Background: an optimization exercise with open tools, aiming at a short achievable clock period and few clock cycles. Do not read the settings as production practice.
In this exercise RTL edits were held to simulation tests only and were not proved equivalent to the original.
Some runs may be left out. An edit can pass the tests and still lose a function that they never use.

File: flow/run.sh
#!/bin/bash
# synth_recipe.tcl (not shown) runs the flow's synth.tcl, then flattens the netlist and writes it again
# the make line also repeats each setting of config.mk as NAME=value (left out here)
make -C /OpenROAD-flow-scripts/flow DESIGN_CONFIG=/design/flow/config.mk WORK_HOME=/design/flow/orfs CLKGATE_MAP_FILE= SYNTH_SCRIPT=/design/flow/synth_recipe.tcl finish
File: flow/config.mk
export PLATFORM = sky130hd
export DESIGN_NAME = cpu
export DESIGN_NICKNAME = cpu
export VERILOG_FILES = /design/flow/design.v
export SDC_FILE = /design/flow/constraint.sdc
export NUM_CORES = 4
export LEC_CHECK = 0
export CAP_MARGIN = 20
export CORE_MARGIN = 2
export CORE_UTILIZATION = 40
export SLEW_MARGIN = 20
File: flow/constraint.sdc
create_clock -name core_clock -period 13.0 [get_ports {clk}]
set_input_delay 2.6000 -clock core_clock [delete_from_list [all_inputs] [get_ports {clk}]]
set_output_delay 2.6000 -clock core_clock [all_outputs]
set_load 0.01 [all_outputs]
File: flow/design.v
package rv32i_types;
  typedef enum logic [6:0] {
    op_lui       = 7'b0110111,  
    op_auipc     = 7'b0010111,  
    op_jal       = 7'b1101111,  
    op_jalr      = 7'b1100111,  
    op_br        = 7'b1100011,  
    op_load      = 7'b0000011,  
    op_store     = 7'b0100011,  
    op_imm       = 7'b0010011,  
    op_reg       = 7'b0110011   
  } rv32i_opcode;
  typedef enum logic [2:0] {
    beq  = 3'b000,
    bne  = 3'b001,
    blt  = 3'b100,
    bge  = 3'b101,
    bltu = 3'b110,
    bgeu = 3'b111
  } branch_funct3_t;
  typedef enum logic [2:0] {
    lb  = 3'b000,
    lh  = 3'b001,
    lw  = 3'b010,
    lbu = 3'b100,
    lhu = 3'b101
  } load_funct3_t;
  typedef enum logic [2:0] {
    sb = 3'b000,
    sh = 3'b001,
    sw = 3'b010
  } store_funct3_t;
  typedef enum logic [2:0] {
    add  = 3'b000,  
    sll  = 3'b001,
    slt  = 3'b010,
    sltu = 3'b011,
    axor = 3'b100,
    sr   = 3'b101,  
    aor  = 3'b110,
    aand = 3'b111
  } arith_funct3_t;
  typedef enum logic [2:0] {
    alu_add = 3'b000,
    alu_sll = 3'b001,
    alu_sra = 3'b010,
    alu_sub = 3'b011,
    alu_xor = 3'b100,
    alu_srl = 3'b101,
    alu_or  = 3'b110,
    alu_and = 3'b111
  } alu_ops;
  typedef enum logic {
    rs1_out = 1'b0,
    pc_out  = 1'b1
  } alu_m1_sel_t;
  typedef struct packed {
    logic valid;
    logic [31:0] pc;
    logic [31:0] pc_next;
    logic [31:0] inst;
  } if_id_t;
  typedef struct packed {
    logic valid;
    logic regf_we;        
    logic mem_we;        
    logic mem_rd;        
    logic [31:0] pc;
    logic  [31:0] pc_next;
    logic  [6:0]  opcode;
    logic  [2:0]  funct3;
    logic  [4:0]  rd_s;
    logic  [6:0]  funct7;
    logic  [31:0] i_imm;
    logic  [31:0] s_imm;
    logic  [31:0] b_imm;
    logic  [31:0] u_imm;
    logic  [31:0] j_imm;
    logic  [31:0] rs1_v, rs2_v;
    logic [4:0]  rs1_s, rs2_s;
    logic [31:0] inst;
  } id_ex_t;
  typedef struct packed {
    logic valid;
    logic [31:0] rd_v;
    logic [2:0] funct3;
    logic [4:0]  rd_s;
    logic regf_we;        
    logic mem_we;        
    logic mem_rd;        
    logic [31:0] inst;
    logic [31:0] pc;
    logic [31:0] pc_next;
    logic  [31:0] rs1_v, rs2_v;
    logic [4:0]  rs1_s, rs2_s;
    logic [3:0] load_mask;  
    logic load_half_s;  
    logic load_byte_s;
    logic load_half_u;
    logic load_byte_u;
    logic [3:0] dmem_wmask;
    logic [3:0] dmem_rmask;
    logic [31:0] dmem_wdata;
    logic [31:0] dmem_addr;
  } ex_mem_t;
  typedef struct packed {
    logic valid;
    logic [4:0]  rd_s;
    logic [31:0] rd_v;
    logic regf_we;       
    logic [31:0] inst;
    logic [31:0] pc;
    logic [31:0] pc_next;
    logic  [31:0] rs1_v, rs2_v;
    logic [4:0]  rs1_s, rs2_s;
    logic [3:0] dmem_wmask;
    logic [3:0] dmem_rmask;
    logic [31:0] dmem_rdata;
    logic [31:0] dmem_wdata;
    logic [31:0] dmem_addr;
  } mem_wb_t;
  typedef struct packed {
    logic [4:0] rd_s;
    logic [31:0] rd_v;
    logic regf_we;
  } fwd_t;
endpackage
import rv32i_types::*;
module alu
(
  input logic [2:0]   aluop,
  input logic [31:0]  a, b,
  output logic [31:0] aluout
);
  logic signed   [31:0] as;
  logic signed   [31:0] bs;
  logic unsigned [31:0] au;
  logic unsigned [31:0] bu;
  assign as =   signed'(a);
  assign bs =   signed'(b);
  assign au = unsigned'(a);
  assign bu = unsigned'(b);
  always_comb begin
    unique case (aluop)
      alu_add: aluout = au +   bu;
      alu_sll: aluout = au <<  bu[4:0];
      alu_sra: aluout = unsigned'(as >>> bu[4:0]);
      alu_sub: aluout = au -   bu;
      alu_xor: aluout = au ^   bu;
      alu_srl: aluout = au >>  bu[4:0];
      alu_or:  aluout = au |   bu;
      alu_and: aluout = au &   bu;
      default: aluout = 'x;
    endcase
  end
endmodule
import rv32i_types::*;
module cmp
(
  input logic [2:0]  cmpop,
  input logic [31:0] a,
  input logic [31:0] b,
  output logic       cmpout
);
  logic signed   [31:0] as;
  logic signed   [31:0] bs;
  logic unsigned [31:0] au;
  logic unsigned [31:0] bu;
  assign as =   signed'(a);
  assign bs =   signed'(b);
  assign au = unsigned'(a);
  assign bu = unsigned'(b);
  always_comb begin
    unique case (cmpop)
      beq:  cmpout = (au == bu);
      bne:  cmpout = (au != bu);
      blt:  cmpout = (as <  bs);
      bge:  cmpout = (as >=  bs);
      bltu: cmpout = (au <  bu);
      bgeu: cmpout = (au >=  bu);
      default: cmpout = 1'bx;
    endcase
  end
endmodule
module regfile
(
  input logic         clk,
  input logic         rst,
  input logic         regf_we,
  input logic [31:0]  rd_v,
  input logic [4:0]   rs1_s, rs2_s, rd_s,
  output logic [31:0] rs1_v, rs2_v
);
  logic   [31:0]  data [32];
  always_ff @(posedge clk) begin
      if (rst) begin
          for (int i = 0; i < 32; i++) begin
              data[i] <= '0;
          end
      end else if (regf_we && (rd_s != 5'd0)) begin
          data[rd_s] <= rd_v;
      end
  end
  always_comb begin
      if (rst) begin
          rs1_v = '0;
      end
      else begin
          if (rs1_s == 0) begin
            rs1_v = '0;
          end else if (rd_s == rs1_s && regf_we) begin
            rs1_v = rd_v;
          end else begin
            rs1_v = data[rs1_s];
          end
      end
      if (rst) begin
          rs2_v = '0;
      end
      else begin
          if (rs2_s == 0) begin
            rs2_v = '0;
          end else if (rd_s == rs2_s && regf_we) begin
            rs2_v = rd_v;
          end else begin
            rs2_v = data[rs2_s];
          end
      end
  end
endmodule
import rv32i_types::*;
module if_stage
(
  input   logic   [31:0]  pc, pc_next,
  input   logic           imem_resp,
  input   logic   [31:0]  imem_rdata,
  input   logic   load_hazard,
  input   logic   global_stall,
  output  logic   [31:0]  imem_addr,
  output  logic   [3:0]   imem_mask,
  output  logic           imem_stall,
  output  rv32i_types::if_id_t         if_id_reg_next
);
  always_comb begin
      if_id_reg_next = '0;
      imem_stall = ~imem_resp;
      imem_mask       = 4'b1111;  
      if (~global_stall && ~load_hazard) begin
        imem_addr = pc_next;
      end else begin
        imem_addr = pc;
      end
      if_id_reg_next = '0;
      if (imem_resp) begin
        if_id_reg_next.pc       = pc;
        if_id_reg_next.pc_next  = pc_next;
        if_id_reg_next.valid = '1;
        if_id_reg_next.inst = imem_rdata;
      end else begin
        if_id_reg_next.valid = '0;
      end
  end
endmodule
import rv32i_types::*;
module id_stage
(
  output logic [4:0] rs1_s,
  output logic [4:0] rs2_s,
  input logic [31:0] rs1_v,
  input logic [31:0] rs2_v,
  input rv32i_types::if_id_t      if_id_reg,
  output rv32i_types::id_ex_t     id_ex_reg_next
);
  logic   [6:0]   opcode;
  assign opcode = if_id_reg.inst[6:0];
  logic [31:0] i_imm, j_imm, s_imm, u_imm, b_imm;
  assign i_imm = {{21{if_id_reg.inst[31]}}, if_id_reg.inst[30:20]};
  assign j_imm = {{12{if_id_reg.inst[31]}}, if_id_reg.inst[19:12], if_id_reg.inst[20], if_id_reg.inst[30:21], 1'b0};
  assign s_imm = {{21{if_id_reg.inst[31]}}, if_id_reg.inst[30:25], if_id_reg.inst[11:7]};
  assign u_imm = {if_id_reg.inst[31:12], 12'h000};
  assign b_imm = {{20{if_id_reg.inst[31]}}, if_id_reg.inst[7], if_id_reg.inst[30:25], if_id_reg.inst[11:8], 1'b0};
  always_comb begin
    id_ex_reg_next = '0;
    id_ex_reg_next.mem_rd = 1'b0;
    id_ex_reg_next.mem_we = 1'b0;
    id_ex_reg_next.regf_we = 1'b0;
    id_ex_reg_next.funct3 = if_id_reg.inst[14:12];
    id_ex_reg_next.funct7 = if_id_reg.inst[31:25];
    id_ex_reg_next.opcode = opcode;
    id_ex_reg_next.rd_s   = if_id_reg.inst[11:7];
    id_ex_reg_next.i_imm  = i_imm;
    id_ex_reg_next.s_imm  = s_imm;
    id_ex_reg_next.b_imm  = b_imm;
    id_ex_reg_next.u_imm  = u_imm;
    id_ex_reg_next.j_imm  = j_imm;
    rs1_s  = if_id_reg.inst[19:15];
    rs2_s  = if_id_reg.inst[24:20];
    id_ex_reg_next.pc = if_id_reg.pc;
    id_ex_reg_next.pc_next = if_id_reg.pc_next;
    id_ex_reg_next.inst = if_id_reg.inst;
    id_ex_reg_next.valid = if_id_reg.valid;
    id_ex_reg_next.rs1_v = rs1_v;
    id_ex_reg_next.rs2_v = rs2_v;
    case(opcode)
      op_lui: begin  
        id_ex_reg_next.regf_we = 1'b1;
        rs1_s = '0;
        rs2_s = '0;
      end
      op_auipc: begin  
        id_ex_reg_next.regf_we = 1'b1;
        rs1_s = '0;
        rs2_s = '0;
      end
      op_jal: begin  
        id_ex_reg_next.regf_we = 1'b1;
        rs1_s = '0;
        rs2_s = '0;
      end
      op_jalr: begin  
        id_ex_reg_next.regf_we = 1'b1;
        rs2_s = '0;
      end
      op_br: begin  
        id_ex_reg_next.regf_we = 1'b0;
        rs2_s = rs2_s;
      end
      op_load: begin  
        id_ex_reg_next.regf_we = 1'b1;
        id_ex_reg_next.mem_rd = 1'b1;
        rs2_s = '0;
      end
      op_store: begin  
        id_ex_reg_next.mem_we = 1'b1;
      end
      op_imm: begin  
        id_ex_reg_next.regf_we = 1'b1;
        rs2_s = '0;
      end
      op_reg: begin  
        id_ex_reg_next.regf_we = 1'b1;
      end
      default: begin
        id_ex_reg_next.valid      = 1'b0;
      end
    endcase
    id_ex_reg_next.rs1_s = rs1_s;
    id_ex_reg_next.rs2_s = rs2_s;
  end
endmodule
import rv32i_types::*;
module ex_stage
(
  input   rv32i_types::id_ex_t         id_ex_reg,
  output  rv32i_types::ex_mem_t        ex_mem_reg_next,
  output  logic   [3:0]   dmem_rmask,
  output  logic   [3:0]   dmem_wmask,
  output  logic   [31:0]  dmem_wdata,
  output  logic   [31:0]  dmem_addr,   
  output logic [31:0] pc_next,
  output logic jmp,
  output logic br_taken,
  output logic br_not_taken,
  input rv32i_types::fwd_t mem_fwd, wb_fwd
);
  logic   [31:0]  a;
  logic   [31:0]  b;
  logic   [2:0]   aluop;
  logic   [2:0]   cmpop;
  logic   [31:0]  aluout;
  logic           cmpout;
  cmp cmp_i (
    .a      (a),
    .b      (b),
    .cmpop  (cmpop),
    .cmpout (cmpout)
  );
  alu alu(
    .a      (a),
    .b      (b),
    .aluop  (aluop),
    .aluout (aluout)
  );
  logic [1:0] byte_align;
  logic [31:0] fwd_rs1, fwd_rs2;
  always_comb begin
    ex_mem_reg_next = '0;
    a = id_ex_reg.rs1_v;
    b = id_ex_reg.rs2_v;
    if(id_ex_reg.rs1_s != 0 && id_ex_reg.rs1_s == mem_fwd.rd_s && mem_fwd.regf_we) begin
      fwd_rs1 = mem_fwd.rd_v;
    end else if (id_ex_reg.rs1_s != 0 && id_ex_reg.rs1_s == wb_fwd.rd_s && wb_fwd.regf_we) begin
      fwd_rs1 = wb_fwd.rd_v;
    end else begin
      fwd_rs1 = id_ex_reg.rs1_v;
    end
    if(id_ex_reg.rs2_s != 0 && id_ex_reg.rs2_s == mem_fwd.rd_s && mem_fwd.regf_we) begin
      fwd_rs2 = mem_fwd.rd_v;
    end else if (id_ex_reg.rs2_s != 0 && id_ex_reg.rs2_s == wb_fwd.rd_s && wb_fwd.regf_we) begin
      fwd_rs2 = wb_fwd.rd_v;
    end else begin
      fwd_rs2 = id_ex_reg.rs2_v;
    end
    ex_mem_reg_next.mem_rd = id_ex_reg.mem_rd;
    ex_mem_reg_next.mem_we = id_ex_reg.mem_we;
    ex_mem_reg_next.rd_s     = id_ex_reg.rd_s;
    ex_mem_reg_next.regf_we = id_ex_reg.regf_we;
    ex_mem_reg_next.rd_v = 32'd0;
    aluop = alu_add;  
    cmpop = beq;  
    ex_mem_reg_next.valid = id_ex_reg.valid;
    byte_align = 2'b0;
    ex_mem_reg_next.pc = id_ex_reg.pc;
    ex_mem_reg_next.pc_next = id_ex_reg.pc_next;
    ex_mem_reg_next.inst = id_ex_reg.inst;
    ex_mem_reg_next.rs1_v = fwd_rs1;
    ex_mem_reg_next.rs2_v = fwd_rs2;
    ex_mem_reg_next.rs1_s = id_ex_reg.rs1_s;
    ex_mem_reg_next.rs2_s = id_ex_reg.rs2_s;
    ex_mem_reg_next.load_mask = 4'h0;
    ex_mem_reg_next.funct3 = id_ex_reg.funct3;
    dmem_rmask = 4'b0000;
    dmem_wmask = 4'b0000;
    dmem_addr  = 32'd0;
    dmem_wdata = 32'd0;
    ex_mem_reg_next.dmem_addr = dmem_addr;
    ex_mem_reg_next.dmem_rmask = dmem_rmask;
    jmp = '0;
    br_taken = '0;
    br_not_taken = '0;
    pc_next = id_ex_reg.pc_next;
    ex_mem_reg_next.dmem_wdata = dmem_wdata;  
    ex_mem_reg_next.dmem_wmask = dmem_wmask;
    case(id_ex_reg.opcode)
      op_imm: begin
        a = fwd_rs1;
        b = id_ex_reg.i_imm;
        ex_mem_reg_next.rs1_v = fwd_rs1;
        ex_mem_reg_next.rs2_v = '0;
        ex_mem_reg_next.rs2_s = '0;
        case(id_ex_reg.funct3)
          3'b000: begin  
            case(id_ex_reg.funct7[5])
              1'b0: begin
                aluop = alu_add;
              end
              1'b1: begin
                aluop = alu_add;  
              end
            endcase
            ex_mem_reg_next.rd_v = aluout;
          end
          3'b010: begin  
            cmpop = blt;
            case(cmpout)
              1'b1: begin
                ex_mem_reg_next.rd_v = 32'd1;
              end
              1'b0: begin
                ex_mem_reg_next.rd_v = 32'd0;
              end
            endcase
          end
          3'b011: begin  
            cmpop = bltu;
            case(cmpout)
              1'b1: begin
                ex_mem_reg_next.rd_v = 32'd1;
              end
              1'b0: begin
                ex_mem_reg_next.rd_v = 32'd0;
              end
            endcase
          end
          3'b100: begin  
            aluop = alu_xor;
            ex_mem_reg_next.rd_v = aluout;
          end
          3'b110: begin  
            aluop = alu_or;
            ex_mem_reg_next.rd_v = aluout;
          end
          3'b111: begin  
            aluop = alu_and;
            ex_mem_reg_next.rd_v = aluout;
          end
          3'b001: begin  
            aluop = alu_sll;
            ex_mem_reg_next.rd_v = aluout;
          end
          3'b101: begin  
            if (id_ex_reg.funct7[5]) begin  
              aluop = alu_sra;
            end else begin  
              aluop = alu_srl;
            end
            ex_mem_reg_next.rd_v = aluout;
          end
          default: begin
            aluop = alu_add;  
            b     = 0;
            ex_mem_reg_next.rd_v = aluout;
            ex_mem_reg_next.valid = 1'b0;
          end
        endcase
      end
      op_reg: begin
        a = fwd_rs1;
        b = fwd_rs2;
        ex_mem_reg_next.rs1_v = fwd_rs1;
        ex_mem_reg_next.rs2_v = fwd_rs2;
        case(id_ex_reg.funct3)
          3'b000: begin  
            if (id_ex_reg.funct7[5]) begin  
              aluop = alu_sub;
            end else begin  
              aluop = alu_add;
            end
            ex_mem_reg_next.rd_v = aluout;
          end
          3'b001: begin  
            aluop = alu_sll;
            ex_mem_reg_next.rd_v = aluout;
          end
          3'b010: begin  
            cmpop = blt;
            case(cmpout)
              1'b1: begin
                ex_mem_reg_next.rd_v = 32'd1;
              end
              1'b0: begin
                ex_mem_reg_next.rd_v = 32'd0;
              end
            endcase
          end
          3'b011: begin  
            cmpop = bltu;
            case(cmpout)
              1'b1: begin
                ex_mem_reg_next.rd_v = 32'd1;
              end
              1'b0: begin
                ex_mem_reg_next.rd_v = 32'd0;
              end
            endcase
          end
          3'b100: begin  
            aluop = alu_xor;
            ex_mem_reg_next.rd_v = aluout;
          end
          3'b110: begin  
            aluop = alu_or;
            ex_mem_reg_next.rd_v = aluout;
          end
          3'b111: begin  
            aluop = alu_and;
            ex_mem_reg_next.rd_v = aluout;
          end
          3'b101: begin  
            if (id_ex_reg.funct7[5]) begin  
              aluop = alu_sra;
            end else begin  
              aluop = alu_srl;
            end
            ex_mem_reg_next.rd_v = aluout;
          end
          default: begin
            aluop = alu_add;  
            b     = 0;
            ex_mem_reg_next.rd_v = aluout;
            ex_mem_reg_next.valid = 1'b0;
          end
        endcase
      end
      op_load: begin
        a = fwd_rs1;
        ex_mem_reg_next.rs1_v = fwd_rs1;
        ex_mem_reg_next.rs2_s = '0;
        ex_mem_reg_next.dmem_wmask = '0;
        aluop = alu_add;  
        b     = id_ex_reg.i_imm;
        ex_mem_reg_next.rd_v = {aluout[31:2], 2'b00};
        dmem_addr = {aluout[31:2], 2'b00};  
        ex_mem_reg_next.dmem_addr = {aluout[31:2], 2'b00};
        byte_align = aluout[1:0];
        case(id_ex_reg.funct3)
          lb: begin
            dmem_rmask = 4'b0001 << byte_align;
            ex_mem_reg_next.load_mask[0] = 1'b1;
            ex_mem_reg_next.dmem_rmask = 4'b0001 << byte_align;
          end
          lh: begin
            dmem_rmask = 4'b0011 << {byte_align[1], 1'b0};
            ex_mem_reg_next.load_mask[1] = 1'b1;
            ex_mem_reg_next.dmem_rmask = 4'b0011 << {byte_align[1], 1'b0};
          end
          lw: begin
            dmem_rmask = 4'b1111;
            ex_mem_reg_next.dmem_rmask = 4'b1111;
          end
          lbu: begin
            dmem_rmask = 4'b0001 << byte_align;
            ex_mem_reg_next.load_mask[2] = 1'b1;
            ex_mem_reg_next.dmem_rmask = 4'b0001 << byte_align;
          end
          lhu: begin
            dmem_rmask = 4'b0011 << {byte_align[1], 1'b0};
            ex_mem_reg_next.load_mask[3] = 1'b1;
            ex_mem_reg_next.dmem_rmask = 4'b0011 << {byte_align[1], 1'b0};
          end
          default: begin
            dmem_rmask = 4'b0000;
            ex_mem_reg_next.valid = 1'b0;
            ex_mem_reg_next.dmem_rmask =  4'b0000;
          end
        endcase
      end
      op_store: begin
        a = fwd_rs1;
        ex_mem_reg_next.rs1_v = fwd_rs1;
        ex_mem_reg_next.dmem_rmask = '0;
        ex_mem_reg_next.rd_s = '0;
        aluop = alu_add;  
        b     = id_ex_reg.s_imm;
        ex_mem_reg_next.rs2_v = fwd_rs2;
        ex_mem_reg_next.rd_v = aluout;
        dmem_addr = {aluout[31:2], 2'b00};  
        ex_mem_reg_next.dmem_addr = {aluout[31:2], 2'b00};
        byte_align = aluout[1:0];
        dmem_wdata = fwd_rs2;
        case(id_ex_reg.funct3)
          sb: begin
            case (byte_align)
            2'b00: begin 
              dmem_wmask = 4'b0001; 
              dmem_wdata = {24'h000000, dmem_wdata[7:0]};
              ex_mem_reg_next.dmem_wmask = dmem_wmask;
              ex_mem_reg_next.dmem_wdata = dmem_wdata;
            end
            2'b01: begin 
              dmem_wmask = 4'b0010; 
              dmem_wdata = {16'h0000, dmem_wdata[7:0], 8'h00};
              ex_mem_reg_next.dmem_wmask = dmem_wmask;
              ex_mem_reg_next.dmem_wdata = dmem_wdata;
            end
            2'b10: begin 
              dmem_wmask = 4'b0100; 
              dmem_wdata = {8'h00, dmem_wdata[7:0], 16'h0000};
              ex_mem_reg_next.dmem_wmask = dmem_wmask;
              ex_mem_reg_next.dmem_wdata = dmem_wdata;
            end
            2'b11: begin 
              dmem_wmask = 4'b1000; 
              dmem_wdata = {dmem_wdata[7:0], 24'h000000};
              ex_mem_reg_next.dmem_wmask = dmem_wmask;
              ex_mem_reg_next.dmem_wdata = dmem_wdata;
            end
            endcase
          end
          sh: begin
            case(byte_align)
            2'b00: begin
              dmem_wmask = 4'b0011;
              dmem_wdata = {16'h0, dmem_wdata[15:0]};
              ex_mem_reg_next.dmem_wmask = dmem_wmask;
              ex_mem_reg_next.dmem_wdata = dmem_wdata;
            end
            2'b10: begin
              dmem_wmask = 4'b1100;
              dmem_wdata = {dmem_wdata[15:0], 16'h0};
              ex_mem_reg_next.dmem_wmask = dmem_wmask;
              ex_mem_reg_next.dmem_wdata = dmem_wdata;
            end
            default:begin
              dmem_wmask = 4'b0000;
              ex_mem_reg_next.dmem_wmask = 4'h0;
              ex_mem_reg_next.valid = 1'b0;
            end
            endcase
          end
          sw: begin
            dmem_wmask = 4'b1111;
            ex_mem_reg_next.dmem_wmask = dmem_wmask;
            ex_mem_reg_next.dmem_wdata = dmem_wdata;
          end
          default: begin
            dmem_wmask = 4'b0000;
            ex_mem_reg_next.dmem_wmask = 4'h0;
            ex_mem_reg_next.valid = 1'b0;
          end
        endcase
      end
      op_lui: begin
        ex_mem_reg_next.rd_v = id_ex_reg.u_imm;
        ex_mem_reg_next.rs2_v = '0;
        ex_mem_reg_next.rs2_s = '0;
        ex_mem_reg_next.rs1_v = '0;
        ex_mem_reg_next.rs1_s = '0;
      end
      op_auipc: begin
        aluop = alu_add;
        a     = id_ex_reg.pc;
        b     = id_ex_reg.u_imm;
        ex_mem_reg_next.rd_v = aluout;
        ex_mem_reg_next.rs1_v = '0;
        ex_mem_reg_next.rs1_s = '0;
        ex_mem_reg_next.rs2_v = '0;
        ex_mem_reg_next.rs2_s = '0;
      end
      op_jal: begin
        aluop = alu_add;
        a = id_ex_reg.pc;
        b     = id_ex_reg.j_imm;
        pc_next = aluout;  
        ex_mem_reg_next.pc_next = pc_next;
        ex_mem_reg_next.rd_v = id_ex_reg.pc + 'd4;  
        ex_mem_reg_next.rs2_v = '0;
        ex_mem_reg_next.rs2_s = '0;
        jmp = '1 & id_ex_reg.valid;
      end
      op_jalr: begin
        a = fwd_rs1;
        ex_mem_reg_next.rs1_v = fwd_rs1;
        ex_mem_reg_next.rs2_v = '0;
        ex_mem_reg_next.rs2_s = '0;
        aluop = alu_add;
        b     = id_ex_reg.i_imm;
        pc_next = aluout & ~32'd1;  
        ex_mem_reg_next.pc_next = pc_next;
        ex_mem_reg_next.rd_v = id_ex_reg.pc + 'd4;  
        jmp = '1 & id_ex_reg.valid;
      end
      op_br: begin
        a = fwd_rs1;
        b = fwd_rs2;
        ex_mem_reg_next.rs1_v = fwd_rs1;
        ex_mem_reg_next.rs2_v = fwd_rs2;
        ex_mem_reg_next.rd_s = '0;
        case(id_ex_reg.funct3)
          beq: begin  
            cmpop = beq;
          end
          bne: begin  
            cmpop = bne;
          end
          blt: begin  
            cmpop = blt;
          end
          bge: begin  
            cmpop = bge;
          end
          bltu: begin  
            cmpop = bltu;
          end
          bgeu: begin  
            cmpop = bgeu;
          end
          default: begin
            cmpop = beq;  
            b     = 0;
            ex_mem_reg_next.valid = 1'b0;
          end
        endcase
        if (cmpout) begin
          pc_next = id_ex_reg.pc + id_ex_reg.b_imm;  
          br_taken = '1 & id_ex_reg.valid;
          jmp = '1 & id_ex_reg.valid;
        end else begin
          ex_mem_reg_next.pc_next = id_ex_reg.pc_next;  
          br_not_taken = '1 & id_ex_reg.valid;
        end
        ex_mem_reg_next.pc_next = pc_next;
      end
      default: begin
        ex_mem_reg_next.rs2_v = '0;
        ex_mem_reg_next.rs2_s = '0;
        aluop = alu_add;  
        b     = 0;
        ex_mem_reg_next.rd_v = aluout;
        ex_mem_reg_next.valid = 1'b0;
      end
    endcase
  end
endmodule
import rv32i_types::*;
module mem_stage
(
  input rv32i_types::ex_mem_t      ex_mem_reg,
  output rv32i_types::mem_wb_t     mem_wb_reg_next,
  input logic [31:0]  dmem_rdata
);
  logic read_req;
  logic write_req;
  logic request;
  assign read_req = |ex_mem_reg.dmem_rmask;
  assign write_req = |ex_mem_reg.dmem_wmask;
  assign request = read_req | write_req;
  always_comb begin
    mem_wb_reg_next = '0;
    mem_wb_reg_next.valid     = ex_mem_reg.valid;
    mem_wb_reg_next.rd_v = ex_mem_reg.rd_v;
    mem_wb_reg_next.rd_s         = ex_mem_reg.rd_s;
    mem_wb_reg_next.regf_we    = ex_mem_reg.regf_we;
    mem_wb_reg_next.valid      = ex_mem_reg.valid;
    mem_wb_reg_next.pc_next    = ex_mem_reg.pc_next;
    mem_wb_reg_next.pc         = ex_mem_reg.pc;
    mem_wb_reg_next.inst       = ex_mem_reg.inst;
    mem_wb_reg_next.rs1_v     = ex_mem_reg.rs1_v;
    mem_wb_reg_next.rs2_v     = ex_mem_reg.rs2_v;
    mem_wb_reg_next.rs1_s     = ex_mem_reg.rs1_s;
    mem_wb_reg_next.rs2_s     = ex_mem_reg.rs2_s;
    mem_wb_reg_next.dmem_wdata = ex_mem_reg.dmem_wdata;
    mem_wb_reg_next.dmem_addr  = ex_mem_reg.dmem_addr;
    mem_wb_reg_next.dmem_wmask = ex_mem_reg.dmem_wmask;
    mem_wb_reg_next.dmem_rmask = ex_mem_reg.dmem_rmask;
    mem_wb_reg_next.dmem_rdata = '0;  
    if (ex_mem_reg.mem_rd & ex_mem_reg.valid) begin  
      mem_wb_reg_next.rd_v = dmem_rdata;  
      mem_wb_reg_next.dmem_rdata = dmem_rdata;
      if(ex_mem_reg.load_mask[0]) begin  
        case(ex_mem_reg.dmem_rmask)
          4'b0001: mem_wb_reg_next.rd_v = {{24{dmem_rdata[7]}}, dmem_rdata[7:0]};
          4'b0010: mem_wb_reg_next.rd_v = {{24{dmem_rdata[15]}}, dmem_rdata[15:8]};
          4'b0100: mem_wb_reg_next.rd_v = {{24{dmem_rdata[23]}}, dmem_rdata[23:16]};
          4'b1000: mem_wb_reg_next.rd_v = {{24{dmem_rdata[31]}}, dmem_rdata[31:24]};
          default: mem_wb_reg_next.valid = 1'b0;
        endcase
      end else if(ex_mem_reg.load_mask[1]) begin  
        case (ex_mem_reg.dmem_rmask)
          4'b0011: mem_wb_reg_next.rd_v = {{16{dmem_rdata[15]}}, dmem_rdata[15:0]};
          4'b1100: mem_wb_reg_next.rd_v = {{16{dmem_rdata[31]}}, dmem_rdata[31:16]};
          default: mem_wb_reg_next.valid = 1'b0;
        endcase
      end else if(ex_mem_reg.load_mask[2]) begin  
        case(ex_mem_reg.dmem_rmask)
          4'b0001: mem_wb_reg_next.rd_v = {{24'h0}, dmem_rdata[7:0]};
          4'b0010: mem_wb_reg_next.rd_v = {{24'h0}, dmem_rdata[15:8]};
          4'b0100: mem_wb_reg_next.rd_v = {{24'h0}, dmem_rdata[23:16]};
          4'b1000: mem_wb_reg_next.rd_v = {{24'h0}, dmem_rdata[31:24]};
          default: mem_wb_reg_next.valid = 1'b0;
        endcase
      end else if(ex_mem_reg.load_mask[3]) begin  
        case (ex_mem_reg.dmem_rmask)
          4'b0011: mem_wb_reg_next.rd_v = {{16'h0}, dmem_rdata[15:0]};
          4'b1100: mem_wb_reg_next.rd_v = {{16'h0}, dmem_rdata[31:16]};
          default: mem_wb_reg_next.valid = 1'b0;
        endcase
      end
    end else if (ex_mem_reg.regf_we & ex_mem_reg.valid) begin
      mem_wb_reg_next.rd_v = ex_mem_reg.rd_v;  
    end else begin
      mem_wb_reg_next.rd_v = '0; 
    end
    if (ex_mem_reg.mem_we & ex_mem_reg.valid) begin
      mem_wb_reg_next.rd_v = '0;  
    end
  end
endmodule
import rv32i_types::*;
module wb_stage
(
  input rv32i_types::mem_wb_t      mem_wb_reg,
  output logic [31:0] wb_rd_v,
  output logic [4:0]  wb_rd_s,
  output logic        wb_regf_we
);
  logic [4:0] rd_addr;
  assign rd_addr = wb_rd_s;
  always_comb begin
    if (mem_wb_reg.regf_we & mem_wb_reg.valid) begin
      wb_rd_v     = mem_wb_reg.rd_v;
      wb_rd_s     = mem_wb_reg.rd_s;
      wb_regf_we  = 1'b1;
    end else begin
      wb_rd_v     = 32'b0;
      wb_rd_s     = 5'b0;
      wb_regf_we  = 1'b0;
    end
  end
endmodule
import rv32i_types::*;
module cpu
(
    input logic         clk,
    input logic         rst,
    output logic [31:0] imem_addr,
    output logic [3:0]  imem_rmask,
    input logic [31:0]  imem_rdata,
    input logic         imem_resp,
    output logic [31:0] dmem_addr,
    output logic [3:0]  dmem_rmask,
    output logic [3:0]  dmem_wmask,
    input logic [31:0]  dmem_rdata,
    output logic [31:0] dmem_wdata,
    input logic         dmem_resp
);
  logic           global_stall;
  logic           imem_stall;
  logic           dmem_stall;
  logic rvfi_valid;
  logic [31:0]    pc, pc_next, pc_jmp;
  logic [4:0]     rs1_s, rs2_s, wb_rd_s;
  logic           wb_regf_we;
  logic [31:0]    rs1_v, rs2_v, wb_rd_v;
  rv32i_types::if_id_t  if_id_reg,  if_id_reg_next;
  rv32i_types::id_ex_t  id_ex_reg,  id_ex_reg_next;
  rv32i_types::ex_mem_t ex_mem_reg, ex_mem_reg_next;
  rv32i_types::mem_wb_t mem_wb_reg, mem_wb_reg_next;
  rv32i_types::fwd_t mem_fwd, wb_fwd;
  assign mem_fwd.rd_v = ex_mem_reg.rd_v; 
  assign mem_fwd.rd_s = ex_mem_reg.rd_s;
  assign mem_fwd.regf_we = ex_mem_reg.valid & ex_mem_reg.regf_we & (~ex_mem_reg.mem_rd);
  assign wb_fwd.rd_v = mem_wb_reg.rd_v;
  assign wb_fwd.rd_s = mem_wb_reg.rd_s;
  assign wb_fwd.regf_we = mem_wb_reg.valid & mem_wb_reg.regf_we;
  logic load_hazard;
  assign load_hazard = (id_ex_reg.mem_rd & ((rs1_s == id_ex_reg.rd_s) | (rs2_s == id_ex_reg.rd_s)) & (|id_ex_reg.rd_s));
  logic inst_latched;
  logic jmp, br_taken, br_not_taken;
  logic [31:0] inst_latch;
  logic if_id_st, pc_st, id_ex_st;
  logic if_id_clr, id_ex_clr;
  always_comb begin
    if_id_st = '0;
    if_id_clr = '0;
    id_ex_clr = '0;
    id_ex_st = '0;
    pc_st = '0;
    if (jmp) begin
      if_id_clr = '1;
      id_ex_clr = '1;
    end 
    if (load_hazard) begin
      id_ex_clr = '1;
      if_id_st = '1;
      pc_st = '1;
    end
  end
  logic [63:0] rvfi_order;
  logic dmem_req;
  assign dmem_req = (|ex_mem_reg.dmem_rmask) | (|ex_mem_reg.dmem_wmask);
  logic [3:0] dmem_rmask_ex;
  logic [3:0] dmem_wmask_ex;
  logic [31:0] dmem_addr_ex, dmem_wdata_ex;
  assign dmem_stall = ex_mem_reg.valid & dmem_req & ~dmem_resp;
  always_comb begin
    if (!global_stall) begin
      dmem_rmask = dmem_rmask_ex;
      dmem_wmask = dmem_wmask_ex;
      dmem_wdata = dmem_wdata_ex;
      dmem_addr = dmem_addr_ex;
    end else begin
      dmem_rmask = ex_mem_reg.dmem_rmask;
      dmem_wmask = ex_mem_reg.dmem_wmask;
      dmem_wdata = ex_mem_reg.dmem_wdata;
      dmem_addr = ex_mem_reg.dmem_addr;
    end
  end
  assign global_stall = imem_stall || dmem_stall;
  assign pc_next = jmp ? pc_jmp : pc + 'd4;
  always_ff @(posedge clk) begin
    if (rst) begin
      pc <= 32'haaaa_a000;
      if_id_reg <= '0;
      id_ex_reg <= '0;
      ex_mem_reg <= '0;
      mem_wb_reg <= '0;
    end else if (!global_stall) begin
      ex_mem_reg <= ex_mem_reg_next;
      mem_wb_reg <= mem_wb_reg_next;
      if(if_id_clr) begin
        if_id_reg <= '0;
      end else if(if_id_st) begin 
        if_id_reg <= if_id_reg;
      end else begin
        if_id_reg <= if_id_reg_next;
      end
      if (id_ex_clr) begin 
        id_ex_reg <= '0;
      end else if (id_ex_st) begin
        id_ex_reg <= id_ex_reg;
      end else begin
        id_ex_reg <= id_ex_reg_next;
      end
      if(pc_st) begin 
        pc <= pc;
      end else begin
        pc        <= pc_next;
      end
    end else begin
      pc        <= pc;
      if_id_reg  <= if_id_reg;
      id_ex_reg  <= id_ex_reg;
      ex_mem_reg <= ex_mem_reg;
      mem_wb_reg <= mem_wb_reg;
    end
  end
  regfile regfile_i (
    .clk     (clk),
    .rst     (rst),
    .regf_we (wb_regf_we),
    .rd_s    (wb_rd_s),
    .rd_v    (wb_rd_v),
    .rs1_s   (rs1_s),
    .rs2_s   (rs2_s),
    .rs1_v   (rs1_v),
    .rs2_v   (rs2_v)
  );
  if_stage if_stage_i (
    .imem_addr      (imem_addr),
    .imem_mask      (imem_rmask),
    .imem_stall     (imem_stall),
    .imem_resp      (imem_resp),
    .pc             (pc),
    .pc_next        (pc_next),
    .if_id_reg_next (if_id_reg_next),
    .imem_rdata     (imem_rdata),
    .load_hazard    (load_hazard),
    .global_stall   (global_stall)
  );
  id_stage id_stage_i (
    .if_id_reg      (if_id_reg),
    .id_ex_reg_next (id_ex_reg_next),
    .rs1_s          (rs1_s),
    .rs2_s          (rs2_s),
    .rs1_v          (rs1_v),
    .rs2_v          (rs2_v)
  );
  ex_stage ex_stage_i (
    .id_ex_reg       (id_ex_reg),
    .ex_mem_reg_next (ex_mem_reg_next),
    .dmem_rmask      (dmem_rmask_ex),
    .dmem_wmask      (dmem_wmask_ex),
    .dmem_wdata      (dmem_wdata_ex),
    .dmem_addr       (dmem_addr_ex),
    .pc_next        (pc_jmp),
    .jmp            (jmp),
    .br_taken       (br_taken),
    .br_not_taken   (br_not_taken),
    .mem_fwd         (mem_fwd),
    .wb_fwd          (wb_fwd)
  );
  mem_stage mem_stage_i (
    .ex_mem_reg      (ex_mem_reg),
    .mem_wb_reg_next (mem_wb_reg_next),
    .dmem_rdata      (dmem_rdata)
  );
  wb_stage wb_stage_i (
    .mem_wb_reg     (mem_wb_reg),
    .wb_rd_v        (wb_rd_v),
    .wb_rd_s        (wb_rd_s),
    .wb_regf_we     (wb_regf_we)
  );
  logic [31:0] rvfi_pc;
  logic [31:0] rvfi_pc_next;
  logic [31:0] rvfi_inst;
  logic [3:0] rvfi_dmem_rmask;
  logic [3:0]  rvfi_dmem_wmask;
  logic [31:0] rvfi_dmem_addr;
  logic [31:0] rvfi_dmem_wdata;
  logic [31:0] rvfi_dmem_rdata;
  assign rvfi_dmem_rmask = mem_wb_reg.dmem_rmask;
  assign rvfi_dmem_wmask = mem_wb_reg.dmem_wmask;
  assign rvfi_dmem_addr  = mem_wb_reg.dmem_addr;
  assign rvfi_dmem_wdata = mem_wb_reg.dmem_wdata;
  assign rvfi_dmem_rdata = mem_wb_reg.dmem_rdata;
  assign rvfi_pc = mem_wb_reg.pc;
  assign rvfi_pc_next = mem_wb_reg.pc_next;
  assign rvfi_inst = mem_wb_reg.inst;
  assign rvfi_valid = mem_wb_reg.valid & !global_stall;
  always_ff @ (posedge clk) begin
    if (rst) begin
      rvfi_order <= 64'd0;
    end else if (rvfi_valid) begin
      rvfi_order <= rvfi_order + 64'd1;
    end
  end
endmodule
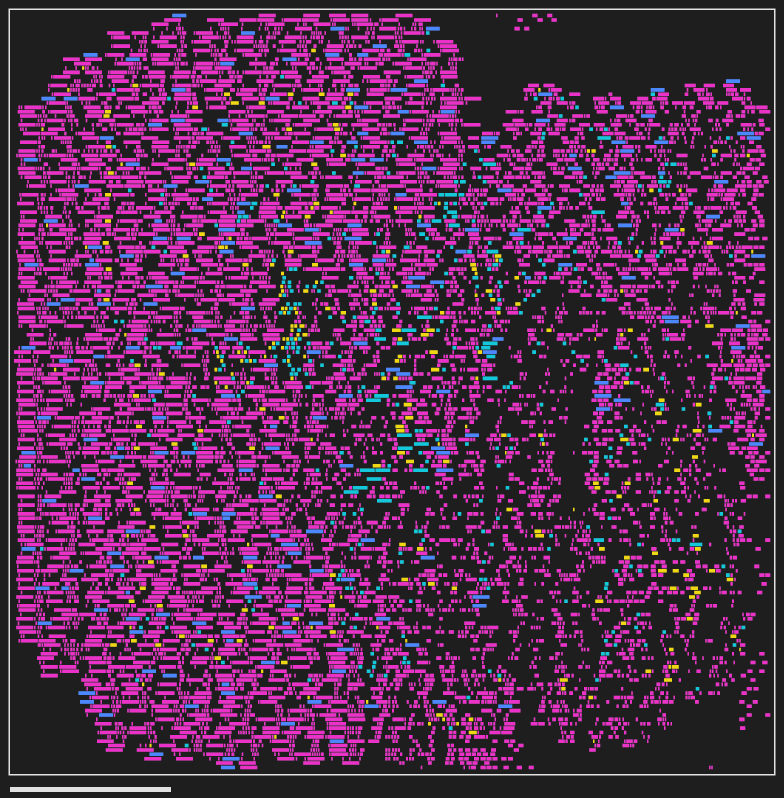
run_1/drive_strength.png
Bar = 100 um.
[drive 6 and up] blue | cells: 228
[drive 2] yellow | cells: 268
[drive 1 or less] magenta | cells: 9283
[drive 3 to 4] cyan | cells: 408

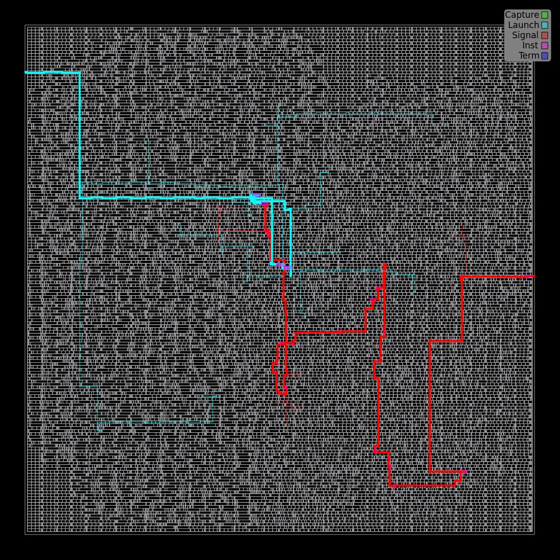
run_1/final_worst_path.png
Final Critical Period: 12210 ps
setup TNS: 0 ps
Non-Filler Instances: 13180

==> qor.yml, run 1 <==
synthesis:
  ys_types: 111
  synth_seq_cells: 1473
  synth-simple-area-share: 0.2060
  seq_area_frac_synth: 0.4471
  synth_edf_count: 1024
  synth_area_per_cell_sq_um: 8.596
  synth_area_sq_um: 88880
  yosysWarningCount: 9
sta:
  worstMarginPinSlew_ps: 1278
  setup_viol_count_final: 0
  slew_viol_final: 0
  slew-limit-headroom: 0.1373
  rsz0062_at_grt: "false"
run_status:
  outcome: "complete, no violations"
place:
  post-dp-hpwl_mm: 312.7
critical_path:
  reg2reg_depth: 23
  crit_chain: "xor2_1 > nor4_1 > and3_1 > buf_4 > mux2i_1 > o21ai_0 > a21boi_0 > inv_1 > ha_1 > nor3_1 > buf_4 > nand2_1 > o21ai_0 > o21ai_0 > a311o_1 > a311oi_1 > o21ai_0 > a311oi_2 > nand2_1 > o21ai_0 > clkdlybuf4s50_1"
  r2r_end: "if_id_reg[20]"
  worstPathRequired_ps: 10400
  path_class: "reg2out"
  cp_slowest_stage_delay_ps: 1140
  rrSetupSlack_ps: 3520
  critical-path-slowest-cell: "a311oi_2"
  cpLargestDelayFamily: "compound AO/OA/AOI/OAI gates"
  r2r-start: "mem_wb_reg[307]"
global_routing:
  grt_pass1_vias: 80510
  overflow: 0
  grt_max_degree: 155
  grt_first_pass_wirelength_mm: 640.7
finish:
  multi_input_area_sq_um: 45250
  regArea_sq_um: 39750
  nFillCells: 21500
  drive_above_1_share: 0.08874
clocking:
  cts_hold_buffers: 0
  cts.reportedPaths.clkPinSlew_ps: 70
  numClockSinks: 1473
  cts_buffers: 170
floorplan:
  fp.dieW_um: 475.4
  ios: 176
  rows: 173
  die_area_sq_um: 226000
route:
  firstDrtPassIters: 7
  via_per_inst: 6.673
  wirelength_mm: 464.8
worst_hold_path:
  min_to: "ex_mem_reg[251]"
Testbench counts for the RTL of run 1, summed over its fixed seeds: cycles 76,797.
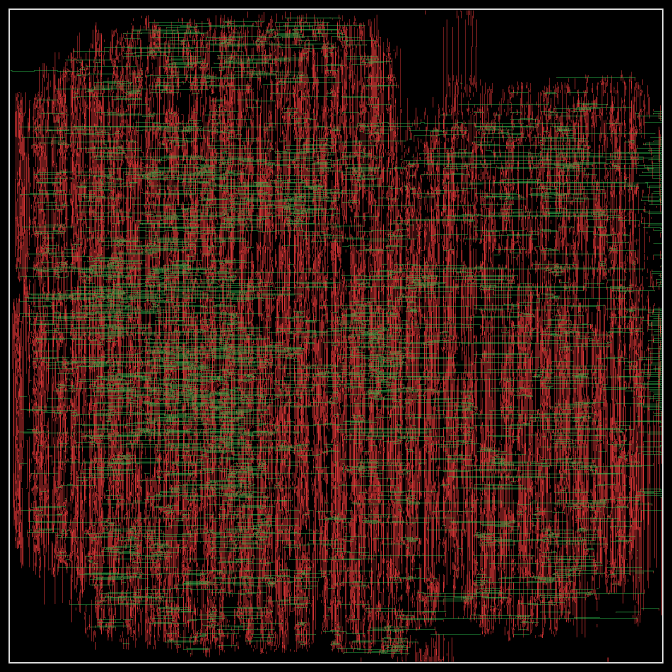
run_1/metal_stack.png
Two of the layers only.
[met2] red | wire length: 199 mm
[met3] green | wire length: 51.9 mm

## run 1: tightest hold or removal path, stage by stage, from the launching register on
cell and delay (ps):
dfxtp_1 310, nand2_1 80, a21oi_1 60
## run 1: metrics by stage
step           setup WS, ps  cells  hold WS (ps)
3_3_place_gp           1828  12850         433.4
3_5_place_dp           1924  12850         442.9
2_1_floorplan          3688  10380         424.9
6_report              789.6  13180         450.2
4_1_cts               982.8  13160         441.7
5_1_grt               438.4  13170         462.3
## run 1: metal layers
layer  track usage  wire length (um)  up-vias
met4        0.2948             41780       18
met1        0.5017            172400    43140
met2        0.5958            198700     6406
met5     0.0004264               117        -
li1              -                 -    37010
met3       0.09359             51880     1407
## run 1: kinds of logic (layout without fill, tap and decap cells)
| group | count (synthesis) | after routing |
|---|---|---|
| buffers and inverters | 1167 | 979 |
| AO/OA/AOI/OAI | 2660 | 2660 |
| other | 2 | 60 |
| AND/OR/NAND/NOR | 4349 | 4349 |
| XOR/XNOR | 135 | 135 |
| flip-flops | 1473 | 1473 |
| multiplexers | 421 | 421 |
| adder cells (fa/ha/maj) | 132 | 132 |
## run 1: synth_stat cells, types with 92 or more instances
master    count
nand2_1    1687
nor2_1     1620
edfxtp_1   1024
clkbuf_1    869
a21oi_1     647
nand3_1     505
dfxtp_1     449
o21ai_0     381
mux2i_1     331
a22oi_1     316
a221oi_1    214
and3_1      200
inv_1       143
a311oi_1    141
ha_1        129
a211oi_1    111
a221o_1      92
## run 1: worst max-delay path by stage
stage / slack, ps / cells past startpoint / to / from
after CTS: 980 / 23 / imem_addr[25] / mem_wb_reg[307]
final: 790 / 21 / dmem_addr[25] / mem_wb_reg[307]
after detailed placement: 1920 / 23 / imem_addr[25] / mem_wb_reg[307]
after floorplan: 3690 / 25 / imem_addr[3] / mem_wb_reg[309]
after global routing: 440 / 22 / imem_addr[22] / mem_wb_reg[307]
after global placement: 1830 / 22 / imem_addr[22] / mem_wb_reg[307]
## run 1: cells in the final DEF, fill, tap and decap left out, types with 72 or more instances in the layout
master / n
edfxtp_1: 1024
and3_1: 199
mux2i_1: 331
a221oi_1: 214
buf_4: 330
a221o_1: 92
o21ai_0: 380
xnor2_1: 90
inv_1: 141
clkbuf_16: 171
a21oi_1: 639
clkdlybuf4s50_1: 168
nand2_1: 1629
ha_1: 129
a211oi_1: 110
mux2_2: 85
a22oi_1: 316
nand3_1: 497
dfxtp_1: 445
nor2_1: 1610
a22o_1: 72
a311oi_1: 140
## run 1: cell type report
type / instances / share of cell area
multi-input combinational: 7735 / 0.4548
sequential: 1473 / 0.3996
clock buffer: 224 / 0.04642
timing repair buffer: 514 / 0.04479
tap: 2975 / 0.03742
clock inverter: 91 / 0.01068
inverter: 150 / 0.005735
antenna: 22 / 0.0005534
run_1/port_nets.png
Bar = 100 um.
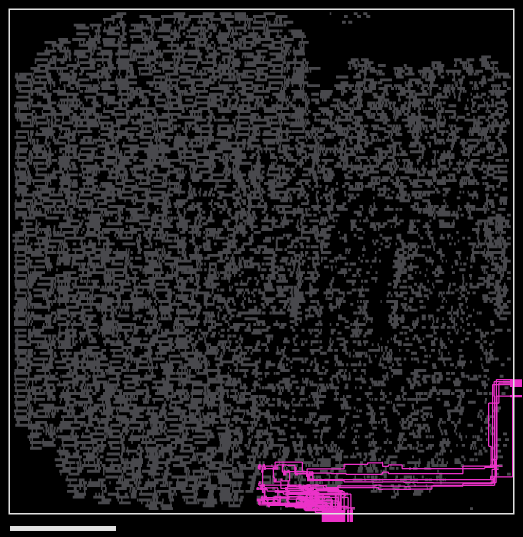

## Run 2: files that changed since run 1, shown whole
==> flow/design.v <==
module cpu
(
    input logic         clk,
    input logic         rst,
    output logic [31:0] imem_addr,
    output logic [3:0]  imem_rmask,
    input logic [31:0]  imem_rdata,
    input logic         imem_resp,
    output logic [31:0] dmem_addr,
    output logic [3:0]  dmem_rmask,
    output logic [3:0]  dmem_wmask,
    input logic [31:0]  dmem_rdata,
    output logic [31:0] dmem_wdata,
    input logic         dmem_resp
);
  localparam logic [31:0] RESET_PC = 32'haaaa_a000;
  logic        global_stall;
  logic        redir_e, redir_m, redir;
  logic [31:0] redir_tgt;
  logic [31:0] fpc;
  logic        can_issue, ibusy, ikill;
  logic [31:0] opc, opnpc;
  logic        optk;
  logic [31:0] q_inst [4];
  logic [31:0] q_pc   [4];
  logic [31:0] q_pnpc [4];
  logic        q_ptk  [4];
  logic [1:0]  q_rptr, q_wptr;
  logic [2:0]  q_cnt;
  logic        btb_v   [16];
  logic [7:0]  btb_tag [16];
  logic [29:0] btb_tgt [16];
  logic [1:0]  btb_ctr [16];
  logic [31:0] rf [32];
  logic        e_valid, e_redone;
  logic [31:0] e_pc, e_a, e_b, e_sd, e_pre, e_tgt, e_pc4, e_pnpc;
  logic        e_fa_m, e_fa_w, e_fa_x, e_fb_m, e_fb_w, e_fb_x, e_fs_m, e_fs_w, e_fs_x;
  logic        e_add, e_sub, e_sll, e_srl, e_sra, e_slt, e_sltu, e_xor, e_or, e_and, e_pres;
  logic        e_br, e_jal, e_jalr, e_load, e_store, e_wr;
  logic [2:0]  e_f3;
  logic [4:0]  e_rd;
  logic        e_ptk, e_tok;
  logic        m_valid, m_redone, m_upd;
  logic [31:0] m_res, m_addr, m_pnpc, m_pc, m_tgt, m_wdata;
  logic [3:0]  m_rmask, m_wmask;
  logic        m_load, m_wr, m_jalr, m_ctrl, m_taken, m_isbr;
  logic [2:0]  m_f3;
  logic [4:0]  m_rd;
  logic        w_valid, w_load, w_wr;
  logic [31:0] w_res;
  logic [2:0]  w_f3;
  logic [1:0]  w_off;
  logic [4:0]  w_rd;
  logic        x_valid, x_wr;
  logic [31:0] x_res;
  logic [4:0]  x_rd;
  logic        dbusy;
  assign imem_addr  = fpc;
  assign imem_rmask = can_issue ? 4'hf : 4'h0;
  logic        ifree, iacc, ipush;
  assign ifree = ~ibusy | imem_resp;
  assign iacc  = can_issue & ifree;
  assign ipush = imem_resp & ibusy & ~ikill;
  logic [3:0]  bidx;
  logic        bhit, bptk;
  logic [31:0] fpc4, pnpc;
  assign bidx = fpc[5:2];
  assign bhit = btb_v[bidx] & (btb_tag[bidx] == fpc[13:6]);
  assign bptk = bhit & btb_ctr[bidx][1];
  assign fpc4 = fpc + 32'd4;
  assign pnpc = bptk ? {btb_tgt[bidx], 2'b00} : fpc4;
  logic        d_valid, d_fire, d_stall;
  logic        qpush, qpop;
  logic [2:0]  q_cnt_n;
  logic        ibusy_n;
  assign qpush = ipush & ~redir;
  assign qpop  = d_fire;
  assign q_cnt_n = redir ? 3'd0 : (q_cnt + {2'b0, qpush} - {2'b0, qpop});
  assign ibusy_n = iacc | (ibusy & ~imem_resp);
  always_ff @(posedge clk) begin
    if (rst) begin
      fpc       <= RESET_PC;
      can_issue <= 1'b1;
      ibusy     <= 1'b0;
      ikill     <= 1'b0;
      q_rptr    <= '0;
      q_wptr    <= '0;
      q_cnt     <= '0;
    end else begin
      ibusy     <= ibusy_n;
      can_issue <= ({1'b0, q_cnt_n} + {3'b0, ibusy_n}) <= 4'd3;
      if (redir)                 ikill <= ibusy_n;
      else if (iacc | imem_resp) ikill <= 1'b0;
      if (redir)     fpc <= redir_tgt;
      else if (iacc) fpc <= pnpc;
      q_cnt <= q_cnt_n;
      if (redir) begin
        q_rptr <= q_wptr;
      end else begin
        if (qpush) q_wptr <= q_wptr + 2'd1;
        if (qpop)  q_rptr <= q_rptr + 2'd1;
      end
    end
  end
  always_ff @(posedge clk) begin
    if (iacc) begin
      opc   <= fpc;
      opnpc <= pnpc;
      optk  <= bptk;
    end
    if (q_cnt != 3'd4) begin
      q_inst[q_wptr] <= imem_rdata;
      q_pc[q_wptr]   <= opc;
      q_pnpc[q_wptr] <= opnpc;
      q_ptk[q_wptr]  <= optk;
    end
  end
  logic [31:0] d_inst, d_pc, d_pnpc;
  logic        d_ptk;
  assign d_valid = (q_cnt != 3'd0);
  assign d_inst  = q_inst[q_rptr];
  assign d_pc    = q_pc[q_rptr];
  assign d_pnpc  = q_pnpc[q_rptr];
  assign d_ptk   = q_ptk[q_rptr];
  logic [6:0] op;
  logic [2:0] f3;
  logic [4:0] rs1, rs2, rd;
  assign op  = d_inst[6:0];
  assign f3  = d_inst[14:12];
  assign rd  = d_inst[11:7];
  assign rs1 = d_inst[19:15];
  assign rs2 = d_inst[24:20];
  logic is_lui, is_auipc, is_jal, is_jalr, is_br, is_load, is_store, is_opimm, is_op;
  assign is_lui   = (op == 7'b0110111);
  assign is_auipc = (op == 7'b0010111);
  assign is_jal   = (op == 7'b1101111);
  assign is_jalr  = (op == 7'b1100111);
  assign is_br    = (op == 7'b1100011);
  assign is_load  = (op == 7'b0000011);
  assign is_store = (op == 7'b0100011);
  assign is_opimm = (op == 7'b0010011);
  assign is_op    = (op == 7'b0110011);
  logic use1, use2, d_wr, alu_rr;
  assign use1   = (is_jalr | is_br | is_load | is_store | is_opimm | is_op) & (rs1 != 5'd0);
  assign use2   = (is_br | is_store | is_op) & (rs2 != 5'd0);
  assign d_wr   = (is_lui | is_auipc | is_jal | is_jalr | is_load | is_opimm | is_op) & (rd != 5'd0);
  assign alu_rr = is_op | is_br;
  logic [31:0] imm_i, imm_s, imm_b, imm_u, imm_j;
  assign imm_i = {{20{d_inst[31]}}, d_inst[31:20]};
  assign imm_s = {{20{d_inst[31]}}, d_inst[31:25], d_inst[11:7]};
  assign imm_b = {{19{d_inst[31]}}, d_inst[31], d_inst[7], d_inst[30:25], d_inst[11:8], 1'b0};
  assign imm_u = {d_inst[31:12], 12'h000};
  assign imm_j = {{11{d_inst[31]}}, d_inst[31], d_inst[19:12], d_inst[20], d_inst[30:21], 1'b0};
  logic [31:0] d_imm, d_tgt, d_pc4, d_pre;
  assign d_imm = is_store ? imm_s : imm_i;
  assign d_tgt = d_pc + (is_auipc ? imm_u : is_jal ? imm_j : imm_b);
  assign d_pc4 = d_pc + 32'd4;
  assign d_pre = is_lui ? imm_u : is_auipc ? d_tgt : d_pc4;
  logic [31:0] rv1, rv2;
  assign rv1 = (x_valid & x_wr & (x_rd == rs1)) ? x_res : rf[rs1];
  assign rv2 = (x_valid & x_wr & (x_rd == rs2)) ? x_res : rf[rs2];
  logic s1m, s1w, s1x, s2m, s2w, s2x;
  assign s1m = use1 & e_valid & e_wr & (e_rd == rs1);
  assign s1w = use1 & ~s1m & m_valid & m_wr & (m_rd == rs1);
  assign s1x = use1 & ~s1m & ~s1w & w_valid & w_wr & (w_rd == rs1);
  assign s2m = use2 & e_valid & e_wr & (e_rd == rs2);
  assign s2w = use2 & ~s2m & m_valid & m_wr & (m_rd == rs2);
  assign s2x = use2 & ~s2m & ~s2w & w_valid & w_wr & (w_rd == rs2);
  assign d_stall = (e_valid & e_load & e_wr & ((use1 & (e_rd == rs1)) | (use2 & (e_rd == rs2)))) |
                   (m_valid & m_load & m_wr & ((use1 & (m_rd == rs1)) | (use2 & (m_rd == rs2))));
  assign d_fire = d_valid & ~d_stall & ~global_stall & ~redir;
  always_ff @(posedge clk) begin
    if (rst) begin
      e_valid  <= 1'b0;
      e_redone <= 1'b0;
    end else begin
      if (redir_m)            e_valid <= 1'b0;
      else if (!global_stall) e_valid <= d_fire;
      e_redone <= global_stall & (redir_e | e_redone);
    end
  end
  always_ff @(posedge clk) begin
    if (!global_stall) begin
      e_pc   <= d_pc;
      e_a    <= rv1;
      e_b    <= alu_rr ? rv2 : d_imm;
      e_sd   <= rv2;
      e_pre  <= d_pre;
      e_tgt  <= d_tgt;
      e_pc4  <= d_pc4;
      e_pnpc <= d_pnpc;
      e_fa_m <= s1m; e_fa_w <= s1w; e_fa_x <= s1x;
      e_fb_m <= s2m & alu_rr; e_fb_w <= s2w & alu_rr; e_fb_x <= s2x & alu_rr;
      e_fs_m <= s2m; e_fs_w <= s2w; e_fs_x <= s2x;
      e_add  <= ((is_opimm | is_op) & (f3 == 3'd0) & ~(is_op & d_inst[30])) | is_load | is_store;
      e_sub  <= is_op & (f3 == 3'd0) & d_inst[30];
      e_sll  <= (is_opimm | is_op) & (f3 == 3'd1);
      e_slt  <= (is_opimm | is_op) & (f3 == 3'd2);
      e_sltu <= (is_opimm | is_op) & (f3 == 3'd3);
      e_xor  <= (is_opimm | is_op) & (f3 == 3'd4);
      e_srl  <= (is_opimm | is_op) & (f3 == 3'd5) & ~d_inst[30];
      e_sra  <= (is_opimm | is_op) & (f3 == 3'd5) & d_inst[30];
      e_or   <= (is_opimm | is_op) & (f3 == 3'd6);
      e_and  <= (is_opimm | is_op) & (f3 == 3'd7);
      e_pres <= is_lui | is_auipc | is_jal | is_jalr;
      e_br   <= is_br;
      e_jal  <= is_jal;
      e_jalr <= is_jalr;
      e_load <= is_load;
      e_store <= is_store;
      e_wr   <= d_wr;
      e_f3   <= f3;
      e_rd   <= rd;
      e_ptk  <= d_ptk;
      e_tok  <= d_ptk & (d_pnpc == d_tgt);
    end
  end
  logic [31:0] fa, fb, fs;
  assign fa = ({32{e_fa_m}} & m_res) | ({32{e_fa_w}} & w_res) | ({32{e_fa_x}} & x_res) |
              ({32{~(e_fa_m | e_fa_w | e_fa_x)}} & e_a);
  assign fb = ({32{e_fb_m}} & m_res) | ({32{e_fb_w}} & w_res) | ({32{e_fb_x}} & x_res) |
              ({32{~(e_fb_m | e_fb_w | e_fb_x)}} & e_b);
  assign fs = ({32{e_fs_m}} & m_res) | ({32{e_fs_w}} & w_res) | ({32{e_fs_x}} & x_res) |
              ({32{~(e_fs_m | e_fs_w | e_fs_x)}} & e_sd);
  logic [31:0] sum, dif, shl, shr, res;
  logic        lt, ltu, eq;
  assign sum = fa + fb;
  assign dif = fa - fb;
  assign shl = fa << fb[4:0];
  assign shr = 32'(signed'({e_sra & fa[31], fa}) >>> fb[4:0]);
  assign lt  = signed'(fa) < signed'(fb);
  assign ltu = fa < fb;
  assign eq  = fa == fb;
  assign res = ({32{e_add}} & sum) | ({32{e_sub}} & dif) | ({32{e_sll}} & shl) |
               ({32{e_srl | e_sra}} & shr) | ({32{e_xor}} & (fa ^ fb)) |
               ({32{e_or}} & (fa | fb)) | ({32{e_and}} & (fa & fb)) |
               {31'b0, (e_slt & lt) | (e_sltu & ltu)} | ({32{e_pres}} & e_pre);
  logic taken;
  always_comb begin
    case (e_f3)
      3'b000:  taken = eq;
      3'b001:  taken = ~eq;
      3'b100:  taken = lt;
      3'b101:  taken = ~lt;
      3'b110:  taken = ltu;
      default: taken = ~ltu;
    endcase
  end
  logic e_mis;
  logic [31:0] e_rtgt;
  always_comb begin
    if (e_br) begin
      e_mis  = taken ? ~e_tok : e_ptk;
      e_rtgt = taken ? e_tgt : e_pc4;
    end else if (e_jal) begin
      e_mis  = ~e_tok;
      e_rtgt = e_tgt;
    end else begin
      e_mis  = e_ptk & ~e_jalr;
      e_rtgt = e_pc4;
    end
  end
  assign redir_e = e_valid & ~e_redone & e_mis;
  logic [3:0] rmask_e, wmask_e;
  logic [31:0] wdata_e;
  always_comb begin
    case (e_f3[1:0])
      2'b00:   rmask_e = 4'b0001 << sum[1:0];
      2'b01:   rmask_e = sum[1] ? 4'b1100 : 4'b0011;
      default: rmask_e = 4'b1111;
    endcase
    wmask_e = rmask_e;
    case (e_f3[1:0])
      2'b00:   wdata_e = {4{fs[7:0]}};
      2'b01:   wdata_e = {2{fs[15:0]}};
      default: wdata_e = fs;
    endcase
  end
  logic e_go;
  assign e_go = e_valid & ~redir_m;
  always_ff @(posedge clk) begin
    if (rst) begin
      m_valid  <= 1'b0;
      m_rmask  <= 4'b0;
      m_wmask  <= 4'b0;
      m_redone <= 1'b0;
      m_upd    <= 1'b0;
    end else begin
      if (!global_stall) begin
        m_valid <= e_go;
        m_rmask <= (e_go & e_load) ? rmask_e : 4'b0;
        m_wmask <= (e_go & e_store) ? wmask_e : 4'b0;
      end
      m_upd    <= ~global_stall & e_go & (e_br | e_jal | e_jalr);
      m_redone <= global_stall & (redir_m | m_redone);
    end
  end
  always_ff @(posedge clk) begin
    if (!global_stall) begin
      m_res   <= res;
      m_addr  <= sum;
      m_wdata <= wdata_e;
      m_pnpc  <= e_pnpc;
      m_pc    <= e_pc;
      m_tgt   <= e_jalr ? {sum[31:1], 1'b0} : e_tgt;
      m_taken <= e_jal | e_jalr | (e_br & taken);
      m_isbr  <= e_br;
      m_load  <= e_load;
      m_wr    <= e_wr;
      m_jalr  <= e_jalr;
      m_f3    <= e_f3;
      m_rd    <= e_rd;
    end
  end
  assign dmem_addr  = m_addr;
  assign dmem_rmask = m_rmask;
  assign dmem_wmask = m_wmask;
  assign dmem_wdata = m_wdata;
  logic m_req, dfree, stall_m, stall_w;
  assign m_req   = (m_rmask != 4'b0) | (m_wmask != 4'b0);
  assign dfree   = ~dbusy | dmem_resp;
  assign stall_m = m_req & ~dfree;
  assign stall_w = w_valid & w_load & ~dmem_resp;
  assign global_stall = stall_m | stall_w;
  always_ff @(posedge clk) begin
    if (rst) dbusy <= 1'b0;
    else     dbusy <= (m_req & dfree) | (dbusy & ~dmem_resp);
  end
  assign redir_m = m_valid & ~m_redone & m_jalr & (m_tgt != m_pnpc);
  assign redir     = redir_m | redir_e;
  assign redir_tgt = redir_m ? m_tgt : e_rtgt;
  logic [3:0] uidx;
  logic       uhit;
  assign uidx = m_pc[5:2];
  assign uhit = btb_v[uidx] & (btb_tag[uidx] == m_pc[13:6]);
  always_ff @(posedge clk) begin
    if (rst) begin
      for (int i = 0; i < 16; i++) begin
        btb_v[i]   <= 1'b0;
        btb_ctr[i] <= 2'b0;
      end
    end else if (m_upd) begin
      if (!m_isbr) begin
        btb_v[uidx]   <= 1'b1;
        btb_tag[uidx] <= m_pc[13:6];
        btb_tgt[uidx] <= m_tgt[31:2];
        btb_ctr[uidx] <= 2'b11;
      end else if (uhit) begin
        if (m_taken) begin
          btb_tgt[uidx] <= m_tgt[31:2];
          if (btb_ctr[uidx] != 2'b11) btb_ctr[uidx] <= btb_ctr[uidx] + 2'b01;
        end else begin
          if (btb_ctr[uidx] != 2'b00) btb_ctr[uidx] <= btb_ctr[uidx] - 2'b01;
        end
      end else if (m_taken) begin
        btb_v[uidx]   <= 1'b1;
        btb_tag[uidx] <= m_pc[13:6];
        btb_tgt[uidx] <= m_tgt[31:2];
        btb_ctr[uidx] <= 2'b10;
      end
    end
  end
  always_ff @(posedge clk) begin
    if (rst) begin
      w_valid <= 1'b0;
    end else if (!global_stall) begin
      w_valid <= m_valid;
    end
  end
  always_ff @(posedge clk) begin
    if (!global_stall) begin
      w_res  <= m_res;
      w_load <= m_rmask != 4'b0;
      w_wr   <= m_wr;
      w_f3   <= m_f3;
      w_off  <= m_addr[1:0];
      w_rd   <= m_rd;
    end
  end
  logic [31:0] lshift, ldata;
  assign lshift = dmem_rdata >> {w_off, 3'b000};
  always_comb begin
    case (w_f3)
      3'b000:  ldata = {{24{lshift[7]}}, lshift[7:0]};
      3'b001:  ldata = {{16{lshift[15]}}, lshift[15:0]};
      3'b100:  ldata = {24'b0, lshift[7:0]};
      3'b101:  ldata = {16'b0, lshift[15:0]};
      default: ldata = dmem_rdata;
    endcase
  end
  always_ff @(posedge clk) begin
    if (rst) begin
      x_valid <= 1'b0;
    end else if (!global_stall) begin
      x_valid <= w_valid;
    end
  end
  always_ff @(posedge clk) begin
    if (!global_stall) begin
      x_res <= w_load ? ldata : w_res;
      x_wr  <= w_wr;
      x_rd  <= w_rd;
    end
  end
  always_ff @(posedge clk) begin
    if (rst) begin
      for (int i = 0; i < 32; i++) rf[i] <= 32'b0;
    end else if (x_valid & x_wr) begin
      rf[x_rd] <= x_res;
    end
  end
endmodule
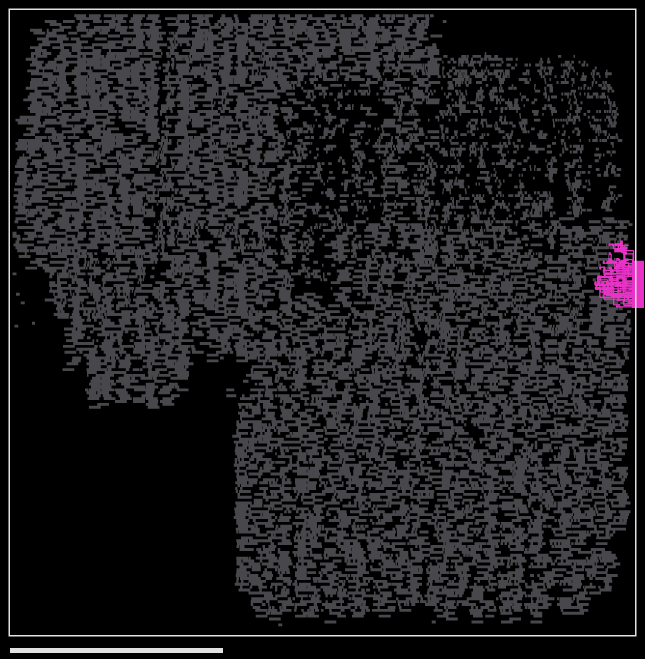
run_2/port_nets.png
Bar = 200 um.
[dmem_rdata] magenta | bits: 32 | direction: input | edge: right | end cells: 56 | wire: 1390 um
Top Ports: 176
port bufs: 175

==> run 2 against run 1 <==
  * Sequential share of layout area up 14 points
  * Clock-buffer cell count up 159
  * Cell area up 53%
  * Core utilization up 0.32 points
  * Wire length up 4.1%
  * Global-route usage down 12 points
  * Worst hold slack worse by 42 ps
  * Still clean on timing, DRC and antenna
  * Critical path type is now reg2reg
  * First-iteration DRC count down 3.6%
==> qor.yml, run 2 <==
run_status:
  outcome: "complete, no violations"  # unchanged
synthesis:
  ys_types: 95  # was 111
  seq_area_frac_synth: 0.6006  # was 0.4471
  synth.most_common_cell: "edfxtp_1"  # was nand2_1
  synthTopCellsByCount: "edfxtp_1 (2655), and2_1 (1057), mux4_2 (753)"  # was nand2_1 (1687), nor2_1 (1620), edfxtp_1 (1024)
  synth_area_sq_um: 135500  # was 88880 sq um
  synth_seq_cells: 2739  # was 1473
  synth_edf_count: 2655  # was 1024
  yosysWarningCount: 1  # was 9
critical_path:
  rrSetupSlack_ps: 5420  # was 3520 ps
  worstPathRequired_ps: 13800  # was 10400 ps
  endpoint: "can_issue"  # was dmem_addr[25]
  startpoint: "e_fa_m"  # was mem_wb_reg[307]
  r2r-start: "e_fa_m"  # was mem_wb_reg[307]
  reg2reg_depth: 23  # unchanged
finish:
  final_cell_mix: "edfxtp_1 (2655), and2_1 (1054), mux4_2 (751)"  # was nand2_1 (1629), nor2_1 (1610), edfxtp_1 (1024)
  nFillCells: 29650  # was 21500
  layout_commonest_cell: "edfxtp_1"  # was nand2_1
  drive_above_1_share: 0.1740  # was 0.08874
global_routing:
  grt_pass1_vias: 85890  # was 80510
  overflow: 0  # unchanged
  grt_max_degree: 183  # was 155
  grt_first_pass_wirelength_mm: 669.2  # was 640.7 mm
sta:
  slew-limit-headroom: 0.1896  # was 0.1373
  post-route-period-util: 0.5829  # was 0.9393
  rsz0062_at_grt: "false"  # unchanged
  setup_viol_count_final: 0  # unchanged
  period_needed_ps: 7577  # was 12210 ps
  slew_viol_final: 0  # unchanged
  setup_tns_ps: 0  # unchanged
  worstMarginPinSlew_ps: 1203  # was 1278 ps
clocking:
  cts_buffers: 304  # was 170
  numClockSinks: 2739  # was 1473
  cts.reportedPaths.clkPinSlew_ps: 60  # was 70 ps
  cts_hold_buffers: 0  # unchanged
place:
  dp_cells: 13650  # was 12850
  post-dp-hpwl_mm: 311.3  # was 312.7 mm
route:
  firstDrtPassIters: 9  # was 7
  via_per_inst: 6.234  # was 6.673
  wirelength_mm: 483.7  # was 464.8 mm
floorplan:
  rows: 213  # was 173
  fp.dieW_um: 586.1  # was 475.4 um
Testbench counts for the RTL of run 2, summed over its fixed seeds: cycles 64,227.
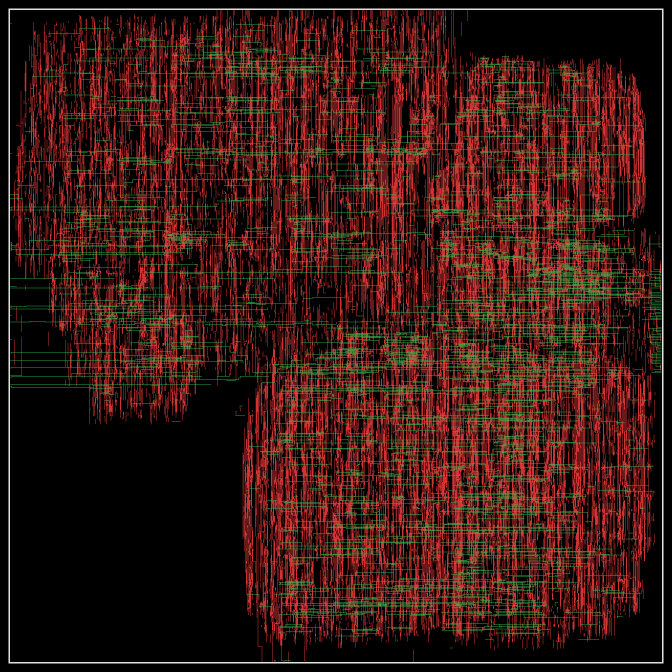
run_2/metal_stack.png
Two of the layers only.
[met2] red | wire length: 217 mm
[met3] green | wire length: 48.1 mm

## run 2: changes by cell type in the layout (fill, tap and decap cells not counted), sizes merged, moves of 217 or more
cell / before / now
and2: 60 / 1058
nand2: 1687 / 611
a22oi: 318 / 28
mux4: 0 / 772
a21oi: 648 / 389
dfxtp: 449 / 84
edfxtp: 1024 / 2655
nand3: 505 / 89
a221oi: 243 / 26
nor2: 1622 / 453
## run 2: logic make-up (layout without fill, tap and decap cells)
group / Yosys count / after routing / share of synthesized area
flops: 2739 / 2739 / 0.6006
simple gates: 2598 / 2598 / 0.09913
compound gates: 1518 / 1518 / 0.07633
mux: 1257 / 1257 / 0.1651
buf+inv: 972 / 1182 / 0.02881
xor+xnor: 258 / 258 / 0.01677
fa+ha+maj: 141 / 141 / 0.01324
other cells: 0 / 15 / 0
## run 2: metrics by stage
| step | setup slack (ps) | area, sq um | hold WS [ps] | util |
|---|---|---|---|---|
| 2_1_floorplan | 224.3 | 135500 | 400.3 | - |
| 5_1_grt | 5080 | 152200 | 420.4 | 0.4519 |
| 3_3_place_gp | 5662 | 142200 | 400.8 | 0.4222 |
| 3_5_place_dp | 5671 | 142300 | 404.5 | 0.4224 |
| 6_report | 5423 | 152300 | 408.3 | 0.4520 |
| 4_1_cts | 5660 | 152200 | 407.0 | 0.4517 |
## run 2: worst min-delay path by stage
stage	endpoint	cells after the start
CTS	m_pnpc[30]	0
global placement	m_pnpc[15]	0
finish	m_pnpc[30]	0
detailed placement	m_pnpc[23]	0
floorplan	m_pc[10]	0
global route	m_pnpc[27]	0
## run 2: worst max-delay path, cell delays in order (launching register included)
cell	delay (ps)
edfxtp_1	370
buf_4	270
nor3_2	510
buf_4	380
a221o_1	350
ha_1	390
nor2b_1	220
o311ai_1	770
a31o_1	260
a31o_1	180
and3_1	240
a21boi_1	280
or3_1	480
nor4b_2	780
o31a_1	220
buf_4	280
nand2_1	100
ha_1	280
inv_1	40
ha_1	190
fa_1	410
xnor2_1	160
o21ai_0	190
nand2_1	80
## run 2: layout make-up
cell class	instances	area (sq um)	share of cell area
Timing Repair Buffer	448	3913	0.02570
Antenna cell	15	37.54	0.0002465
Multi-Input combinational cell	5772	50690	0.3329
Clock buffer	383	8089	0.05312
Tap cell	4515	5649	0.03710
Sequential cell	2739	81430	0.5348
Inverter	181	684.4	0.004495
Clock inverter	170	1768	0.01161
## run 2: per-layer routing
| layer | vias up | share of wire | track usage |
|---|---|---|---|
| met5 | - | 0.00026 | 0 |
| met4 | 20 | 0.052 | 0.1281 |
| met3 | 923 | 0.10 | 0.04976 |
| met2 | 5226 | 0.45 | 0.4192 |
| met1 | 45830 | 0.40 | 0.3854 |
| li1 | 36660 | - | - |
run_2/drive_strength.png
Bar = 200 um.
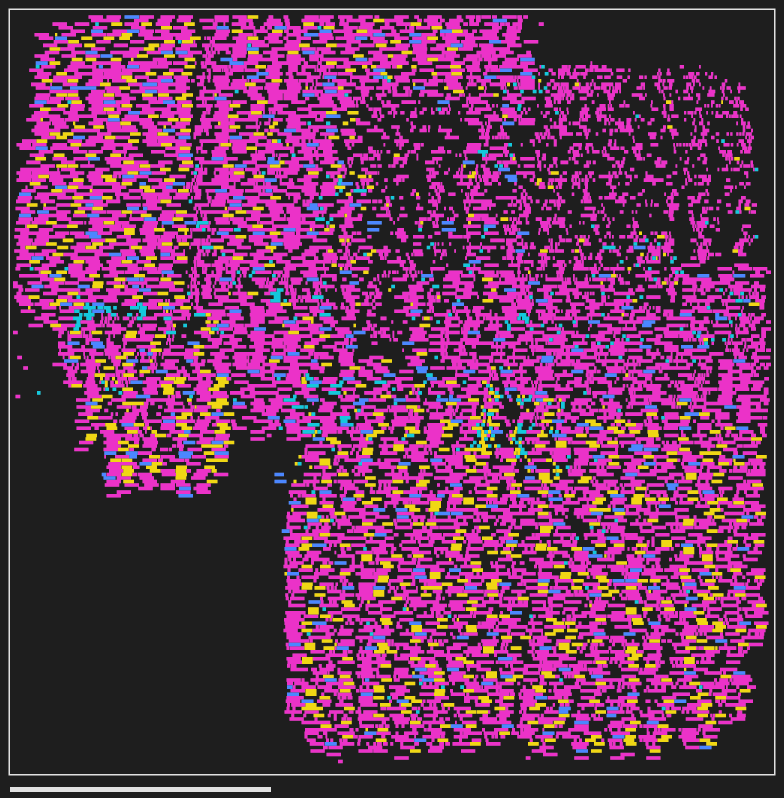

--- run 3 (diff from run 2) ---
--- a/flow/design.v
+++ b/flow/design.v
@@ -15,7 +15,7 @@
 );
   localparam logic [31:0] RESET_PC = 32'haaaa_a000;
   logic        global_stall;
-  logic        redir_e, redir_m, redir;
+  logic        redir;
   logic [31:0] redir_tgt;
   logic [31:0] fpc;
   logic        can_issue, ibusy, ikill;
@@ -32,18 +32,19 @@
   logic [29:0] btb_tgt [16];
   logic [1:0]  btb_ctr [16];
   logic [31:0] rf [32];
-  logic        e_valid, e_redone;
+  logic        e_valid;
   logic [31:0] e_pc, e_a, e_b, e_sd, e_pre, e_tgt, e_pc4, e_pnpc;
   logic        e_fa_m, e_fa_w, e_fa_x, e_fb_m, e_fb_w, e_fb_x, e_fs_m, e_fs_w, e_fs_x;
   logic        e_add, e_sub, e_sll, e_srl, e_sra, e_slt, e_sltu, e_xor, e_or, e_and, e_pres;
   logic        e_br, e_jal, e_jalr, e_load, e_store, e_wr;
   logic [2:0]  e_f3;
   logic [4:0]  e_rd;
-  logic        e_ptk, e_tok;
+  logic        e_ptk;
   logic        m_valid, m_redone, m_upd;
   logic [31:0] m_res, m_addr, m_pnpc, m_pc, m_tgt, m_wdata;
   logic [3:0]  m_rmask, m_wmask;
-  logic        m_load, m_wr, m_jalr, m_ctrl, m_taken, m_isbr;
+  logic        m_load, m_wr, m_jalr, m_taken, m_isbr, m_mis;
+  logic [31:0] m_rtgt;
   logic [2:0]  m_f3;
   logic [4:0]  m_rd;
   logic        w_valid, w_load, w_wr;
@@ -88,7 +89,7 @@
       q_cnt     <= '0;
     end else begin
       ibusy     <= ibusy_n;
-      can_issue <= ({1'b0, q_cnt_n} + {3'b0, ibusy_n}) <= 4'd3;
+      can_issue <= redir | (({1'b0, q_cnt} + {3'b0, ipush} + {3'b0, ibusy_n}) <= 4'd3);
       if (redir)                 ikill <= ibusy_n;
       else if (iacc | imem_resp) ikill <= 1'b0;
       if (redir)     fpc <= redir_tgt;
@@ -172,11 +173,9 @@
   always_ff @(posedge clk) begin
     if (rst) begin
       e_valid  <= 1'b0;
-      e_redone <= 1'b0;
     end else begin
-      if (redir_m)            e_valid <= 1'b0;
+      if (redir)              e_valid <= 1'b0;
       else if (!global_stall) e_valid <= d_fire;
-      e_redone <= global_stall & (redir_e | e_redone);
     end
   end
   always_ff @(posedge clk) begin
@@ -212,7 +211,6 @@
       e_f3   <= f3;
       e_rd   <= rd;
       e_ptk  <= d_ptk;
-      e_tok  <= d_ptk & (d_pnpc == d_tgt);
     end
   end
   logic [31:0] fa, fb, fs;
@@ -246,8 +244,9 @@
       default: taken = ~ltu;
     endcase
   end
-  logic e_mis;
+  logic e_mis, e_tok;
   logic [31:0] e_rtgt;
+  assign e_tok = e_ptk & (e_pnpc == e_tgt);
   always_comb begin
     if (e_br) begin
       e_mis  = taken ? ~e_tok : e_ptk;
@@ -255,12 +254,14 @@
     end else if (e_jal) begin
       e_mis  = ~e_tok;
       e_rtgt = e_tgt;
+    end else if (e_jalr) begin
+      e_mis  = 1'b0;
+      e_rtgt = {sum[31:1], 1'b0};
     end else begin
-      e_mis  = e_ptk & ~e_jalr;
+      e_mis  = e_ptk;
       e_rtgt = e_pc4;
     end
   end
-  assign redir_e = e_valid & ~e_redone & e_mis;
   logic [3:0] rmask_e, wmask_e;
   logic [31:0] wdata_e;
   always_comb begin
@@ -277,7 +278,7 @@
     endcase
   end
   logic e_go;
-  assign e_go = e_valid & ~redir_m;
+  assign e_go = e_valid & ~redir;
   always_ff @(posedge clk) begin
     if (rst) begin
       m_valid  <= 1'b0;
@@ -292,7 +293,7 @@
         m_wmask <= (e_go & e_store) ? wmask_e : 4'b0;
       end
       m_upd    <= ~global_stall & e_go & (e_br | e_jal | e_jalr);
-      m_redone <= global_stall & (redir_m | m_redone);
+      m_redone <= global_stall & (redir | m_redone);
     end
   end
   always_ff @(posedge clk) begin
@@ -305,6 +306,8 @@
       m_tgt   <= e_jalr ? {sum[31:1], 1'b0} : e_tgt;
       m_taken <= e_jal | e_jalr | (e_br & taken);
       m_isbr  <= e_br;
+      m_mis   <= e_mis;
+      m_rtgt  <= e_rtgt;
       m_load  <= e_load;
       m_wr    <= e_wr;
       m_jalr  <= e_jalr;
@@ -326,9 +329,8 @@
     if (rst) dbusy <= 1'b0;
     else     dbusy <= (m_req & dfree) | (dbusy & ~dmem_resp);
   end
-  assign redir_m = m_valid & ~m_redone & m_jalr & (m_tgt != m_pnpc);
-  assign redir     = redir_m | redir_e;
-  assign redir_tgt = redir_m ? m_tgt : e_rtgt;
+  assign redir     = m_valid & ~m_redone & (m_mis | (m_jalr & (m_rtgt[31:1] != m_pnpc[31:1])));
+  assign redir_tgt = m_rtgt;
   logic [3:0] uidx;
   logic       uhit;
   assign uidx = m_pc[5:2];
==> flow/flow/run.sh (new file) <==
#!/bin/bash
# The standard layout (standard synthesis, floorplan, placement, CTS, routing), with the
# timing repair steps asked to leave extra setup slack so that the layout runs faster than the
# clock period requires. The SDC (clock period, I/O delays, loads) is the design's, unchanged.
set -euo pipefail
export SETUP_SLACK_MARGIN=${REPAIR_MARGIN:-8.5}
export TNS_END_PERCENT=100
bash standard.sh > standard_flow.log 2>&1
==> flow/standard.sh (new file) <==
#!/bin/bash
# synth_recipe.tcl (not shown) runs the flow's synth.tcl, then flattens the netlist and writes it again
# the make line also repeats each setting of config.mk as NAME=value (left out here)
make -C /OpenROAD-flow-scripts/flow DESIGN_CONFIG=/design/flow/config.mk WORK_HOME=/design/flow/orfs CLKGATE_MAP_FILE= SYNTH_SCRIPT=/design/flow/synth_recipe.tcl "${@:-finish}"
--- a/flow/config.mk
+++ b/flow/config.mk
@@ -5,6 +5,7 @@
 export SDC_FILE = /design/flow/constraint.sdc
 export NUM_CORES = 4
 export LEC_CHECK = 0
+export ABC_CLOCK_PERIOD_IN_PS = 3000
 export CAP_MARGIN = 20
 export CORE_MARGIN = 2
 export CORE_UTILIZATION = 40
removed: flow/run.sh
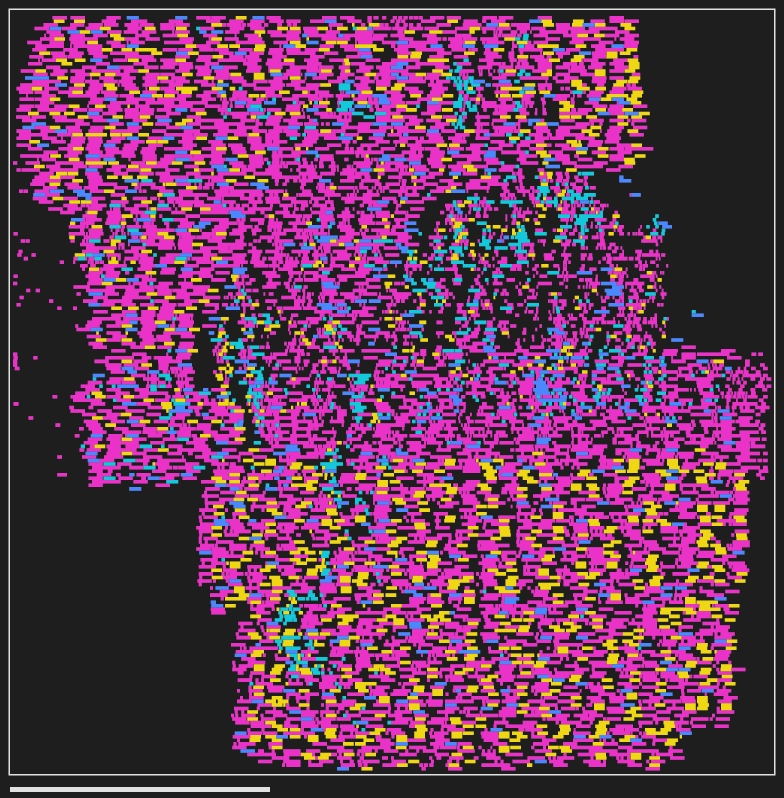
run_3/drive_strength.png
Bar = 200 um.
[drive 1 or less] magenta | cells: 6966
[drive 6 and up] blue | cells: 522
[drive 2] yellow | cells: 1321
[drive 3 to 4] cyan | cells: 626
post-layout worst setup margin: 8322 ps
nonclk buf count: 695
post-route cell area: 158600 sq um
synthesis-to-finish area growth: 16.80%

==> run 3 against run 2 <==
  * Largest cell class unchanged
  * First-iteration DRC count is 12% higher
  * Wire length is 1.4% higher
  * Clock skew is 1.3 ps lower
  * Critical path depth is 5 lower
  * Cell count is 1.7% lower
  * Worst hold slack better by 10 ps
  * Core utilization is 1.8 points higher
  * Sequential share of layout area is 1.5 points lower
  * Clock-buffer cell count is 4 lower
  * Worst setup slack better by 2900 ps
  * Flip-flop and latch count is 28 higher
==> qor.yml, run 3 <==
run_status:
  outcome: "complete, no violations"  # unchanged
synthesis:
  synthTopCellsByCount: "edfxtp_1 (2684), and2_1 (1055), mux4_2 (976)"  # was edfxtp_1 (2655), and2_1 (1057), mux4_2 (753)
  synth.most_common_cell: "edfxtp_1"  # unchanged
  synth_area_per_cell_sq_um: 15.21  # was 14.29 sq um
  synth_area_leaders: "edfxtp_1 (59%), mux4_2 (16%), and2_1 (4.9%)"  # was edfxtp_1 (59%), mux4_2 (13%), and2_1 (4.9%)
  seq_area_frac_synth: 0.6057  # was 0.6006
  synth_area_sq_um: 135800  # was 135500 sq um
  yosysWarningCount: 1  # unchanged
  synth_edf_count: 2684  # was 2655
  synth_seq_cells: 2767  # was 2739
sta:
  rsz0062_at_grt: "true"  # was false
  worstMarginPinSlew_ps: 1227  # was 1203 ps
  slew-limit-headroom: 0.1583  # was 0.1896
  post-route-period-util: 0.3599  # was 0.5829
  setup_tns_ps: 0  # unchanged
  period_needed_ps: 4678  # was 7577 ps
  hold_slack_ps: 418.5  # was 408.3 ps
  setup_viol_count_final: 0  # unchanged
  slew_viol_final: 0  # unchanged
clocking:
  cts_buffers: 304  # unchanged
  cts.reportedPaths.clkPinSlew_ps: 60  # about the same
finish:
  nFillCells: 28770  # was 29650
  largest_reg_flops: 1024  # unchanged
  final_cell_mix: "edfxtp_1 (2684), and2_1 (1053), mux4_2 (971)"  # was edfxtp_1 (2655), and2_1 (1054), mux4_2 (751)
  utilization: 0.4702  # was 0.4520
  layout_commonest_cell: "edfxtp_1"  # unchanged
floorplan:
  ios: 176  # unchanged
  fp.dieW_um: 586.7  # was 586.1 um
  rows: 213  # unchanged
global_routing:
  grtUsageMet3: 0.07964  # was 0.04976
  grtUsageMet2: 0.4015  # was 0.4192
  grt_pass1_vias: 85330  # was 85890
  grt_max_degree: 174  # was 183
  grt_first_pass_wirelength_mm: 675.0  # was 669.2 mm
  busiest_layer: "met2"  # unchanged
  overflow: 0  # unchanged
worst_hold_path:
  hold_class: "reg2reg"  # unchanged
critical_path:
  startpoint: "e_fa_x"  # was e_fa_m
  r2r-start: "e_fa_x"  # was e_fa_m
  reg2reg_depth: 18  # was 23
  r2r_end: "m_rtgt[30]"  # was can_issue
  critical-path-slowest-cell: "nor4_2"  # was nor4b_2
  crit_top_cell: "buf_6"
  cp_slowest_stage_delay_ps: 590  # was 780 ps
  endpoint: "m_rtgt[30]"  # was can_issue
  worstPathRequired_ps: 13610  # was 13800 ps
  rrSetupSlack_ps: 8320  # was 5420 ps
route:
  firstDrtPassIters: 12  # was 9
place:
  place_ws_ps: 5528  # was 5671 ps
  post-dp-hpwl_mm: 307.8  # was 311.3 mm
  io_buffers: 175  # unchanged
Testbench counts for the RTL of run 3, summed over its fixed seeds: cycles 65,921.
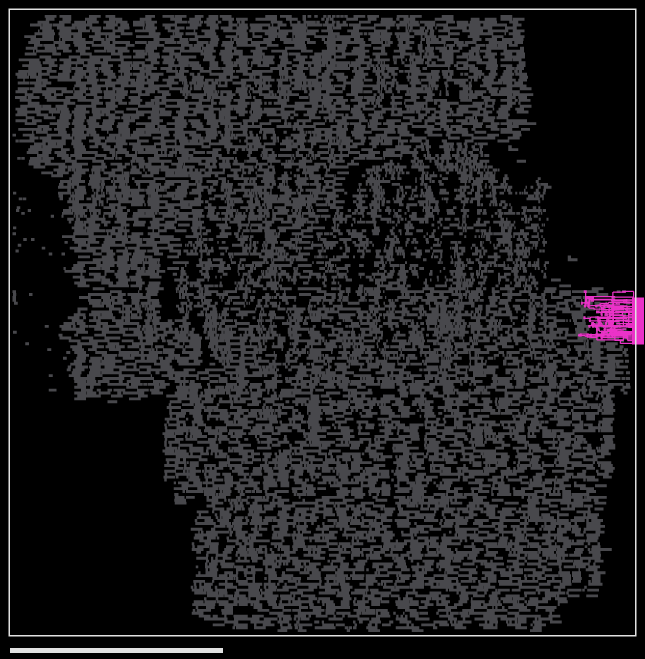
run_3/port_nets.png
Bar = 200 um.
[dmem_rdata] magenta | bits: 32 | direction: input | edge: right | end cells: 56 | wire: 1590 um

[run 3: cell types whose count changed in the layout (fill, tap and decap cells not counted), moves of 44 or more]
cell             change
clkdlybuf4s50_1     -83
a21oi_1            -159
ha_1                -44
buf_4              +110
nand2_1             -71
mux4_2             +220
mux2i_1            -192
o221ai_1           -130
nor3_1              -56
buf_6               +52
o22ai_1             -98
dlygate4sd2_1       +79
nor2_1              -61
o21ai_0             -59
[run 3: cells by family (layout without fill, tap and decap cells)]
kind of cell,after synthesis,count (layout),share of synthesized area
flops,2767,2767,0.6057
simple gates,2415,2416,0.09313
mux,1299,1305,0.1864
compound gates,1155,1155,0.05855
buf+inv,898,1397,0.02661
xor+xnor,251,251,0.01624
fa+ha+maj,144,144,0.01338
other cells,0,27,0
[run 3: per-stage QoR]
stage               cell area (sq um)  cells
floorplan                      136000   8929
global placement               142800  13130
detailed placement             142900  13130
CTS                            157000  13870
global route                   158600  13960
finish                         158600  13980
[run 3: repair_timing]
action | CTS | global route
hold endpoints to repair | 0 | 0
gates cloned | 29 | 7
endpoints found under the setup margin | 1961 | 418
setup buffers | 174 | 68
gates resized for setup | 585 | 173
hold buffers | 0 | 0
pin swaps | 105 | 73
[run 3: worst min-delay path by stage]
| stage | from | to | slack, ps | cells after the start |
|---|---|---|---|---|
| finish | m_f3[1] | w_f3[1] | 420 | 0 |
| floorplan | e_pc[10] | m_pc[10] | 400 | 0 |
| CTS | e_pc[13] | m_pc[13] | 420 | 0 |
| global placement | m_f3[1] | w_f3[1] | 410 | 0 |
| detailed placement | m_f3[1] | w_f3[1] | 410 | 0 |
| global route | m_f3[1] | w_f3[1] | 430 | 0 |
[run 3: area by class of cell]
| cell class | count | area [sq um] | area share |
|---|---|---|---|
| flip-flops and latches | 2767 | 82400 | 0.5195 |
| repair buffers | 695 | 7098 | 0.04475 |
| repair inverters | 2 | 10.01 | 0.00006310 |
| well taps | 4515 | 5649 | 0.03561 |
| diodes | 27 | 67.56 | 0.0004259 |
| clock inverters | 166 | 1899 | 0.01197 |
| clock buffers | 379 | 8122 | 0.05120 |
| inverters | 155 | 621.8 | 0.003920 |
| multi-input cells | 5271 | 52760 | 0.3326 |
[run 3: metal layers]
metal,wire (um),up-vias
met3,61010,984
li1,-,35460
met2,212200,5920
met4,22610,46
met5,277,-
met1,194300,46250
[run 3: worst max-delay path, delay by kind of cell, from the launching register on]
kind,cells,cell delay (ps)
AND/OR/NAND/NOR,6,1540
AO/OA/AOI/OAI,4,1130
buffers and inverters,7,950
adder cells (fa/ha/maj),1,360
flip-flops,1,420
run_3/final_worst_path.png
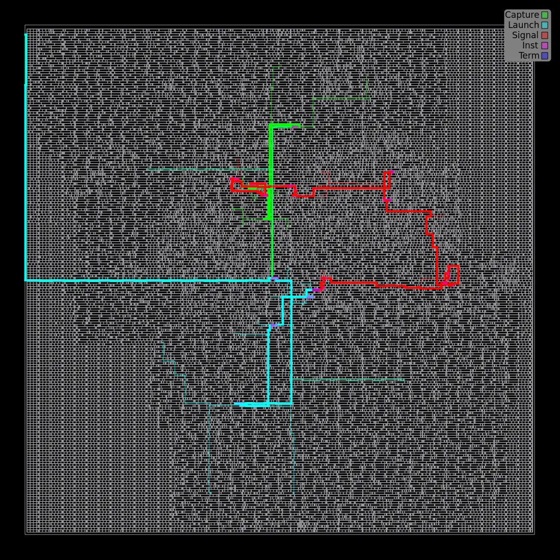

==> run 4: a larger rewrite; changed files in full <==
==> flow/design.v <==
module cpu
(
    input logic         clk,
    input logic         rst,
    output logic [31:0] imem_addr,
    output logic [3:0]  imem_rmask,
    input logic [31:0]  imem_rdata,
    input logic         imem_resp,
    output logic [31:0] dmem_addr,
    output logic [3:0]  dmem_rmask,
    output logic [3:0]  dmem_wmask,
    input logic [31:0]  dmem_rdata,
    output logic [31:0] dmem_wdata,
    input logic         dmem_resp
);
  localparam logic [31:0] RESET_PC = 32'haaaa_a000;
  logic        global_stall;
  logic        redir;
  logic [31:0] redir_tgt;
  logic [31:0] fpc;
  logic        can_issue, ibusy, ikill;
  logic [31:0] opc, opnpc;
  logic        optk;
  logic [31:0] q_inst [4];
  logic [31:0] q_pc   [4];
  logic [31:0] q_pnpc [4];
  logic        q_ptk  [4];
  logic [1:0]  q_rptr, q_wptr;
  logic [2:0]  q_cnt;
  logic        dv, d_redone;
  logic [31:0] d_inst, d_pc, d_pnpc;
  logic        d_ptk;
  logic        ras_v;
  logic [31:0] ras;
  localparam int NB = 16;
  localparam int BI = 4;
  logic        btb_v   [NB];
  logic [7:0]  btb_tag [NB];
  logic [29:0] btb_tgt [NB];
  logic [1:0]  btb_ctr [NB];
  logic [31:0] rf [32];
  logic        e_valid;
  logic [31:0] e_pc, e_a, e_b, e_sd, e_pre, e_tgt, e_pc4, e_pnpc;
  logic        e_fa_m, e_fa_w, e_fa_x, e_fb_m, e_fb_w, e_fb_x, e_fs_m, e_fs_w, e_fs_x;
  logic        e_add, e_sub, e_sll, e_srl, e_sra, e_slt, e_sltu, e_xor, e_or, e_and, e_pres;
  logic        e_br, e_jal, e_jalr, e_ret, e_load, e_store, e_wr;
  logic [2:0]  e_f3;
  logic [4:0]  e_rd;
  logic        e_ptk;
  logic        m_valid, m_redone, m_upd;
  logic [31:0] m_res, m_addr, m_pnpc, m_pc, m_tgt, m_wdata;
  logic [3:0]  m_rmask, m_wmask;
  logic        m_load, m_wr, m_jalr, m_taken, m_isbr, m_mis, m_ret;
  logic [31:0] m_pc4;
  logic [2:0]  m_f3;
  logic [4:0]  m_rd;
  logic        w_valid, w_load, w_wr;
  logic [31:0] w_res;
  logic [2:0]  w_f3;
  logic [1:0]  w_off;
  logic [4:0]  w_rd;
  logic        x_valid, x_wr;
  logic [31:0] x_res;
  logic [4:0]  x_rd;
  logic        dbusy;
  assign imem_addr  = fpc;
  assign imem_rmask = can_issue ? 4'hf : 4'h0;
  logic        ifree, iacc, ipush;
  assign ifree = ~ibusy | imem_resp;
  assign iacc  = can_issue & ifree;
  assign ipush = imem_resp & ibusy & ~ikill;
  logic [BI-1:0] bidx;
  logic        bhit, bptk;
  logic [31:0] fpc4, pnpc;
  assign bidx = fpc[BI+1:2];
  assign bhit = btb_v[bidx] & (btb_tag[bidx] == fpc[BI+9:BI+2]);
  assign bptk = bhit & btb_ctr[bidx][1];
  assign fpc4 = fpc + 32'd4;
  assign pnpc = bptk ? {btb_tgt[bidx], 2'b00} : fpc4;
  logic [6:0] op;
  logic [2:0] f3;
  logic [4:0] rs1, rs2, rd;
  assign op  = d_inst[6:0];
  assign f3  = d_inst[14:12];
  assign rd  = d_inst[11:7];
  assign rs1 = d_inst[19:15];
  assign rs2 = d_inst[24:20];
  logic        d_fire, d_stall, dpred, dredir, flush;
  logic [31:0] dtgt, d_tgt, d_pc4;
  logic        qpush, qpop, d_take, d_from_q, d_from_in;
  logic        ibusy_n;
  assign ibusy_n = iacc | (ibusy & ~imem_resp);
  assign flush   = redir | dredir;
  assign d_take  = ~dv | d_fire;
  assign d_from_q  = d_take & (q_cnt != 3'd0);
  assign d_from_in = d_take & (q_cnt == 3'd0) & ipush;
  assign qpop  = d_from_q;
  assign qpush = ipush & ~d_from_in;
  always_ff @(posedge clk) begin
    if (rst) begin
      fpc       <= RESET_PC;
      can_issue <= 1'b1;
      ibusy     <= 1'b0;
      ikill     <= 1'b0;
      q_rptr    <= '0;
      q_wptr    <= '0;
      q_cnt     <= '0;
      dv        <= 1'b0;
      d_redone  <= 1'b0;
      ras_v     <= 1'b0;
    end else begin
      ibusy     <= ibusy_n;
      can_issue <= flush | (({1'b0, q_cnt} + {3'b0, dv} + {3'b0, ipush} + {3'b0, ibusy_n}) <= 4'd4);
      if (flush)                 ikill <= ibusy_n;
      else if (iacc | imem_resp) ikill <= 1'b0;
      if (redir)       fpc <= redir_tgt;
      else if (dredir) fpc <= dtgt;
      else if (iacc)   fpc <= pnpc;
      if (flush) begin
        q_cnt  <= '0;
        q_rptr <= q_wptr;
      end else begin
        q_cnt <= q_cnt + {2'b0, qpush} - {2'b0, qpop};
        if (qpush) q_wptr <= q_wptr + 2'd1;
        if (qpop)  q_rptr <= q_rptr + 2'd1;
      end
      if (redir)                  dv <= 1'b0;
      else if (dredir)            dv <= ~d_fire;
      else if (d_take)            dv <= d_from_q | d_from_in;
      if (redir | d_take)         d_redone <= 1'b0;
      else if (dredir)            d_redone <= 1'b1;
      if (d_fire && (op == 7'b1101111 || op == 7'b1100111) && rd != 5'd0) begin
        ras_v <= 1'b1;
        ras   <= d_pc4;
      end
    end
  end
  always_ff @(posedge clk) begin
    if (iacc) begin
      opc   <= fpc;
      opnpc <= pnpc;
      optk  <= bptk;
    end
    if (q_cnt != 3'd4) begin
      q_inst[q_wptr] <= imem_rdata;
      q_pc[q_wptr]   <= opc;
      q_pnpc[q_wptr] <= opnpc;
      q_ptk[q_wptr]  <= optk;
    end
    if (d_from_q) begin
      d_inst <= q_inst[q_rptr];
      d_pc   <= q_pc[q_rptr];
      d_pnpc <= q_pnpc[q_rptr];
      d_ptk  <= q_ptk[q_rptr];
    end else if (d_from_in) begin
      d_inst <= imem_rdata;
      d_pc   <= opc;
      d_pnpc <= opnpc;
      d_ptk  <= optk;
    end
  end
  logic is_lui, is_auipc, is_jal, is_jalr, is_br, is_load, is_store, is_opimm, is_op;
  assign is_lui   = (op == 7'b0110111);
  assign is_auipc = (op == 7'b0010111);
  assign is_jal   = (op == 7'b1101111);
  assign is_jalr  = (op == 7'b1100111);
  assign is_br    = (op == 7'b1100011);
  assign is_load  = (op == 7'b0000011);
  assign is_store = (op == 7'b0100011);
  assign is_opimm = (op == 7'b0010011);
  assign is_op    = (op == 7'b0110011);
  logic use1, use2, d_wr, alu_rr;
  assign use1   = (is_jalr | is_br | is_load | is_store | is_opimm | is_op) & (rs1 != 5'd0);
  assign use2   = (is_br | is_store | is_op) & (rs2 != 5'd0);
  assign d_wr   = (is_lui | is_auipc | is_jal | is_jalr | is_load | is_opimm | is_op) & (rd != 5'd0);
  assign alu_rr = is_op | is_br;
  logic [31:0] imm_i, imm_s, imm_b, imm_u, imm_j;
  assign imm_i = {{20{d_inst[31]}}, d_inst[31:20]};
  assign imm_s = {{20{d_inst[31]}}, d_inst[31:25], d_inst[11:7]};
  assign imm_b = {{19{d_inst[31]}}, d_inst[31], d_inst[7], d_inst[30:25], d_inst[11:8], 1'b0};
  assign imm_u = {d_inst[31:12], 12'h000};
  assign imm_j = {{11{d_inst[31]}}, d_inst[31], d_inst[19:12], d_inst[20], d_inst[30:21], 1'b0};
  logic [31:0] d_imm, d_pre;
  logic        is_ret;
  assign is_ret = is_jalr & (rd == 5'd0) & (d_inst[31:20] == 12'd0);
  assign d_imm = is_store ? imm_s : imm_i;
  assign d_tgt = d_pc + (is_auipc ? imm_u : is_jal ? imm_j : imm_b);
  assign d_pc4 = d_pc + 32'd4;
  assign d_pre = is_lui ? imm_u : is_auipc ? d_tgt : d_pc4;
  logic [31:0] rv1, rv2;
  assign rv1 = (x_valid & x_wr & (x_rd == rs1)) ? x_res : rf[rs1];
  assign rv2 = (x_valid & x_wr & (x_rd == rs2)) ? x_res : rf[rs2];
  logic s1m, s1w, s1x, s2m, s2w, s2x;
  assign s1m = use1 & e_valid & e_wr & (e_rd == rs1);
  assign s1w = use1 & ~s1m & m_valid & m_wr & (m_rd == rs1);
  assign s1x = use1 & ~s1m & ~s1w & w_valid & w_wr & (w_rd == rs1);
  assign s2m = use2 & e_valid & e_wr & (e_rd == rs2);
  assign s2w = use2 & ~s2m & m_valid & m_wr & (m_rd == rs2);
  assign s2x = use2 & ~s2m & ~s2w & w_valid & w_wr & (w_rd == rs2);
  assign d_stall = (e_valid & e_load & e_wr & ((use1 & (e_rd == rs1)) | (use2 & (e_rd == rs2)))) |
                   (m_valid & m_load & m_wr & ((use1 & (m_rd == rs1)) | (use2 & (m_rd == rs2))));
  assign d_fire = dv & ~d_stall & ~global_stall & ~redir;
  assign dpred  = dv & ~d_ptk & (is_jal | (is_br & d_inst[31]) | (is_ret & ras_v));
  assign dredir = dpred & ~d_redone & ~redir;
  assign dtgt   = is_ret ? ras : d_tgt;
  always_ff @(posedge clk) begin
    if (rst) begin
      e_valid  <= 1'b0;
    end else begin
      if (redir)              e_valid <= 1'b0;
      else if (!global_stall) e_valid <= d_fire;
    end
  end
  always_ff @(posedge clk) begin
    if (!global_stall) begin
      e_pc   <= d_pc;
      e_a    <= rv1;
      e_b    <= alu_rr ? rv2 : d_imm;
      e_sd   <= rv2;
      e_pre  <= d_pre;
      e_tgt  <= d_tgt;
      e_pc4  <= d_pc4;
      e_pnpc <= dpred ? dtgt : d_pnpc;
      e_fa_m <= s1m; e_fa_w <= s1w; e_fa_x <= s1x;
      e_fb_m <= s2m & alu_rr; e_fb_w <= s2w & alu_rr; e_fb_x <= s2x & alu_rr;
      e_fs_m <= s2m; e_fs_w <= s2w; e_fs_x <= s2x;
      e_add  <= ((is_opimm | is_op) & (f3 == 3'd0) & ~(is_op & d_inst[30])) | is_load | is_store;
      e_sub  <= is_op & (f3 == 3'd0) & d_inst[30];
      e_sll  <= (is_opimm | is_op) & (f3 == 3'd1);
      e_slt  <= (is_opimm | is_op) & (f3 == 3'd2);
      e_sltu <= (is_opimm | is_op) & (f3 == 3'd3);
      e_xor  <= (is_opimm | is_op) & (f3 == 3'd4);
      e_srl  <= (is_opimm | is_op) & (f3 == 3'd5) & ~d_inst[30];
      e_sra  <= (is_opimm | is_op) & (f3 == 3'd5) & d_inst[30];
      e_or   <= (is_opimm | is_op) & (f3 == 3'd6);
      e_and  <= (is_opimm | is_op) & (f3 == 3'd7);
      e_pres <= is_lui | is_auipc | is_jal | is_jalr;
      e_br   <= is_br;
      e_jal  <= is_jal;
      e_jalr <= is_jalr;
      e_ret  <= is_ret;
      e_load <= is_load;
      e_store <= is_store;
      e_wr   <= d_wr;
      e_f3   <= f3;
      e_rd   <= rd;
      e_ptk  <= d_ptk | dpred;
    end
  end
  logic [31:0] fa, fb, fs;
  assign fa = ({32{e_fa_m}} & m_res) | ({32{e_fa_w}} & w_res) | ({32{e_fa_x}} & x_res) |
              ({32{~(e_fa_m | e_fa_w | e_fa_x)}} & e_a);
  assign fb = ({32{e_fb_m}} & m_res) | ({32{e_fb_w}} & w_res) | ({32{e_fb_x}} & x_res) |
              ({32{~(e_fb_m | e_fb_w | e_fb_x)}} & e_b);
  assign fs = ({32{e_fs_m}} & m_res) | ({32{e_fs_w}} & w_res) | ({32{e_fs_x}} & x_res) |
              ({32{~(e_fs_m | e_fs_w | e_fs_x)}} & e_sd);
  logic [31:0] sum, dif, shl, shr, res;
  logic        lt, ltu, eq;
  assign sum = fa + fb;
  assign dif = fa - fb;
  assign shl = fa << fb[4:0];
  assign shr = 32'(signed'({e_sra & fa[31], fa}) >>> fb[4:0]);
  assign lt  = signed'(fa) < signed'(fb);
  assign ltu = fa < fb;
  assign eq  = fa == fb;
  assign res = ({32{e_add}} & sum) | ({32{e_sub}} & dif) | ({32{e_sll}} & shl) |
               ({32{e_srl | e_sra}} & shr) | ({32{e_xor}} & (fa ^ fb)) |
               ({32{e_or}} & (fa | fb)) | ({32{e_and}} & (fa & fb)) |
               {31'b0, (e_slt & lt) | (e_sltu & ltu)} | ({32{e_pres}} & e_pre);
  logic taken;
  always_comb begin
    case (e_f3)
      3'b000:  taken = eq;
      3'b001:  taken = ~eq;
      3'b100:  taken = lt;
      3'b101:  taken = ~lt;
      3'b110:  taken = ltu;
      default: taken = ~ltu;
    endcase
  end
  logic e_mis, e_tok;
  assign e_tok = e_ptk & (e_pnpc == e_tgt);
  always_comb begin
    if (e_br)        e_mis = taken ? ~e_tok : e_ptk;
    else if (e_jal)  e_mis = ~e_tok;
    else if (e_jalr) e_mis = 1'b0;
    else             e_mis = e_ptk;
  end
  logic [3:0] rmask_e, wmask_e;
  logic [31:0] wdata_e;
  always_comb begin
    case (e_f3[1:0])
      2'b00:   rmask_e = 4'b0001 << sum[1:0];
      2'b01:   rmask_e = sum[1] ? 4'b1100 : 4'b0011;
      default: rmask_e = 4'b1111;
    endcase
    wmask_e = rmask_e;
    case (e_f3[1:0])
      2'b00:   wdata_e = {4{fs[7:0]}};
      2'b01:   wdata_e = {2{fs[15:0]}};
      default: wdata_e = fs;
    endcase
  end
  logic e_go;
  assign e_go = e_valid & ~redir;
  always_ff @(posedge clk) begin
    if (rst) begin
      m_valid  <= 1'b0;
      m_rmask  <= 4'b0;
      m_wmask  <= 4'b0;
      m_redone <= 1'b0;
      m_upd    <= 1'b0;
    end else begin
      if (!global_stall) begin
        m_valid <= e_go;
        m_rmask <= (e_go & e_load) ? rmask_e : 4'b0;
        m_wmask <= (e_go & e_store) ? wmask_e : 4'b0;
      end
      m_upd    <= ~global_stall & e_go & (e_br | e_jal | e_jalr);
      m_redone <= global_stall & (redir | m_redone);
    end
  end
  always_ff @(posedge clk) begin
    if (!global_stall) begin
      m_res   <= res;
      m_addr  <= sum;
      m_wdata <= wdata_e;
      m_pnpc  <= e_pnpc;
      m_pc    <= e_pc;
      m_tgt   <= e_jalr ? {sum[31:1], 1'b0} : e_tgt;
      m_taken <= e_jal | e_jalr | (e_br & taken);
      m_isbr  <= e_br;
      m_mis   <= e_mis;
      m_pc4   <= e_pc4;
      m_ret   <= e_ret;
      m_load  <= e_load;
      m_wr    <= e_wr;
      m_jalr  <= e_jalr;
      m_f3    <= e_f3;
      m_rd    <= e_rd;
    end
  end
  assign dmem_addr  = m_addr;
  assign dmem_rmask = m_rmask;
  assign dmem_wmask = m_wmask;
  assign dmem_wdata = m_wdata;
  logic m_req, dfree, stall_m, stall_w;
  assign m_req   = (m_rmask != 4'b0) | (m_wmask != 4'b0);
  assign dfree   = ~dbusy | dmem_resp;
  assign stall_m = m_req & ~dfree;
  assign stall_w = w_valid & w_load & ~dmem_resp;
  assign global_stall = stall_m | stall_w;
  always_ff @(posedge clk) begin
    if (rst) dbusy <= 1'b0;
    else     dbusy <= (m_req & dfree) | (dbusy & ~dmem_resp);
  end
  assign redir     = m_valid & ~m_redone & (m_mis | (m_jalr & (m_tgt[31:1] != m_pnpc[31:1])));
  assign redir_tgt = m_taken ? m_tgt : m_pc4;
  logic [BI-1:0] uidx;
  logic [7:0]    utag;
  logic          uhit;
  assign uidx = m_pc[BI+1:2];
  assign utag = m_pc[BI+9:BI+2];
  assign uhit = btb_v[uidx] & (btb_tag[uidx] == utag);
  always_ff @(posedge clk) begin
    if (rst) begin
      for (int i = 0; i < NB; i++) begin
        btb_v[i]   <= 1'b0;
        btb_ctr[i] <= 2'b0;
      end
    end else if (m_upd & ~m_ret) begin
      if (!m_isbr) begin
        btb_v[uidx]   <= 1'b1;
        btb_tag[uidx] <= utag;
        btb_tgt[uidx] <= m_tgt[31:2];
        btb_ctr[uidx] <= 2'b11;
      end else if (uhit) begin
        if (m_taken) begin
          btb_tgt[uidx] <= m_tgt[31:2];
          if (btb_ctr[uidx] != 2'b11) btb_ctr[uidx] <= btb_ctr[uidx] + 2'b01;
        end else begin
          if (btb_ctr[uidx] != 2'b00) btb_ctr[uidx] <= btb_ctr[uidx] - 2'b01;
        end
      end else if (m_taken) begin
        btb_v[uidx]   <= 1'b1;
        btb_tag[uidx] <= utag;
        btb_tgt[uidx] <= m_tgt[31:2];
        btb_ctr[uidx] <= 2'b10;
      end
    end
  end
  always_ff @(posedge clk) begin
    if (rst) begin
      w_valid <= 1'b0;
    end else if (!global_stall) begin
      w_valid <= m_valid;
    end
  end
  always_ff @(posedge clk) begin
    if (!global_stall) begin
      w_res  <= m_res;
      w_load <= m_rmask != 4'b0;
      w_wr   <= m_wr;
      w_f3   <= m_f3;
      w_off  <= m_addr[1:0];
      w_rd   <= m_rd;
    end
  end
  logic [31:0] lshift, ldata;
  assign lshift = dmem_rdata >> {w_off, 3'b000};
  always_comb begin
    case (w_f3)
      3'b000:  ldata = {{24{lshift[7]}}, lshift[7:0]};
      3'b001:  ldata = {{16{lshift[15]}}, lshift[15:0]};
      3'b100:  ldata = {24'b0, lshift[7:0]};
      3'b101:  ldata = {16'b0, lshift[15:0]};
      default: ldata = dmem_rdata;
    endcase
  end
  always_ff @(posedge clk) begin
    if (rst) begin
      x_valid <= 1'b0;
    end else if (!global_stall) begin
      x_valid <= w_valid;
    end
  end
  always_ff @(posedge clk) begin
    if (!global_stall) begin
      x_res <= w_load ? ldata : w_res;
      x_wr  <= w_wr;
      x_rd  <= w_rd;
    end
  end
  always_ff @(posedge clk) begin
    if (rst) begin
      for (int i = 0; i < 32; i++) rf[i] <= 32'b0;
    end else if (x_valid & x_wr) begin
      rf[x_rd] <= x_res;
    end
  end
endmodule
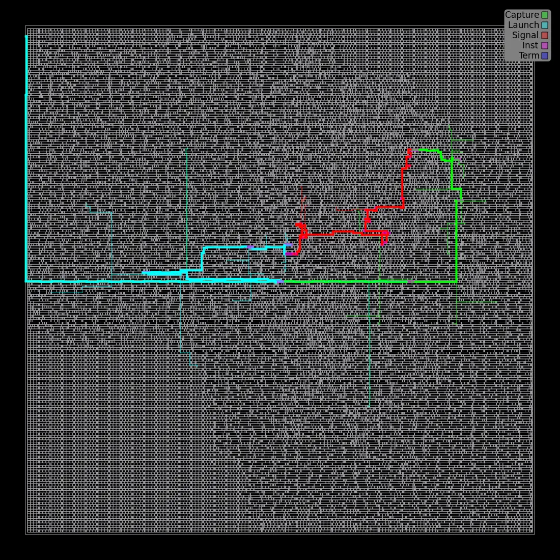
run_4/final_worst_path.png
fin util: 0.4649
Final Critical Period: 4577 ps
post-layout worst setup margin: 8423 ps
Non-Filler Instances: 14530

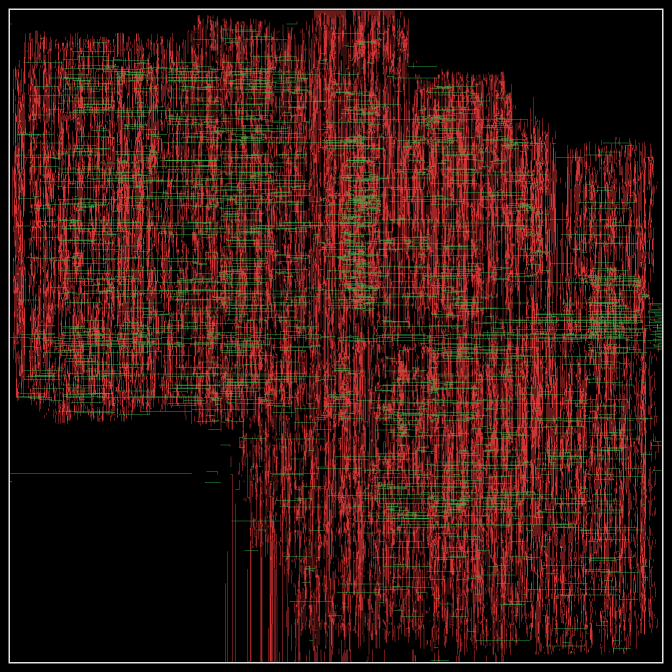
run_4/metal_stack.png
Two of the layers only.
final WL: 493.3 mm
via count: 89260

==> run 4 against run 3 <==
  * Still clean on timing, DRC and antenna
  * Cell area rose by 3.4%
  * Die area up 4.4%
  * Global-route usage decreased by 0.74 points
  * Register-to-register slack improved by 100 ps
  * Wire length grew 0.60%
  * Core utilization fell by 0.52 points
  * Worst setup slack gained 100 ps
  * Highest routed layer unchanged
==> qor.yml, run 4 <==
clocking:
  cts_hold_buffers: 0  # unchanged
  cts.reportedPaths.clkPinSlew_ps: 60  # about the same
  cts_buffers: 323  # was 304
  numClockSinks: 2913  # was 2767
synthesis:
  seq_area_frac_synth: 0.6101  # was 0.6057
  synth.most_common_cell: "edfxtp_1"  # unchanged
  yosysWarningCount: 1  # unchanged
  synth_seq_cells: 2913  # was 2767
  synthTopCellsByCount: "edfxtp_1 (2817), and2_1 (1042), mux4_2 (967)"  # was edfxtp_1 (2684), and2_1 (1055), mux4_2 (976)
  synth_area_leaders: "edfxtp_1 (60%), mux4_2 (15%), and2_1 (4.6%)"  # was edfxtp_1 (59%), mux4_2 (16%), and2_1 (4.9%)
  ys_types: 102  # was 99
  synth_area_sq_um: 141800  # was 135800 sq um
  synth_area_per_cell_sq_um: 15.21  # about the same
floorplan:
  ios: 176  # unchanged
  die_area_sq_um: 359300  # was 344200 sq um
  fp.dieW_um: 599.4  # was 586.7 um
  rows: 218  # was 213
finish:
  final_cell_mix: "edfxtp_1 (2817), and2_1 (1039), mux4_2 (967)"  # was edfxtp_1 (2684), and2_1 (1053), mux4_2 (971)
  largest_reg_flops: 1024  # unchanged
  syn2layout_area_growth_pct: 15.63  # was 16.80%
  layout_commonest_cell: "edfxtp_1"  # unchanged
sta:
  worstMarginPinSlew_ps: 1133  # was 1227 ps
  post-route-period-util: 0.3521  # was 0.3599
  slew-limit-headroom: 0.2374  # was 0.1583
  slew_viol_final: 0  # unchanged
critical_path:
  r2r_end: "m_res[28]"  # was m_rtgt[30]
  path_class: "reg2reg"  # unchanged
  reg2reg_depth: 15  # was 18
  worstPathRequired_ps: 13650  # was 13610 ps
  endpoint: "m_res[28]"  # was m_rtgt[30]
  cp_max_fo: 6  # was 10
  r2r-start: "e_fa_w"  # was e_fa_x
global_routing:
  overflow: 0  # unchanged
  grt_first_pass_wirelength_mm: 684.2  # was 675.0 mm
  grt_max_degree: 92  # was 174
place:
  io_buffers: 175  # unchanged
  post-dp-hpwl_mm: 318.9  # was 307.8 mm
  dp_cells: 13740  # was 13130
  dpl_cell_area_sq_um: 149600  # was 142900 sq um
worst_hold_path:
  holdPathStages: 0  # unchanged
  hold_class: "reg2reg"  # unchanged
route:
  firstDrtPassIters: 14  # was 12
  via_per_inst: 6.143  # was 6.344
run_status:
  outcome: "complete, no violations"  # unchanged
Testbench counts for the RTL of run 4, summed over its fixed seeds: cycles 63,886.
==> run 4: cell types whose count changed in the layout (fill, tap and decap cells not counted), sizes merged, moves of 57 or more <==
cell    before   now
buf        501   444
nor2       409   513
nand2      567   444
edfxtp    2684  2817
a21oi      257   361
mux2        74   196
==> run 4: critical path, stage by stage (launching register included) <==
cell,delay [ps]
edfxtp_1,370
buf_6,160
buf_4,160
a222oi_1,510
nand2_4,160
ha_4,260
or4_4,540
nor3_4,250
nand3_2,110
buf_4,150
buf_6,120
or4_4,500
o211ai_1,220
a211oi_2,180
a221o_1,330
a221o_1,330
==> run 4: worst min path at each step <==
stage	start	endpoint	slack, ps
after global placement	e_pc4[14]	m_pc4[14]	400
after global routing	e_pc4[13]	m_pc4[13]	400
after floorplan	e_pc4[10]	m_pc4[10]	400
after detailed placement	e_pc4[26]	m_pc4[26]	400
final	e_pc4[13]	m_pc4[13]	390
after CTS	e_pc4[13]	m_pc4[13]	400
==> run 4: final cells by class <==
type                       count  area [sq um]
clock inverter               178          1904
antenna                       11         27.53
fill                       30430        188700
clock buffer                 415          8663
sequential                  2913         86650
tap                         4730          5918
timing repair buffer         636          6335
multi-input combinational   5447         53670
inverter                     200         800.8
==> run 4: stage by stage <==
| step | setup WS [ps] | hold WS [ps] |
|---|---|---|
| 2_1_floorplan | -141.6 | 400.3 |
| 3_3_place_gp | 6342 | 402.3 |
| 3_5_place_dp | 6327 | 404.5 |
| 4_1_cts | 8427 | 395.3 |
| 5_1_grt | 8330 | 399.4 |
| 6_report | 8423 | 387.9 |
==> run 4: layer usage <==
metal	up-vias	part of all wire	global-route usage
li1	36730	-	-
met5	-	0.00014	0
met1	46750	0.38	0.3513
met4	10	0.057	0.1263
met3	994	0.084	0.04006
met2	4786	0.48	0.4426
==> run 4: repair_timing <==
| action | in CTS | in global routing |
|---|---|---|
| buffers inserted | 89 | 70 |
| gates resized for setup | 367 | 172 |
| endpoints found under the setup margin | 1318 | 254 |
| gates cloned | 14 | 8 |
| pin swaps | 29 | 63 |
==> run 4: cell families after synthesis <==
family	synth area share
mux	0.1874
xor+xnor	0.01606
simple gates	0.08932
buf+inv	0.02672
flops	0.6101
fa+ha+maj	0.01283
compound gates	0.05753
run_4/clock_map.png
Bar = 200 um.
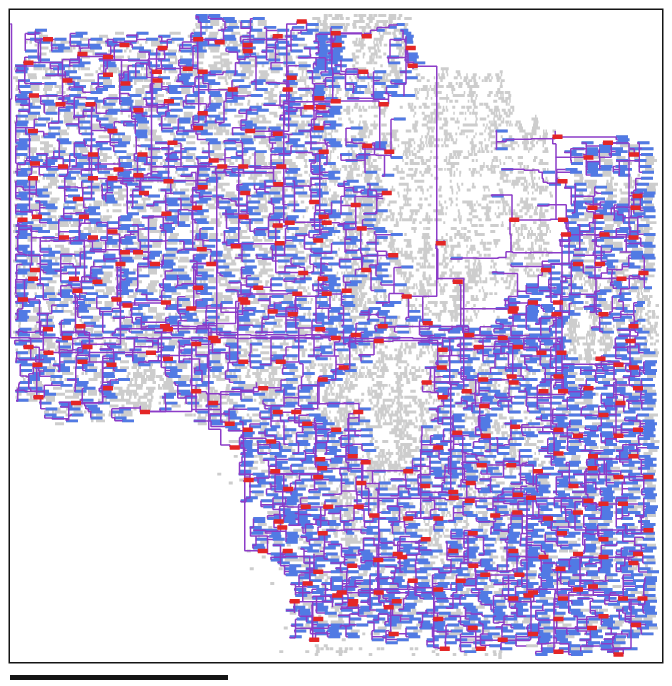

--- run 5 (diff from run 4) ---
--- a/flow/design.v
+++ b/flow/design.v
@@ -39,9 +39,11 @@
   logic [29:0] btb_tgt [NB];
   logic [1:0]  btb_ctr [NB];
   logic [31:0] rf [32];
+  logic [31:0] rf_v;       
   logic        e_valid;
   logic [31:0] e_pc, e_a, e_b, e_sd, e_pre, e_tgt, e_pc4, e_pnpc;
   logic        e_fa_m, e_fa_w, e_fa_x, e_fb_m, e_fb_w, e_fb_x, e_fs_m, e_fs_w, e_fs_x;
+  logic        e_fa_r, e_fb_r, e_fs_r;
   logic        e_add, e_sub, e_sll, e_srl, e_sra, e_slt, e_sltu, e_xor, e_or, e_and, e_pres;
   logic        e_br, e_jal, e_jalr, e_ret, e_load, e_store, e_wr;
   logic [2:0]  e_f3;
@@ -184,12 +186,12 @@
   logic        is_ret;
   assign is_ret = is_jalr & (rd == 5'd0) & (d_inst[31:20] == 12'd0);
   assign d_imm = is_store ? imm_s : imm_i;
-  assign d_tgt = d_pc + (is_auipc ? imm_u : is_jal ? imm_j : imm_b);
+  assign d_tgt = d_pc + (d_inst[3] ? imm_j : imm_b);
   assign d_pc4 = d_pc + 32'd4;
-  assign d_pre = is_lui ? imm_u : is_auipc ? d_tgt : d_pc4;
+  assign d_pre = is_lui ? imm_u : is_auipc ? {d_pc[31:12] + d_inst[31:12], d_pc[11:0]} : d_pc4;
   logic [31:0] rv1, rv2;
-  assign rv1 = (x_valid & x_wr & (x_rd == rs1)) ? x_res : rf[rs1];
-  assign rv2 = (x_valid & x_wr & (x_rd == rs2)) ? x_res : rf[rs2];
+  assign rv1 = (x_valid & x_wr & (x_rd == rs1)) ? x_res : (rf[rs1] & {32{rf_v[rs1]}});
+  assign rv2 = (x_valid & x_wr & (x_rd == rs2)) ? x_res : (rf[rs2] & {32{rf_v[rs2]}});
   logic s1m, s1w, s1x, s2m, s2w, s2x;
   assign s1m = use1 & e_valid & e_wr & (e_rd == rs1);
   assign s1w = use1 & ~s1m & m_valid & m_wr & (m_rd == rs1);
@@ -200,7 +202,13 @@
   assign d_stall = (e_valid & e_load & e_wr & ((use1 & (e_rd == rs1)) | (use2 & (e_rd == rs2)))) |
                    (m_valid & m_load & m_wr & ((use1 & (m_rd == rs1)) | (use2 & (m_rd == rs2))));
   assign d_fire = dv & ~d_stall & ~global_stall & ~redir;
-  assign dpred  = dv & ~d_ptk & (is_jal | (is_br & d_inst[31]) | (is_ret & ras_v));
+  logic br_guess;
+  always_comb begin
+    if (d_inst[31])       br_guess = 1'b1;
+    else if (rs1 == rs2)  br_guess = (f3 == 3'b000) | (f3 == 3'b101) | (f3 == 3'b111);
+    else                  br_guess = 1'b0;
+  end
+  assign dpred  = dv & ~d_ptk & (is_jal | (is_br & br_guess) | (is_ret & ras_v));
   assign dredir = dpred & ~d_redone & ~redir;
   assign dtgt   = is_ret ? ras : d_tgt;
   always_ff @(posedge clk) begin
@@ -224,6 +232,9 @@
       e_fa_m <= s1m; e_fa_w <= s1w; e_fa_x <= s1x;
       e_fb_m <= s2m & alu_rr; e_fb_w <= s2w & alu_rr; e_fb_x <= s2x & alu_rr;
       e_fs_m <= s2m; e_fs_w <= s2w; e_fs_x <= s2x;
+      e_fa_r <= ~(s1m | s1w | s1x);
+      e_fb_r <= ~((s2m | s2w | s2x) & alu_rr);
+      e_fs_r <= ~(s2m | s2w | s2x);
       e_add  <= ((is_opimm | is_op) & (f3 == 3'd0) & ~(is_op & d_inst[30])) | is_load | is_store;
       e_sub  <= is_op & (f3 == 3'd0) & d_inst[30];
       e_sll  <= (is_opimm | is_op) & (f3 == 3'd1);
@@ -249,11 +260,11 @@
   end
   logic [31:0] fa, fb, fs;
   assign fa = ({32{e_fa_m}} & m_res) | ({32{e_fa_w}} & w_res) | ({32{e_fa_x}} & x_res) |
-              ({32{~(e_fa_m | e_fa_w | e_fa_x)}} & e_a);
+              ({32{e_fa_r}} & e_a);
   assign fb = ({32{e_fb_m}} & m_res) | ({32{e_fb_w}} & w_res) | ({32{e_fb_x}} & x_res) |
-              ({32{~(e_fb_m | e_fb_w | e_fb_x)}} & e_b);
+              ({32{e_fb_r}} & e_b);
   assign fs = ({32{e_fs_m}} & m_res) | ({32{e_fs_w}} & w_res) | ({32{e_fs_x}} & x_res) |
-              ({32{~(e_fs_m | e_fs_w | e_fs_x)}} & e_sd);
+              ({32{e_fs_r}} & e_sd);
   logic [31:0] sum, dif, shl, shr, res;
   logic        lt, ltu, eq;
   assign sum = fa + fb;
@@ -433,9 +444,12 @@
   end
   always_ff @(posedge clk) begin
     if (rst) begin
-      for (int i = 0; i < 32; i++) rf[i] <= 32'b0;
+      rf_v <= 32'b0;
     end else if (x_valid & x_wr) begin
-      rf[x_rd] <= x_res;
+      rf_v[x_rd] <= 1'b1;
     end
   end
+  always_ff @(posedge clk) begin
+    if (x_valid & x_wr) rf[x_rd] <= x_res;
+  end
 endmodule
==> flow/flow/run.sh (replaced) <==
#!/bin/bash
# The standard layout (standard synthesis, floorplan, placement, CTS, routing), with
#  - the timing repair steps asked to leave extra setup slack, so that the layout runs faster
#    than the clock period requires;
#  - port buffers of a plain buffer cell (buf_4) rather than the delay cell buffer_ports picks.
# The SDC (clock period, I/O delays, loads) is the design's, unchanged.
set -euo pipefail
export SETUP_SLACK_MARGIN=${REPAIR_MARGIN:-9.0}
export TNS_END_PERCENT=100
export BUFFER_PORTS_ARGS="-buffer_cell sky130_fd_sc_hd__buf_4"
bash standard.sh > standard_flow.log 2>&1
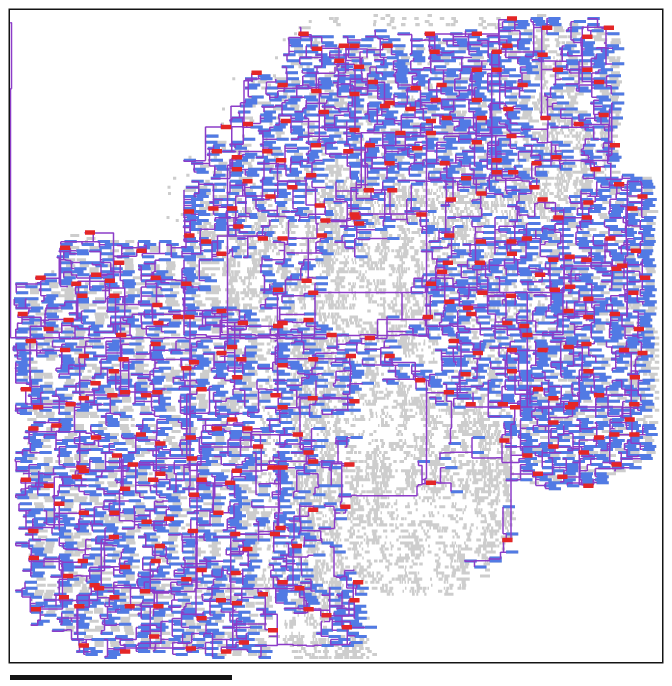
run_5/clock_map.png
Bar = 200 um.
[flip-flops] blue | count: 2948
[cells driving clock nets] red | count: 318
[clock wires] purple | length: 36.0 mm
routed clock nets: 319

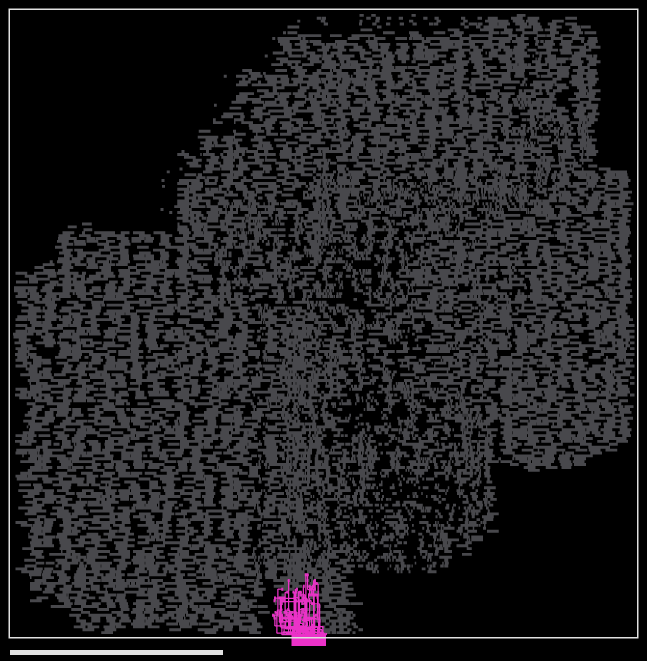
run_5/port_nets.png
Bar = 200 um.

==> run 5 against run 4 <==
  * Clock skew down 9.0 ps
  * Die area down 3.6%
  * Flip-flop and latch count up 35
  * Synthesized area down 3.6%
  * Worst hold slack better by 14 ps
  * Cell count down 6.4%
  * Still clean
  * Via count down 5.1%
  * Sequential share of layout area up 1.4 points
  * Synthesized cell count down 11%
  * Register-to-register slack better by 460 ps
  * Fmax up 6.8%
==> qor.yml, run 5 <==
synthesis:
  synth.most_common_cell: "edfxtp_1"  # unchanged
  synth-simple-area-share: 0.04534  # was 0.08932
  synth_xor_area_frac: 0.01724  # was 0.01606
  seq_area_frac_synth: 0.6385  # was 0.6101
  synth_area_per_cell_sq_um: 16.51  # was 15.21 sq um
  synth_compound_area_frac: 0.06171  # was 0.05753
critical_path:
  worstPathRequired_ps: 13790  # was 13650 ps
  startpoint: "dmem_resp"  # was e_fa_w
  crit_chain: "buf_12 > a21oi_4 > buf_12 > clkinv_16 > nand2_4 > a211o_4 > o21a_4 > o41ai_4 > ha_4 > inv_2 > ha_4 > inv_2 > fa_2 > xor2_2 > xnor2_1 > nor2_1"  # was buf_6 > buf_4 > a222oi_1 > nand2_4 > ha_4 > or4_4 > nor3_4 > nand3_2 > buf_4 > buf_6 > or4_4 > o211ai_1 > a211oi_2 > a221o_1 > a221o_1
  cp_slowest_stage_delay_ps: 350  # was 540 ps
  r2r-start: "e_fa_x"  # was e_fa_w
  cp_num_buf_inv: 5  # was 4
finish:
  regArea_sq_um: 87400  # was 86650 sq um
  drive_above_1_share: 0.3119  # was 0.2564
  final_cell_mix: "edfxtp_1 (2820), mux4_2 (984), buf_4 (463)"  # was edfxtp_1 (2817), and2_1 (1039), mux4_2 (967)
  layout_commonest_cell: "edfxtp_1"  # unchanged
  nFillCells: 28580  # was 30430
run_status:
  outcome: "complete, no violations"  # unchanged
sta:
  worstMarginPinSlew_ps: 1264  # was 1133 ps
  slew-limit-headroom: 0.1513  # was 0.2374
  period_needed_ps: 4287  # was 4577 ps
  rsz0062_at_grt: "true"  # unchanged
floorplan:
  rows: 214  # was 218
  ios: 176  # unchanged
global_routing:
  grt_pass1_vias: 82800  # was 87890
  grt_first_pass_wirelength_mm: 642.9  # was 684.2 mm
worst_hold_path:
  min_from: "e_pc4[4]"  # was e_pc4[13]
clocking:
  numClockSinks: 2948  # was 2913
  cts_hold_buffers: 0  # unchanged
Testbench counts for the RTL of run 5, summed over its fixed seeds: cycles 63,724.
## run 5: cell count changes after synthesis, sizes merged, moves of 57 or more
cell / previous run / this run
clkbuf: 590 / 364
mux2i: 243 / 300
a22oi: 34 / 218
a222oi: 91 / 1
nand2: 444 / 517
and2: 1042 / 28
## run 5: through the flow
stage               area (sq um)  hold slack [ps]    util  worst slack (ps)
floorplan                 136800            400.3       -              6929
global placement          143700            401.5  0.4230              5784
detailed placement        143900            404.5  0.4234              5652
CTS                       158900            389.3  0.4676              8688
global route              161100            402.0  0.4740              8625
finish                    161100            401.9  0.4741              8713
## run 5: per-layer routing
layer,up-vias,share of wire,track usage
li1,34570,-,-
met1,44510,0.38,0.3393
met2,4653,0.47,0.4203
met3,999,0.089,0.05086
met4,22,0.060,0.1337
met5,-,0.00032,0
## run 5: cell type report
cell class	count	share of cell area
sequential	2948	0.5425
multi-input combinational	4617	0.3058
clock buffer	392	0.05230
timing repair buffer	730	0.04740
tap	4536	0.03523
clock inverter	180	0.01115
inverter	182	0.004924
timing repair inverter	4	0.0004039
antenna	12	0.0001864
## run 5: repair_timing
action,4_1_cts,5_1_grt
setup endpoints to repair,1337,588
resized for setup,592,242
pin swaps,63,121
buffers inserted,187,119
gates cloned,24,11
hold endpoints to repair,0,0
## run 5: kinds of logic (layout without fill, tap and decap cells)
group | after synthesis | in the layout
other | 0 | 12
AND/OR/NAND/NOR | 1403 | 1403
AO/OA/AOI/OAI | 1299 | 1299
multiplexers | 1479 | 1479
XOR/XNOR | 269 | 269
flip-flops | 2948 | 2948
buffers and inverters | 709 | 1488
adder cells (fa/ha/maj) | 167 | 167
## run 5: path summary, 6_finish.rpt
path / endpoint / slack, ps / cells past startpoint
hold / removal: m_pc4[4] / 400 / 0
setup / recovery: q_cnt[2] / 8710 / 16
hold reg to reg: m_pc4[4] / 400 / 0
setup reg to reg: m_res[17] / 8880 / 16
## run 5: worst reg2reg max path, cell delays in order (launching register included)
cell and delay, ps:
edfxtp_1 470, buf_6 190, buf_16 150, a22oi_2 370, nand2_4 150, ha_4 300, nand2b_4 90, a21oi_4 70
buf_4 150, o21bai_4 140, nand4_1 150, a21oi_2 300, a31oi_4 140, a211o_1 340, a41oi_2 300, xnor2_2 200
a221o_1 380
run_5/metal_stack.png
Two of the layers only.
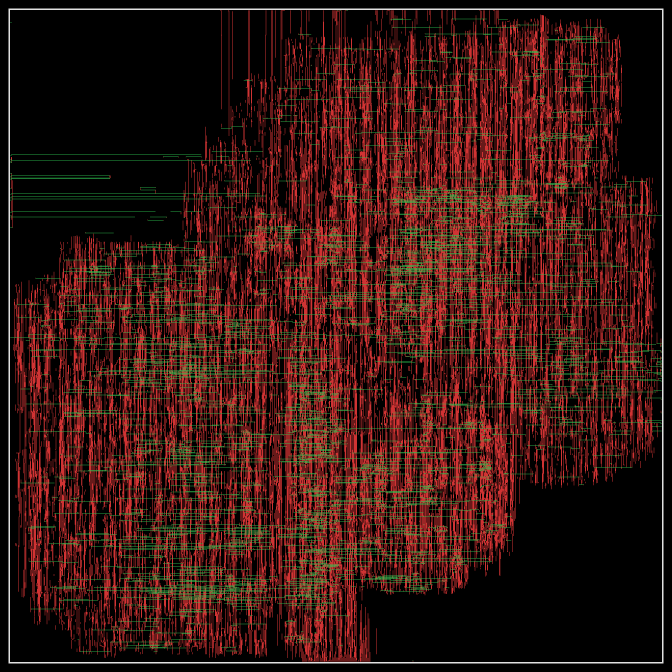

--- run 6 (diff from run 5) ---
--- a/flow/design.v
+++ b/flow/design.v
@@ -92,6 +92,9 @@
   logic        qpush, qpop, d_take, d_from_q, d_from_in;
   logic        ibusy_n;
   assign ibusy_n = iacc | (ibusy & ~imem_resp);
+  logic [2:0]  q_cnt_inc, q_cnt_dec;
+  assign q_cnt_inc = q_cnt + 3'd1;
+  assign q_cnt_dec = q_cnt - 3'd1;
   assign flush   = redir | dredir;
   assign d_take  = ~dv | d_fire;
   assign d_from_q  = d_take & (q_cnt != 3'd0);
@@ -122,7 +125,8 @@
         q_cnt  <= '0;
         q_rptr <= q_wptr;
       end else begin
-        q_cnt <= q_cnt + {2'b0, qpush} - {2'b0, qpop};
+        if (qpush & ~qpop)      q_cnt <= q_cnt_inc;
+        else if (qpop & ~qpush) q_cnt <= q_cnt_dec;
         if (qpush) q_wptr <= q_wptr + 2'd1;
         if (qpop)  q_rptr <= q_rptr + 2'd1;
       end
@@ -319,6 +323,8 @@
       m_valid  <= 1'b0;
       m_rmask  <= 4'b0;
       m_wmask  <= 4'b0;
+      m_addr   <= 32'b0;
+      m_wdata  <= 32'b0;
       m_redone <= 1'b0;
       m_upd    <= 1'b0;
     end else begin
@@ -326,6 +332,8 @@
         m_valid <= e_go;
         m_rmask <= (e_go & e_load) ? rmask_e : 4'b0;
         m_wmask <= (e_go & e_store) ? wmask_e : 4'b0;
+        m_addr  <= sum;
+        m_wdata <= wdata_e;
       end
       m_upd    <= ~global_stall & e_go & (e_br | e_jal | e_jalr);
       m_redone <= global_stall & (redir | m_redone);
@@ -334,8 +342,6 @@
   always_ff @(posedge clk) begin
     if (!global_stall) begin
       m_res   <= res;
-      m_addr  <= sum;
-      m_wdata <= wdata_e;
       m_pnpc  <= e_pnpc;
       m_pc    <= e_pc;
       m_tgt   <= e_jalr ? {sum[31:1], 1'b0} : e_tgt;
--- a/flow/flow/run.sh
+++ b/flow/flow/run.sh
@@ -5,7 +5,7 @@
 #  - port buffers of a plain buffer cell (buf_4) rather than the delay cell buffer_ports picks.
 # The SDC (clock period, I/O delays, loads) is the design's, unchanged.
 set -euo pipefail
-export SETUP_SLACK_MARGIN=${REPAIR_MARGIN:-9.0}
+export SETUP_SLACK_MARGIN=${REPAIR_MARGIN:-9.5}
 export TNS_END_PERCENT=100
 export BUFFER_PORTS_ARGS="-buffer_cell sky130_fd_sc_hd__buf_4"
 bash standard.sh > standard_flow.log 2>&1
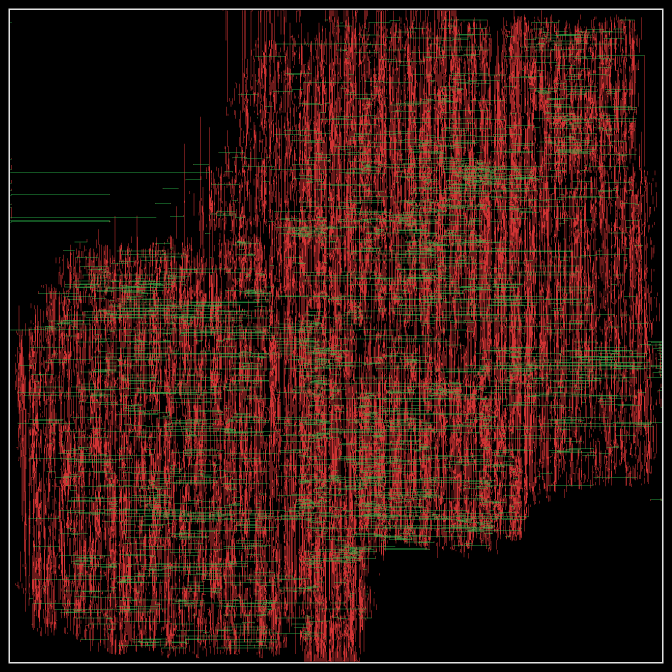
run_6/metal_stack.png
Two of the layers only.
[met3] green | wire length: 44.8 mm
[met2] red | wire length: 233 mm
total track usage: 0.2758
final WL: 495.7 mm
via count: 88690

==> run 6 against run 5 <==
  * Still clean
  * Worst hold slack gained 11 ps
  * Die area increased by 0.33%
  * Core utilization is 1.7 points higher
  * Wire length rose by 6.2%
  * Synthesized area grew 0.33%
  * Worst setup slack gained 30 ps
  * Non-clock buffer count up 212
==> qor.yml, run 6 <==
run_status:
  outcome: "complete, no violations"  # unchanged
synthesis:
  synth_area_per_cell_sq_um: 16.04  # was 16.51 sq um
  synth_area_sq_um: 137100  # was 136600 sq um
  synth_edf_count: 2756  # was 2820
  synth.most_common_cell: "edfxtp_1"  # unchanged
  synthTopCellsByCount: "edfxtp_1 (2756), mux4_2 (987), nand2_1 (619)"  # was edfxtp_1 (2820), mux4_2 (984), nand2_1 (517)
  ys_types: 85  # was 89
floorplan:
  rows: 214  # unchanged
  die_area_sq_um: 347500  # was 346300 sq um
  fp.dieW_um: 589.5  # was 588.5 um
global_routing:
  grt_pass1_vias: 86470  # was 82800
  overflow: 0  # unchanged
clocking:
  numClockSinks: 2948  # unchanged
  cts.reportedPaths.clkPinSlew_ps: 60  # about the same
finish:
  nFillCells: 28180  # was 28580
  regArea_sq_um: 86970  # was 87400 sq um
  final_cell_mix: "edfxtp_1 (2756), mux4_2 (987), nand2_1 (567)"  # was edfxtp_1 (2820), mux4_2 (984), buf_4 (463)
  largest_reg_flops: 1024  # unchanged
  multi_input_area_sq_um: 52820  # was 49270 sq um
  layout_commonest_cell: "edfxtp_1"  # unchanged
critical_path:
  reg2reg_depth: 16  # unchanged
  r2r_end: "m_mis"  # was m_res[17]
  rrSetupSlack_ps: 8740  # was 8880 ps
  path_class: "reg2reg"  # was in2reg
sta:
  slew-limit-headroom: 0.1635  # was 0.1513
  worstMarginPinSlew_ps: 1250  # was 1264 ps
worst_hold_path:
  min_from: "e_pc4[28]"  # was e_pc4[4]
  min_to: "m_pc4[28]"  # was m_pc4[4]
Testbench counts for the RTL of run 6, summed over its fixed seeds: cycles 63,724.
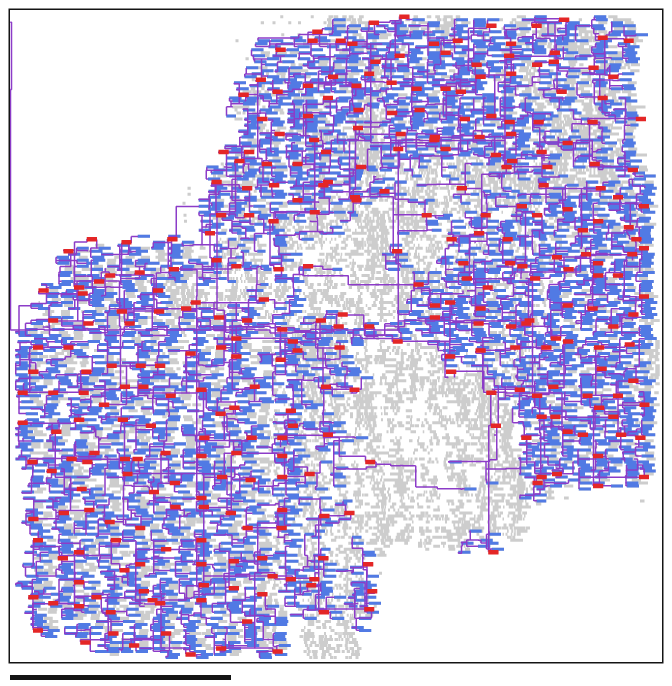
run_6/clock_map.png
Bar = 200 um.
[clock wires] purple | length: 36.4 mm
[flip-flops] blue | count: 2948
[cells driving clock nets] red | count: 319
flops lie: all over the die
routed clock nets: 320

## run 6: cell types whose count changed after synthesis, moves of 18 or more
cell      delta
clkbuf_1    +26
nor3_1      +18
xnor2_1     +26
a211oi_1    +34
inv_1       -20
mux2i_1     -30
nand2_1    +102
dfxtp_1     +64
nor2_1      +64
o21ai_0     +35
nand3_1     +26
xor2_1      -23
edfxtp_1    -64
## run 6: metrics by stage
stage                     std cells  hold WS (ps)  worst slack, ps  cell area (sq um)
after CTS                     13950         415.5             8812             164300
after global placement        12930         400.6             6172             144200
after detailed placement      12930         404.5             6078             144300
final                         14100         412.7             8743             167200
after floorplan                8545         400.3             8257             137400
after global routing          14090         416.5             8679             167200
## run 6: how the worst max path moves through the flow
| stage | end | slack, ps |
|---|---|---|
| 2_1_floorplan | q_cnt[2] | 8260 |
| 3_3_place_gp | flop | 6170 |
| 3_5_place_dp | flop | 6080 |
| 4_1_cts | m_mis | 8810 |
| 5_1_grt | m_mis | 8680 |
| 6_report | m_mis | 8740 |
## run 6: kinds of logic (layout without fill, tap and decap cells)
family	count (synthesis)	after routing	synth area share
xor gates and xnor gates	272	272	0.01738
AOI/OAI and AO/OA	1374	1374	0.06522
adders and majority gates	166	166	0.01542
other	0	11	0
muxes	1452	1452	0.1979
and+or+nand+nor	1624	1643	0.05225
DFF	2948	2948	0.6317
buffers and inverters	709	1693	0.02020
## run 6: per-layer routing
| layer | track usage | up-vias | wire length [um] |
|---|---|---|---|
| met4 | 0.1460 | 14 | 32830 |
| met3 | 0.04935 | 1131 | 44790 |
| met2 | 0.4425 | 5131 | 233100 |
| met1 | 0.3593 | 46510 | 184800 |
| li1 | - | 35910 | - |
| met5 | 0 | - | 100 |
## run 6: repair_timing
action | in CTS | in global routing
cloned | 59 | 24
setup endpoints to repair | 2162 | 1291
hold buffers | 0 | 0
setup buffers | 367 | 115
pin swaps | 154 | 161
resized for setup | 1222 | 377
## run 6: critical path: stages, from the launching register on
cell	delay (ps)
edfxtp_1	410
buf_6	170
buf_16	150
a22oi_2	240
nand2_4	130
ha_4	270
or3_4	400
a211o_1	280
a211oi_4	360
o31a_1	260
a21o_1	200
a211oi_2	80
or4_4	530
nand4b_1	120
buf_6	130
mux2i_1	180
a21oi_1	100
## run 6: final cells by class
type / count / area share
Multi-Input combinational cell: 4907 / 0.3159
Timing Repair inverter: 7 / 0.0003666
Antenna cell: 11 / 0.0001646
Clock inverter: 184 / 0.01108
Tap cell: 4536 / 0.03394
Inverter: 157 / 0.004175
Timing Repair Buffer: 942 / 0.06355
Sequential cell: 2948 / 0.5200
Clock buffer: 403 / 0.05085
run_6/final_worst_path.png
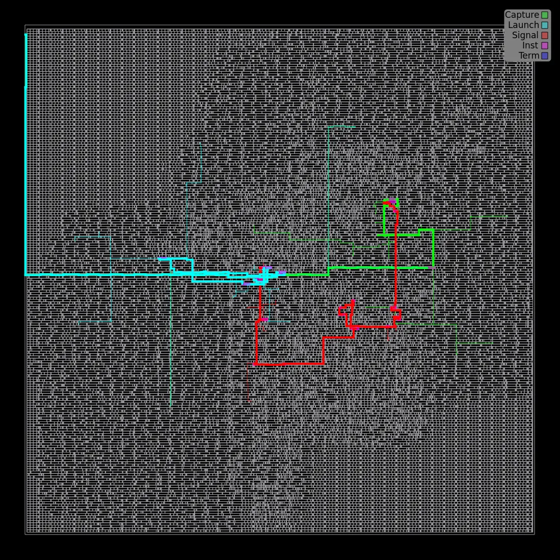

--- run 7 (diff from run 6) ---
--- a/flow/design.v
+++ b/flow/design.v
@@ -32,11 +32,11 @@
   logic        d_ptk;
   logic        ras_v;
   logic [31:0] ras;
-  localparam int NB = 16;
-  localparam int BI = 4;
+  localparam int NB = 32;
+  localparam int BI = 5;
   logic        btb_v   [NB];
   logic [7:0]  btb_tag [NB];
-  logic [29:0] btb_tgt [NB];
+  logic [13:0] btb_tgt [NB];    
   logic [1:0]  btb_ctr [NB];
   logic [31:0] rf [32];
   logic [31:0] rf_v;       
@@ -78,7 +78,7 @@
   assign bhit = btb_v[bidx] & (btb_tag[bidx] == fpc[BI+9:BI+2]);
   assign bptk = bhit & btb_ctr[bidx][1];
   assign fpc4 = fpc + 32'd4;
-  assign pnpc = bptk ? {btb_tgt[bidx], 2'b00} : fpc4;
+  assign pnpc = bptk ? {fpc[31:16], btb_tgt[bidx], 2'b00} : fpc4;
   logic [6:0] op;
   logic [2:0] f3;
   logic [4:0] rs1, rs2, rd;
@@ -389,11 +389,11 @@
       if (!m_isbr) begin
         btb_v[uidx]   <= 1'b1;
         btb_tag[uidx] <= utag;
-        btb_tgt[uidx] <= m_tgt[31:2];
+        btb_tgt[uidx] <= m_tgt[15:2];
         btb_ctr[uidx] <= 2'b11;
       end else if (uhit) begin
         if (m_taken) begin
-          btb_tgt[uidx] <= m_tgt[31:2];
+          btb_tgt[uidx] <= m_tgt[15:2];
           if (btb_ctr[uidx] != 2'b11) btb_ctr[uidx] <= btb_ctr[uidx] + 2'b01;
         end else begin
           if (btb_ctr[uidx] != 2'b00) btb_ctr[uidx] <= btb_ctr[uidx] - 2'b01;
@@ -401,7 +401,7 @@
       end else if (m_taken) begin
         btb_v[uidx]   <= 1'b1;
         btb_tag[uidx] <= utag;
-        btb_tgt[uidx] <= m_tgt[31:2];
+        btb_tgt[uidx] <= m_tgt[15:2];
         btb_ctr[uidx] <= 2'b10;
       end
     end
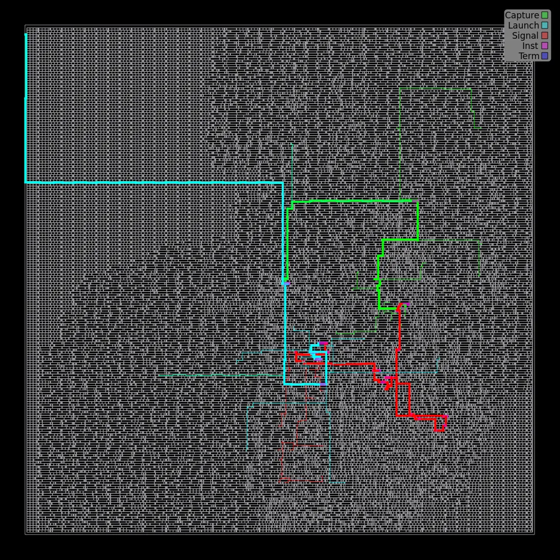
run_7/final_worst_path.png
fin util: 0.4968
Non-Filler Instances: 14900
Final Critical Period: 4426 ps
post-layout worst setup margin: 8574 ps

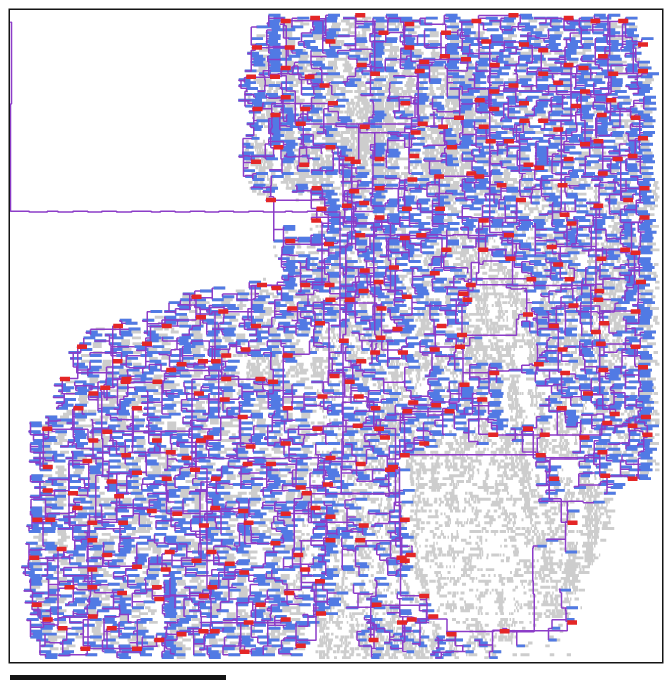
run_7/clock_map.png
Bar = 200 um.
[clock wires] purple | length: 38.8 mm
[cells driving clock nets] red | count: 336
[flip-flops] blue | count: 3096
flops lie: all over the die

==> run 7 against run 6 <==
  * Register-to-register slack got worse by 170 ps
  * Die area increased by 5.2%
  * Worst setup slack got worse by 170 ps
  * Via count up 6.9%
  * Highest routed layer unchanged
  * Critical endpoint unchanged
  * Flip-flop and latch count increased by 148
  * Sequential share of layout area is 0.86 points lower
  * Critical path type unchanged
  * Cell area increased by 6.6%
  * Synthesized area up 5.2%
==> qor.yml, run 7 <==
finish:
  layout_commonest_cell: "edfxtp_1"  # unchanged
  drive_above_1_share: 0.3706  # was 0.3571
  final_cell_mix: "edfxtp_1 (2886), mux4_2 (1056), nand2_1 (572)"  # was edfxtp_1 (2756), mux4_2 (987), nand2_1 (567)
  syn2layout_area_growth_pct: 23.60  # was 21.98%
  multi_input_area_sq_um: 56760  # was 52820 sq um
  largest_reg_flops: 1024  # unchanged
  regArea_sq_um: 91190  # was 86970 sq um
synthesis:
  yosysWarningCount: 1  # unchanged
  synth_area_leaders: "edfxtp_1 (60%), mux4_2 (16%), dfxtp_1 (2.9%)"  # was edfxtp_1 (60%), mux4_2 (16%), dfxtp_1 (2.8%)
  synth.most_common_cell: "edfxtp_1"  # unchanged
  synthTopCellsByCount: "edfxtp_1 (2886), mux4_2 (1056), nand2_1 (659)"  # was edfxtp_1 (2756), mux4_2 (987), nand2_1 (619)
  synth_seq_cells: 3096  # was 2948
  ys_types: 88  # was 85
  synth_area_per_cell_sq_um: 16.07  # was 16.04 sq um
  synth_edf_count: 2886  # was 2756
  seq_area_frac_synth: 0.6299  # was 0.6317
route:
  vias: 94770  # was 88690
  firstDrtPassIters: 8  # was 6
  wirelength_mm: 528.2  # was 495.7 mm
clocking:
  cts_buffers: 336  # was 319
  numClockSinks: 3096  # was 2948
  cts_hold_buffers: 0  # unchanged
  clockBufferDepth: 4  # unchanged
sta:
  hold_slack_ps: 335.7  # was 412.7 ps
  rsz0062_at_grt: "true"  # unchanged
  worstMarginPinSlew_ps: 1359  # was 1250 ps
  slew-limit-headroom: 0.08714  # was 0.1635
  setup_viol_count_final: 0  # unchanged
  post-route-period-util: 0.3405  # was 0.3274
global_routing:
  grt_use_total: 0.2808  # was 0.2758
  overflow: 0  # unchanged
  grt_pass1_vias: 92840  # was 86470
  grt_first_pass_wirelength_mm: 726.4  # was 677.6 mm
  grt_max_degree: 113  # was 86
critical_path:
  rrSetupSlack_ps: 8570  # was 8740 ps
  worstSetupStartpointType: "flop"  # unchanged
  crit_top_cell: "o211ai_1"  # was buf_6
  r2r-start: "e_fb_x"  # was e_fa_x
  cp_slowest_stage_delay_ps: 460  # was 530 ps
  worstPathRequired_ps: 13780  # was 13650 ps
  crit_chain: "buf_12 > a22oi_1 > nand2_2 > ha_4 > nor4_4 > a21oi_2 > a2111oi_4 > buf_4 > a211oi_2 > o31a_1 > or4_4 > a21oi_4 > o211ai_1 > or3_1 > o211ai_1"  # was buf_6 > buf_16 > a22oi_2 > nand2_4 > ha_4 > or3_4 > a211o_1 > a211oi_4 > o31a_1 > a21o_1 > a211oi_2 > or4_4 > nand4b_1 > buf_6 > mux2i_1 > a21oi_1
  path_class: "reg2reg"  # unchanged
  reg2reg_depth: 15  # was 16
place:
  io_buffers: 175  # unchanged
  post-dp-hpwl_mm: 315.2  # was 297.1 mm
  dp_cells: 13580  # was 12930
worst_hold_path:
  min_to: "m_pc4[28]"  # unchanged
  hold_class: "reg2reg"  # unchanged
  min_from: "e_pc4[28]"  # unchanged
  holdPathStages: 0  # unchanged
floorplan:
  die_area_sq_um: 365500  # was 347500 sq um
  rows: 220  # was 214
run_status:
  outcome: "complete, no violations"  # unchanged
run:
  cap_violations: 0  # unchanged
Testbench counts for the RTL of run 7, summed over its fixed seeds: cycles 63,028.
==> run 7: changes by cell type after synthesis, moves of 16 or more <==
cell      before   now
edfxtp_1    2756  2886
mux4_2       987  1056
mux2i_1      270   336
nand3_1      107   154
nand2_1      619   659
clkbuf_1     390   425
a211oi_1      64    42
a21oi_1      328   348
o21a_1        29    49
dfxtp_1      192   210
mux2_2       195   177
o21ai_0      303   286
a21boi_0      23     7
==> run 7: final cells by class <==
type,instances,share of cell area
flip-flops and latches,3096,0.5114
multi-input cells,5160,0.3183
repair buffers,1053,0.07166
clock buffers,417,0.05002
well taps,4773,0.03349
clock inverters,195,0.01064
inverters,166,0.003908
diodes,32,0.0004491
repair inverters,3,0.0001474
==> run 7: cell families (layout without fill, tap and decap cells) <==
group | Yosys count | in the layout | synth area share
multiplexers | 1569 | 1569 | 0.2020
other | 0 | 32 | 0
flip-flops | 3096 | 3096 | 0.6299
AND/OR/NAND/NOR | 1727 | 1767 | 0.05325
buffers and inverters | 760 | 1834 | 0.02077
AO/OA/AOI/OAI | 1387 | 1387 | 0.06291
adder cells (fa/ha/maj) | 168 | 168 | 0.01483
XOR/XNOR | 269 | 269 | 0.01638
==> run 7: metrics by stage <==
stage,utilization,area (sq um)
floorplan,-,144800
global placement,0.4232,151900
detailed placement,0.4234,152000
CTS,0.4860,174500
global route,0.4967,178300
finish,0.4968,178300
==> run 7: routing by layer <==
layer  wire length, um  GRT usage
met1            201500     0.3821
met2            238500     0.4291
met3             54820    0.05454
met4             33230     0.1468
met5               190          0
==> run 7: what timing repair did <==
item	CTS	global route
cloned	113	8
setup buffers	390	162
hold endpoints to repair	0	0
endpoints found under the setup margin	2219	1231
gates resized for setup	1399	445
pin swaps	253	228
==> run 7: worst max-delay path by stage <==
stage / startpoint / endpoint / slack (ps)
floorplan: dmem_resp / e_a[0] / 8430
detailed placement: dmem_resp / flop / 6270
global route: e_fb_x / m_mis / 8500
CTS: e_fa_x / m_res[31] / 8640
global placement: dmem_resp / flop / 6340
finish: e_fb_x / m_mis / 8570
==> run 7: worst max-delay path: cells and delay by family, from the launching register on <==
| kind | cells | cell delay [ps] |
|---|---|---|
| flip-flops | 1 | 420 |
| AO/OA/AOI/OAI | 8 | 1860 |
| buffers and inverters | 2 | 400 |
| AND/OR/NAND/NOR | 4 | 1350 |
| adder cells (fa/ha/maj) | 1 | 280 |
run_7/metal_stack.png
Two of the layers only.
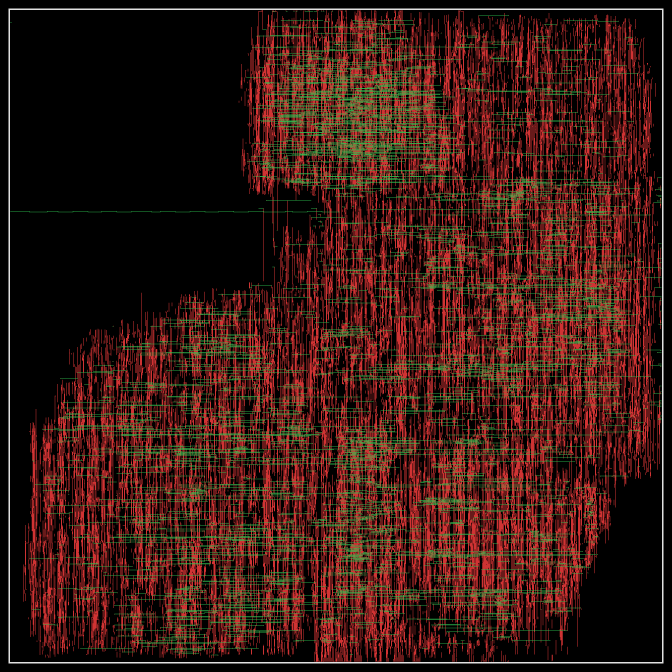

--- run 8 (diff from run 7) ---
--- a/flow/design.v
+++ b/flow/design.v
@@ -21,12 +21,12 @@
   logic        can_issue, ibusy, ikill;
   logic [31:0] opc, opnpc;
   logic        optk;
-  logic [31:0] q_inst [4];
-  logic [31:0] q_pc   [4];
-  logic [31:0] q_pnpc [4];
-  logic        q_ptk  [4];
-  logic [1:0]  q_rptr, q_wptr;
-  logic [2:0]  q_cnt;
+  logic [31:0] q_inst [8];
+  logic [31:0] q_pc   [8];
+  logic [31:0] q_pnpc [8];
+  logic        q_ptk  [8];
+  logic [2:0]  q_rptr, q_wptr;
+  logic [3:0]  q_cnt;
   logic        dv, d_redone;
   logic [31:0] d_inst, d_pc, d_pnpc;
   logic        d_ptk;
@@ -52,7 +52,10 @@
   logic        m_valid, m_redone, m_upd;
   logic [31:0] m_res, m_addr, m_pnpc, m_pc, m_tgt, m_wdata;
   logic [3:0]  m_rmask, m_wmask;
-  logic        m_load, m_wr, m_jalr, m_taken, m_isbr, m_mis, m_ret;
+  logic        m_load, m_wr, m_jalr, m_isbr, m_mis_nb, m_ret, m_uncond, m_tok, m_ptk;
+  logic        m_eq, m_lt, m_ltu;
+  logic [2:0]  m_bf3;
+  logic        m_taken;
   logic [31:0] m_pc4;
   logic [2:0]  m_f3;
   logic [4:0]  m_rd;
@@ -92,13 +95,13 @@
   logic        qpush, qpop, d_take, d_from_q, d_from_in;
   logic        ibusy_n;
   assign ibusy_n = iacc | (ibusy & ~imem_resp);
-  logic [2:0]  q_cnt_inc, q_cnt_dec;
-  assign q_cnt_inc = q_cnt + 3'd1;
-  assign q_cnt_dec = q_cnt - 3'd1;
+  logic [3:0]  q_cnt_inc, q_cnt_dec;
+  assign q_cnt_inc = q_cnt + 4'd1;
+  assign q_cnt_dec = q_cnt - 4'd1;
   assign flush   = redir | dredir;
   assign d_take  = ~dv | d_fire;
-  assign d_from_q  = d_take & (q_cnt != 3'd0);
-  assign d_from_in = d_take & (q_cnt == 3'd0) & ipush;
+  assign d_from_q  = d_take & (q_cnt != 4'd0);
+  assign d_from_in = d_take & (q_cnt == 4'd0) & ipush;
   assign qpop  = d_from_q;
   assign qpush = ipush & ~d_from_in;
   always_ff @(posedge clk) begin
@@ -115,7 +118,7 @@
       ras_v     <= 1'b0;
     end else begin
       ibusy     <= ibusy_n;
-      can_issue <= flush | (({1'b0, q_cnt} + {3'b0, dv} + {3'b0, ipush} + {3'b0, ibusy_n}) <= 4'd4);
+      can_issue <= flush | (({1'b0, q_cnt} + {4'b0, dv} + {4'b0, ipush} + {4'b0, ibusy_n}) <= 5'd8);
       if (flush)                 ikill <= ibusy_n;
       else if (iacc | imem_resp) ikill <= 1'b0;
       if (redir)       fpc <= redir_tgt;
@@ -127,8 +130,8 @@
       end else begin
         if (qpush & ~qpop)      q_cnt <= q_cnt_inc;
         else if (qpop & ~qpush) q_cnt <= q_cnt_dec;
-        if (qpush) q_wptr <= q_wptr + 2'd1;
-        if (qpop)  q_rptr <= q_rptr + 2'd1;
+        if (qpush) q_wptr <= q_wptr + 3'd1;
+        if (qpop)  q_rptr <= q_rptr + 3'd1;
       end
       if (redir)                  dv <= 1'b0;
       else if (dredir)            dv <= ~d_fire;
@@ -147,7 +150,7 @@
       opnpc <= pnpc;
       optk  <= bptk;
     end
-    if (q_cnt != 3'd4) begin
+    if (q_cnt != 4'd8) begin
       q_inst[q_wptr] <= imem_rdata;
       q_pc[q_wptr]   <= opc;
       q_pnpc[q_wptr] <= opnpc;
@@ -282,25 +285,8 @@
                ({32{e_srl | e_sra}} & shr) | ({32{e_xor}} & (fa ^ fb)) |
                ({32{e_or}} & (fa | fb)) | ({32{e_and}} & (fa & fb)) |
                {31'b0, (e_slt & lt) | (e_sltu & ltu)} | ({32{e_pres}} & e_pre);
-  logic taken;
-  always_comb begin
-    case (e_f3)
-      3'b000:  taken = eq;
-      3'b001:  taken = ~eq;
-      3'b100:  taken = lt;
-      3'b101:  taken = ~lt;
-      3'b110:  taken = ltu;
-      default: taken = ~ltu;
-    endcase
-  end
-  logic e_mis, e_tok;
+  logic e_tok;
   assign e_tok = e_ptk & (e_pnpc == e_tgt);
-  always_comb begin
-    if (e_br)        e_mis = taken ? ~e_tok : e_ptk;
-    else if (e_jal)  e_mis = ~e_tok;
-    else if (e_jalr) e_mis = 1'b0;
-    else             e_mis = e_ptk;
-  end
   logic [3:0] rmask_e, wmask_e;
   logic [31:0] wdata_e;
   always_comb begin
@@ -345,9 +331,15 @@
       m_pnpc  <= e_pnpc;
       m_pc    <= e_pc;
       m_tgt   <= e_jalr ? {sum[31:1], 1'b0} : e_tgt;
-      m_taken <= e_jal | e_jalr | (e_br & taken);
+      m_uncond <= e_jal | e_jalr;
+      m_eq    <= eq;
+      m_lt    <= lt;
+      m_ltu   <= ltu;
+      m_bf3   <= e_f3;
+      m_tok   <= e_tok;
+      m_ptk   <= e_ptk;
       m_isbr  <= e_br;
-      m_mis   <= e_mis;
+      m_mis_nb <= e_jal ? ~e_tok : (~e_br & ~e_jalr & e_ptk);
       m_pc4   <= e_pc4;
       m_ret   <= e_ret;
       m_load  <= e_load;
@@ -371,6 +363,19 @@
     if (rst) dbusy <= 1'b0;
     else     dbusy <= (m_req & dfree) | (dbusy & ~dmem_resp);
   end
+  logic m_brt, m_mis;
+  always_comb begin
+    case (m_bf3)
+      3'b000:  m_brt = m_eq;
+      3'b001:  m_brt = ~m_eq;
+      3'b100:  m_brt = m_lt;
+      3'b101:  m_brt = ~m_lt;
+      3'b110:  m_brt = m_ltu;
+      default: m_brt = ~m_ltu;
+    endcase
+  end
+  assign m_taken = m_uncond | (m_isbr & m_brt);
+  assign m_mis   = m_mis_nb | (m_isbr & (m_brt ? ~m_tok : m_ptk));
   assign redir     = m_valid & ~m_redone & (m_mis | (m_jalr & (m_tgt[31:1] != m_pnpc[31:1])));
   assign redir_tgt = m_taken ? m_tgt : m_pc4;
   logic [BI-1:0] uidx;
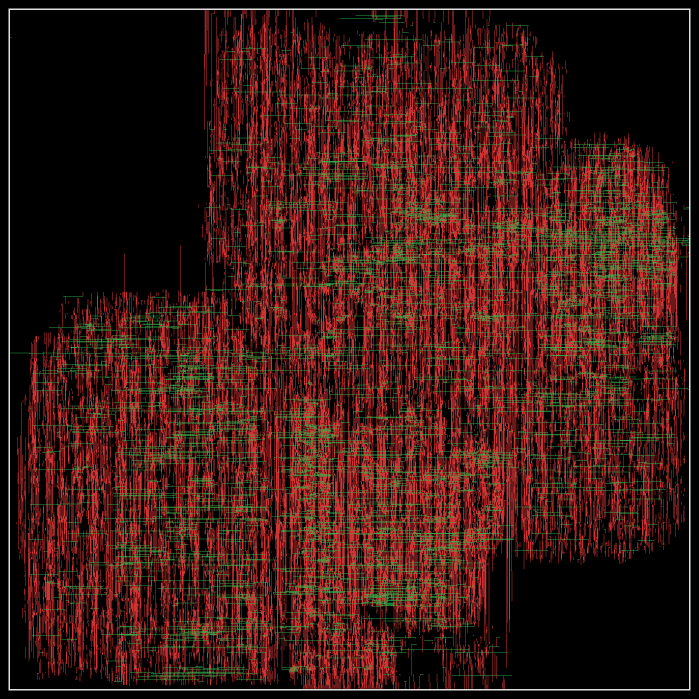
run_8/metal_stack.png
Two of the layers only.
[met3] green | wire length: 48.7 mm
[met2] red | wire length: 274 mm
via count: 102300
wire per inst: 35.08 um
final WL: 569.6 mm
total track usage: 0.2704

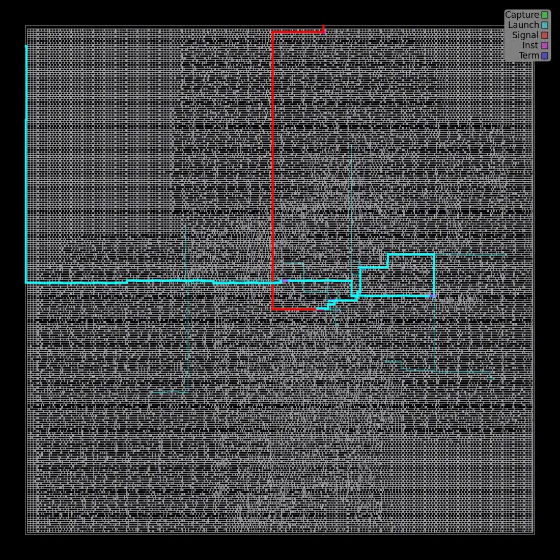
run_8/final_worst_path.png
Non-Filler Instances: 16240
post-layout worst setup margin: 8823 ps
fin util: 0.5012
Final Critical Period: 4177 ps

==> run 8 against run 7 <==
  * Cell count rose by 9.0%
  * Critical endpoint is now dmem_addr[23]
  * Critical path depth fell by 14
  * Register-to-register slack improved by 260 ps
  * Core utilization rose by 0.44 points
  * Flip-flop and latch count rose by 397
  * Critical path type is now reg2out
  * Synthesized area rose by 11%
  * First-iteration DRC count fell by 5.6%
  * Non-clock buffer count rose by 159
  * Clock skew rose by 7.8 ps
==> qor.yml, run 8 <==
critical_path:
  cpLargestDelayFamily: "flip-flops"  # was compound AO/OA/AOI/OAI gates
  startpoint: "m_addr[23]"  # was e_fb_x
  worstSetupStartpointType: "flop"  # unchanged
  endpoint: "dmem_addr[23]"  # was m_mis
  worstPathRequired_ps: 10400  # was 13780 ps
  cp_max_fo: 2  # was 32
  crit_chain: "buf_6"  # was buf_12 > a22oi_1 > nand2_2 > ha_4 > nor4_4 > a21oi_2 > a2111oi_4 > buf_4 > a211oi_2 > o31a_1 > or4_4 > a21oi_4 > o211ai_1 > or3_1 > o211ai_1
  rrSetupSlack_ps: 8830  # was 8570 ps
  cp_num_buf_inv: 1  # was 2
  cp_slowest_stage_delay_ps: 500  # was 460 ps
  r2r-start: "e_fb_r"  # was e_fb_x
sta:
  setup_tns_ps: 0  # unchanged
  rsz0062_at_grt: "true"  # unchanged
  hold_slack_ps: 386.6  # was 335.7 ps
  post-route-period-util: 0.3213  # was 0.3405
  slew-limit-headroom: 0.1834  # was 0.08714
  worstMarginPinSlew_ps: 1216  # was 1359 ps
  setup_viol_count_final: 0  # unchanged
finish:
  drive_above_1_share: 0.3904  # was 0.3706
  final_cell_mix: "edfxtp_1 (3279), mux4_2 (1167), buf_4 (610)"  # was edfxtp_1 (2886), mux4_2 (1056), nand2_1 (572)
  nFillCells: 31970  # was 29480
  layout_commonest_cell: "edfxtp_1"  # unchanged
  syn2layout_area_growth_pct: 24.60  # was 23.60%
  largest_reg_flops: 1024  # unchanged
synthesis:
  synth_area_leaders: "edfxtp_1 (62%), mux4_2 (16%), mux2i_1 (2.9%)"  # was edfxtp_1 (60%), mux4_2 (16%), dfxtp_1 (2.9%)
  seq_area_frac_synth: 0.6442  # was 0.6299
  synth_seq_cells: 3493  # was 3096
  synthTopCellsByCount: "edfxtp_1 (3279), mux4_2 (1167), nor2_1 (652)"  # was edfxtp_1 (2886), mux4_2 (1056), nand2_1 (659)
  synth.most_common_cell: "edfxtp_1"  # unchanged
  synth.top_cell.area_share: 0.6173  # was 0.6007
  synth_edf_count: 3279  # was 2886
  synth_area_per_cell_sq_um: 16.49  # was 16.07 sq um
global_routing:
  grt_max_degree: 140  # was 113
  overflow: 0  # unchanged
  grt_first_pass_wirelength_mm: 779.8  # was 726.4 mm
place:
  io_buffers: 175  # unchanged
  post-dp-hpwl_mm: 332.3  # was 315.2 mm
clocking:
  cts_buffers: 372  # was 336
  clockRootBuffer: "clkbuf_16"  # unchanged
  cts.reportedPaths.clkPinSlew_ps: 60  # was 70 ps
  numClockSinks: 3493  # was 3096
  clockBufferDepth: 4  # unchanged
worst_hold_path:
  min_from: "e_pc4[20]"  # was e_pc4[28]
  hold_class: "reg2reg"  # unchanged
floorplan:
  fp.dieW_um: 635.5  # was 604.6 um
  die_area_sq_um: 403800  # was 365500 sq um
run_status:
  outcome: "complete, no violations"  # unchanged
route:
  via_per_inst: 6.299  # was 6.363
Testbench counts for the RTL of run 8, summed over its fixed seeds: cycles 62,198.
==> run 8: worst min path at each step <==
stage | end | slack [ps] | cells past startpoint
6_report | m_pc4[20] | 390 | 0
3_3_place_gp | m_pc[8] | 400 | 0
3_5_place_dp | m_pc4[19] | 400 | 0
4_1_cts | m_pc4[20] | 400 | 0
2_1_floorplan | m_f3[2] | 400 | 0
5_1_grt | m_pc4[20] | 400 | 0
==> run 8: cells by family after synthesis <==
family | after synthesis | share of synthesized area
adders and majority gates | 167 | 0.01338
DFF | 3493 | 0.6442
buffers and inverters | 808 | 0.02011
xor gates and xnor gates | 268 | 0.01472
and+or+nand+nor | 1751 | 0.04810
muxes | 1737 | 0.2014
AOI/OAI and AO/OA | 1449 | 0.05804
==> run 8: layout make-up <==
class                           instances  area, sq um  share of cell area
Tap cell                             5242         6559             0.03300
Timing Repair Buffer                 1212        14550             0.07319
Timing Repair inverter                  7        126.4           0.0006359
Antenna cell                           12        30.03           0.0001511
Clock inverter                        201         2118             0.01066
Clock buffer                          481         9983             0.05024
Inverter                              174        772.0            0.003885
Sequential cell                      3493       103100              0.5186
Multi-Input combinational cell       5417        61540              0.3096
==> run 8: routing by layer <==
metal | share of wire | up-vias | routed length (um) | GRT usage
li1 | - | 41150 | - | -
met1 | 0.35 | 53270 | 201000 | 0.3321
met2 | 0.48 | 6273 | 273600 | 0.4405
met3 | 0.086 | 1597 | 48710 | 0.04625
met4 | 0.081 | 4 | 46250 | 0.1815
met5 | 0.000039 | - | 22 | 0
==> run 8: what timing repair did <==
action,CTS,global route
endpoints found under the setup margin,1796,1280
pin swaps,218,310
cloned,95,41
setup buffers,478,216
gates resized for setup,1610,775
==> run 8: metrics by stage <==
stage	setup slack [ps]	cells	utilization	instance area, sq um
finish	8823	16240	0.5012	198700
global route	8771	16230	0.5011	198700
CTS	8787	15970	0.4859	192700
detailed placement	6791	14710	0.4225	167500
global placement	6861	14710	0.4223	167500
floorplan	8387	9673	-	159800
run_8/clock_map.png
Bar = 200 um.
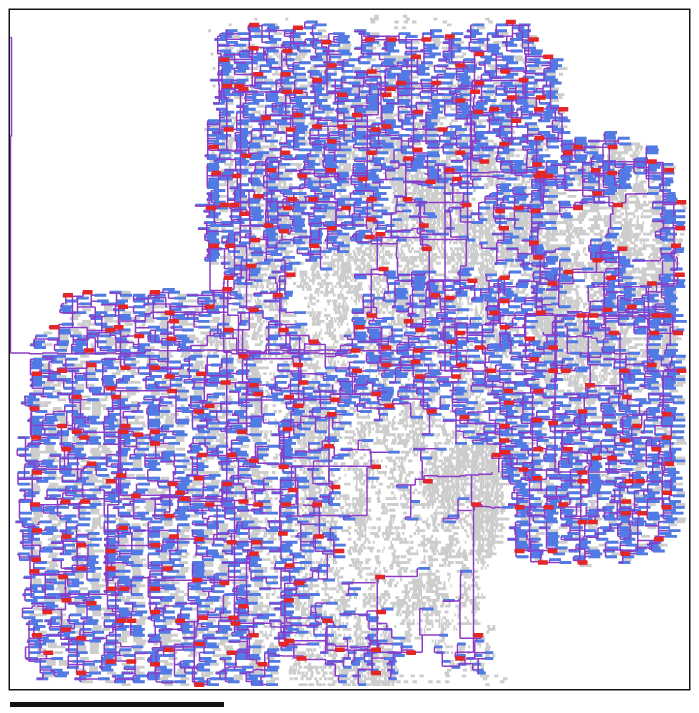

--- run 9 (diff from run 8) ---
--- a/flow/design.v
+++ b/flow/design.v
@@ -68,6 +68,11 @@
   logic [31:0] x_res;
   logic [4:0]  x_rd;
   logic        dbusy;
+  logic        p_valid, p_ready, p_wr;
+  logic [4:0]  p_rd;
+  logic [2:0]  p_f3;
+  logic [1:0]  p_off;
+  logic [31:0] p_data;
   assign imem_addr  = fpc;
   assign imem_rmask = can_issue ? 4'hf : 4'h0;
   logic        ifree, iacc, ipush;
@@ -196,9 +201,26 @@
   assign d_tgt = d_pc + (d_inst[3] ? imm_j : imm_b);
   assign d_pc4 = d_pc + 32'd4;
   assign d_pre = is_lui ? imm_u : is_auipc ? {d_pc[31:12] + d_inst[31:12], d_pc[11:0]} : d_pc4;
+  logic [31:0] pshift, pdata_n;
+  assign pshift = dmem_rdata >> {p_off, 3'b000};
+  always_comb begin
+    case (p_f3)
+      3'b000:  pdata_n = {{24{pshift[7]}}, pshift[7:0]};
+      3'b001:  pdata_n = {{16{pshift[15]}}, pshift[15:0]};
+      3'b100:  pdata_n = {24'b0, pshift[7:0]};
+      3'b101:  pdata_n = {16'b0, pshift[15:0]};
+      default: pdata_n = dmem_rdata;
+    endcase
+  end
   logic [31:0] rv1, rv2;
-  assign rv1 = (x_valid & x_wr & (x_rd == rs1)) ? x_res : (rf[rs1] & {32{rf_v[rs1]}});
-  assign rv2 = (x_valid & x_wr & (x_rd == rs2)) ? x_res : (rf[rs2] & {32{rf_v[rs2]}});
+  logic [31:0] pv;
+  logic        p_byp;
+  assign pv    = p_ready ? p_data : pdata_n;
+  assign p_byp = p_valid & p_wr;
+  assign rv1 = (x_valid & x_wr & (x_rd == rs1)) ? x_res :
+               (p_byp & (p_rd == rs1)) ? pv : (rf[rs1] & {32{rf_v[rs1]}});
+  assign rv2 = (x_valid & x_wr & (x_rd == rs2)) ? x_res :
+               (p_byp & (p_rd == rs2)) ? pv : (rf[rs2] & {32{rf_v[rs2]}});
   logic s1m, s1w, s1x, s2m, s2w, s2x;
   assign s1m = use1 & e_valid & e_wr & (e_rd == rs1);
   assign s1w = use1 & ~s1m & m_valid & m_wr & (m_rd == rs1);
@@ -207,7 +229,11 @@
   assign s2w = use2 & ~s2m & m_valid & m_wr & (m_rd == rs2);
   assign s2x = use2 & ~s2m & ~s2w & w_valid & w_wr & (w_rd == rs2);
   assign d_stall = (e_valid & e_load & e_wr & ((use1 & (e_rd == rs1)) | (use2 & (e_rd == rs2)))) |
-                   (m_valid & m_load & m_wr & ((use1 & (m_rd == rs1)) | (use2 & (m_rd == rs2))));
+                   (m_valid & m_load & m_wr & ((use1 & (m_rd == rs1)) | (use2 & (m_rd == rs2)))) |
+                   (w_valid & w_load & w_wr & ~dmem_resp &
+                    ((use1 & (w_rd == rs1)) | (use2 & (w_rd == rs2)))) |
+                   (p_valid & p_wr & ~p_ready & ~dmem_resp &
+                    ((use1 & (p_rd == rs1)) | (use2 & (p_rd == rs2))));
   assign d_fire = dv & ~d_stall & ~global_stall & ~redir;
   logic br_guess;
   always_comb begin
@@ -357,7 +383,9 @@
   assign m_req   = (m_rmask != 4'b0) | (m_wmask != 4'b0);
   assign dfree   = ~dbusy | dmem_resp;
   assign stall_m = m_req & ~dfree;
-  assign stall_w = w_valid & w_load & ~dmem_resp;
+  logic w_late;    
+  assign w_late  = w_valid & w_load & ~dmem_resp;
+  assign stall_w = w_late & p_valid & ~p_ready;
   assign global_stall = stall_m | stall_w;
   always_ff @(posedge clk) begin
     if (rst) dbusy <= 1'b0;
@@ -443,7 +471,32 @@
     if (rst) begin
       x_valid <= 1'b0;
     end else if (!global_stall) begin
-      x_valid <= w_valid;
+      x_valid <= w_valid & ~w_late;
+    end
+  end
+  always_ff @(posedge clk) begin
+    if (rst) begin
+      p_valid <= 1'b0;
+      p_ready <= 1'b0;
+      p_wr    <= 1'b0;
+    end else begin
+      if (w_late & ~stall_w) begin
+        p_valid <= 1'b1;
+        p_ready <= 1'b0;
+        p_wr    <= w_wr;
+        p_rd    <= w_rd;
+        p_f3    <= w_f3;
+        p_off   <= w_off;
+      end else if (p_valid & p_ready) begin
+        p_valid <= 1'b0;
+        p_ready <= 1'b0;
+      end else if (p_valid & dmem_resp) begin
+        p_ready <= 1'b1;
+        p_data  <= pdata_n;
+        if (x_valid & x_wr & (x_rd == p_rd)) p_wr <= 1'b0;
+      end else if (p_valid & x_valid & x_wr & (x_rd == p_rd)) begin
+        p_wr <= 1'b0;
+      end
     end
   end
   always_ff @(posedge clk) begin
@@ -456,11 +509,13 @@
   always_ff @(posedge clk) begin
     if (rst) begin
       rf_v <= 32'b0;
-    end else if (x_valid & x_wr) begin
-      rf_v[x_rd] <= 1'b1;
+    end else begin
+      if (p_valid & p_ready & p_wr) rf_v[p_rd] <= 1'b1;
+      if (x_valid & x_wr)           rf_v[x_rd] <= 1'b1;
     end
   end
   always_ff @(posedge clk) begin
-    if (x_valid & x_wr) rf[x_rd] <= x_res;
+    if (p_valid & p_ready & p_wr) rf[p_rd] <= p_data;
+    if (x_valid & x_wr)           rf[x_rd] <= x_res;
   end
 endmodule
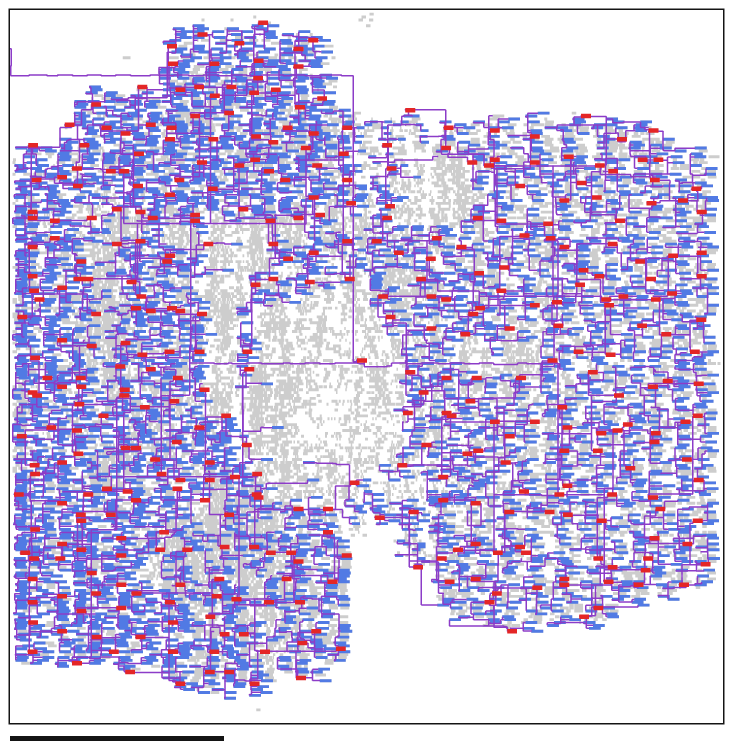
run_9/clock_map.png
Bar = 200 um.
[clock wires] purple | length: 45.3 mm
[flip-flops] blue | count: 3538
[cells driving clock nets] red | count: 383
flops lie: all over the die

==> run 9 against run 8 <==
  * First-iteration DRC count is 27% higher
  * Non-clock buffer count grew 155
  * Clock skew rose by 0.97 ps
  * Flip-flop and latch count increased by 45
  * Cell count increased by 12%
  * Clock-buffer cell count grew 7
  * Synthesized cell count up 17%
  * Cell area rose by 9.4%
  * Die area rose by 9.9%
  * Largest cell class unchanged
==> qor.yml, run 9 <==
sta:
  period_needed_ps: 4285  # was 4177 ps
  setup_slack_ps: 8715  # was 8823 ps
  rsz0062_at_grt: "true"  # unchanged
  hold_slack_ps: 418.6  # was 386.6 ps
floorplan:
  rows: 243  # was 231
  ios: 176  # unchanged
synthesis:
  yosysWarningCount: 1  # unchanged
  synth_area_leaders: "edfxtp_1 (57%), mux4_2 (15%), mux2_2 (7.1%)"  # was edfxtp_1 (62%), mux4_2 (16%), mux2i_1 (2.9%)
  synth_edf_count: 3321  # was 3279
clocking:
  cts_buffers: 383  # was 372
  numClockSinks: 3538  # was 3493
  cts.reportedPaths.clkPinSlew_ps: 60  # about the same
  clockRootBuffer: "clkbuf_16"  # unchanged
finish:
  syn2layout_area_growth_pct: 23.92  # was 24.60%
  layout_commonest_cell: "edfxtp_1"  # unchanged
  drive_above_1_share: 0.4399  # was 0.3904
  utilization: 0.4971  # was 0.5012
  stdcell_count: 18170  # was 16240
critical_path:
  reg2reg_depth: 18  # was 17
  worstPathRequired_ps: 10400  # about the same
  path_class: "reg2out"  # unchanged
run_status:
  outcome: "complete, no violations"  # unchanged
global_routing:
  grt_max_degree: 125  # was 140
  overflow: 0  # unchanged
  grt_use_total: 0.2934  # was 0.2704
  grt_first_pass_wirelength_mm: 919.9  # was 779.8 mm
route:
  firstDrtPassIters: 9  # was 8
  via_per_inst: 6.552  # was 6.299
worst_hold_path:
  holdPathStages: 0  # unchanged
  hold_class: "reg2reg"  # unchanged
place:
  post-dp-hpwl_mm: 380.0  # was 332.3 mm
Testbench counts for the RTL of run 9, summed over its fixed seeds: cycles 61,982.
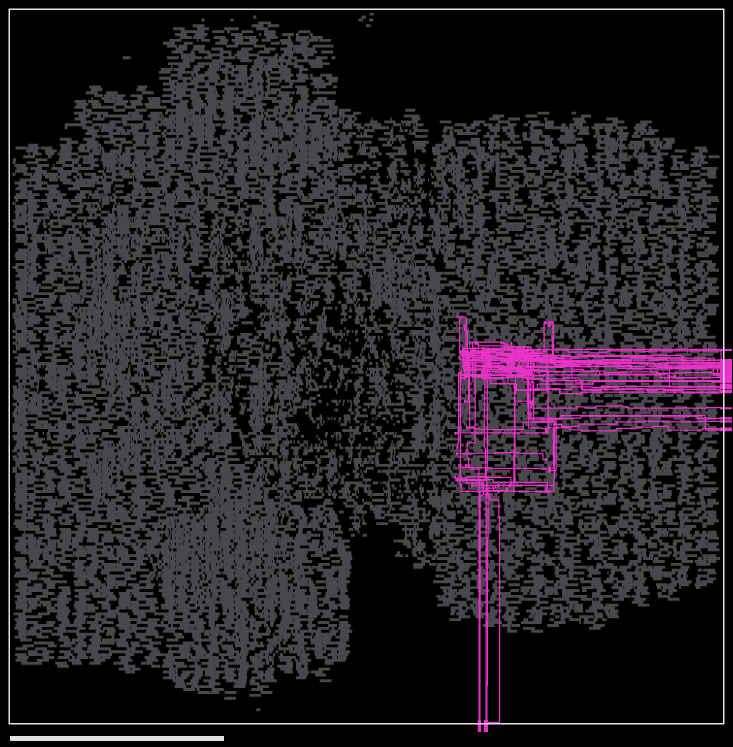
run_9/port_nets.png
Bar = 200 um.
[dmem_rdata] magenta | bits: 32 | direction: input | edge: 27 right, 5 bottom | end cells: 119 | wire: 11300 um

## run 9: timing repair
action,in CTS,in global routing
endpoints found under the setup margin,1884,1709
pin swaps,387,317
setup buffers,547,183
cloned,142,18
resized for setup,1876,682
## run 9: cell families (layout without fill, tap and decap cells)
group	Yosys count	count (layout)	synth area share
flops	3538	3538	0.5933
mux	2725	2725	0.2462
compound gates	1698	1702	0.06481
simple gates	1683	1708	0.04240
buf+inv	1155	2239	0.02580
xor+xnor	303	303	0.01513
fa+ha+maj	169	169	0.01227
other cells	0	28	0
## run 9: worst paths after layout
kind	start	to	slack, ps
max reg2reg	e_fb_x	m_res[27]	8750
min	e_pc4[24]	m_pc4[24]	420
min reg2reg	e_pc4[24]	m_pc4[24]	420
max	fpc[9]	imem_addr[9]	8710
## run 9: layout make-up
type	instances	share of cell area
diodes	28	0.0003224
clock buffers	488	0.04784
clock inverters	210	0.01017
inverters	166	0.003402
multi-input cells	6607	0.3463
flip-flops and latches	3538	0.4803
well taps	5757	0.03314
repair buffers	1367	0.07781
repair inverters	8	0.0006793
## run 9: metrics by stage
step                instance area (sq um)
floorplan                          175500
global placement                   183500
detailed placement                 183600
CTS                                211900
global route                       217300
finish                             217300
## run 9: critical path, cell delays in order, from the launching register on
cell,delay (ps)
dfxtp_4,360
buf_12,140
buf_6,120
## run 9: routing by layer
layer	share of wire	vias to the layer above	routed length [um]	GRT usage
li1	-	46890	-	-
met1	0.37	62130	247700	0.3795
met2	0.46	7968	311500	0.4631
met3	0.10	2034	69120	0.05758
met4	0.071	24	48380	0.1666
met5	0.00032	-	214	0.003039
run_9/metal_stack.png
Two of the layers only.
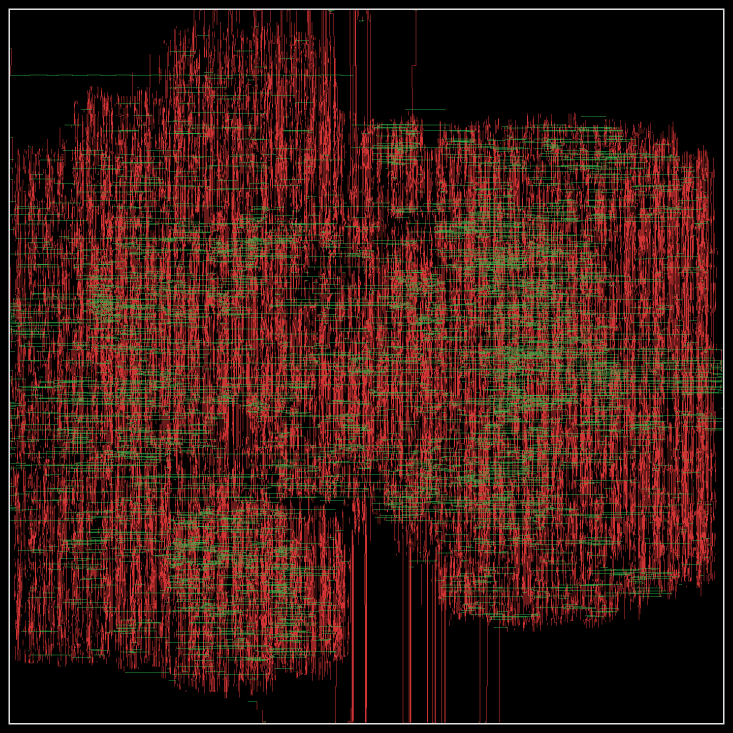

--- run 10 (diff from run 9) ---
--- a/flow/design.v
+++ b/flow/design.v
@@ -255,30 +255,10 @@
   always_ff @(posedge clk) begin
     if (!global_stall) begin
       e_pc   <= d_pc;
-      e_a    <= rv1;
-      e_b    <= alu_rr ? rv2 : d_imm;
-      e_sd   <= rv2;
       e_pre  <= d_pre;
       e_tgt  <= d_tgt;
       e_pc4  <= d_pc4;
       e_pnpc <= dpred ? dtgt : d_pnpc;
-      e_fa_m <= s1m; e_fa_w <= s1w; e_fa_x <= s1x;
-      e_fb_m <= s2m & alu_rr; e_fb_w <= s2w & alu_rr; e_fb_x <= s2x & alu_rr;
-      e_fs_m <= s2m; e_fs_w <= s2w; e_fs_x <= s2x;
-      e_fa_r <= ~(s1m | s1w | s1x);
-      e_fb_r <= ~((s2m | s2w | s2x) & alu_rr);
-      e_fs_r <= ~(s2m | s2w | s2x);
-      e_add  <= ((is_opimm | is_op) & (f3 == 3'd0) & ~(is_op & d_inst[30])) | is_load | is_store;
-      e_sub  <= is_op & (f3 == 3'd0) & d_inst[30];
-      e_sll  <= (is_opimm | is_op) & (f3 == 3'd1);
-      e_slt  <= (is_opimm | is_op) & (f3 == 3'd2);
-      e_sltu <= (is_opimm | is_op) & (f3 == 3'd3);
-      e_xor  <= (is_opimm | is_op) & (f3 == 3'd4);
-      e_srl  <= (is_opimm | is_op) & (f3 == 3'd5) & ~d_inst[30];
-      e_sra  <= (is_opimm | is_op) & (f3 == 3'd5) & d_inst[30];
-      e_or   <= (is_opimm | is_op) & (f3 == 3'd6);
-      e_and  <= (is_opimm | is_op) & (f3 == 3'd7);
-      e_pres <= is_lui | is_auipc | is_jal | is_jalr;
       e_br   <= is_br;
       e_jal  <= is_jal;
       e_jalr <= is_jalr;
@@ -291,6 +271,57 @@
       e_ptk  <= d_ptk | dpred;
     end
   end
+  always_ff @(posedge clk) begin
+    if (rst) begin
+      e_a <= '0;
+      e_b <= '0;
+      e_sd <= '0;
+      e_fa_m <= '0;
+      e_fa_w <= '0;
+      e_fa_x <= '0;
+      e_fb_m <= '0;
+      e_fb_w <= '0;
+      e_fb_x <= '0;
+      e_fs_m <= '0;
+      e_fs_w <= '0;
+      e_fs_x <= '0;
+      e_fa_r <= '0;
+      e_fb_r <= '0;
+      e_fs_r <= '0;
+      e_add <= '0;
+      e_sub <= '0;
+      e_sll <= '0;
+      e_slt <= '0;
+      e_sltu <= '0;
+      e_xor <= '0;
+      e_srl <= '0;
+      e_sra <= '0;
+      e_or <= '0;
+      e_and <= '0;
+      e_pres <= '0;
+    end else if (!global_stall) begin
+        e_a    <= rv1;
+        e_b    <= alu_rr ? rv2 : d_imm;
+        e_sd   <= rv2;
+        e_fa_m <= s1m; e_fa_w <= s1w; e_fa_x <= s1x;
+        e_fb_m <= s2m & alu_rr; e_fb_w <= s2w & alu_rr; e_fb_x <= s2x & alu_rr;
+        e_fs_m <= s2m; e_fs_w <= s2w; e_fs_x <= s2x;
+        e_fa_r <= ~(s1m | s1w | s1x);
+        e_fb_r <= ~((s2m | s2w | s2x) & alu_rr);
+        e_fs_r <= ~(s2m | s2w | s2x);
+        e_add  <= ((is_opimm | is_op) & (f3 == 3'd0) & ~(is_op & d_inst[30])) | is_load | is_store;
+        e_sub  <= is_op & (f3 == 3'd0) & d_inst[30];
+        e_sll  <= (is_opimm | is_op) & (f3 == 3'd1);
+        e_slt  <= (is_opimm | is_op) & (f3 == 3'd2);
+        e_sltu <= (is_opimm | is_op) & (f3 == 3'd3);
+        e_xor  <= (is_opimm | is_op) & (f3 == 3'd4);
+        e_srl  <= (is_opimm | is_op) & (f3 == 3'd5) & ~d_inst[30];
+        e_sra  <= (is_opimm | is_op) & (f3 == 3'd5) & d_inst[30];
+        e_or   <= (is_opimm | is_op) & (f3 == 3'd6);
+        e_and  <= (is_opimm | is_op) & (f3 == 3'd7);
+        e_pres <= is_lui | is_auipc | is_jal | is_jalr;
+    end
+  end
   logic [31:0] fa, fb, fs;
   assign fa = ({32{e_fa_m}} & m_res) | ({32{e_fa_w}} & w_res) | ({32{e_fa_x}} & x_res) |
               ({32{e_fa_r}} & e_a);
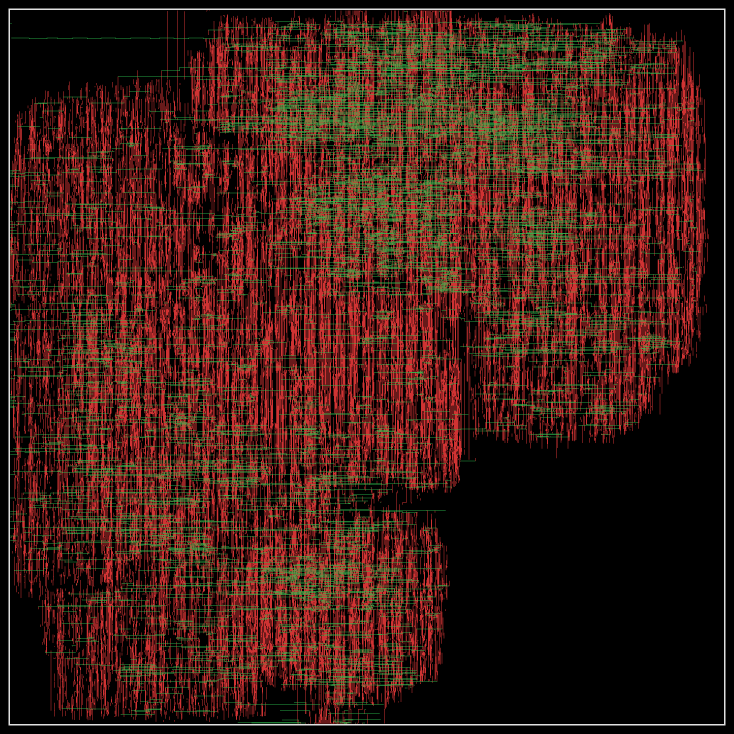
run_10/metal_stack.png
Two of the layers only.
[met2] red | wire length: 315 mm
[met3] green | wire length: 82.1 mm
wire per inst: 37.86 um
total track usage: 0.3066
final WL: 709.0 mm
via count: 122600

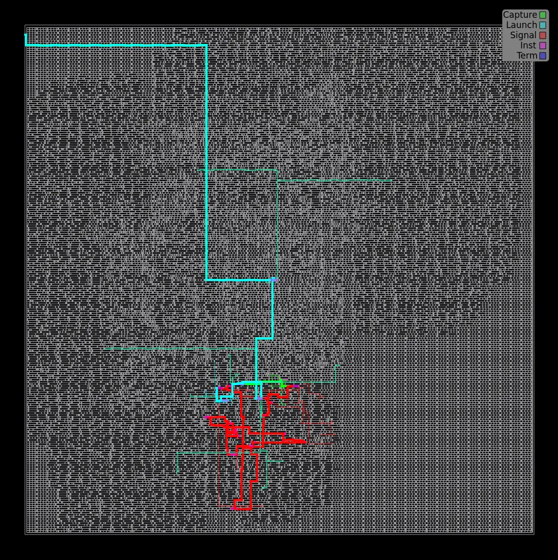
run_10/final_worst_path.png
Non-Filler Instances: 18730
Final Critical Period: 4289 ps
post-layout worst setup margin: 8711 ps
fin util: 0.4988

==> run 10 against run 9 <==
  * Die area rose by 0.30%
  * Fmax barely moved
  * Critical path depth is 16 higher
  * Worst setup slack worse by 3.3 ps
  * Cell count is 3.1% higher
  * Critical path type is now reg2reg
  * Critical endpoint is now btb_tag[13][5]
  * Largest cell class unchanged
  * Flip-flop and latch count stayed put
==> qor.yml, run 10 <==
synthesis:
  seq_area_frac_synth: 0.5848  # was 0.5933
  synth_area_per_cell_sq_um: 15.04  # was 15.56 sq um
  synth-simple-area-share: 0.05063  # was 0.04240
  synthTopCellsByCount: "edfxtp_1 (3202), mux4_2 (1162), mux2_2 (1096)"  # was edfxtp_1 (3321), mux4_2 (1162), mux2_2 (1100)
  synth_mux_area_frac: 0.2440  # was 0.2462
  synth_area_sq_um: 175900  # was 175400 sq um
  synth_area_leaders: "edfxtp_1 (55%), mux4_2 (15%), mux2_2 (7.0%)"  # was edfxtp_1 (57%), mux4_2 (15%), mux2_2 (7.1%)
  yosys.area_share.adder: 0.01223  # was 0.01227
  ys_types: 86  # was 94
clocking:
  clockRootBuffer: "clkbuf_16"  # unchanged
  cts.reportedPaths.clkPinSlew_ps: 70  # was 60 ps
  cts_buffers: 387  # was 383
  cts_hold_buffers: 0  # unchanged
  numClockSinks: 3538  # unchanged
critical_path:
  crit_top_cell: "buf_6"
  cp_num_buf_inv: 11  # was 2
  crit_cells: 18  # was 2
  reg2reg_depth: 18  # unchanged
  critical-path-slowest-cell: "mux4_2"  # was dfxtp_4
  worstPathRequired_ps: 13640  # was 10400 ps
  cpLargestDelayFamily: "buffers and inverters"  # was flip-flops
  path_class: "reg2reg"  # was reg2out
  cp_slowest_stage_delay_ps: 610  # was 360 ps
  endpoint: "btb_tag[13][5]"  # was imem_addr[9]
  crit_chain: "buf_12 > buf_12 > mux4_2 > mux4_2 > mux2i_1 > nor4_2 > nand4_1 > buf_6 > o21bai_4 > buf_6 > buf_6 > buf_6 > buf_6 > buf_6 > buf_16 > buf_6 > buf_6 > nor2_4"  # was buf_12 > buf_6
global_routing:
  grt_first_pass_wirelength_mm: 959.2  # was 919.9 mm
  overflow: 0  # unchanged
  grt_max_degree: 119  # was 125
  grt_pass1_vias: 118900  # was 116100
finish:
  layout_commonest_cell: "edfxtp_1"  # unchanged
  drive_above_1_share: 0.4319  # was 0.4399
  final_cell_mix: "edfxtp_1 (3202), mux4_2 (1162), mux2_2 (1065)"  # was edfxtp_1 (3321), mux4_2 (1162), mux2_2 (1056)
route:
  firstDrtPassIters: 7  # was 9
  via_per_inst: 6.547  # was 6.552
worst_hold_path:
  holdPathStages: 0  # unchanged
  min_from: "e_pc4[12]"  # was e_pc4[24]
  hold_class: "reg2reg"  # unchanged
place:
  io_buffers: 175  # unchanged
sta:
  worstMarginPinSlew_ps: 1314  # was 1392 ps
  post-route-period-util: 0.3299  # was 0.3296
  slew-limit-headroom: 0.1237  # was 0.07197
run_status:
  outcome: "complete, no violations"  # unchanged
floorplan:
  die_area_sq_um: 445100  # was 443800 sq um
  rows: 243  # unchanged
Testbench counts for the RTL of run 10, summed over its fixed seeds: cycles 61,982.
[run 10: worst min path at each step]
stage	end	slack [ps]
3_5_place_dp	m_pc[8]	400
2_1_floorplan	m_f3[2]	400
5_1_grt	m_pc4[25]	420
6_report	m_pc4[12]	410
3_3_place_gp	m_f3[2]	400
4_1_cts	m_pc4[27]	410
[run 10: cell type report]
cell class / count / area (sq um) / share of cell area
Antenna cell: 12 / 30.03 / 0.0001374
Timing Repair inverter: 10 / 161.4 / 0.0007386
Clock buffer: 511 / 10510 / 0.04810
Tap cell: 5880 / 7357 / 0.03367
Sequential cell: 3538 / 103300 / 0.4728
Multi-Input combinational cell: 7000 / 76790 / 0.3514
Inverter: 164 / 693.2 / 0.003172
Timing Repair Buffer: 1402 / 17660 / 0.08080
Clock inverter: 211 / 2008 / 0.009189
[run 10: kinds of logic (layout without fill, tap and decap cells)]
logic type / after synthesis / after routing
multiplexers: 2698 / 2698
XOR/XNOR: 299 / 299
AO/OA/AOI/OAI: 1788 / 1792
flip-flops: 3538 / 3538
AND/OR/NAND/NOR: 2006 / 2042
other: 0 / 12
buffers and inverters: 1200 / 2298
adder cells (fa/ha/maj): 169 / 169
[run 10: what timing repair did]
item | 4_1_cts | 5_1_grt
buffers inserted | 565 | 158
setup endpoints to repair | 2803 | 1539
hold endpoints to repair | 0 | 0
cloned | 161 | 19
pin swaps | 405 | 311
gates resized for setup | 2056 | 728
[run 10: per-stage QoR]
stage | hold WS, ps | worst slack, ps | utilization | instance area [sq um]
floorplan | 400.3 | 7765 | - | 176100
global placement | 401.9 | 5845 | 0.4207 | 184300
detailed placement | 404.5 | 5803 | 0.4212 | 184600
CTS | 413.9 | 8700 | 0.4871 | 213400
global route | 421.8 | 8712 | 0.4987 | 218500
finish | 411.3 | 8711 | 0.4988 | 218500
[run 10: metal layers]
layer / track usage / wire, um / vias up
met2: 0.4649 / 315100 / 8531
met4: 0.1782 / 51800 / 33
met5: 0.0005426 / 751 / -
met3: 0.07830 / 82140 / 2070
met1: 0.3993 / 259200 / 63750
li1: - / - / 48240
run_10/port_nets.png
Bar = 200 um.
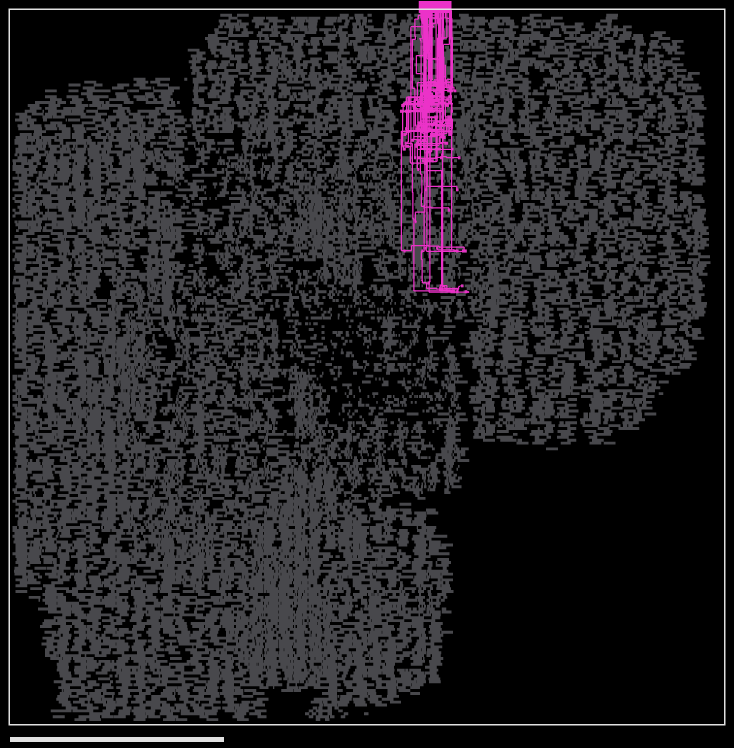

--- run 11 (diff from run 10) ---
--- a/flow/design.v
+++ b/flow/design.v
@@ -1,3 +1,35 @@
+module add32
+(
+  input  logic [31:0] a,
+  input  logic [31:0] b,
+  input  logic        cin,
+  output logic [31:0] s,
+  output logic        cout
+);
+  logic [31:0] g [6];
+  logic [31:0] p [6];
+  logic [32:0] c;
+  assign g[0] = a & b;
+  assign p[0] = a ^ b;
+  genvar l, i;
+  generate
+    for (l = 1; l < 6; l++) begin : lvl
+      for (i = 0; i < 32; i++) begin : bit_
+        if (i >= (1 << (l - 1))) begin : op
+          assign g[l][i] = g[l-1][i] | (p[l-1][i] & g[l-1][i - (1 << (l - 1))]);
+          assign p[l][i] = p[l-1][i] & p[l-1][i - (1 << (l - 1))];
+        end else begin : pass
+          assign g[l][i] = g[l-1][i];
+          assign p[l][i] = p[l-1][i];
+        end
+      end
+    end
+  endgenerate
+  assign c[0]    = cin;
+  assign c[32:1] = g[5] | (p[5] & {32{cin}});
+  assign s       = p[0] ^ c[31:0];
+  assign cout    = c[32];
+endmodule
 module cpu
 (
     input logic         clk,
@@ -42,8 +74,7 @@
   logic [31:0] rf_v;       
   logic        e_valid;
   logic [31:0] e_pc, e_a, e_b, e_sd, e_pre, e_tgt, e_pc4, e_pnpc;
-  logic        e_fa_m, e_fa_w, e_fa_x, e_fb_m, e_fb_w, e_fb_x, e_fs_m, e_fs_w, e_fs_x;
-  logic        e_fa_r, e_fb_r, e_fs_r;
+  logic        e_fa_m, e_fb_m, e_fs_m;    
   logic        e_add, e_sub, e_sll, e_srl, e_sra, e_slt, e_sltu, e_xor, e_or, e_and, e_pres;
   logic        e_br, e_jal, e_jalr, e_ret, e_load, e_store, e_wr;
   logic [2:0]  e_f3;
@@ -73,7 +104,8 @@
   logic [2:0]  p_f3;
   logic [1:0]  p_off;
   logic [31:0] p_data;
-  assign imem_addr  = fpc;
+  logic [31:0] fpc_o;
+  assign imem_addr  = fpc_o;
   assign imem_rmask = can_issue ? 4'hf : 4'h0;
   logic        ifree, iacc, ipush;
   assign ifree = ~ibusy | imem_resp;
@@ -112,6 +144,7 @@
   always_ff @(posedge clk) begin
     if (rst) begin
       fpc       <= RESET_PC;
+      fpc_o     <= RESET_PC;
       can_issue <= 1'b1;
       ibusy     <= 1'b0;
       ikill     <= 1'b0;
@@ -129,6 +162,10 @@
       if (redir)       fpc <= redir_tgt;
       else if (dredir) fpc <= dtgt;
       else if (iacc)   fpc <= pnpc;
+      if (redir)       fpc_o <= redir_tgt;
+      else if (dredir) fpc_o <= dtgt;
+      else if (iacc)   fpc_o <= pnpc;
+      else             fpc_o <= fpc;
       if (flush) begin
         q_cnt  <= '0;
         q_rptr <= q_wptr;
@@ -212,6 +249,17 @@
       default: pdata_n = dmem_rdata;
     endcase
   end
+  logic [31:0] lshift, ldata;
+  assign lshift = dmem_rdata >> {w_off, 3'b000};
+  always_comb begin
+    case (w_f3)
+      3'b000:  ldata = {{24{lshift[7]}}, lshift[7:0]};
+      3'b001:  ldata = {{16{lshift[15]}}, lshift[15:0]};
+      3'b100:  ldata = {24'b0, lshift[7:0]};
+      3'b101:  ldata = {16'b0, lshift[15:0]};
+      default: ldata = dmem_rdata;
+    endcase
+  end
   logic [31:0] rv1, rv2;
   logic [31:0] pv;
   logic        p_byp;
@@ -228,6 +276,10 @@
   assign s2m = use2 & e_valid & e_wr & (e_rd == rs2);
   assign s2w = use2 & ~s2m & m_valid & m_wr & (m_rd == rs2);
   assign s2x = use2 & ~s2m & ~s2w & w_valid & w_wr & (w_rd == rs2);
+  logic [31:0] wv, op1, op2;
+  assign wv  = w_load ? ldata : w_res;
+  assign op1 = s1w ? m_res : s1x ? wv : rv1;
+  assign op2 = s2w ? m_res : s2x ? wv : rv2;
   assign d_stall = (e_valid & e_load & e_wr & ((use1 & (e_rd == rs1)) | (use2 & (e_rd == rs2)))) |
                    (m_valid & m_load & m_wr & ((use1 & (m_rd == rs1)) | (use2 & (m_rd == rs2)))) |
                    (w_valid & w_load & w_wr & ~dmem_resp &
@@ -277,17 +329,8 @@
       e_b <= '0;
       e_sd <= '0;
       e_fa_m <= '0;
-      e_fa_w <= '0;
-      e_fa_x <= '0;
       e_fb_m <= '0;
-      e_fb_w <= '0;
-      e_fb_x <= '0;
       e_fs_m <= '0;
-      e_fs_w <= '0;
-      e_fs_x <= '0;
-      e_fa_r <= '0;
-      e_fb_r <= '0;
-      e_fs_r <= '0;
       e_add <= '0;
       e_sub <= '0;
       e_sll <= '0;
@@ -300,15 +343,12 @@
       e_and <= '0;
       e_pres <= '0;
     end else if (!global_stall) begin
-        e_a    <= rv1;
-        e_b    <= alu_rr ? rv2 : d_imm;
-        e_sd   <= rv2;
-        e_fa_m <= s1m; e_fa_w <= s1w; e_fa_x <= s1x;
-        e_fb_m <= s2m & alu_rr; e_fb_w <= s2w & alu_rr; e_fb_x <= s2x & alu_rr;
-        e_fs_m <= s2m; e_fs_w <= s2w; e_fs_x <= s2x;
-        e_fa_r <= ~(s1m | s1w | s1x);
-        e_fb_r <= ~((s2m | s2w | s2x) & alu_rr);
-        e_fs_r <= ~(s2m | s2w | s2x);
+        e_a    <= op1;
+        e_b    <= alu_rr ? op2 : d_imm;
+        e_sd   <= op2;
+        e_fa_m <= s1m;
+        e_fb_m <= s2m & alu_rr;
+        e_fs_m <= s2m;
         e_add  <= ((is_opimm | is_op) & (f3 == 3'd0) & ~(is_op & d_inst[30])) | is_load | is_store;
         e_sub  <= is_op & (f3 == 3'd0) & d_inst[30];
         e_sll  <= (is_opimm | is_op) & (f3 == 3'd1);
@@ -323,20 +363,18 @@
     end
   end
   logic [31:0] fa, fb, fs;
-  assign fa = ({32{e_fa_m}} & m_res) | ({32{e_fa_w}} & w_res) | ({32{e_fa_x}} & x_res) |
-              ({32{e_fa_r}} & e_a);
-  assign fb = ({32{e_fb_m}} & m_res) | ({32{e_fb_w}} & w_res) | ({32{e_fb_x}} & x_res) |
-              ({32{e_fb_r}} & e_b);
-  assign fs = ({32{e_fs_m}} & m_res) | ({32{e_fs_w}} & w_res) | ({32{e_fs_x}} & x_res) |
-              ({32{e_fs_r}} & e_sd);
+  assign fa = e_fa_m ? m_res : e_a;
+  assign fb = e_fb_m ? m_res : e_b;
+  assign fs = e_fs_m ? m_res : e_sd;
   logic [31:0] sum, dif, shl, shr, res;
   logic        lt, ltu, eq;
-  assign sum = fa + fb;
-  assign dif = fa - fb;
+  logic        sum_co, dif_co;
+  add32 add_i (.a(fa), .b(fb),  .cin(1'b0), .s(sum), .cout(sum_co));
+  add32 sub_i (.a(fa), .b(~fb), .cin(1'b1), .s(dif), .cout(dif_co));
   assign shl = fa << fb[4:0];
   assign shr = 32'(signed'({e_sra & fa[31], fa}) >>> fb[4:0]);
-  assign lt  = signed'(fa) < signed'(fb);
-  assign ltu = fa < fb;
+  assign ltu = ~dif_co;
+  assign lt  = (fa[31] ^ fb[31]) ? fa[31] : ltu;
   assign eq  = fa == fb;
   assign res = ({32{e_add}} & sum) | ({32{e_sub}} & dif) | ({32{e_sll}} & shl) |
                ({32{e_srl | e_sra}} & shr) | ({32{e_xor}} & (fa ^ fb)) |
@@ -487,17 +525,6 @@
       w_rd   <= m_rd;
     end
   end
-  logic [31:0] lshift, ldata;
-  assign lshift = dmem_rdata >> {w_off, 3'b000};
-  always_comb begin
-    case (w_f3)
-      3'b000:  ldata = {{24{lshift[7]}}, lshift[7:0]};
-      3'b001:  ldata = {{16{lshift[15]}}, lshift[15:0]};
-      3'b100:  ldata = {24'b0, lshift[7:0]};
-      3'b101:  ldata = {16'b0, lshift[15:0]};
-      default: ldata = dmem_rdata;
-    endcase
-  end
   always_ff @(posedge clk) begin
     if (rst) begin
       x_valid <= 1'b0;
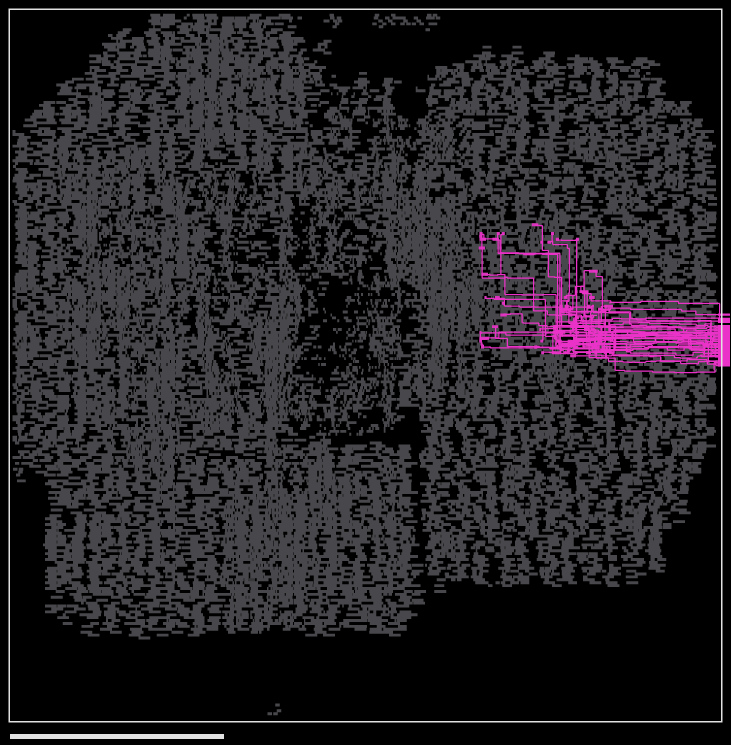
run_11/port_nets.png
Bar = 200 um.
[dmem_rdata] magenta | bits: 32 | direction: input | edge: right | end cells: 126 | wire: 7650 um

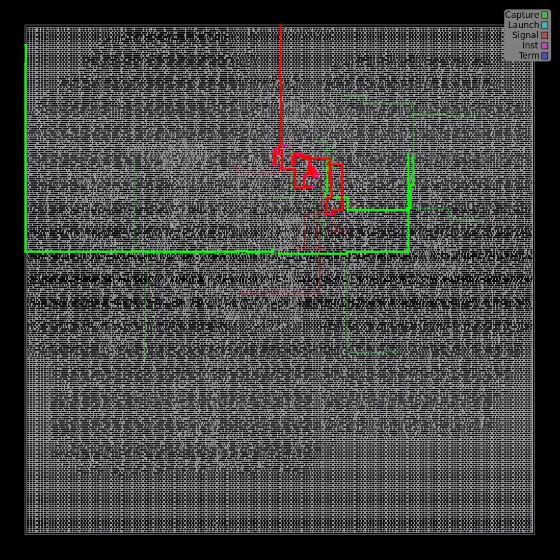
run_11/final_worst_path.png
post-layout worst setup margin: 8736 ps
Final Critical Period: 4264 ps

==> run 11 against run 10 <==
  * Still clean on timing, DRC and antenna
  * Core utilization increased by 0.98 points
  * Clock-buffer cell count shrank 21
  * Worst setup slack better by 24 ps
  * Critical path depth grew 2
  * Wire length shrank 1.9%
  * Via count decreased by 0.49%
  * Critical endpoint is now m_wdata[26]
==> qor.yml, run 11 <==
run_status:
  outcome: "complete, no violations"  # unchanged
sta:
  slew-limit-headroom: 0.08777  # was 0.1237
  setup_viol_count_final: 0  # unchanged
  worstMarginPinSlew_ps: 1354  # was 1314 ps
  setup_tns_ps: 0  # unchanged
  rsz0062_at_grt: "true"  # unchanged
finish:
  drive_above_1_share: 0.4654  # was 0.4319
  nFillCells: 35060  # was 35880
  largest_reg_flops: 1024  # unchanged
  layout_commonest_cell: "edfxtp_1"  # unchanged
  fin_area_sq_um: 220800  # was 218500 sq um
  utilization: 0.5086  # was 0.4988
critical_path:
  crit_top_cell: "buf_6"  # unchanged
  endpoint: "m_wdata[26]"  # was btb_tag[13][5]
  path_class: "in2reg"  # was reg2reg
  r2r_end: "fpc_o[31]"  # was btb_tag[13][5]
  rrSetupSlack_ps: 8740  # was 8710 ps
  cp_max_fo: 8  # was 13
  reg2reg_depth: 15  # was 18
  startpoint: "dmem_resp"
global_routing:
  grt_pass1_vias: 117300  # was 118900
  overflow: 0  # unchanged
  busiest_layer: "met2"  # unchanged
  grtUsageMet3: 0.07045  # was 0.07830
  grtUsageMet2: 0.4574  # was 0.4649
  grt_first_pass_wirelength_mm: 932.8  # was 959.2 mm
clocking:
  cts_hold_buffers: 0  # unchanged
  numClockSinks: 3529  # was 3538
  cts.reportedPaths.clkPinSlew_ps: 60  # was 70 ps
place:
  io_buffers: 175  # unchanged
  dpl_cell_area_sq_um: 182600  # was 184600 sq um
synthesis:
  synth.most_common_cell: "edfxtp_1"  # unchanged
  synth_seq_cells: 3529  # was 3538
  synth_edf_count: 3202  # unchanged
  yosysWarningCount: 4  # was 1
  synth.top_cell.area_share: 0.5512  # was 0.5466
  ys_types: 90  # was 86
  synth_area_leaders: "edfxtp_1 (55%), mux4_2 (15%), mux2_2 (7.1%)"  # was edfxtp_1 (55%), mux4_2 (15%), mux2_2 (7.0%)
floorplan:
  rows: 242  # was 243
  fp.dieW_um: 664.4  # was 667.2 um
worst_hold_path:
  hold_class: "reg2reg"  # unchanged
route:
  wirelength_mm: 695.4  # was 709.0 mm
Testbench counts for the RTL of run 11, summed over its fixed seeds: cycles 61,982.
==> run 11: cell type report <==
| cell class | instances | area, sq um | share of cell area |
|---|---|---|---|
| repair inverters | 6 | 57.56 | 0.0002606 |
| inverters | 161 | 760.7 | 0.003445 |
| clock inverters | 200 | 2108 | 0.009548 |
| clock buffers | 490 | 10100 | 0.04575 |
| well taps | 5734 | 7174 | 0.03249 |
| repair buffers | 1544 | 20040 | 0.09077 |
| diodes | 15 | 37.54 | 0.0001700 |
| multi-input cells | 6756 | 77410 | 0.3506 |
| flip-flops and latches | 3529 | 103100 | 0.4670 |
==> run 11: worst min-delay path by stage <==
| stage | start | endpoint | cells past startpoint |
|---|---|---|---|
| after floorplan | e_f3[2] | m_f3[2] | 0 |
| after global placement | e_pc[1] | m_pc[1] | 0 |
| after detailed placement | e_pc4[25] | m_pc4[25] | 0 |
| after CTS | e_pc4[25] | m_pc4[25] | 0 |
| after global routing | e_pc4[4] | m_pc4[4] | 0 |
| final | e_pc4[25] | m_pc4[25] | 0 |
==> run 11: cells by family (layout without fill, tap and decap cells) <==
family | count (synthesis) | count (layout) | synth area share
flip-flops | 3529 | 3529 | 0.5887
multiplexers | 2724 | 2724 | 0.2497
AND/OR/NAND/NOR | 1819 | 1857 | 0.04618
AO/OA/AOI/OAI | 1696 | 1710 | 0.06299
buffers and inverters | 1137 | 2401 | 0.02520
XOR/XNOR | 295 | 295 | 0.01481
adder cells (fa/ha/maj) | 170 | 170 | 0.01245
other | 0 | 15 | 0
==> run 11: metal layers <==
layer | wire (um) | up-vias | part of all wire
li1 | - | 47610 | -
met1 | 253100 | 63440 | 0.36
met2 | 311000 | 8753 | 0.45
met3 | 80530 | 2185 | 0.12
met4 | 50620 | 22 | 0.073
met5 | 147 | - | 0.00021
==> run 11: through the flow <==
stage               instances  hold slack, ps  worst slack, ps
floorplan               11370           400.3             8035
global placement        16600           402.4             5803
detailed placement      16610           404.5             5691
CTS                     18040           400.8             8719
global route            18420           413.6             8660
finish                  18440           411.1             8736
==> run 11: critical path: cells and delay by family <==
kind,cells,cell delay [ps]
compound gates,2,320
buf+inv,15,1770
simple gates,3,430
==> run 11: what timing repair did <==
| action | CTS | global route |
|---|---|---|
| setup endpoints to repair | 3115 | 2569 |
| buffers inserted | 569 | 271 |
| pin swaps | 451 | 401 |
| gates cloned | 175 | 88 |
| resized for setup | 2215 | 1004 |
run_11/clock_map.png
Bar = 200 um.
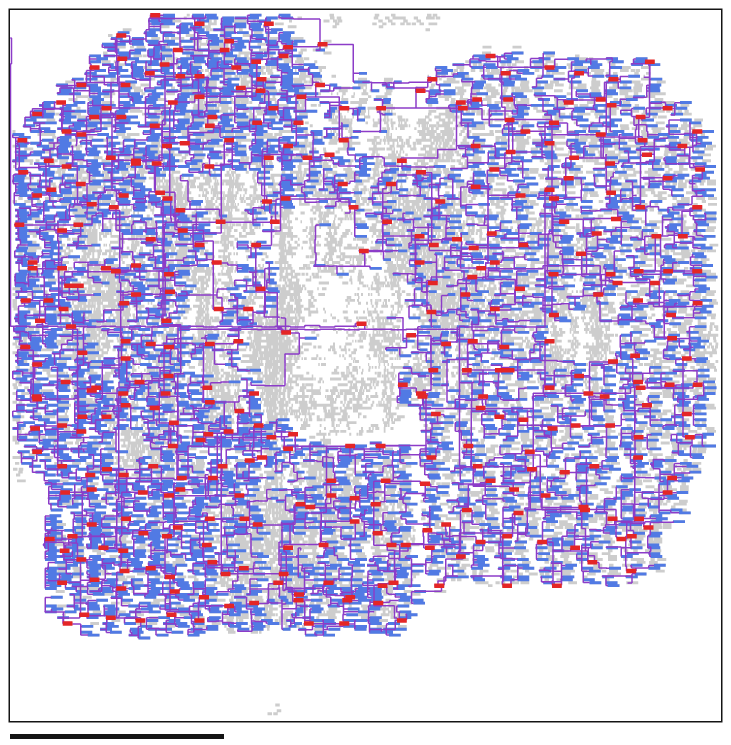

--- run 12 (diff from run 11) ---
--- a/flow/design.v
+++ b/flow/design.v
@@ -87,6 +87,8 @@
   logic        m_eq, m_lt, m_ltu;
   logic [2:0]  m_bf3;
   logic        m_taken;
+  logic        m_uhit;      
+  logic [1:0]  m_uctr;      
   logic [31:0] m_pc4;
   logic [2:0]  m_f3;
   logic [4:0]  m_rd;
@@ -380,6 +382,10 @@
                ({32{e_srl | e_sra}} & shr) | ({32{e_xor}} & (fa ^ fb)) |
                ({32{e_or}} & (fa | fb)) | ({32{e_and}} & (fa & fb)) |
                {31'b0, (e_slt & lt) | (e_sltu & ltu)} | ({32{e_pres}} & e_pre);
+  logic [BI-1:0] eidx;
+  logic          e_uhit;
+  assign eidx   = e_pc[BI+1:2];
+  assign e_uhit = btb_v[eidx] & (btb_tag[eidx] == e_pc[BI+9:BI+2]);
   logic e_tok;
   assign e_tok = e_ptk & (e_pnpc == e_tgt);
   logic [3:0] rmask_e, wmask_e;
@@ -427,6 +433,8 @@
       m_pc    <= e_pc;
       m_tgt   <= e_jalr ? {sum[31:1], 1'b0} : e_tgt;
       m_uncond <= e_jal | e_jalr;
+      m_uhit  <= e_uhit;
+      m_uctr  <= btb_ctr[eidx];
       m_eq    <= eq;
       m_lt    <= lt;
       m_ltu   <= ltu;
@@ -477,35 +485,28 @@
   assign redir_tgt = m_taken ? m_tgt : m_pc4;
   logic [BI-1:0] uidx;
   logic [7:0]    utag;
-  logic          uhit;
+  logic [1:0]    uctr_n;
+  logic          uwrite;
   assign uidx = m_pc[BI+1:2];
   assign utag = m_pc[BI+9:BI+2];
-  assign uhit = btb_v[uidx] & (btb_tag[uidx] == utag);
+  always_comb begin
+    if (!m_isbr)      uctr_n = 2'b11;
+    else if (!m_uhit) uctr_n = 2'b10;
+    else if (m_taken) uctr_n = (m_uctr == 2'b11) ? 2'b11 : m_uctr + 2'b01;
+    else              uctr_n = (m_uctr == 2'b00) ? 2'b00 : m_uctr - 2'b01;
+  end
+  assign uwrite = m_upd & ~m_ret & (~m_isbr | m_uhit | m_taken);
   always_ff @(posedge clk) begin
     if (rst) begin
       for (int i = 0; i < NB; i++) begin
         btb_v[i]   <= 1'b0;
         btb_ctr[i] <= 2'b0;
       end
-    end else if (m_upd & ~m_ret) begin
-      if (!m_isbr) begin
-        btb_v[uidx]   <= 1'b1;
-        btb_tag[uidx] <= utag;
-        btb_tgt[uidx] <= m_tgt[15:2];
-        btb_ctr[uidx] <= 2'b11;
-      end else if (uhit) begin
-        if (m_taken) begin
-          btb_tgt[uidx] <= m_tgt[15:2];
-          if (btb_ctr[uidx] != 2'b11) btb_ctr[uidx] <= btb_ctr[uidx] + 2'b01;
-        end else begin
-          if (btb_ctr[uidx] != 2'b00) btb_ctr[uidx] <= btb_ctr[uidx] - 2'b01;
-        end
-      end else if (m_taken) begin
-        btb_v[uidx]   <= 1'b1;
-        btb_tag[uidx] <= utag;
-        btb_tgt[uidx] <= m_tgt[15:2];
-        btb_ctr[uidx] <= 2'b10;
-      end
+    end else if (uwrite) begin
+      btb_v[uidx]   <= 1'b1;
+      btb_tag[uidx] <= utag;
+      btb_ctr[uidx] <= uctr_n;
+      if (m_taken) btb_tgt[uidx] <= m_tgt[15:2];
     end
   end
   always_ff @(posedge clk) begin
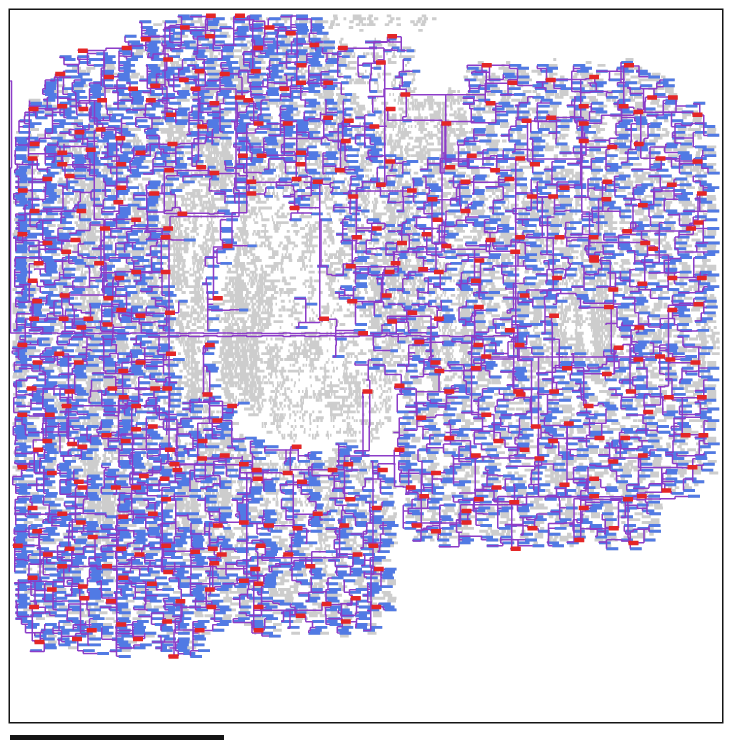
run_12/clock_map.png
Bar = 200 um.
[cells driving clock nets] red | count: 374
[flip-flops] blue | count: 3532
[clock wires] purple | length: 44.8 mm
routed clock nets: 375
flops lie: all over the die
clock skew: 83.45 ps
Skew-Pair Late Insertion Delay: 1030 ps

==> run 12 against run 11 <==
  * Still clean on timing, DRC and antenna
  * Worst setup slack worse by 14 ps
  * Synthesized cell count is 1.2% higher
  * Synthesized area is 0.20% higher
  * Die area up 0.20%
  * Sequential share of layout area increased by 0.96 points
  * Critical path depth fell by 4
  * Cell count fell by 0.27%
  * Non-clock buffer count fell by 134
  * Cell area shrank 1.9%
==> qor.yml, run 12 <==
critical_path:
  reg2reg_depth: 18  # was 15
  cp_slowest_stage_delay_ps: 510  # was 290 ps
run_status:
  outcome: "complete, no violations"  # unchanged
sta:
  slew-limit-headroom: 0.1839  # was 0.08777
  setup_viol_count_final: 0  # unchanged
  slew_viol_final: 0  # unchanged
  post-route-period-util: 0.3291  # was 0.3280
  setup_tns_ps: 0  # unchanged
  rsz0062_at_grt: "true"  # unchanged
clocking:
  clockRootBuffer: "clkbuf_16"  # unchanged
  numClockSinks: 3532  # was 3529
  cts.reportedPaths.clkPinSlew_ps: 60  # about the same
global_routing:
  grt_use_total: 0.2905  # was 0.2984
  overflow: 0  # unchanged
  grt_pass1_vias: 116000  # was 117300
  grtUsageMet3: 0.07064  # was 0.07045
  grtUsageMet2: 0.4456  # was 0.4574
finish:
  nFillCells: 35730  # was 35060
  syn2layout_area_growth_pct: 23.91  # was 26.58%
floorplan:
  fp.dieW_um: 665.1  # was 664.4 um
  rows: 242  # unchanged
  ios: 176  # unchanged
place:
  io_buffers: 175  # unchanged
  post-dp-hpwl_mm: 373.6  # was 382.9 mm
synthesis:
  seq_area_frac_synth: 0.5880  # was 0.5887
  synth_area_per_cell_sq_um: 15.20  # was 15.34 sq um
  synth_area_leaders: "edfxtp_1 (55%), mux4_2 (15%), mux2_2 (7.3%)"  # was edfxtp_1 (55%), mux4_2 (15%), mux2_2 (7.1%)
  synth.most_common_cell: "edfxtp_1"  # unchanged
  yosysWarningCount: 4  # unchanged
worst_hold_path:
  holdPathStages: 0  # unchanged
route:
  firstDrtPassIters: 6  # was 8
run:
  cap_violations: 0  # unchanged
Testbench counts for the RTL of run 12, summed over its fixed seeds: cycles 61,982.
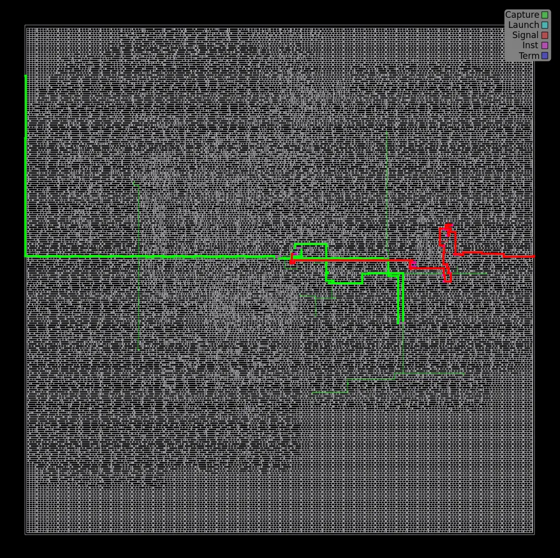
run_12/final_worst_path.png
Non-Filler Instances: 18390
fin util: 0.4981

## run 12: area by class of cell
type / count / area [sq um] / area share
timing repair buffer: 1410 / 17390 / 0.08029
sequential: 3532 / 103200 / 0.4766
clock inverter: 189 / 1789 / 0.008261
timing repair inverter: 11 / 141.4 / 0.0006528
antenna: 9 / 22.52 / 0.0001040
inverter: 191 / 977.2 / 0.004512
clock buffer: 496 / 10170 / 0.04697
multi-input combinational: 6814 / 75700 / 0.3495
tap: 5734 / 7174 / 0.03312
## run 12: worst max-delay path, delay by kind of cell
family	cells	cell delay [ps]
multiplexers	2	740
AO/OA/AOI/OAI	5	850
AND/OR/NAND/NOR	4	350
buffers and inverters	5	560
## run 12: cell families (layout without fill, tap and decap cells)
| group | count (synthesis) | in the layout | synth area share |
|---|---|---|---|
| AOI/OAI and AO/OA | 1669 | 1669 | 0.06151 |
| xor gates and xnor gates | 297 | 297 | 0.01488 |
| adders and majority gates | 170 | 170 | 0.01240 |
| buffers and inverters | 1167 | 2297 | 0.02594 |
| DFF | 3532 | 3532 | 0.5880 |
| muxes | 2741 | 2741 | 0.2485 |
| other | 0 | 9 | 0 |
| and+or+nand+nor | 1928 | 1937 | 0.04877 |
## run 12: worst paths after layout
check	startpoint	slack (ps)	endpoint
hold / removal	e_pc4[23]	410	m_pc4[23]
setup / recovery	dmem_rdata[31]	8720	e_b[11]
hold reg to reg	e_pc4[23]	410	m_pc4[23]
setup reg to reg	e_fb_m	8900	m_res[31]
## run 12: repair_timing
action,4_1_cts,5_1_grt
pin swaps,419,302
gates cloned,100,23
endpoints found under the setup margin,2100,1901
resized for setup,1956,657
setup buffers,638,205
hold buffers,0,0
## run 12: metal layers
layer	wire, um	up-vias
li1	-	47410
met1	246500	61900
met2	300900	8014
met3	75880	1901
met4	45400	16
met5	230	-
## run 12: stage by stage
stage | area (sq um) | utilization | worst slack [ps] | hold slack (ps)
2_1_floorplan | 174900 | - | 7967 | 400.3
3_3_place_gp | 182700 | 0.4201 | 6010 | 401.7
3_5_place_dp | 182700 | 0.4202 | 5949 | 405.6
4_1_cts | 211100 | 0.4855 | 8726 | 419.3
5_1_grt | 216600 | 0.4981 | 8677 | 422.3
6_report | 216600 | 0.4981 | 8722 | 406.9
run_12/metal_stack.png
Two of the layers only.
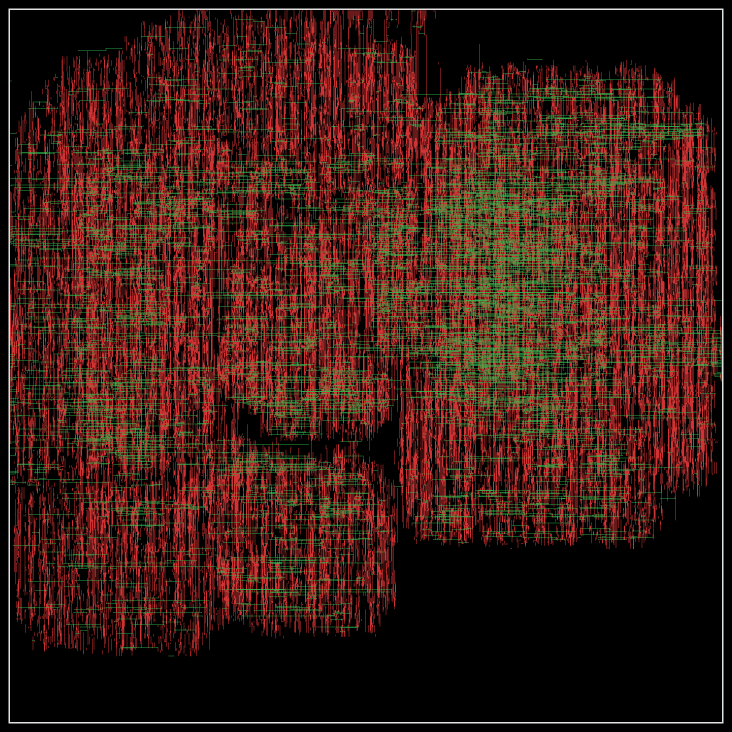

--- run 13 (diff from run 12) ---
--- a/flow/design.v
+++ b/flow/design.v
@@ -74,7 +74,8 @@
   logic [31:0] rf_v;       
   logic        e_valid;
   logic [31:0] e_pc, e_a, e_b, e_sd, e_pre, e_tgt, e_pc4, e_pnpc;
-  logic        e_fa_m, e_fb_m, e_fs_m;    
+  logic        e_fa_m, e_fa_w, e_fa_x, e_fb_m, e_fb_w, e_fb_x, e_fs_m, e_fs_w, e_fs_x;
+  logic        e_fa_r, e_fb_r, e_fs_r;
   logic        e_add, e_sub, e_sll, e_srl, e_sra, e_slt, e_sltu, e_xor, e_or, e_and, e_pres;
   logic        e_br, e_jal, e_jalr, e_ret, e_load, e_store, e_wr;
   logic [2:0]  e_f3;
@@ -101,11 +102,6 @@
   logic [31:0] x_res;
   logic [4:0]  x_rd;
   logic        dbusy;
-  logic        p_valid, p_ready, p_wr;
-  logic [4:0]  p_rd;
-  logic [2:0]  p_f3;
-  logic [1:0]  p_off;
-  logic [31:0] p_data;
   logic [31:0] fpc_o;
   assign imem_addr  = fpc_o;
   assign imem_rmask = can_issue ? 4'hf : 4'h0;
@@ -240,37 +236,9 @@
   assign d_tgt = d_pc + (d_inst[3] ? imm_j : imm_b);
   assign d_pc4 = d_pc + 32'd4;
   assign d_pre = is_lui ? imm_u : is_auipc ? {d_pc[31:12] + d_inst[31:12], d_pc[11:0]} : d_pc4;
-  logic [31:0] pshift, pdata_n;
-  assign pshift = dmem_rdata >> {p_off, 3'b000};
-  always_comb begin
-    case (p_f3)
-      3'b000:  pdata_n = {{24{pshift[7]}}, pshift[7:0]};
-      3'b001:  pdata_n = {{16{pshift[15]}}, pshift[15:0]};
-      3'b100:  pdata_n = {24'b0, pshift[7:0]};
-      3'b101:  pdata_n = {16'b0, pshift[15:0]};
-      default: pdata_n = dmem_rdata;
-    endcase
-  end
-  logic [31:0] lshift, ldata;
-  assign lshift = dmem_rdata >> {w_off, 3'b000};
-  always_comb begin
-    case (w_f3)
-      3'b000:  ldata = {{24{lshift[7]}}, lshift[7:0]};
-      3'b001:  ldata = {{16{lshift[15]}}, lshift[15:0]};
-      3'b100:  ldata = {24'b0, lshift[7:0]};
-      3'b101:  ldata = {16'b0, lshift[15:0]};
-      default: ldata = dmem_rdata;
-    endcase
-  end
   logic [31:0] rv1, rv2;
-  logic [31:0] pv;
-  logic        p_byp;
-  assign pv    = p_ready ? p_data : pdata_n;
-  assign p_byp = p_valid & p_wr;
-  assign rv1 = (x_valid & x_wr & (x_rd == rs1)) ? x_res :
-               (p_byp & (p_rd == rs1)) ? pv : (rf[rs1] & {32{rf_v[rs1]}});
-  assign rv2 = (x_valid & x_wr & (x_rd == rs2)) ? x_res :
-               (p_byp & (p_rd == rs2)) ? pv : (rf[rs2] & {32{rf_v[rs2]}});
+  assign rv1 = (x_valid & x_wr & (x_rd == rs1)) ? x_res : (rf[rs1] & {32{rf_v[rs1]}});
+  assign rv2 = (x_valid & x_wr & (x_rd == rs2)) ? x_res : (rf[rs2] & {32{rf_v[rs2]}});
   logic s1m, s1w, s1x, s2m, s2w, s2x;
   assign s1m = use1 & e_valid & e_wr & (e_rd == rs1);
   assign s1w = use1 & ~s1m & m_valid & m_wr & (m_rd == rs1);
@@ -278,16 +246,8 @@
   assign s2m = use2 & e_valid & e_wr & (e_rd == rs2);
   assign s2w = use2 & ~s2m & m_valid & m_wr & (m_rd == rs2);
   assign s2x = use2 & ~s2m & ~s2w & w_valid & w_wr & (w_rd == rs2);
-  logic [31:0] wv, op1, op2;
-  assign wv  = w_load ? ldata : w_res;
-  assign op1 = s1w ? m_res : s1x ? wv : rv1;
-  assign op2 = s2w ? m_res : s2x ? wv : rv2;
   assign d_stall = (e_valid & e_load & e_wr & ((use1 & (e_rd == rs1)) | (use2 & (e_rd == rs2)))) |
-                   (m_valid & m_load & m_wr & ((use1 & (m_rd == rs1)) | (use2 & (m_rd == rs2)))) |
-                   (w_valid & w_load & w_wr & ~dmem_resp &
-                    ((use1 & (w_rd == rs1)) | (use2 & (w_rd == rs2)))) |
-                   (p_valid & p_wr & ~p_ready & ~dmem_resp &
-                    ((use1 & (p_rd == rs1)) | (use2 & (p_rd == rs2))));
+                   (m_valid & m_load & m_wr & ((use1 & (m_rd == rs1)) | (use2 & (m_rd == rs2))));
   assign d_fire = dv & ~d_stall & ~global_stall & ~redir;
   logic br_guess;
   always_comb begin
@@ -309,10 +269,30 @@
   always_ff @(posedge clk) begin
     if (!global_stall) begin
       e_pc   <= d_pc;
+      e_a    <= rv1;
+      e_b    <= alu_rr ? rv2 : d_imm;
+      e_sd   <= rv2;
       e_pre  <= d_pre;
       e_tgt  <= d_tgt;
       e_pc4  <= d_pc4;
       e_pnpc <= dpred ? dtgt : d_pnpc;
+      e_fa_m <= s1m; e_fa_w <= s1w; e_fa_x <= s1x;
+      e_fb_m <= s2m & alu_rr; e_fb_w <= s2w & alu_rr; e_fb_x <= s2x & alu_rr;
+      e_fs_m <= s2m; e_fs_w <= s2w; e_fs_x <= s2x;
+      e_fa_r <= ~(s1m | s1w | s1x);
+      e_fb_r <= ~((s2m | s2w | s2x) & alu_rr);
+      e_fs_r <= ~(s2m | s2w | s2x);
+      e_add  <= ((is_opimm | is_op) & (f3 == 3'd0) & ~(is_op & d_inst[30])) | is_load | is_store;
+      e_sub  <= is_op & (f3 == 3'd0) & d_inst[30];
+      e_sll  <= (is_opimm | is_op) & (f3 == 3'd1);
+      e_slt  <= (is_opimm | is_op) & (f3 == 3'd2);
+      e_sltu <= (is_opimm | is_op) & (f3 == 3'd3);
+      e_xor  <= (is_opimm | is_op) & (f3 == 3'd4);
+      e_srl  <= (is_opimm | is_op) & (f3 == 3'd5) & ~d_inst[30];
+      e_sra  <= (is_opimm | is_op) & (f3 == 3'd5) & d_inst[30];
+      e_or   <= (is_opimm | is_op) & (f3 == 3'd6);
+      e_and  <= (is_opimm | is_op) & (f3 == 3'd7);
+      e_pres <= is_lui | is_auipc | is_jal | is_jalr;
       e_br   <= is_br;
       e_jal  <= is_jal;
       e_jalr <= is_jalr;
@@ -325,49 +305,13 @@
       e_ptk  <= d_ptk | dpred;
     end
   end
-  always_ff @(posedge clk) begin
-    if (rst) begin
-      e_a <= '0;
-      e_b <= '0;
-      e_sd <= '0;
-      e_fa_m <= '0;
-      e_fb_m <= '0;
-      e_fs_m <= '0;
-      e_add <= '0;
-      e_sub <= '0;
-      e_sll <= '0;
-      e_slt <= '0;
-      e_sltu <= '0;
-      e_xor <= '0;
-      e_srl <= '0;
-      e_sra <= '0;
-      e_or <= '0;
-      e_and <= '0;
-      e_pres <= '0;
-    end else if (!global_stall) begin
-        e_a    <= op1;
-        e_b    <= alu_rr ? op2 : d_imm;
-        e_sd   <= op2;
-        e_fa_m <= s1m;
-        e_fb_m <= s2m & alu_rr;
-        e_fs_m <= s2m;
-        e_add  <= ((is_opimm | is_op) & (f3 == 3'd0) & ~(is_op & d_inst[30])) | is_load | is_store;
-        e_sub  <= is_op & (f3 == 3'd0) & d_inst[30];
-        e_sll  <= (is_opimm | is_op) & (f3 == 3'd1);
-        e_slt  <= (is_opimm | is_op) & (f3 == 3'd2);
-        e_sltu <= (is_opimm | is_op) & (f3 == 3'd3);
-        e_xor  <= (is_opimm | is_op) & (f3 == 3'd4);
-        e_srl  <= (is_opimm | is_op) & (f3 == 3'd5) & ~d_inst[30];
-        e_sra  <= (is_opimm | is_op) & (f3 == 3'd5) & d_inst[30];
-        e_or   <= (is_opimm | is_op) & (f3 == 3'd6);
-        e_and  <= (is_opimm | is_op) & (f3 == 3'd7);
-        e_pres <= is_lui | is_auipc | is_jal | is_jalr;
-    end
-  end
   logic [31:0] fa, fb, fs;
-  assign fa = e_fa_m ? m_res : e_a;
-  assign fb = e_fb_m ? m_res : e_b;
-  assign fs = e_fs_m ? m_res : e_sd;
+  assign fa = ({32{e_fa_m}} & m_res) | ({32{e_fa_w}} & w_res) | ({32{e_fa_x}} & x_res) |
+              ({32{e_fa_r}} & e_a);
+  assign fb = ({32{e_fb_m}} & m_res) | ({32{e_fb_w}} & w_res) | ({32{e_fb_x}} & x_res) |
+              ({32{e_fb_r}} & e_b);
+  assign fs = ({32{e_fs_m}} & m_res) | ({32{e_fs_w}} & w_res) | ({32{e_fs_x}} & x_res) |
+              ({32{e_fs_r}} & e_sd);
   logic [31:0] sum, dif, shl, shr, res;
   logic        lt, ltu, eq;
   logic        sum_co, dif_co;
@@ -460,9 +404,7 @@
   assign m_req   = (m_rmask != 4'b0) | (m_wmask != 4'b0);
   assign dfree   = ~dbusy | dmem_resp;
   assign stall_m = m_req & ~dfree;
-  logic w_late;    
-  assign w_late  = w_valid & w_load & ~dmem_resp;
-  assign stall_w = w_late & p_valid & ~p_ready;
+  assign stall_w = w_valid & w_load & ~dmem_resp;
   assign global_stall = stall_m | stall_w;
   always_ff @(posedge clk) begin
     if (rst) dbusy <= 1'b0;
@@ -526,36 +468,22 @@
       w_rd   <= m_rd;
     end
   end
+  logic [31:0] lshift, ldata;
+  assign lshift = dmem_rdata >> {w_off, 3'b000};
+  always_comb begin
+    case (w_f3)
+      3'b000:  ldata = {{24{lshift[7]}}, lshift[7:0]};
+      3'b001:  ldata = {{16{lshift[15]}}, lshift[15:0]};
+      3'b100:  ldata = {24'b0, lshift[7:0]};
+      3'b101:  ldata = {16'b0, lshift[15:0]};
+      default: ldata = dmem_rdata;
+    endcase
+  end
   always_ff @(posedge clk) begin
     if (rst) begin
       x_valid <= 1'b0;
     end else if (!global_stall) begin
-      x_valid <= w_valid & ~w_late;
-    end
-  end
-  always_ff @(posedge clk) begin
-    if (rst) begin
-      p_valid <= 1'b0;
-      p_ready <= 1'b0;
-      p_wr    <= 1'b0;
-    end else begin
-      if (w_late & ~stall_w) begin
-        p_valid <= 1'b1;
-        p_ready <= 1'b0;
-        p_wr    <= w_wr;
-        p_rd    <= w_rd;
-        p_f3    <= w_f3;
-        p_off   <= w_off;
-      end else if (p_valid & p_ready) begin
-        p_valid <= 1'b0;
-        p_ready <= 1'b0;
-      end else if (p_valid & dmem_resp) begin
-        p_ready <= 1'b1;
-        p_data  <= pdata_n;
-        if (x_valid & x_wr & (x_rd == p_rd)) p_wr <= 1'b0;
-      end else if (p_valid & x_valid & x_wr & (x_rd == p_rd)) begin
-        p_wr <= 1'b0;
-      end
+      x_valid <= w_valid;
     end
   end
   always_ff @(posedge clk) begin
@@ -568,13 +496,11 @@
   always_ff @(posedge clk) begin
     if (rst) begin
       rf_v <= 32'b0;
-    end else begin
-      if (p_valid & p_ready & p_wr) rf_v[p_rd] <= 1'b1;
-      if (x_valid & x_wr)           rf_v[x_rd] <= 1'b1;
+    end else if (x_valid & x_wr) begin
+      rf_v[x_rd] <= 1'b1;
     end
   end
   always_ff @(posedge clk) begin
-    if (p_valid & p_ready & p_wr) rf[p_rd] <= p_data;
-    if (x_valid & x_wr)           rf[x_rd] <= x_res;
+    if (x_valid & x_wr) rf[x_rd] <= x_res;
   end
 endmodule
--- a/flow/config.mk
+++ b/flow/config.mk
@@ -8,5 +8,5 @@
 export ABC_CLOCK_PERIOD_IN_PS = 3000
 export CAP_MARGIN = 20
 export CORE_MARGIN = 2
-export CORE_UTILIZATION = 40
+export CORE_UTILIZATION = 60
 export SLEW_MARGIN = 20
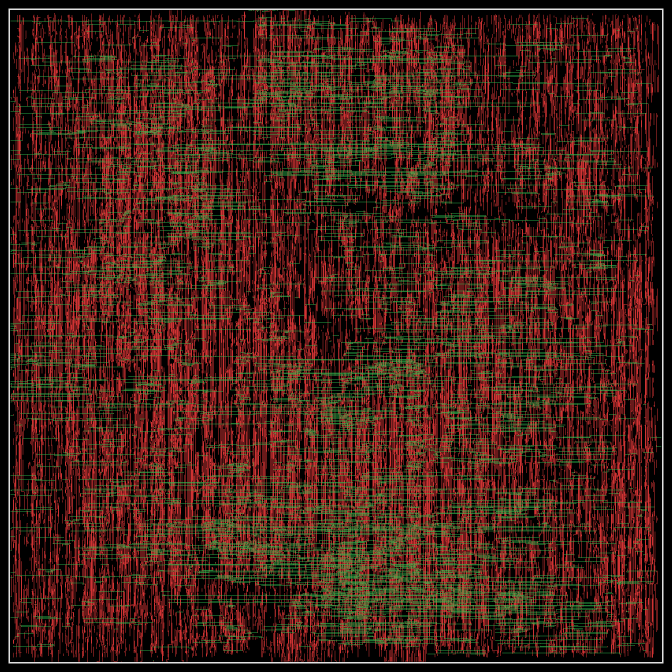
run_13/metal_stack.png
Two of the layers only.
[met3] green | wire length: 69.0 mm
[met2] red | wire length: 245 mm
via count: 103600
final WL: 548.5 mm
total track usage: 0.3981
wire per inst: 37.91 um

==> run 13 against run 12 <==
  * Non-clock buffer count is 241 lower
  * Sequential share of layout area is 5.8 points higher
  * Register-to-register slack worse by 120 ps
  * Core utilization grew 23 points
  * Flip-flop and latch count shrank 36
  * Clock-buffer cell count shrank 24
  * Wire length down 18%
  * Synthesized area down 8.9%
  * Largest cell class unchanged
  * Critical endpoint is now m_res[23]
  * The layout now fails its checks (capacitance limit, slew limit)
  * Synthesized cell count down 16%
==> qor.yml, run 13 <==
critical_path:
  path_class: "reg2reg"  # was in2reg
  cp_slowest_stage_delay_ps: 440  # was 510 ps
  critical-path-slowest-cell: "a2111oi_4"  # was mux4_2
  worstSetupStartpointType: "flop"  # was input port
  cpLargestDelayFamily: "compound AO/OA/AOI/OAI gates"  # unchanged
  cp_max_fo: 6  # was 4
  crit_top_cell: "buf_12"
  cp_num_buf_inv: 3  # was 5
  crit_chain: "buf_12 > buf_12 > a22oi_2 > nand2_4 > ha_4 > and3_4 > a221o_1 > a21o_1 > a41o_2 > a2111oi_4 > o31ai_4 > buf_12 > a31oi_4 > nand2b_4 > a32oi_2 > a211o_1"  # was buf_12 > mux4_2 > nand2_4 > buf_6 > buf_6 > buf_6 > o211ai_1 > mux2i_1 > o221ai_1 > o21ai_2 > nor2_1 > a221oi_4 > buf_12 > nor2_1 > o22ai_1 > nor2_1
finish:
  nFillCells: 15880  # was 35730
  largest_reg_flops: 1024  # unchanged
  layout_commonest_cell: "edfxtp_1"  # unchanged
  utilization: 0.7288  # was 0.4981
  drive_above_1_share: 0.3560  # was 0.4411
  syn2layout_area_growth_pct: 21.15  # was 23.91%
synthesis:
  synth_area_sq_um: 159200  # was 174800 sq um
  synth_edf_count: 3282  # was 3205
  synthCells: 9720  # was 11500
  synth_seq_cells: 3496  # was 3532
  synth_area_leaders: "edfxtp_1 (62%), mux4_2 (16%), mux2i_1 (2.7%)"  # was edfxtp_1 (55%), mux4_2 (15%), mux2_2 (7.3%)
  yosysWarningCount: 4  # unchanged
  synth.top_cell.area_share: 0.6191  # was 0.5506
  synthTopCellsByCount: "edfxtp_1 (3282), mux4_2 (1151), nand2_1 (752)"  # was edfxtp_1 (3205), mux4_2 (1166), mux2_2 (1126)
  ys_types: 85  # was 93
  synth_area_per_cell_sq_um: 16.38  # was 15.20 sq um
run_status:
  outcome: "failed layout checks"  # was complete, no violations
  so.violations: "capacitance limit, slew limit"
worst_hold_path:
  hold_class: "reg2reg"  # unchanged
floorplan:
  fp.dieW_um: 519.1  # was 665.1 um
  die_h_um: 519.1  # was 665.1 um
  ios: 176  # unchanged
  die_area_sq_um: 269400  # was 442300 sq um
sta:
  setup_viol_count_final: 0  # unchanged
  post-route-period-util: 0.3247  # was 0.3291
  slew-limit-headroom: -0.2427  # was 0.1839
  slew_viol_final: 14  # was 0
  rsz0062_at_grt: "true"  # unchanged
  clock_skew_ps: 64.87  # was 83.45 ps
  worstMarginPinSlew_ps: 1864  # was 1224 ps
  setup_tns_ps: 0  # unchanged
clocking:
  numClockSinks: 3496  # was 3532
  clockRootBuffer: "clkbuf_16"  # unchanged
  cts.reportedPaths.clkPinSlew_ps: 60  # about the same
  clk-insertion-delay-late_ps: 970  # was 1030 ps
  cts_hold_buffers: 0  # unchanged
  cts_buffers: 355  # was 374
global_routing:
  grt_pass1_vias: 99970  # was 116000
  antenna_found_initial: 23  # was 26
  grt_first_pass_wirelength_mm: 755.3  # was 912.7 mm
  overflow: 0  # unchanged
place:
  post-dp-hpwl_mm: 315.1  # was 373.6 mm
route:
  firstDrtPassIters: 10  # was 6
  via_per_inst: 7.158  # was 6.485
run:
  cap_violations: 1  # was 0
Testbench counts for the RTL of run 13, summed over its fixed seeds: cycles 62,198.
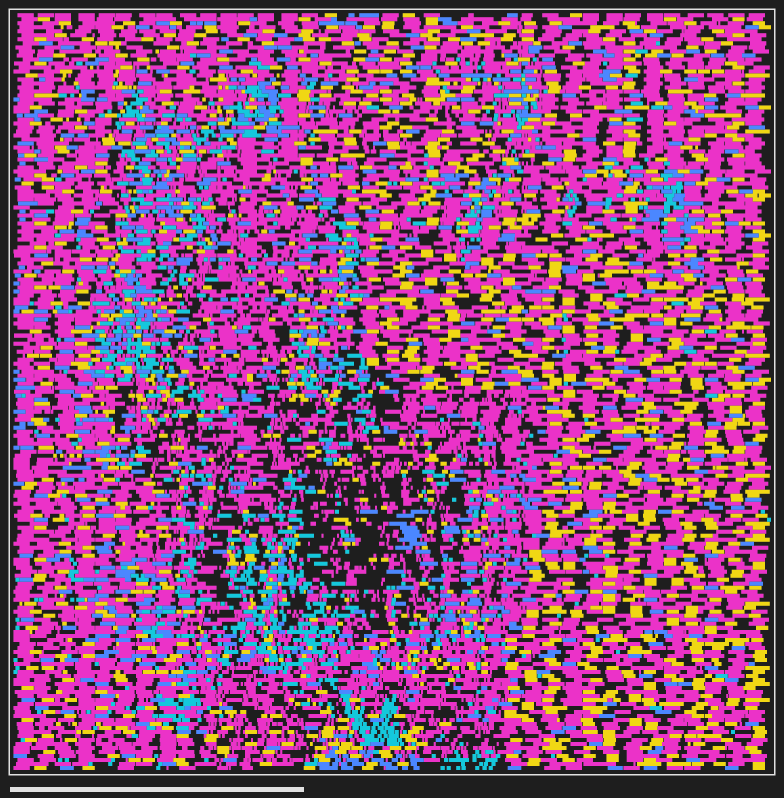
run_13/drive_strength.png
Bar = 200 um.
[drive 1 or less] magenta | cells: 7038
[drive 3 to 4] cyan | cells: 1141
[drive 6 and up] blue | cells: 985
[drive 2] yellow | cells: 1765

==> run 13: cell types whose count changed in the layout (fill, tap and decap cells not counted), sizes merged, moves of 79 or more <==
cell,before,now
buf,1358,1125
nand2,670,762
o221ai,97,18
o21ai,473,364
mux2,1127,76
dfxtp,327,214
a22oi,44,250
nor2,710,576
==> run 13: what timing repair did <==
action / in CTS / in global routing
endpoints found under the hold margin: 0 / 0
cloned: 77 / 24
setup buffers: 483 / 164
gates resized for setup: 1430 / 463
endpoints found under the setup margin: 2083 / 1147
pin swaps: 304 / 233
==> run 13: layer usage <==
| metal | GRT usage | share of wire | wire [um] |
|---|---|---|---|
| met1 | 0.5479 | 0.36 | 194900 |
| met4 | 0.2295 | 0.072 | 39580 |
| met3 | 0.09906 | 0.13 | 69030 |
| met5 | 0 | 0.00013 | 72 |
| met2 | 0.5855 | 0.45 | 244900 |
==> run 13: path summary, 6_finish.rpt <==
check,slack [ps],endpoint,depth (start not counted),from
worst max-delay path,8780,m_res[23],16,e_fa_r
worst min register to register,410,m_pc4[5],0,e_pc4[5]
worst min-delay path,410,m_pc4[5],0,e_pc4[5]
worst max register to register,8780,m_res[23],16,e_fa_r
==> run 13: through the flow <==
| stage | area [sq um] | hold WS (ps) | std cells | worst slack (ps) |
|---|---|---|---|---|
| finish | 192900 | 414.0 | 14470 | 8779 |
| global route | 192800 | 423.7 | 14470 | 8773 |
| global placement | 165100 | 402.2 | 13060 | 6458 |
| floorplan | 159400 | 400.3 | 9720 | 8340 |
| CTS | 189000 | 410.5 | 14270 | 8802 |
| detailed placement | 165200 | 404.5 | 13070 | 6355 |
==> run 13: layout make-up <==
| cell class | instances | area [sq um] | share of cell area |
|---|---|---|---|
| repair inverters | 10 | 121.4 | 0.0006293 |
| clock inverters | 176 | 1760 | 0.009129 |
| inverters | 182 | 897.1 | 0.004652 |
| multi-input cells | 5424 | 58960 | 0.3057 |
| well taps | 3533 | 4420 | 0.02292 |
| flip-flops and latches | 3496 | 103100 | 0.5349 |
| clock buffers | 472 | 9833 | 0.05099 |
| repair buffers | 1169 | 13690 | 0.07100 |
| diodes | 7 | 17.52 | 0.00009083 |
==> run 13: kinds of logic after synthesis <==
group           after synthesis  synth area share
buf+inv                     813           0.01983
xor+xnor                    277           0.01524
simple gates               1826           0.05034
mux                        1660            0.1955
flops                      3496            0.6460
fa+ha+maj                   165           0.01319
compound gates             1483           0.05990
run_13/final_routing.png
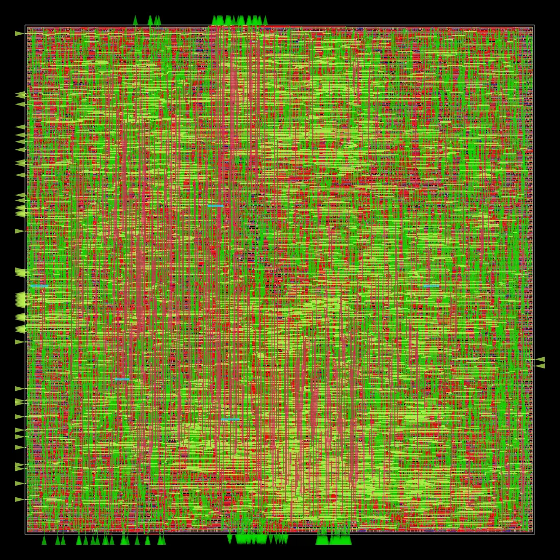

--- run 14 (diff from run 13) ---
--- a/flow/config.mk
+++ b/flow/config.mk
@@ -8,5 +8,5 @@
 export ABC_CLOCK_PERIOD_IN_PS = 3000
 export CAP_MARGIN = 20
 export CORE_MARGIN = 2
-export CORE_UTILIZATION = 60
+export CORE_UTILIZATION = 50
 export SLEW_MARGIN = 20
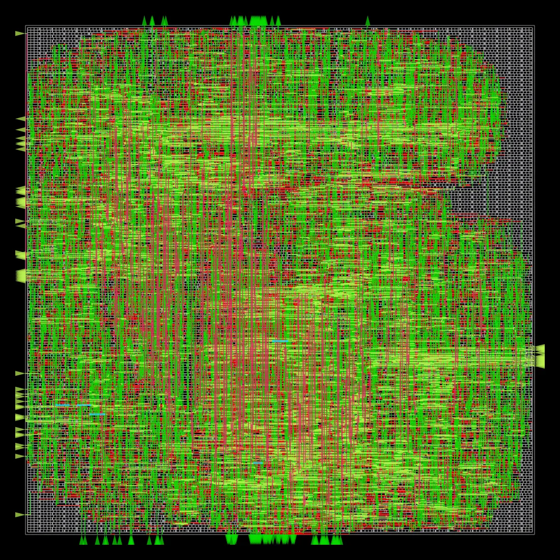
run_14/final_routing.png
final WL: 556.6 mm
total track usage: 0.3387
met1 wire length: 211.0 mm
max layer used: met5

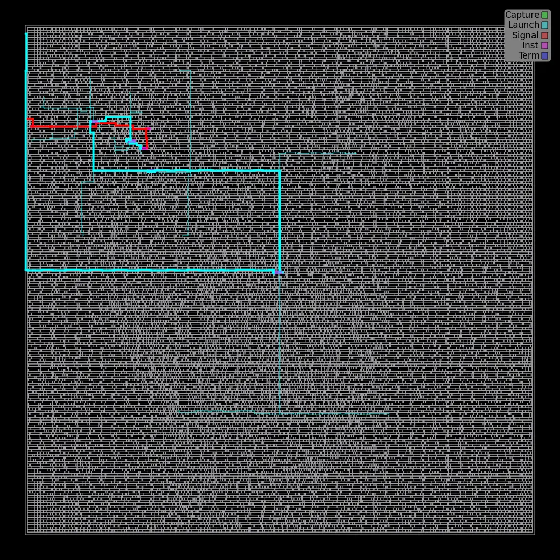
run_14/final_worst_path.png
post-layout worst setup margin: 8839 ps
Final Critical Period: 4161 ps
fin util: 0.6140
Non-Filler Instances: 15180

==> run 14 against run 13 <==
  * The run now finishes clean
  * Global-route usage shrank 5.9 points
  * Clock skew grew 7.4 ps
  * Worst setup slack gained 60 ps
  * Die area grew 20%
  * Largest cell class unchanged
==> qor.yml, run 14 <==
run_status:
  outcome: "complete, no violations"  # was failed layout checks
sta:
  post-route-period-util: 0.3201  # was 0.3247
  slew_viol_final: 0  # was 14
  setup_tns_ps: 0  # unchanged
  clock_skew_ps: 72.31  # was 64.87 ps
  slew-limit-headroom: 0.1910  # was -0.2427
  hold_slack_ps: 419.2  # was 414.0 ps
  setup_viol_count_final: 0  # unchanged
  worstMarginPinSlew_ps: 1205  # was 1864 ps
global_routing:
  grt_first_pass_wirelength_mm: 769.3  # was 755.3 mm
  grt_max_degree: 98  # was 160
  grt_pass1_vias: 99710  # was 99970
finish:
  final_cell_mix: "edfxtp_1 (3282), mux4_2 (1151), buf_4 (610)"  # was edfxtp_1 (3282), mux4_2 (1151), buf_4 (640)
  nFillCells: 22830  # was 15880
  largest_reg_flops: 1024  # unchanged
  layout_commonest_cell: "edfxtp_1"  # unchanged
  drive_above_1_share: 0.3607  # was 0.3560
critical_path:
  cpLargestDelayFamily: "flip-flops"  # was compound AO/OA/AOI/OAI gates
  cp_max_fo: 2  # was 6
  crit_cells: 2  # was 16
  cp_num_buf_inv: 2  # was 3
  r2r_end: "fpc_o[17]"  # was m_res[23]
  path_class: "reg2out"  # was reg2reg
floorplan:
  die_area_sq_um: 322900  # was 269400 sq um
  rows: 207  # was 189
  fp.dieW_um: 568.2  # was 519.1 um
synthesis:
  synth_area_sq_um: 159200  # unchanged
  ys_types: 85  # unchanged
  synth_area_leaders: "edfxtp_1 (62%), mux4_2 (16%), mux2i_1 (2.7%)"  # unchanged
  synth_seq_cells: 3496  # unchanged
  yosysWarningCount: 4  # unchanged
  seq_area_frac_synth: 0.6460  # unchanged
  synthTopCellsByCount: "edfxtp_1 (3282), mux4_2 (1151), nand2_1 (752)"  # unchanged
  synth_area_per_cell_sq_um: 16.38  # unchanged
clocking:
  clockBufferDepth: 4  # unchanged
  cts_buffers: 374  # was 355
  clk-insertion-delay-late_ps: 960  # was 970 ps
  numClockSinks: 3496  # unchanged
place:
  io_buffers: 175  # unchanged
  post-dp-hpwl_mm: 334.5  # was 315.1 mm
route:
  firstDrtPassIters: 7  # was 10
  vias: 101500  # was 103600
  wire_per_inst_um: 36.66  # was 37.91 um
  via_per_inst: 6.686  # was 7.158
  wl_met2_mm: 255.6  # was 244.9 mm
worst_hold_path:
  hold_class: "reg2reg"  # unchanged
  holdPathStages: 0  # unchanged
run:
  cap_violations: 0  # was 1
[run 14: layout make-up]
class                           instances  area [sq um]  share of cell area
Timing Repair Buffer                 1186         13940             0.07155
Inverter                              182         890.9            0.004573
Timing Repair inverter                 18         187.7           0.0009634
Sequential cell                      3496        103200              0.5296
Clock inverter                        205          2344             0.01203
Antenna cell                           12         30.03           0.0001541
Multi-Input combinational cell       5421         58820              0.3019
Tap cell                             4180          5230             0.02685
Clock buffer                          484         10200             0.05234
[run 14: what timing repair did]
item                                    4_1_cts  5_1_grt
cloned                                       84       16
setup buffers                               486      172
hold endpoints to repair                      0        0
hold buffers                                  0        0
endpoints found under the setup margin     2062     1232
resized for setup                          1517      476
pin swaps                                   305      231
[run 14: how the worst max path moves through the flow]
stage	from	endpoint	slack, ps
CTS	fpc_o[13]	imem_addr[13]	8790
global placement	dmem_resp	flop	6560
detailed placement	flop	flop	6410
floorplan	dmem_resp	e_a[0]	8340
global route	flop	flop	8780
finish	fpc_o[13]	imem_addr[13]	8840
[run 14: per-stage QoR]
step           std cells  worst slack (ps)    util  cell area, sq um
2_1_floorplan       9720              8340       -            159400
3_3_place_gp       13720              6555  0.5232            166000
3_5_place_dp       13720              6411  0.5235            166100
4_1_cts            14980              8792  0.6014            190800
5_1_grt            15180              8785  0.6139            194800
6_report           15180              8839  0.6140            194800
[run 14: cells by family after synthesis]
| group | count (synthesis) | share of synthesized area |
|---|---|---|
| XOR/XNOR | 277 | 0.01524 |
| flip-flops | 3496 | 0.6460 |
| buffers and inverters | 813 | 0.01983 |
| multiplexers | 1660 | 0.1955 |
| AO/OA/AOI/OAI | 1483 | 0.05990 |
| AND/OR/NAND/NOR | 1826 | 0.05034 |
| adder cells (fa/ha/maj) | 165 | 0.01319 |
[run 14: per-layer routing]
metal  vias to the layer above  track usage
li1                      41070            -
met1                     53130       0.4609
met2                      6111       0.5226
met3                      1196      0.07014
met4                        10       0.1671
met5                         -            0
[run 14: worst reg2reg max path, cell delays in order, from the launching register on]
cell	delay, ps
dfxtp_4	380
buf_12	140
buf_12	130
buf_16	130
buf_6	140
mux4_2	580
a22oi_2	200
nand4_1	200
xor2_1	220
or4_4	640
buf_12	200
buf_6	120
o21a_4	240
and3_4	180
o31a_1	250
o32a_1	300

==> separate check: timing with driven ports <==
Ports are ideal in the flow. The routed layouts listed here were re-timed in OpenROAD.
Step 1, drivers: a clkbuf_16 drives clk and a buf_2 each remaining input, both assumed.
Step 2 times the ports against the registers' clock, not the clock port: input delays grow and output delays shrink by t, the midpoint of the rising clock arrivals with the driver on.
a / b / c = ideal ports / drivers / drivers and shift; a / b = the first two.
| run | shift t [ns] | slack for setup (ns) | worst register clock-pin slew, ns |
|---|---|---|---|
| run 1 | 0.944 | 0.790 / 0.690 / 1.634 | 0.08 / 0.08 |
| run 2 | 0.998 | 5.423 / 5.423 / 5.423 | 0.08 / 0.08 |
| run 3 | 1.003 | 8.322 / 8.322 / 7.697 | 0.07 / 0.07 |
| run 4 | 1.010 | 8.423 / 8.423 / 7.615 | 0.07 / 0.07 |
| run 5 | 1.000 | 8.713 / 8.681 / 7.740 | 0.08 / 0.08 |
| run 6 | 1.008 | 8.743 / 8.743 / 8.104 | 0.08 / 0.08 |
| run 7 | 1.025 | 8.574 / 8.574 / 7.924 | 0.07 / 0.07 |
| run 8 | 1.052 | 8.823 / 8.714 / 8.019 | 0.07 / 0.07 |
| run 9 | 1.131 | 8.715 / 8.595 / 7.691 | 0.07 / 0.07 |
| run 10 | 1.122 | 8.711 / 8.533 / 7.412 | 0.07 / 0.07 |
| run 11 | 1.131 | 8.736 / 8.657 / 7.585 | 0.08 / 0.08 |
| run 12 | 1.094 | 8.721 / 8.657 / 7.637 | 0.08 / 0.08 |
| run 13 | 1.049 | 8.779 / 8.723 / 8.002 | 0.07 / 0.07 |
| run 14 | 1.034 | 8.839 / 8.732 / 7.922 | 0.07 / 0.07 |
For run 10, which loses most, drivers alone change the setup slack by -0.178 ns; drivers and shift together by -1.299 ns.
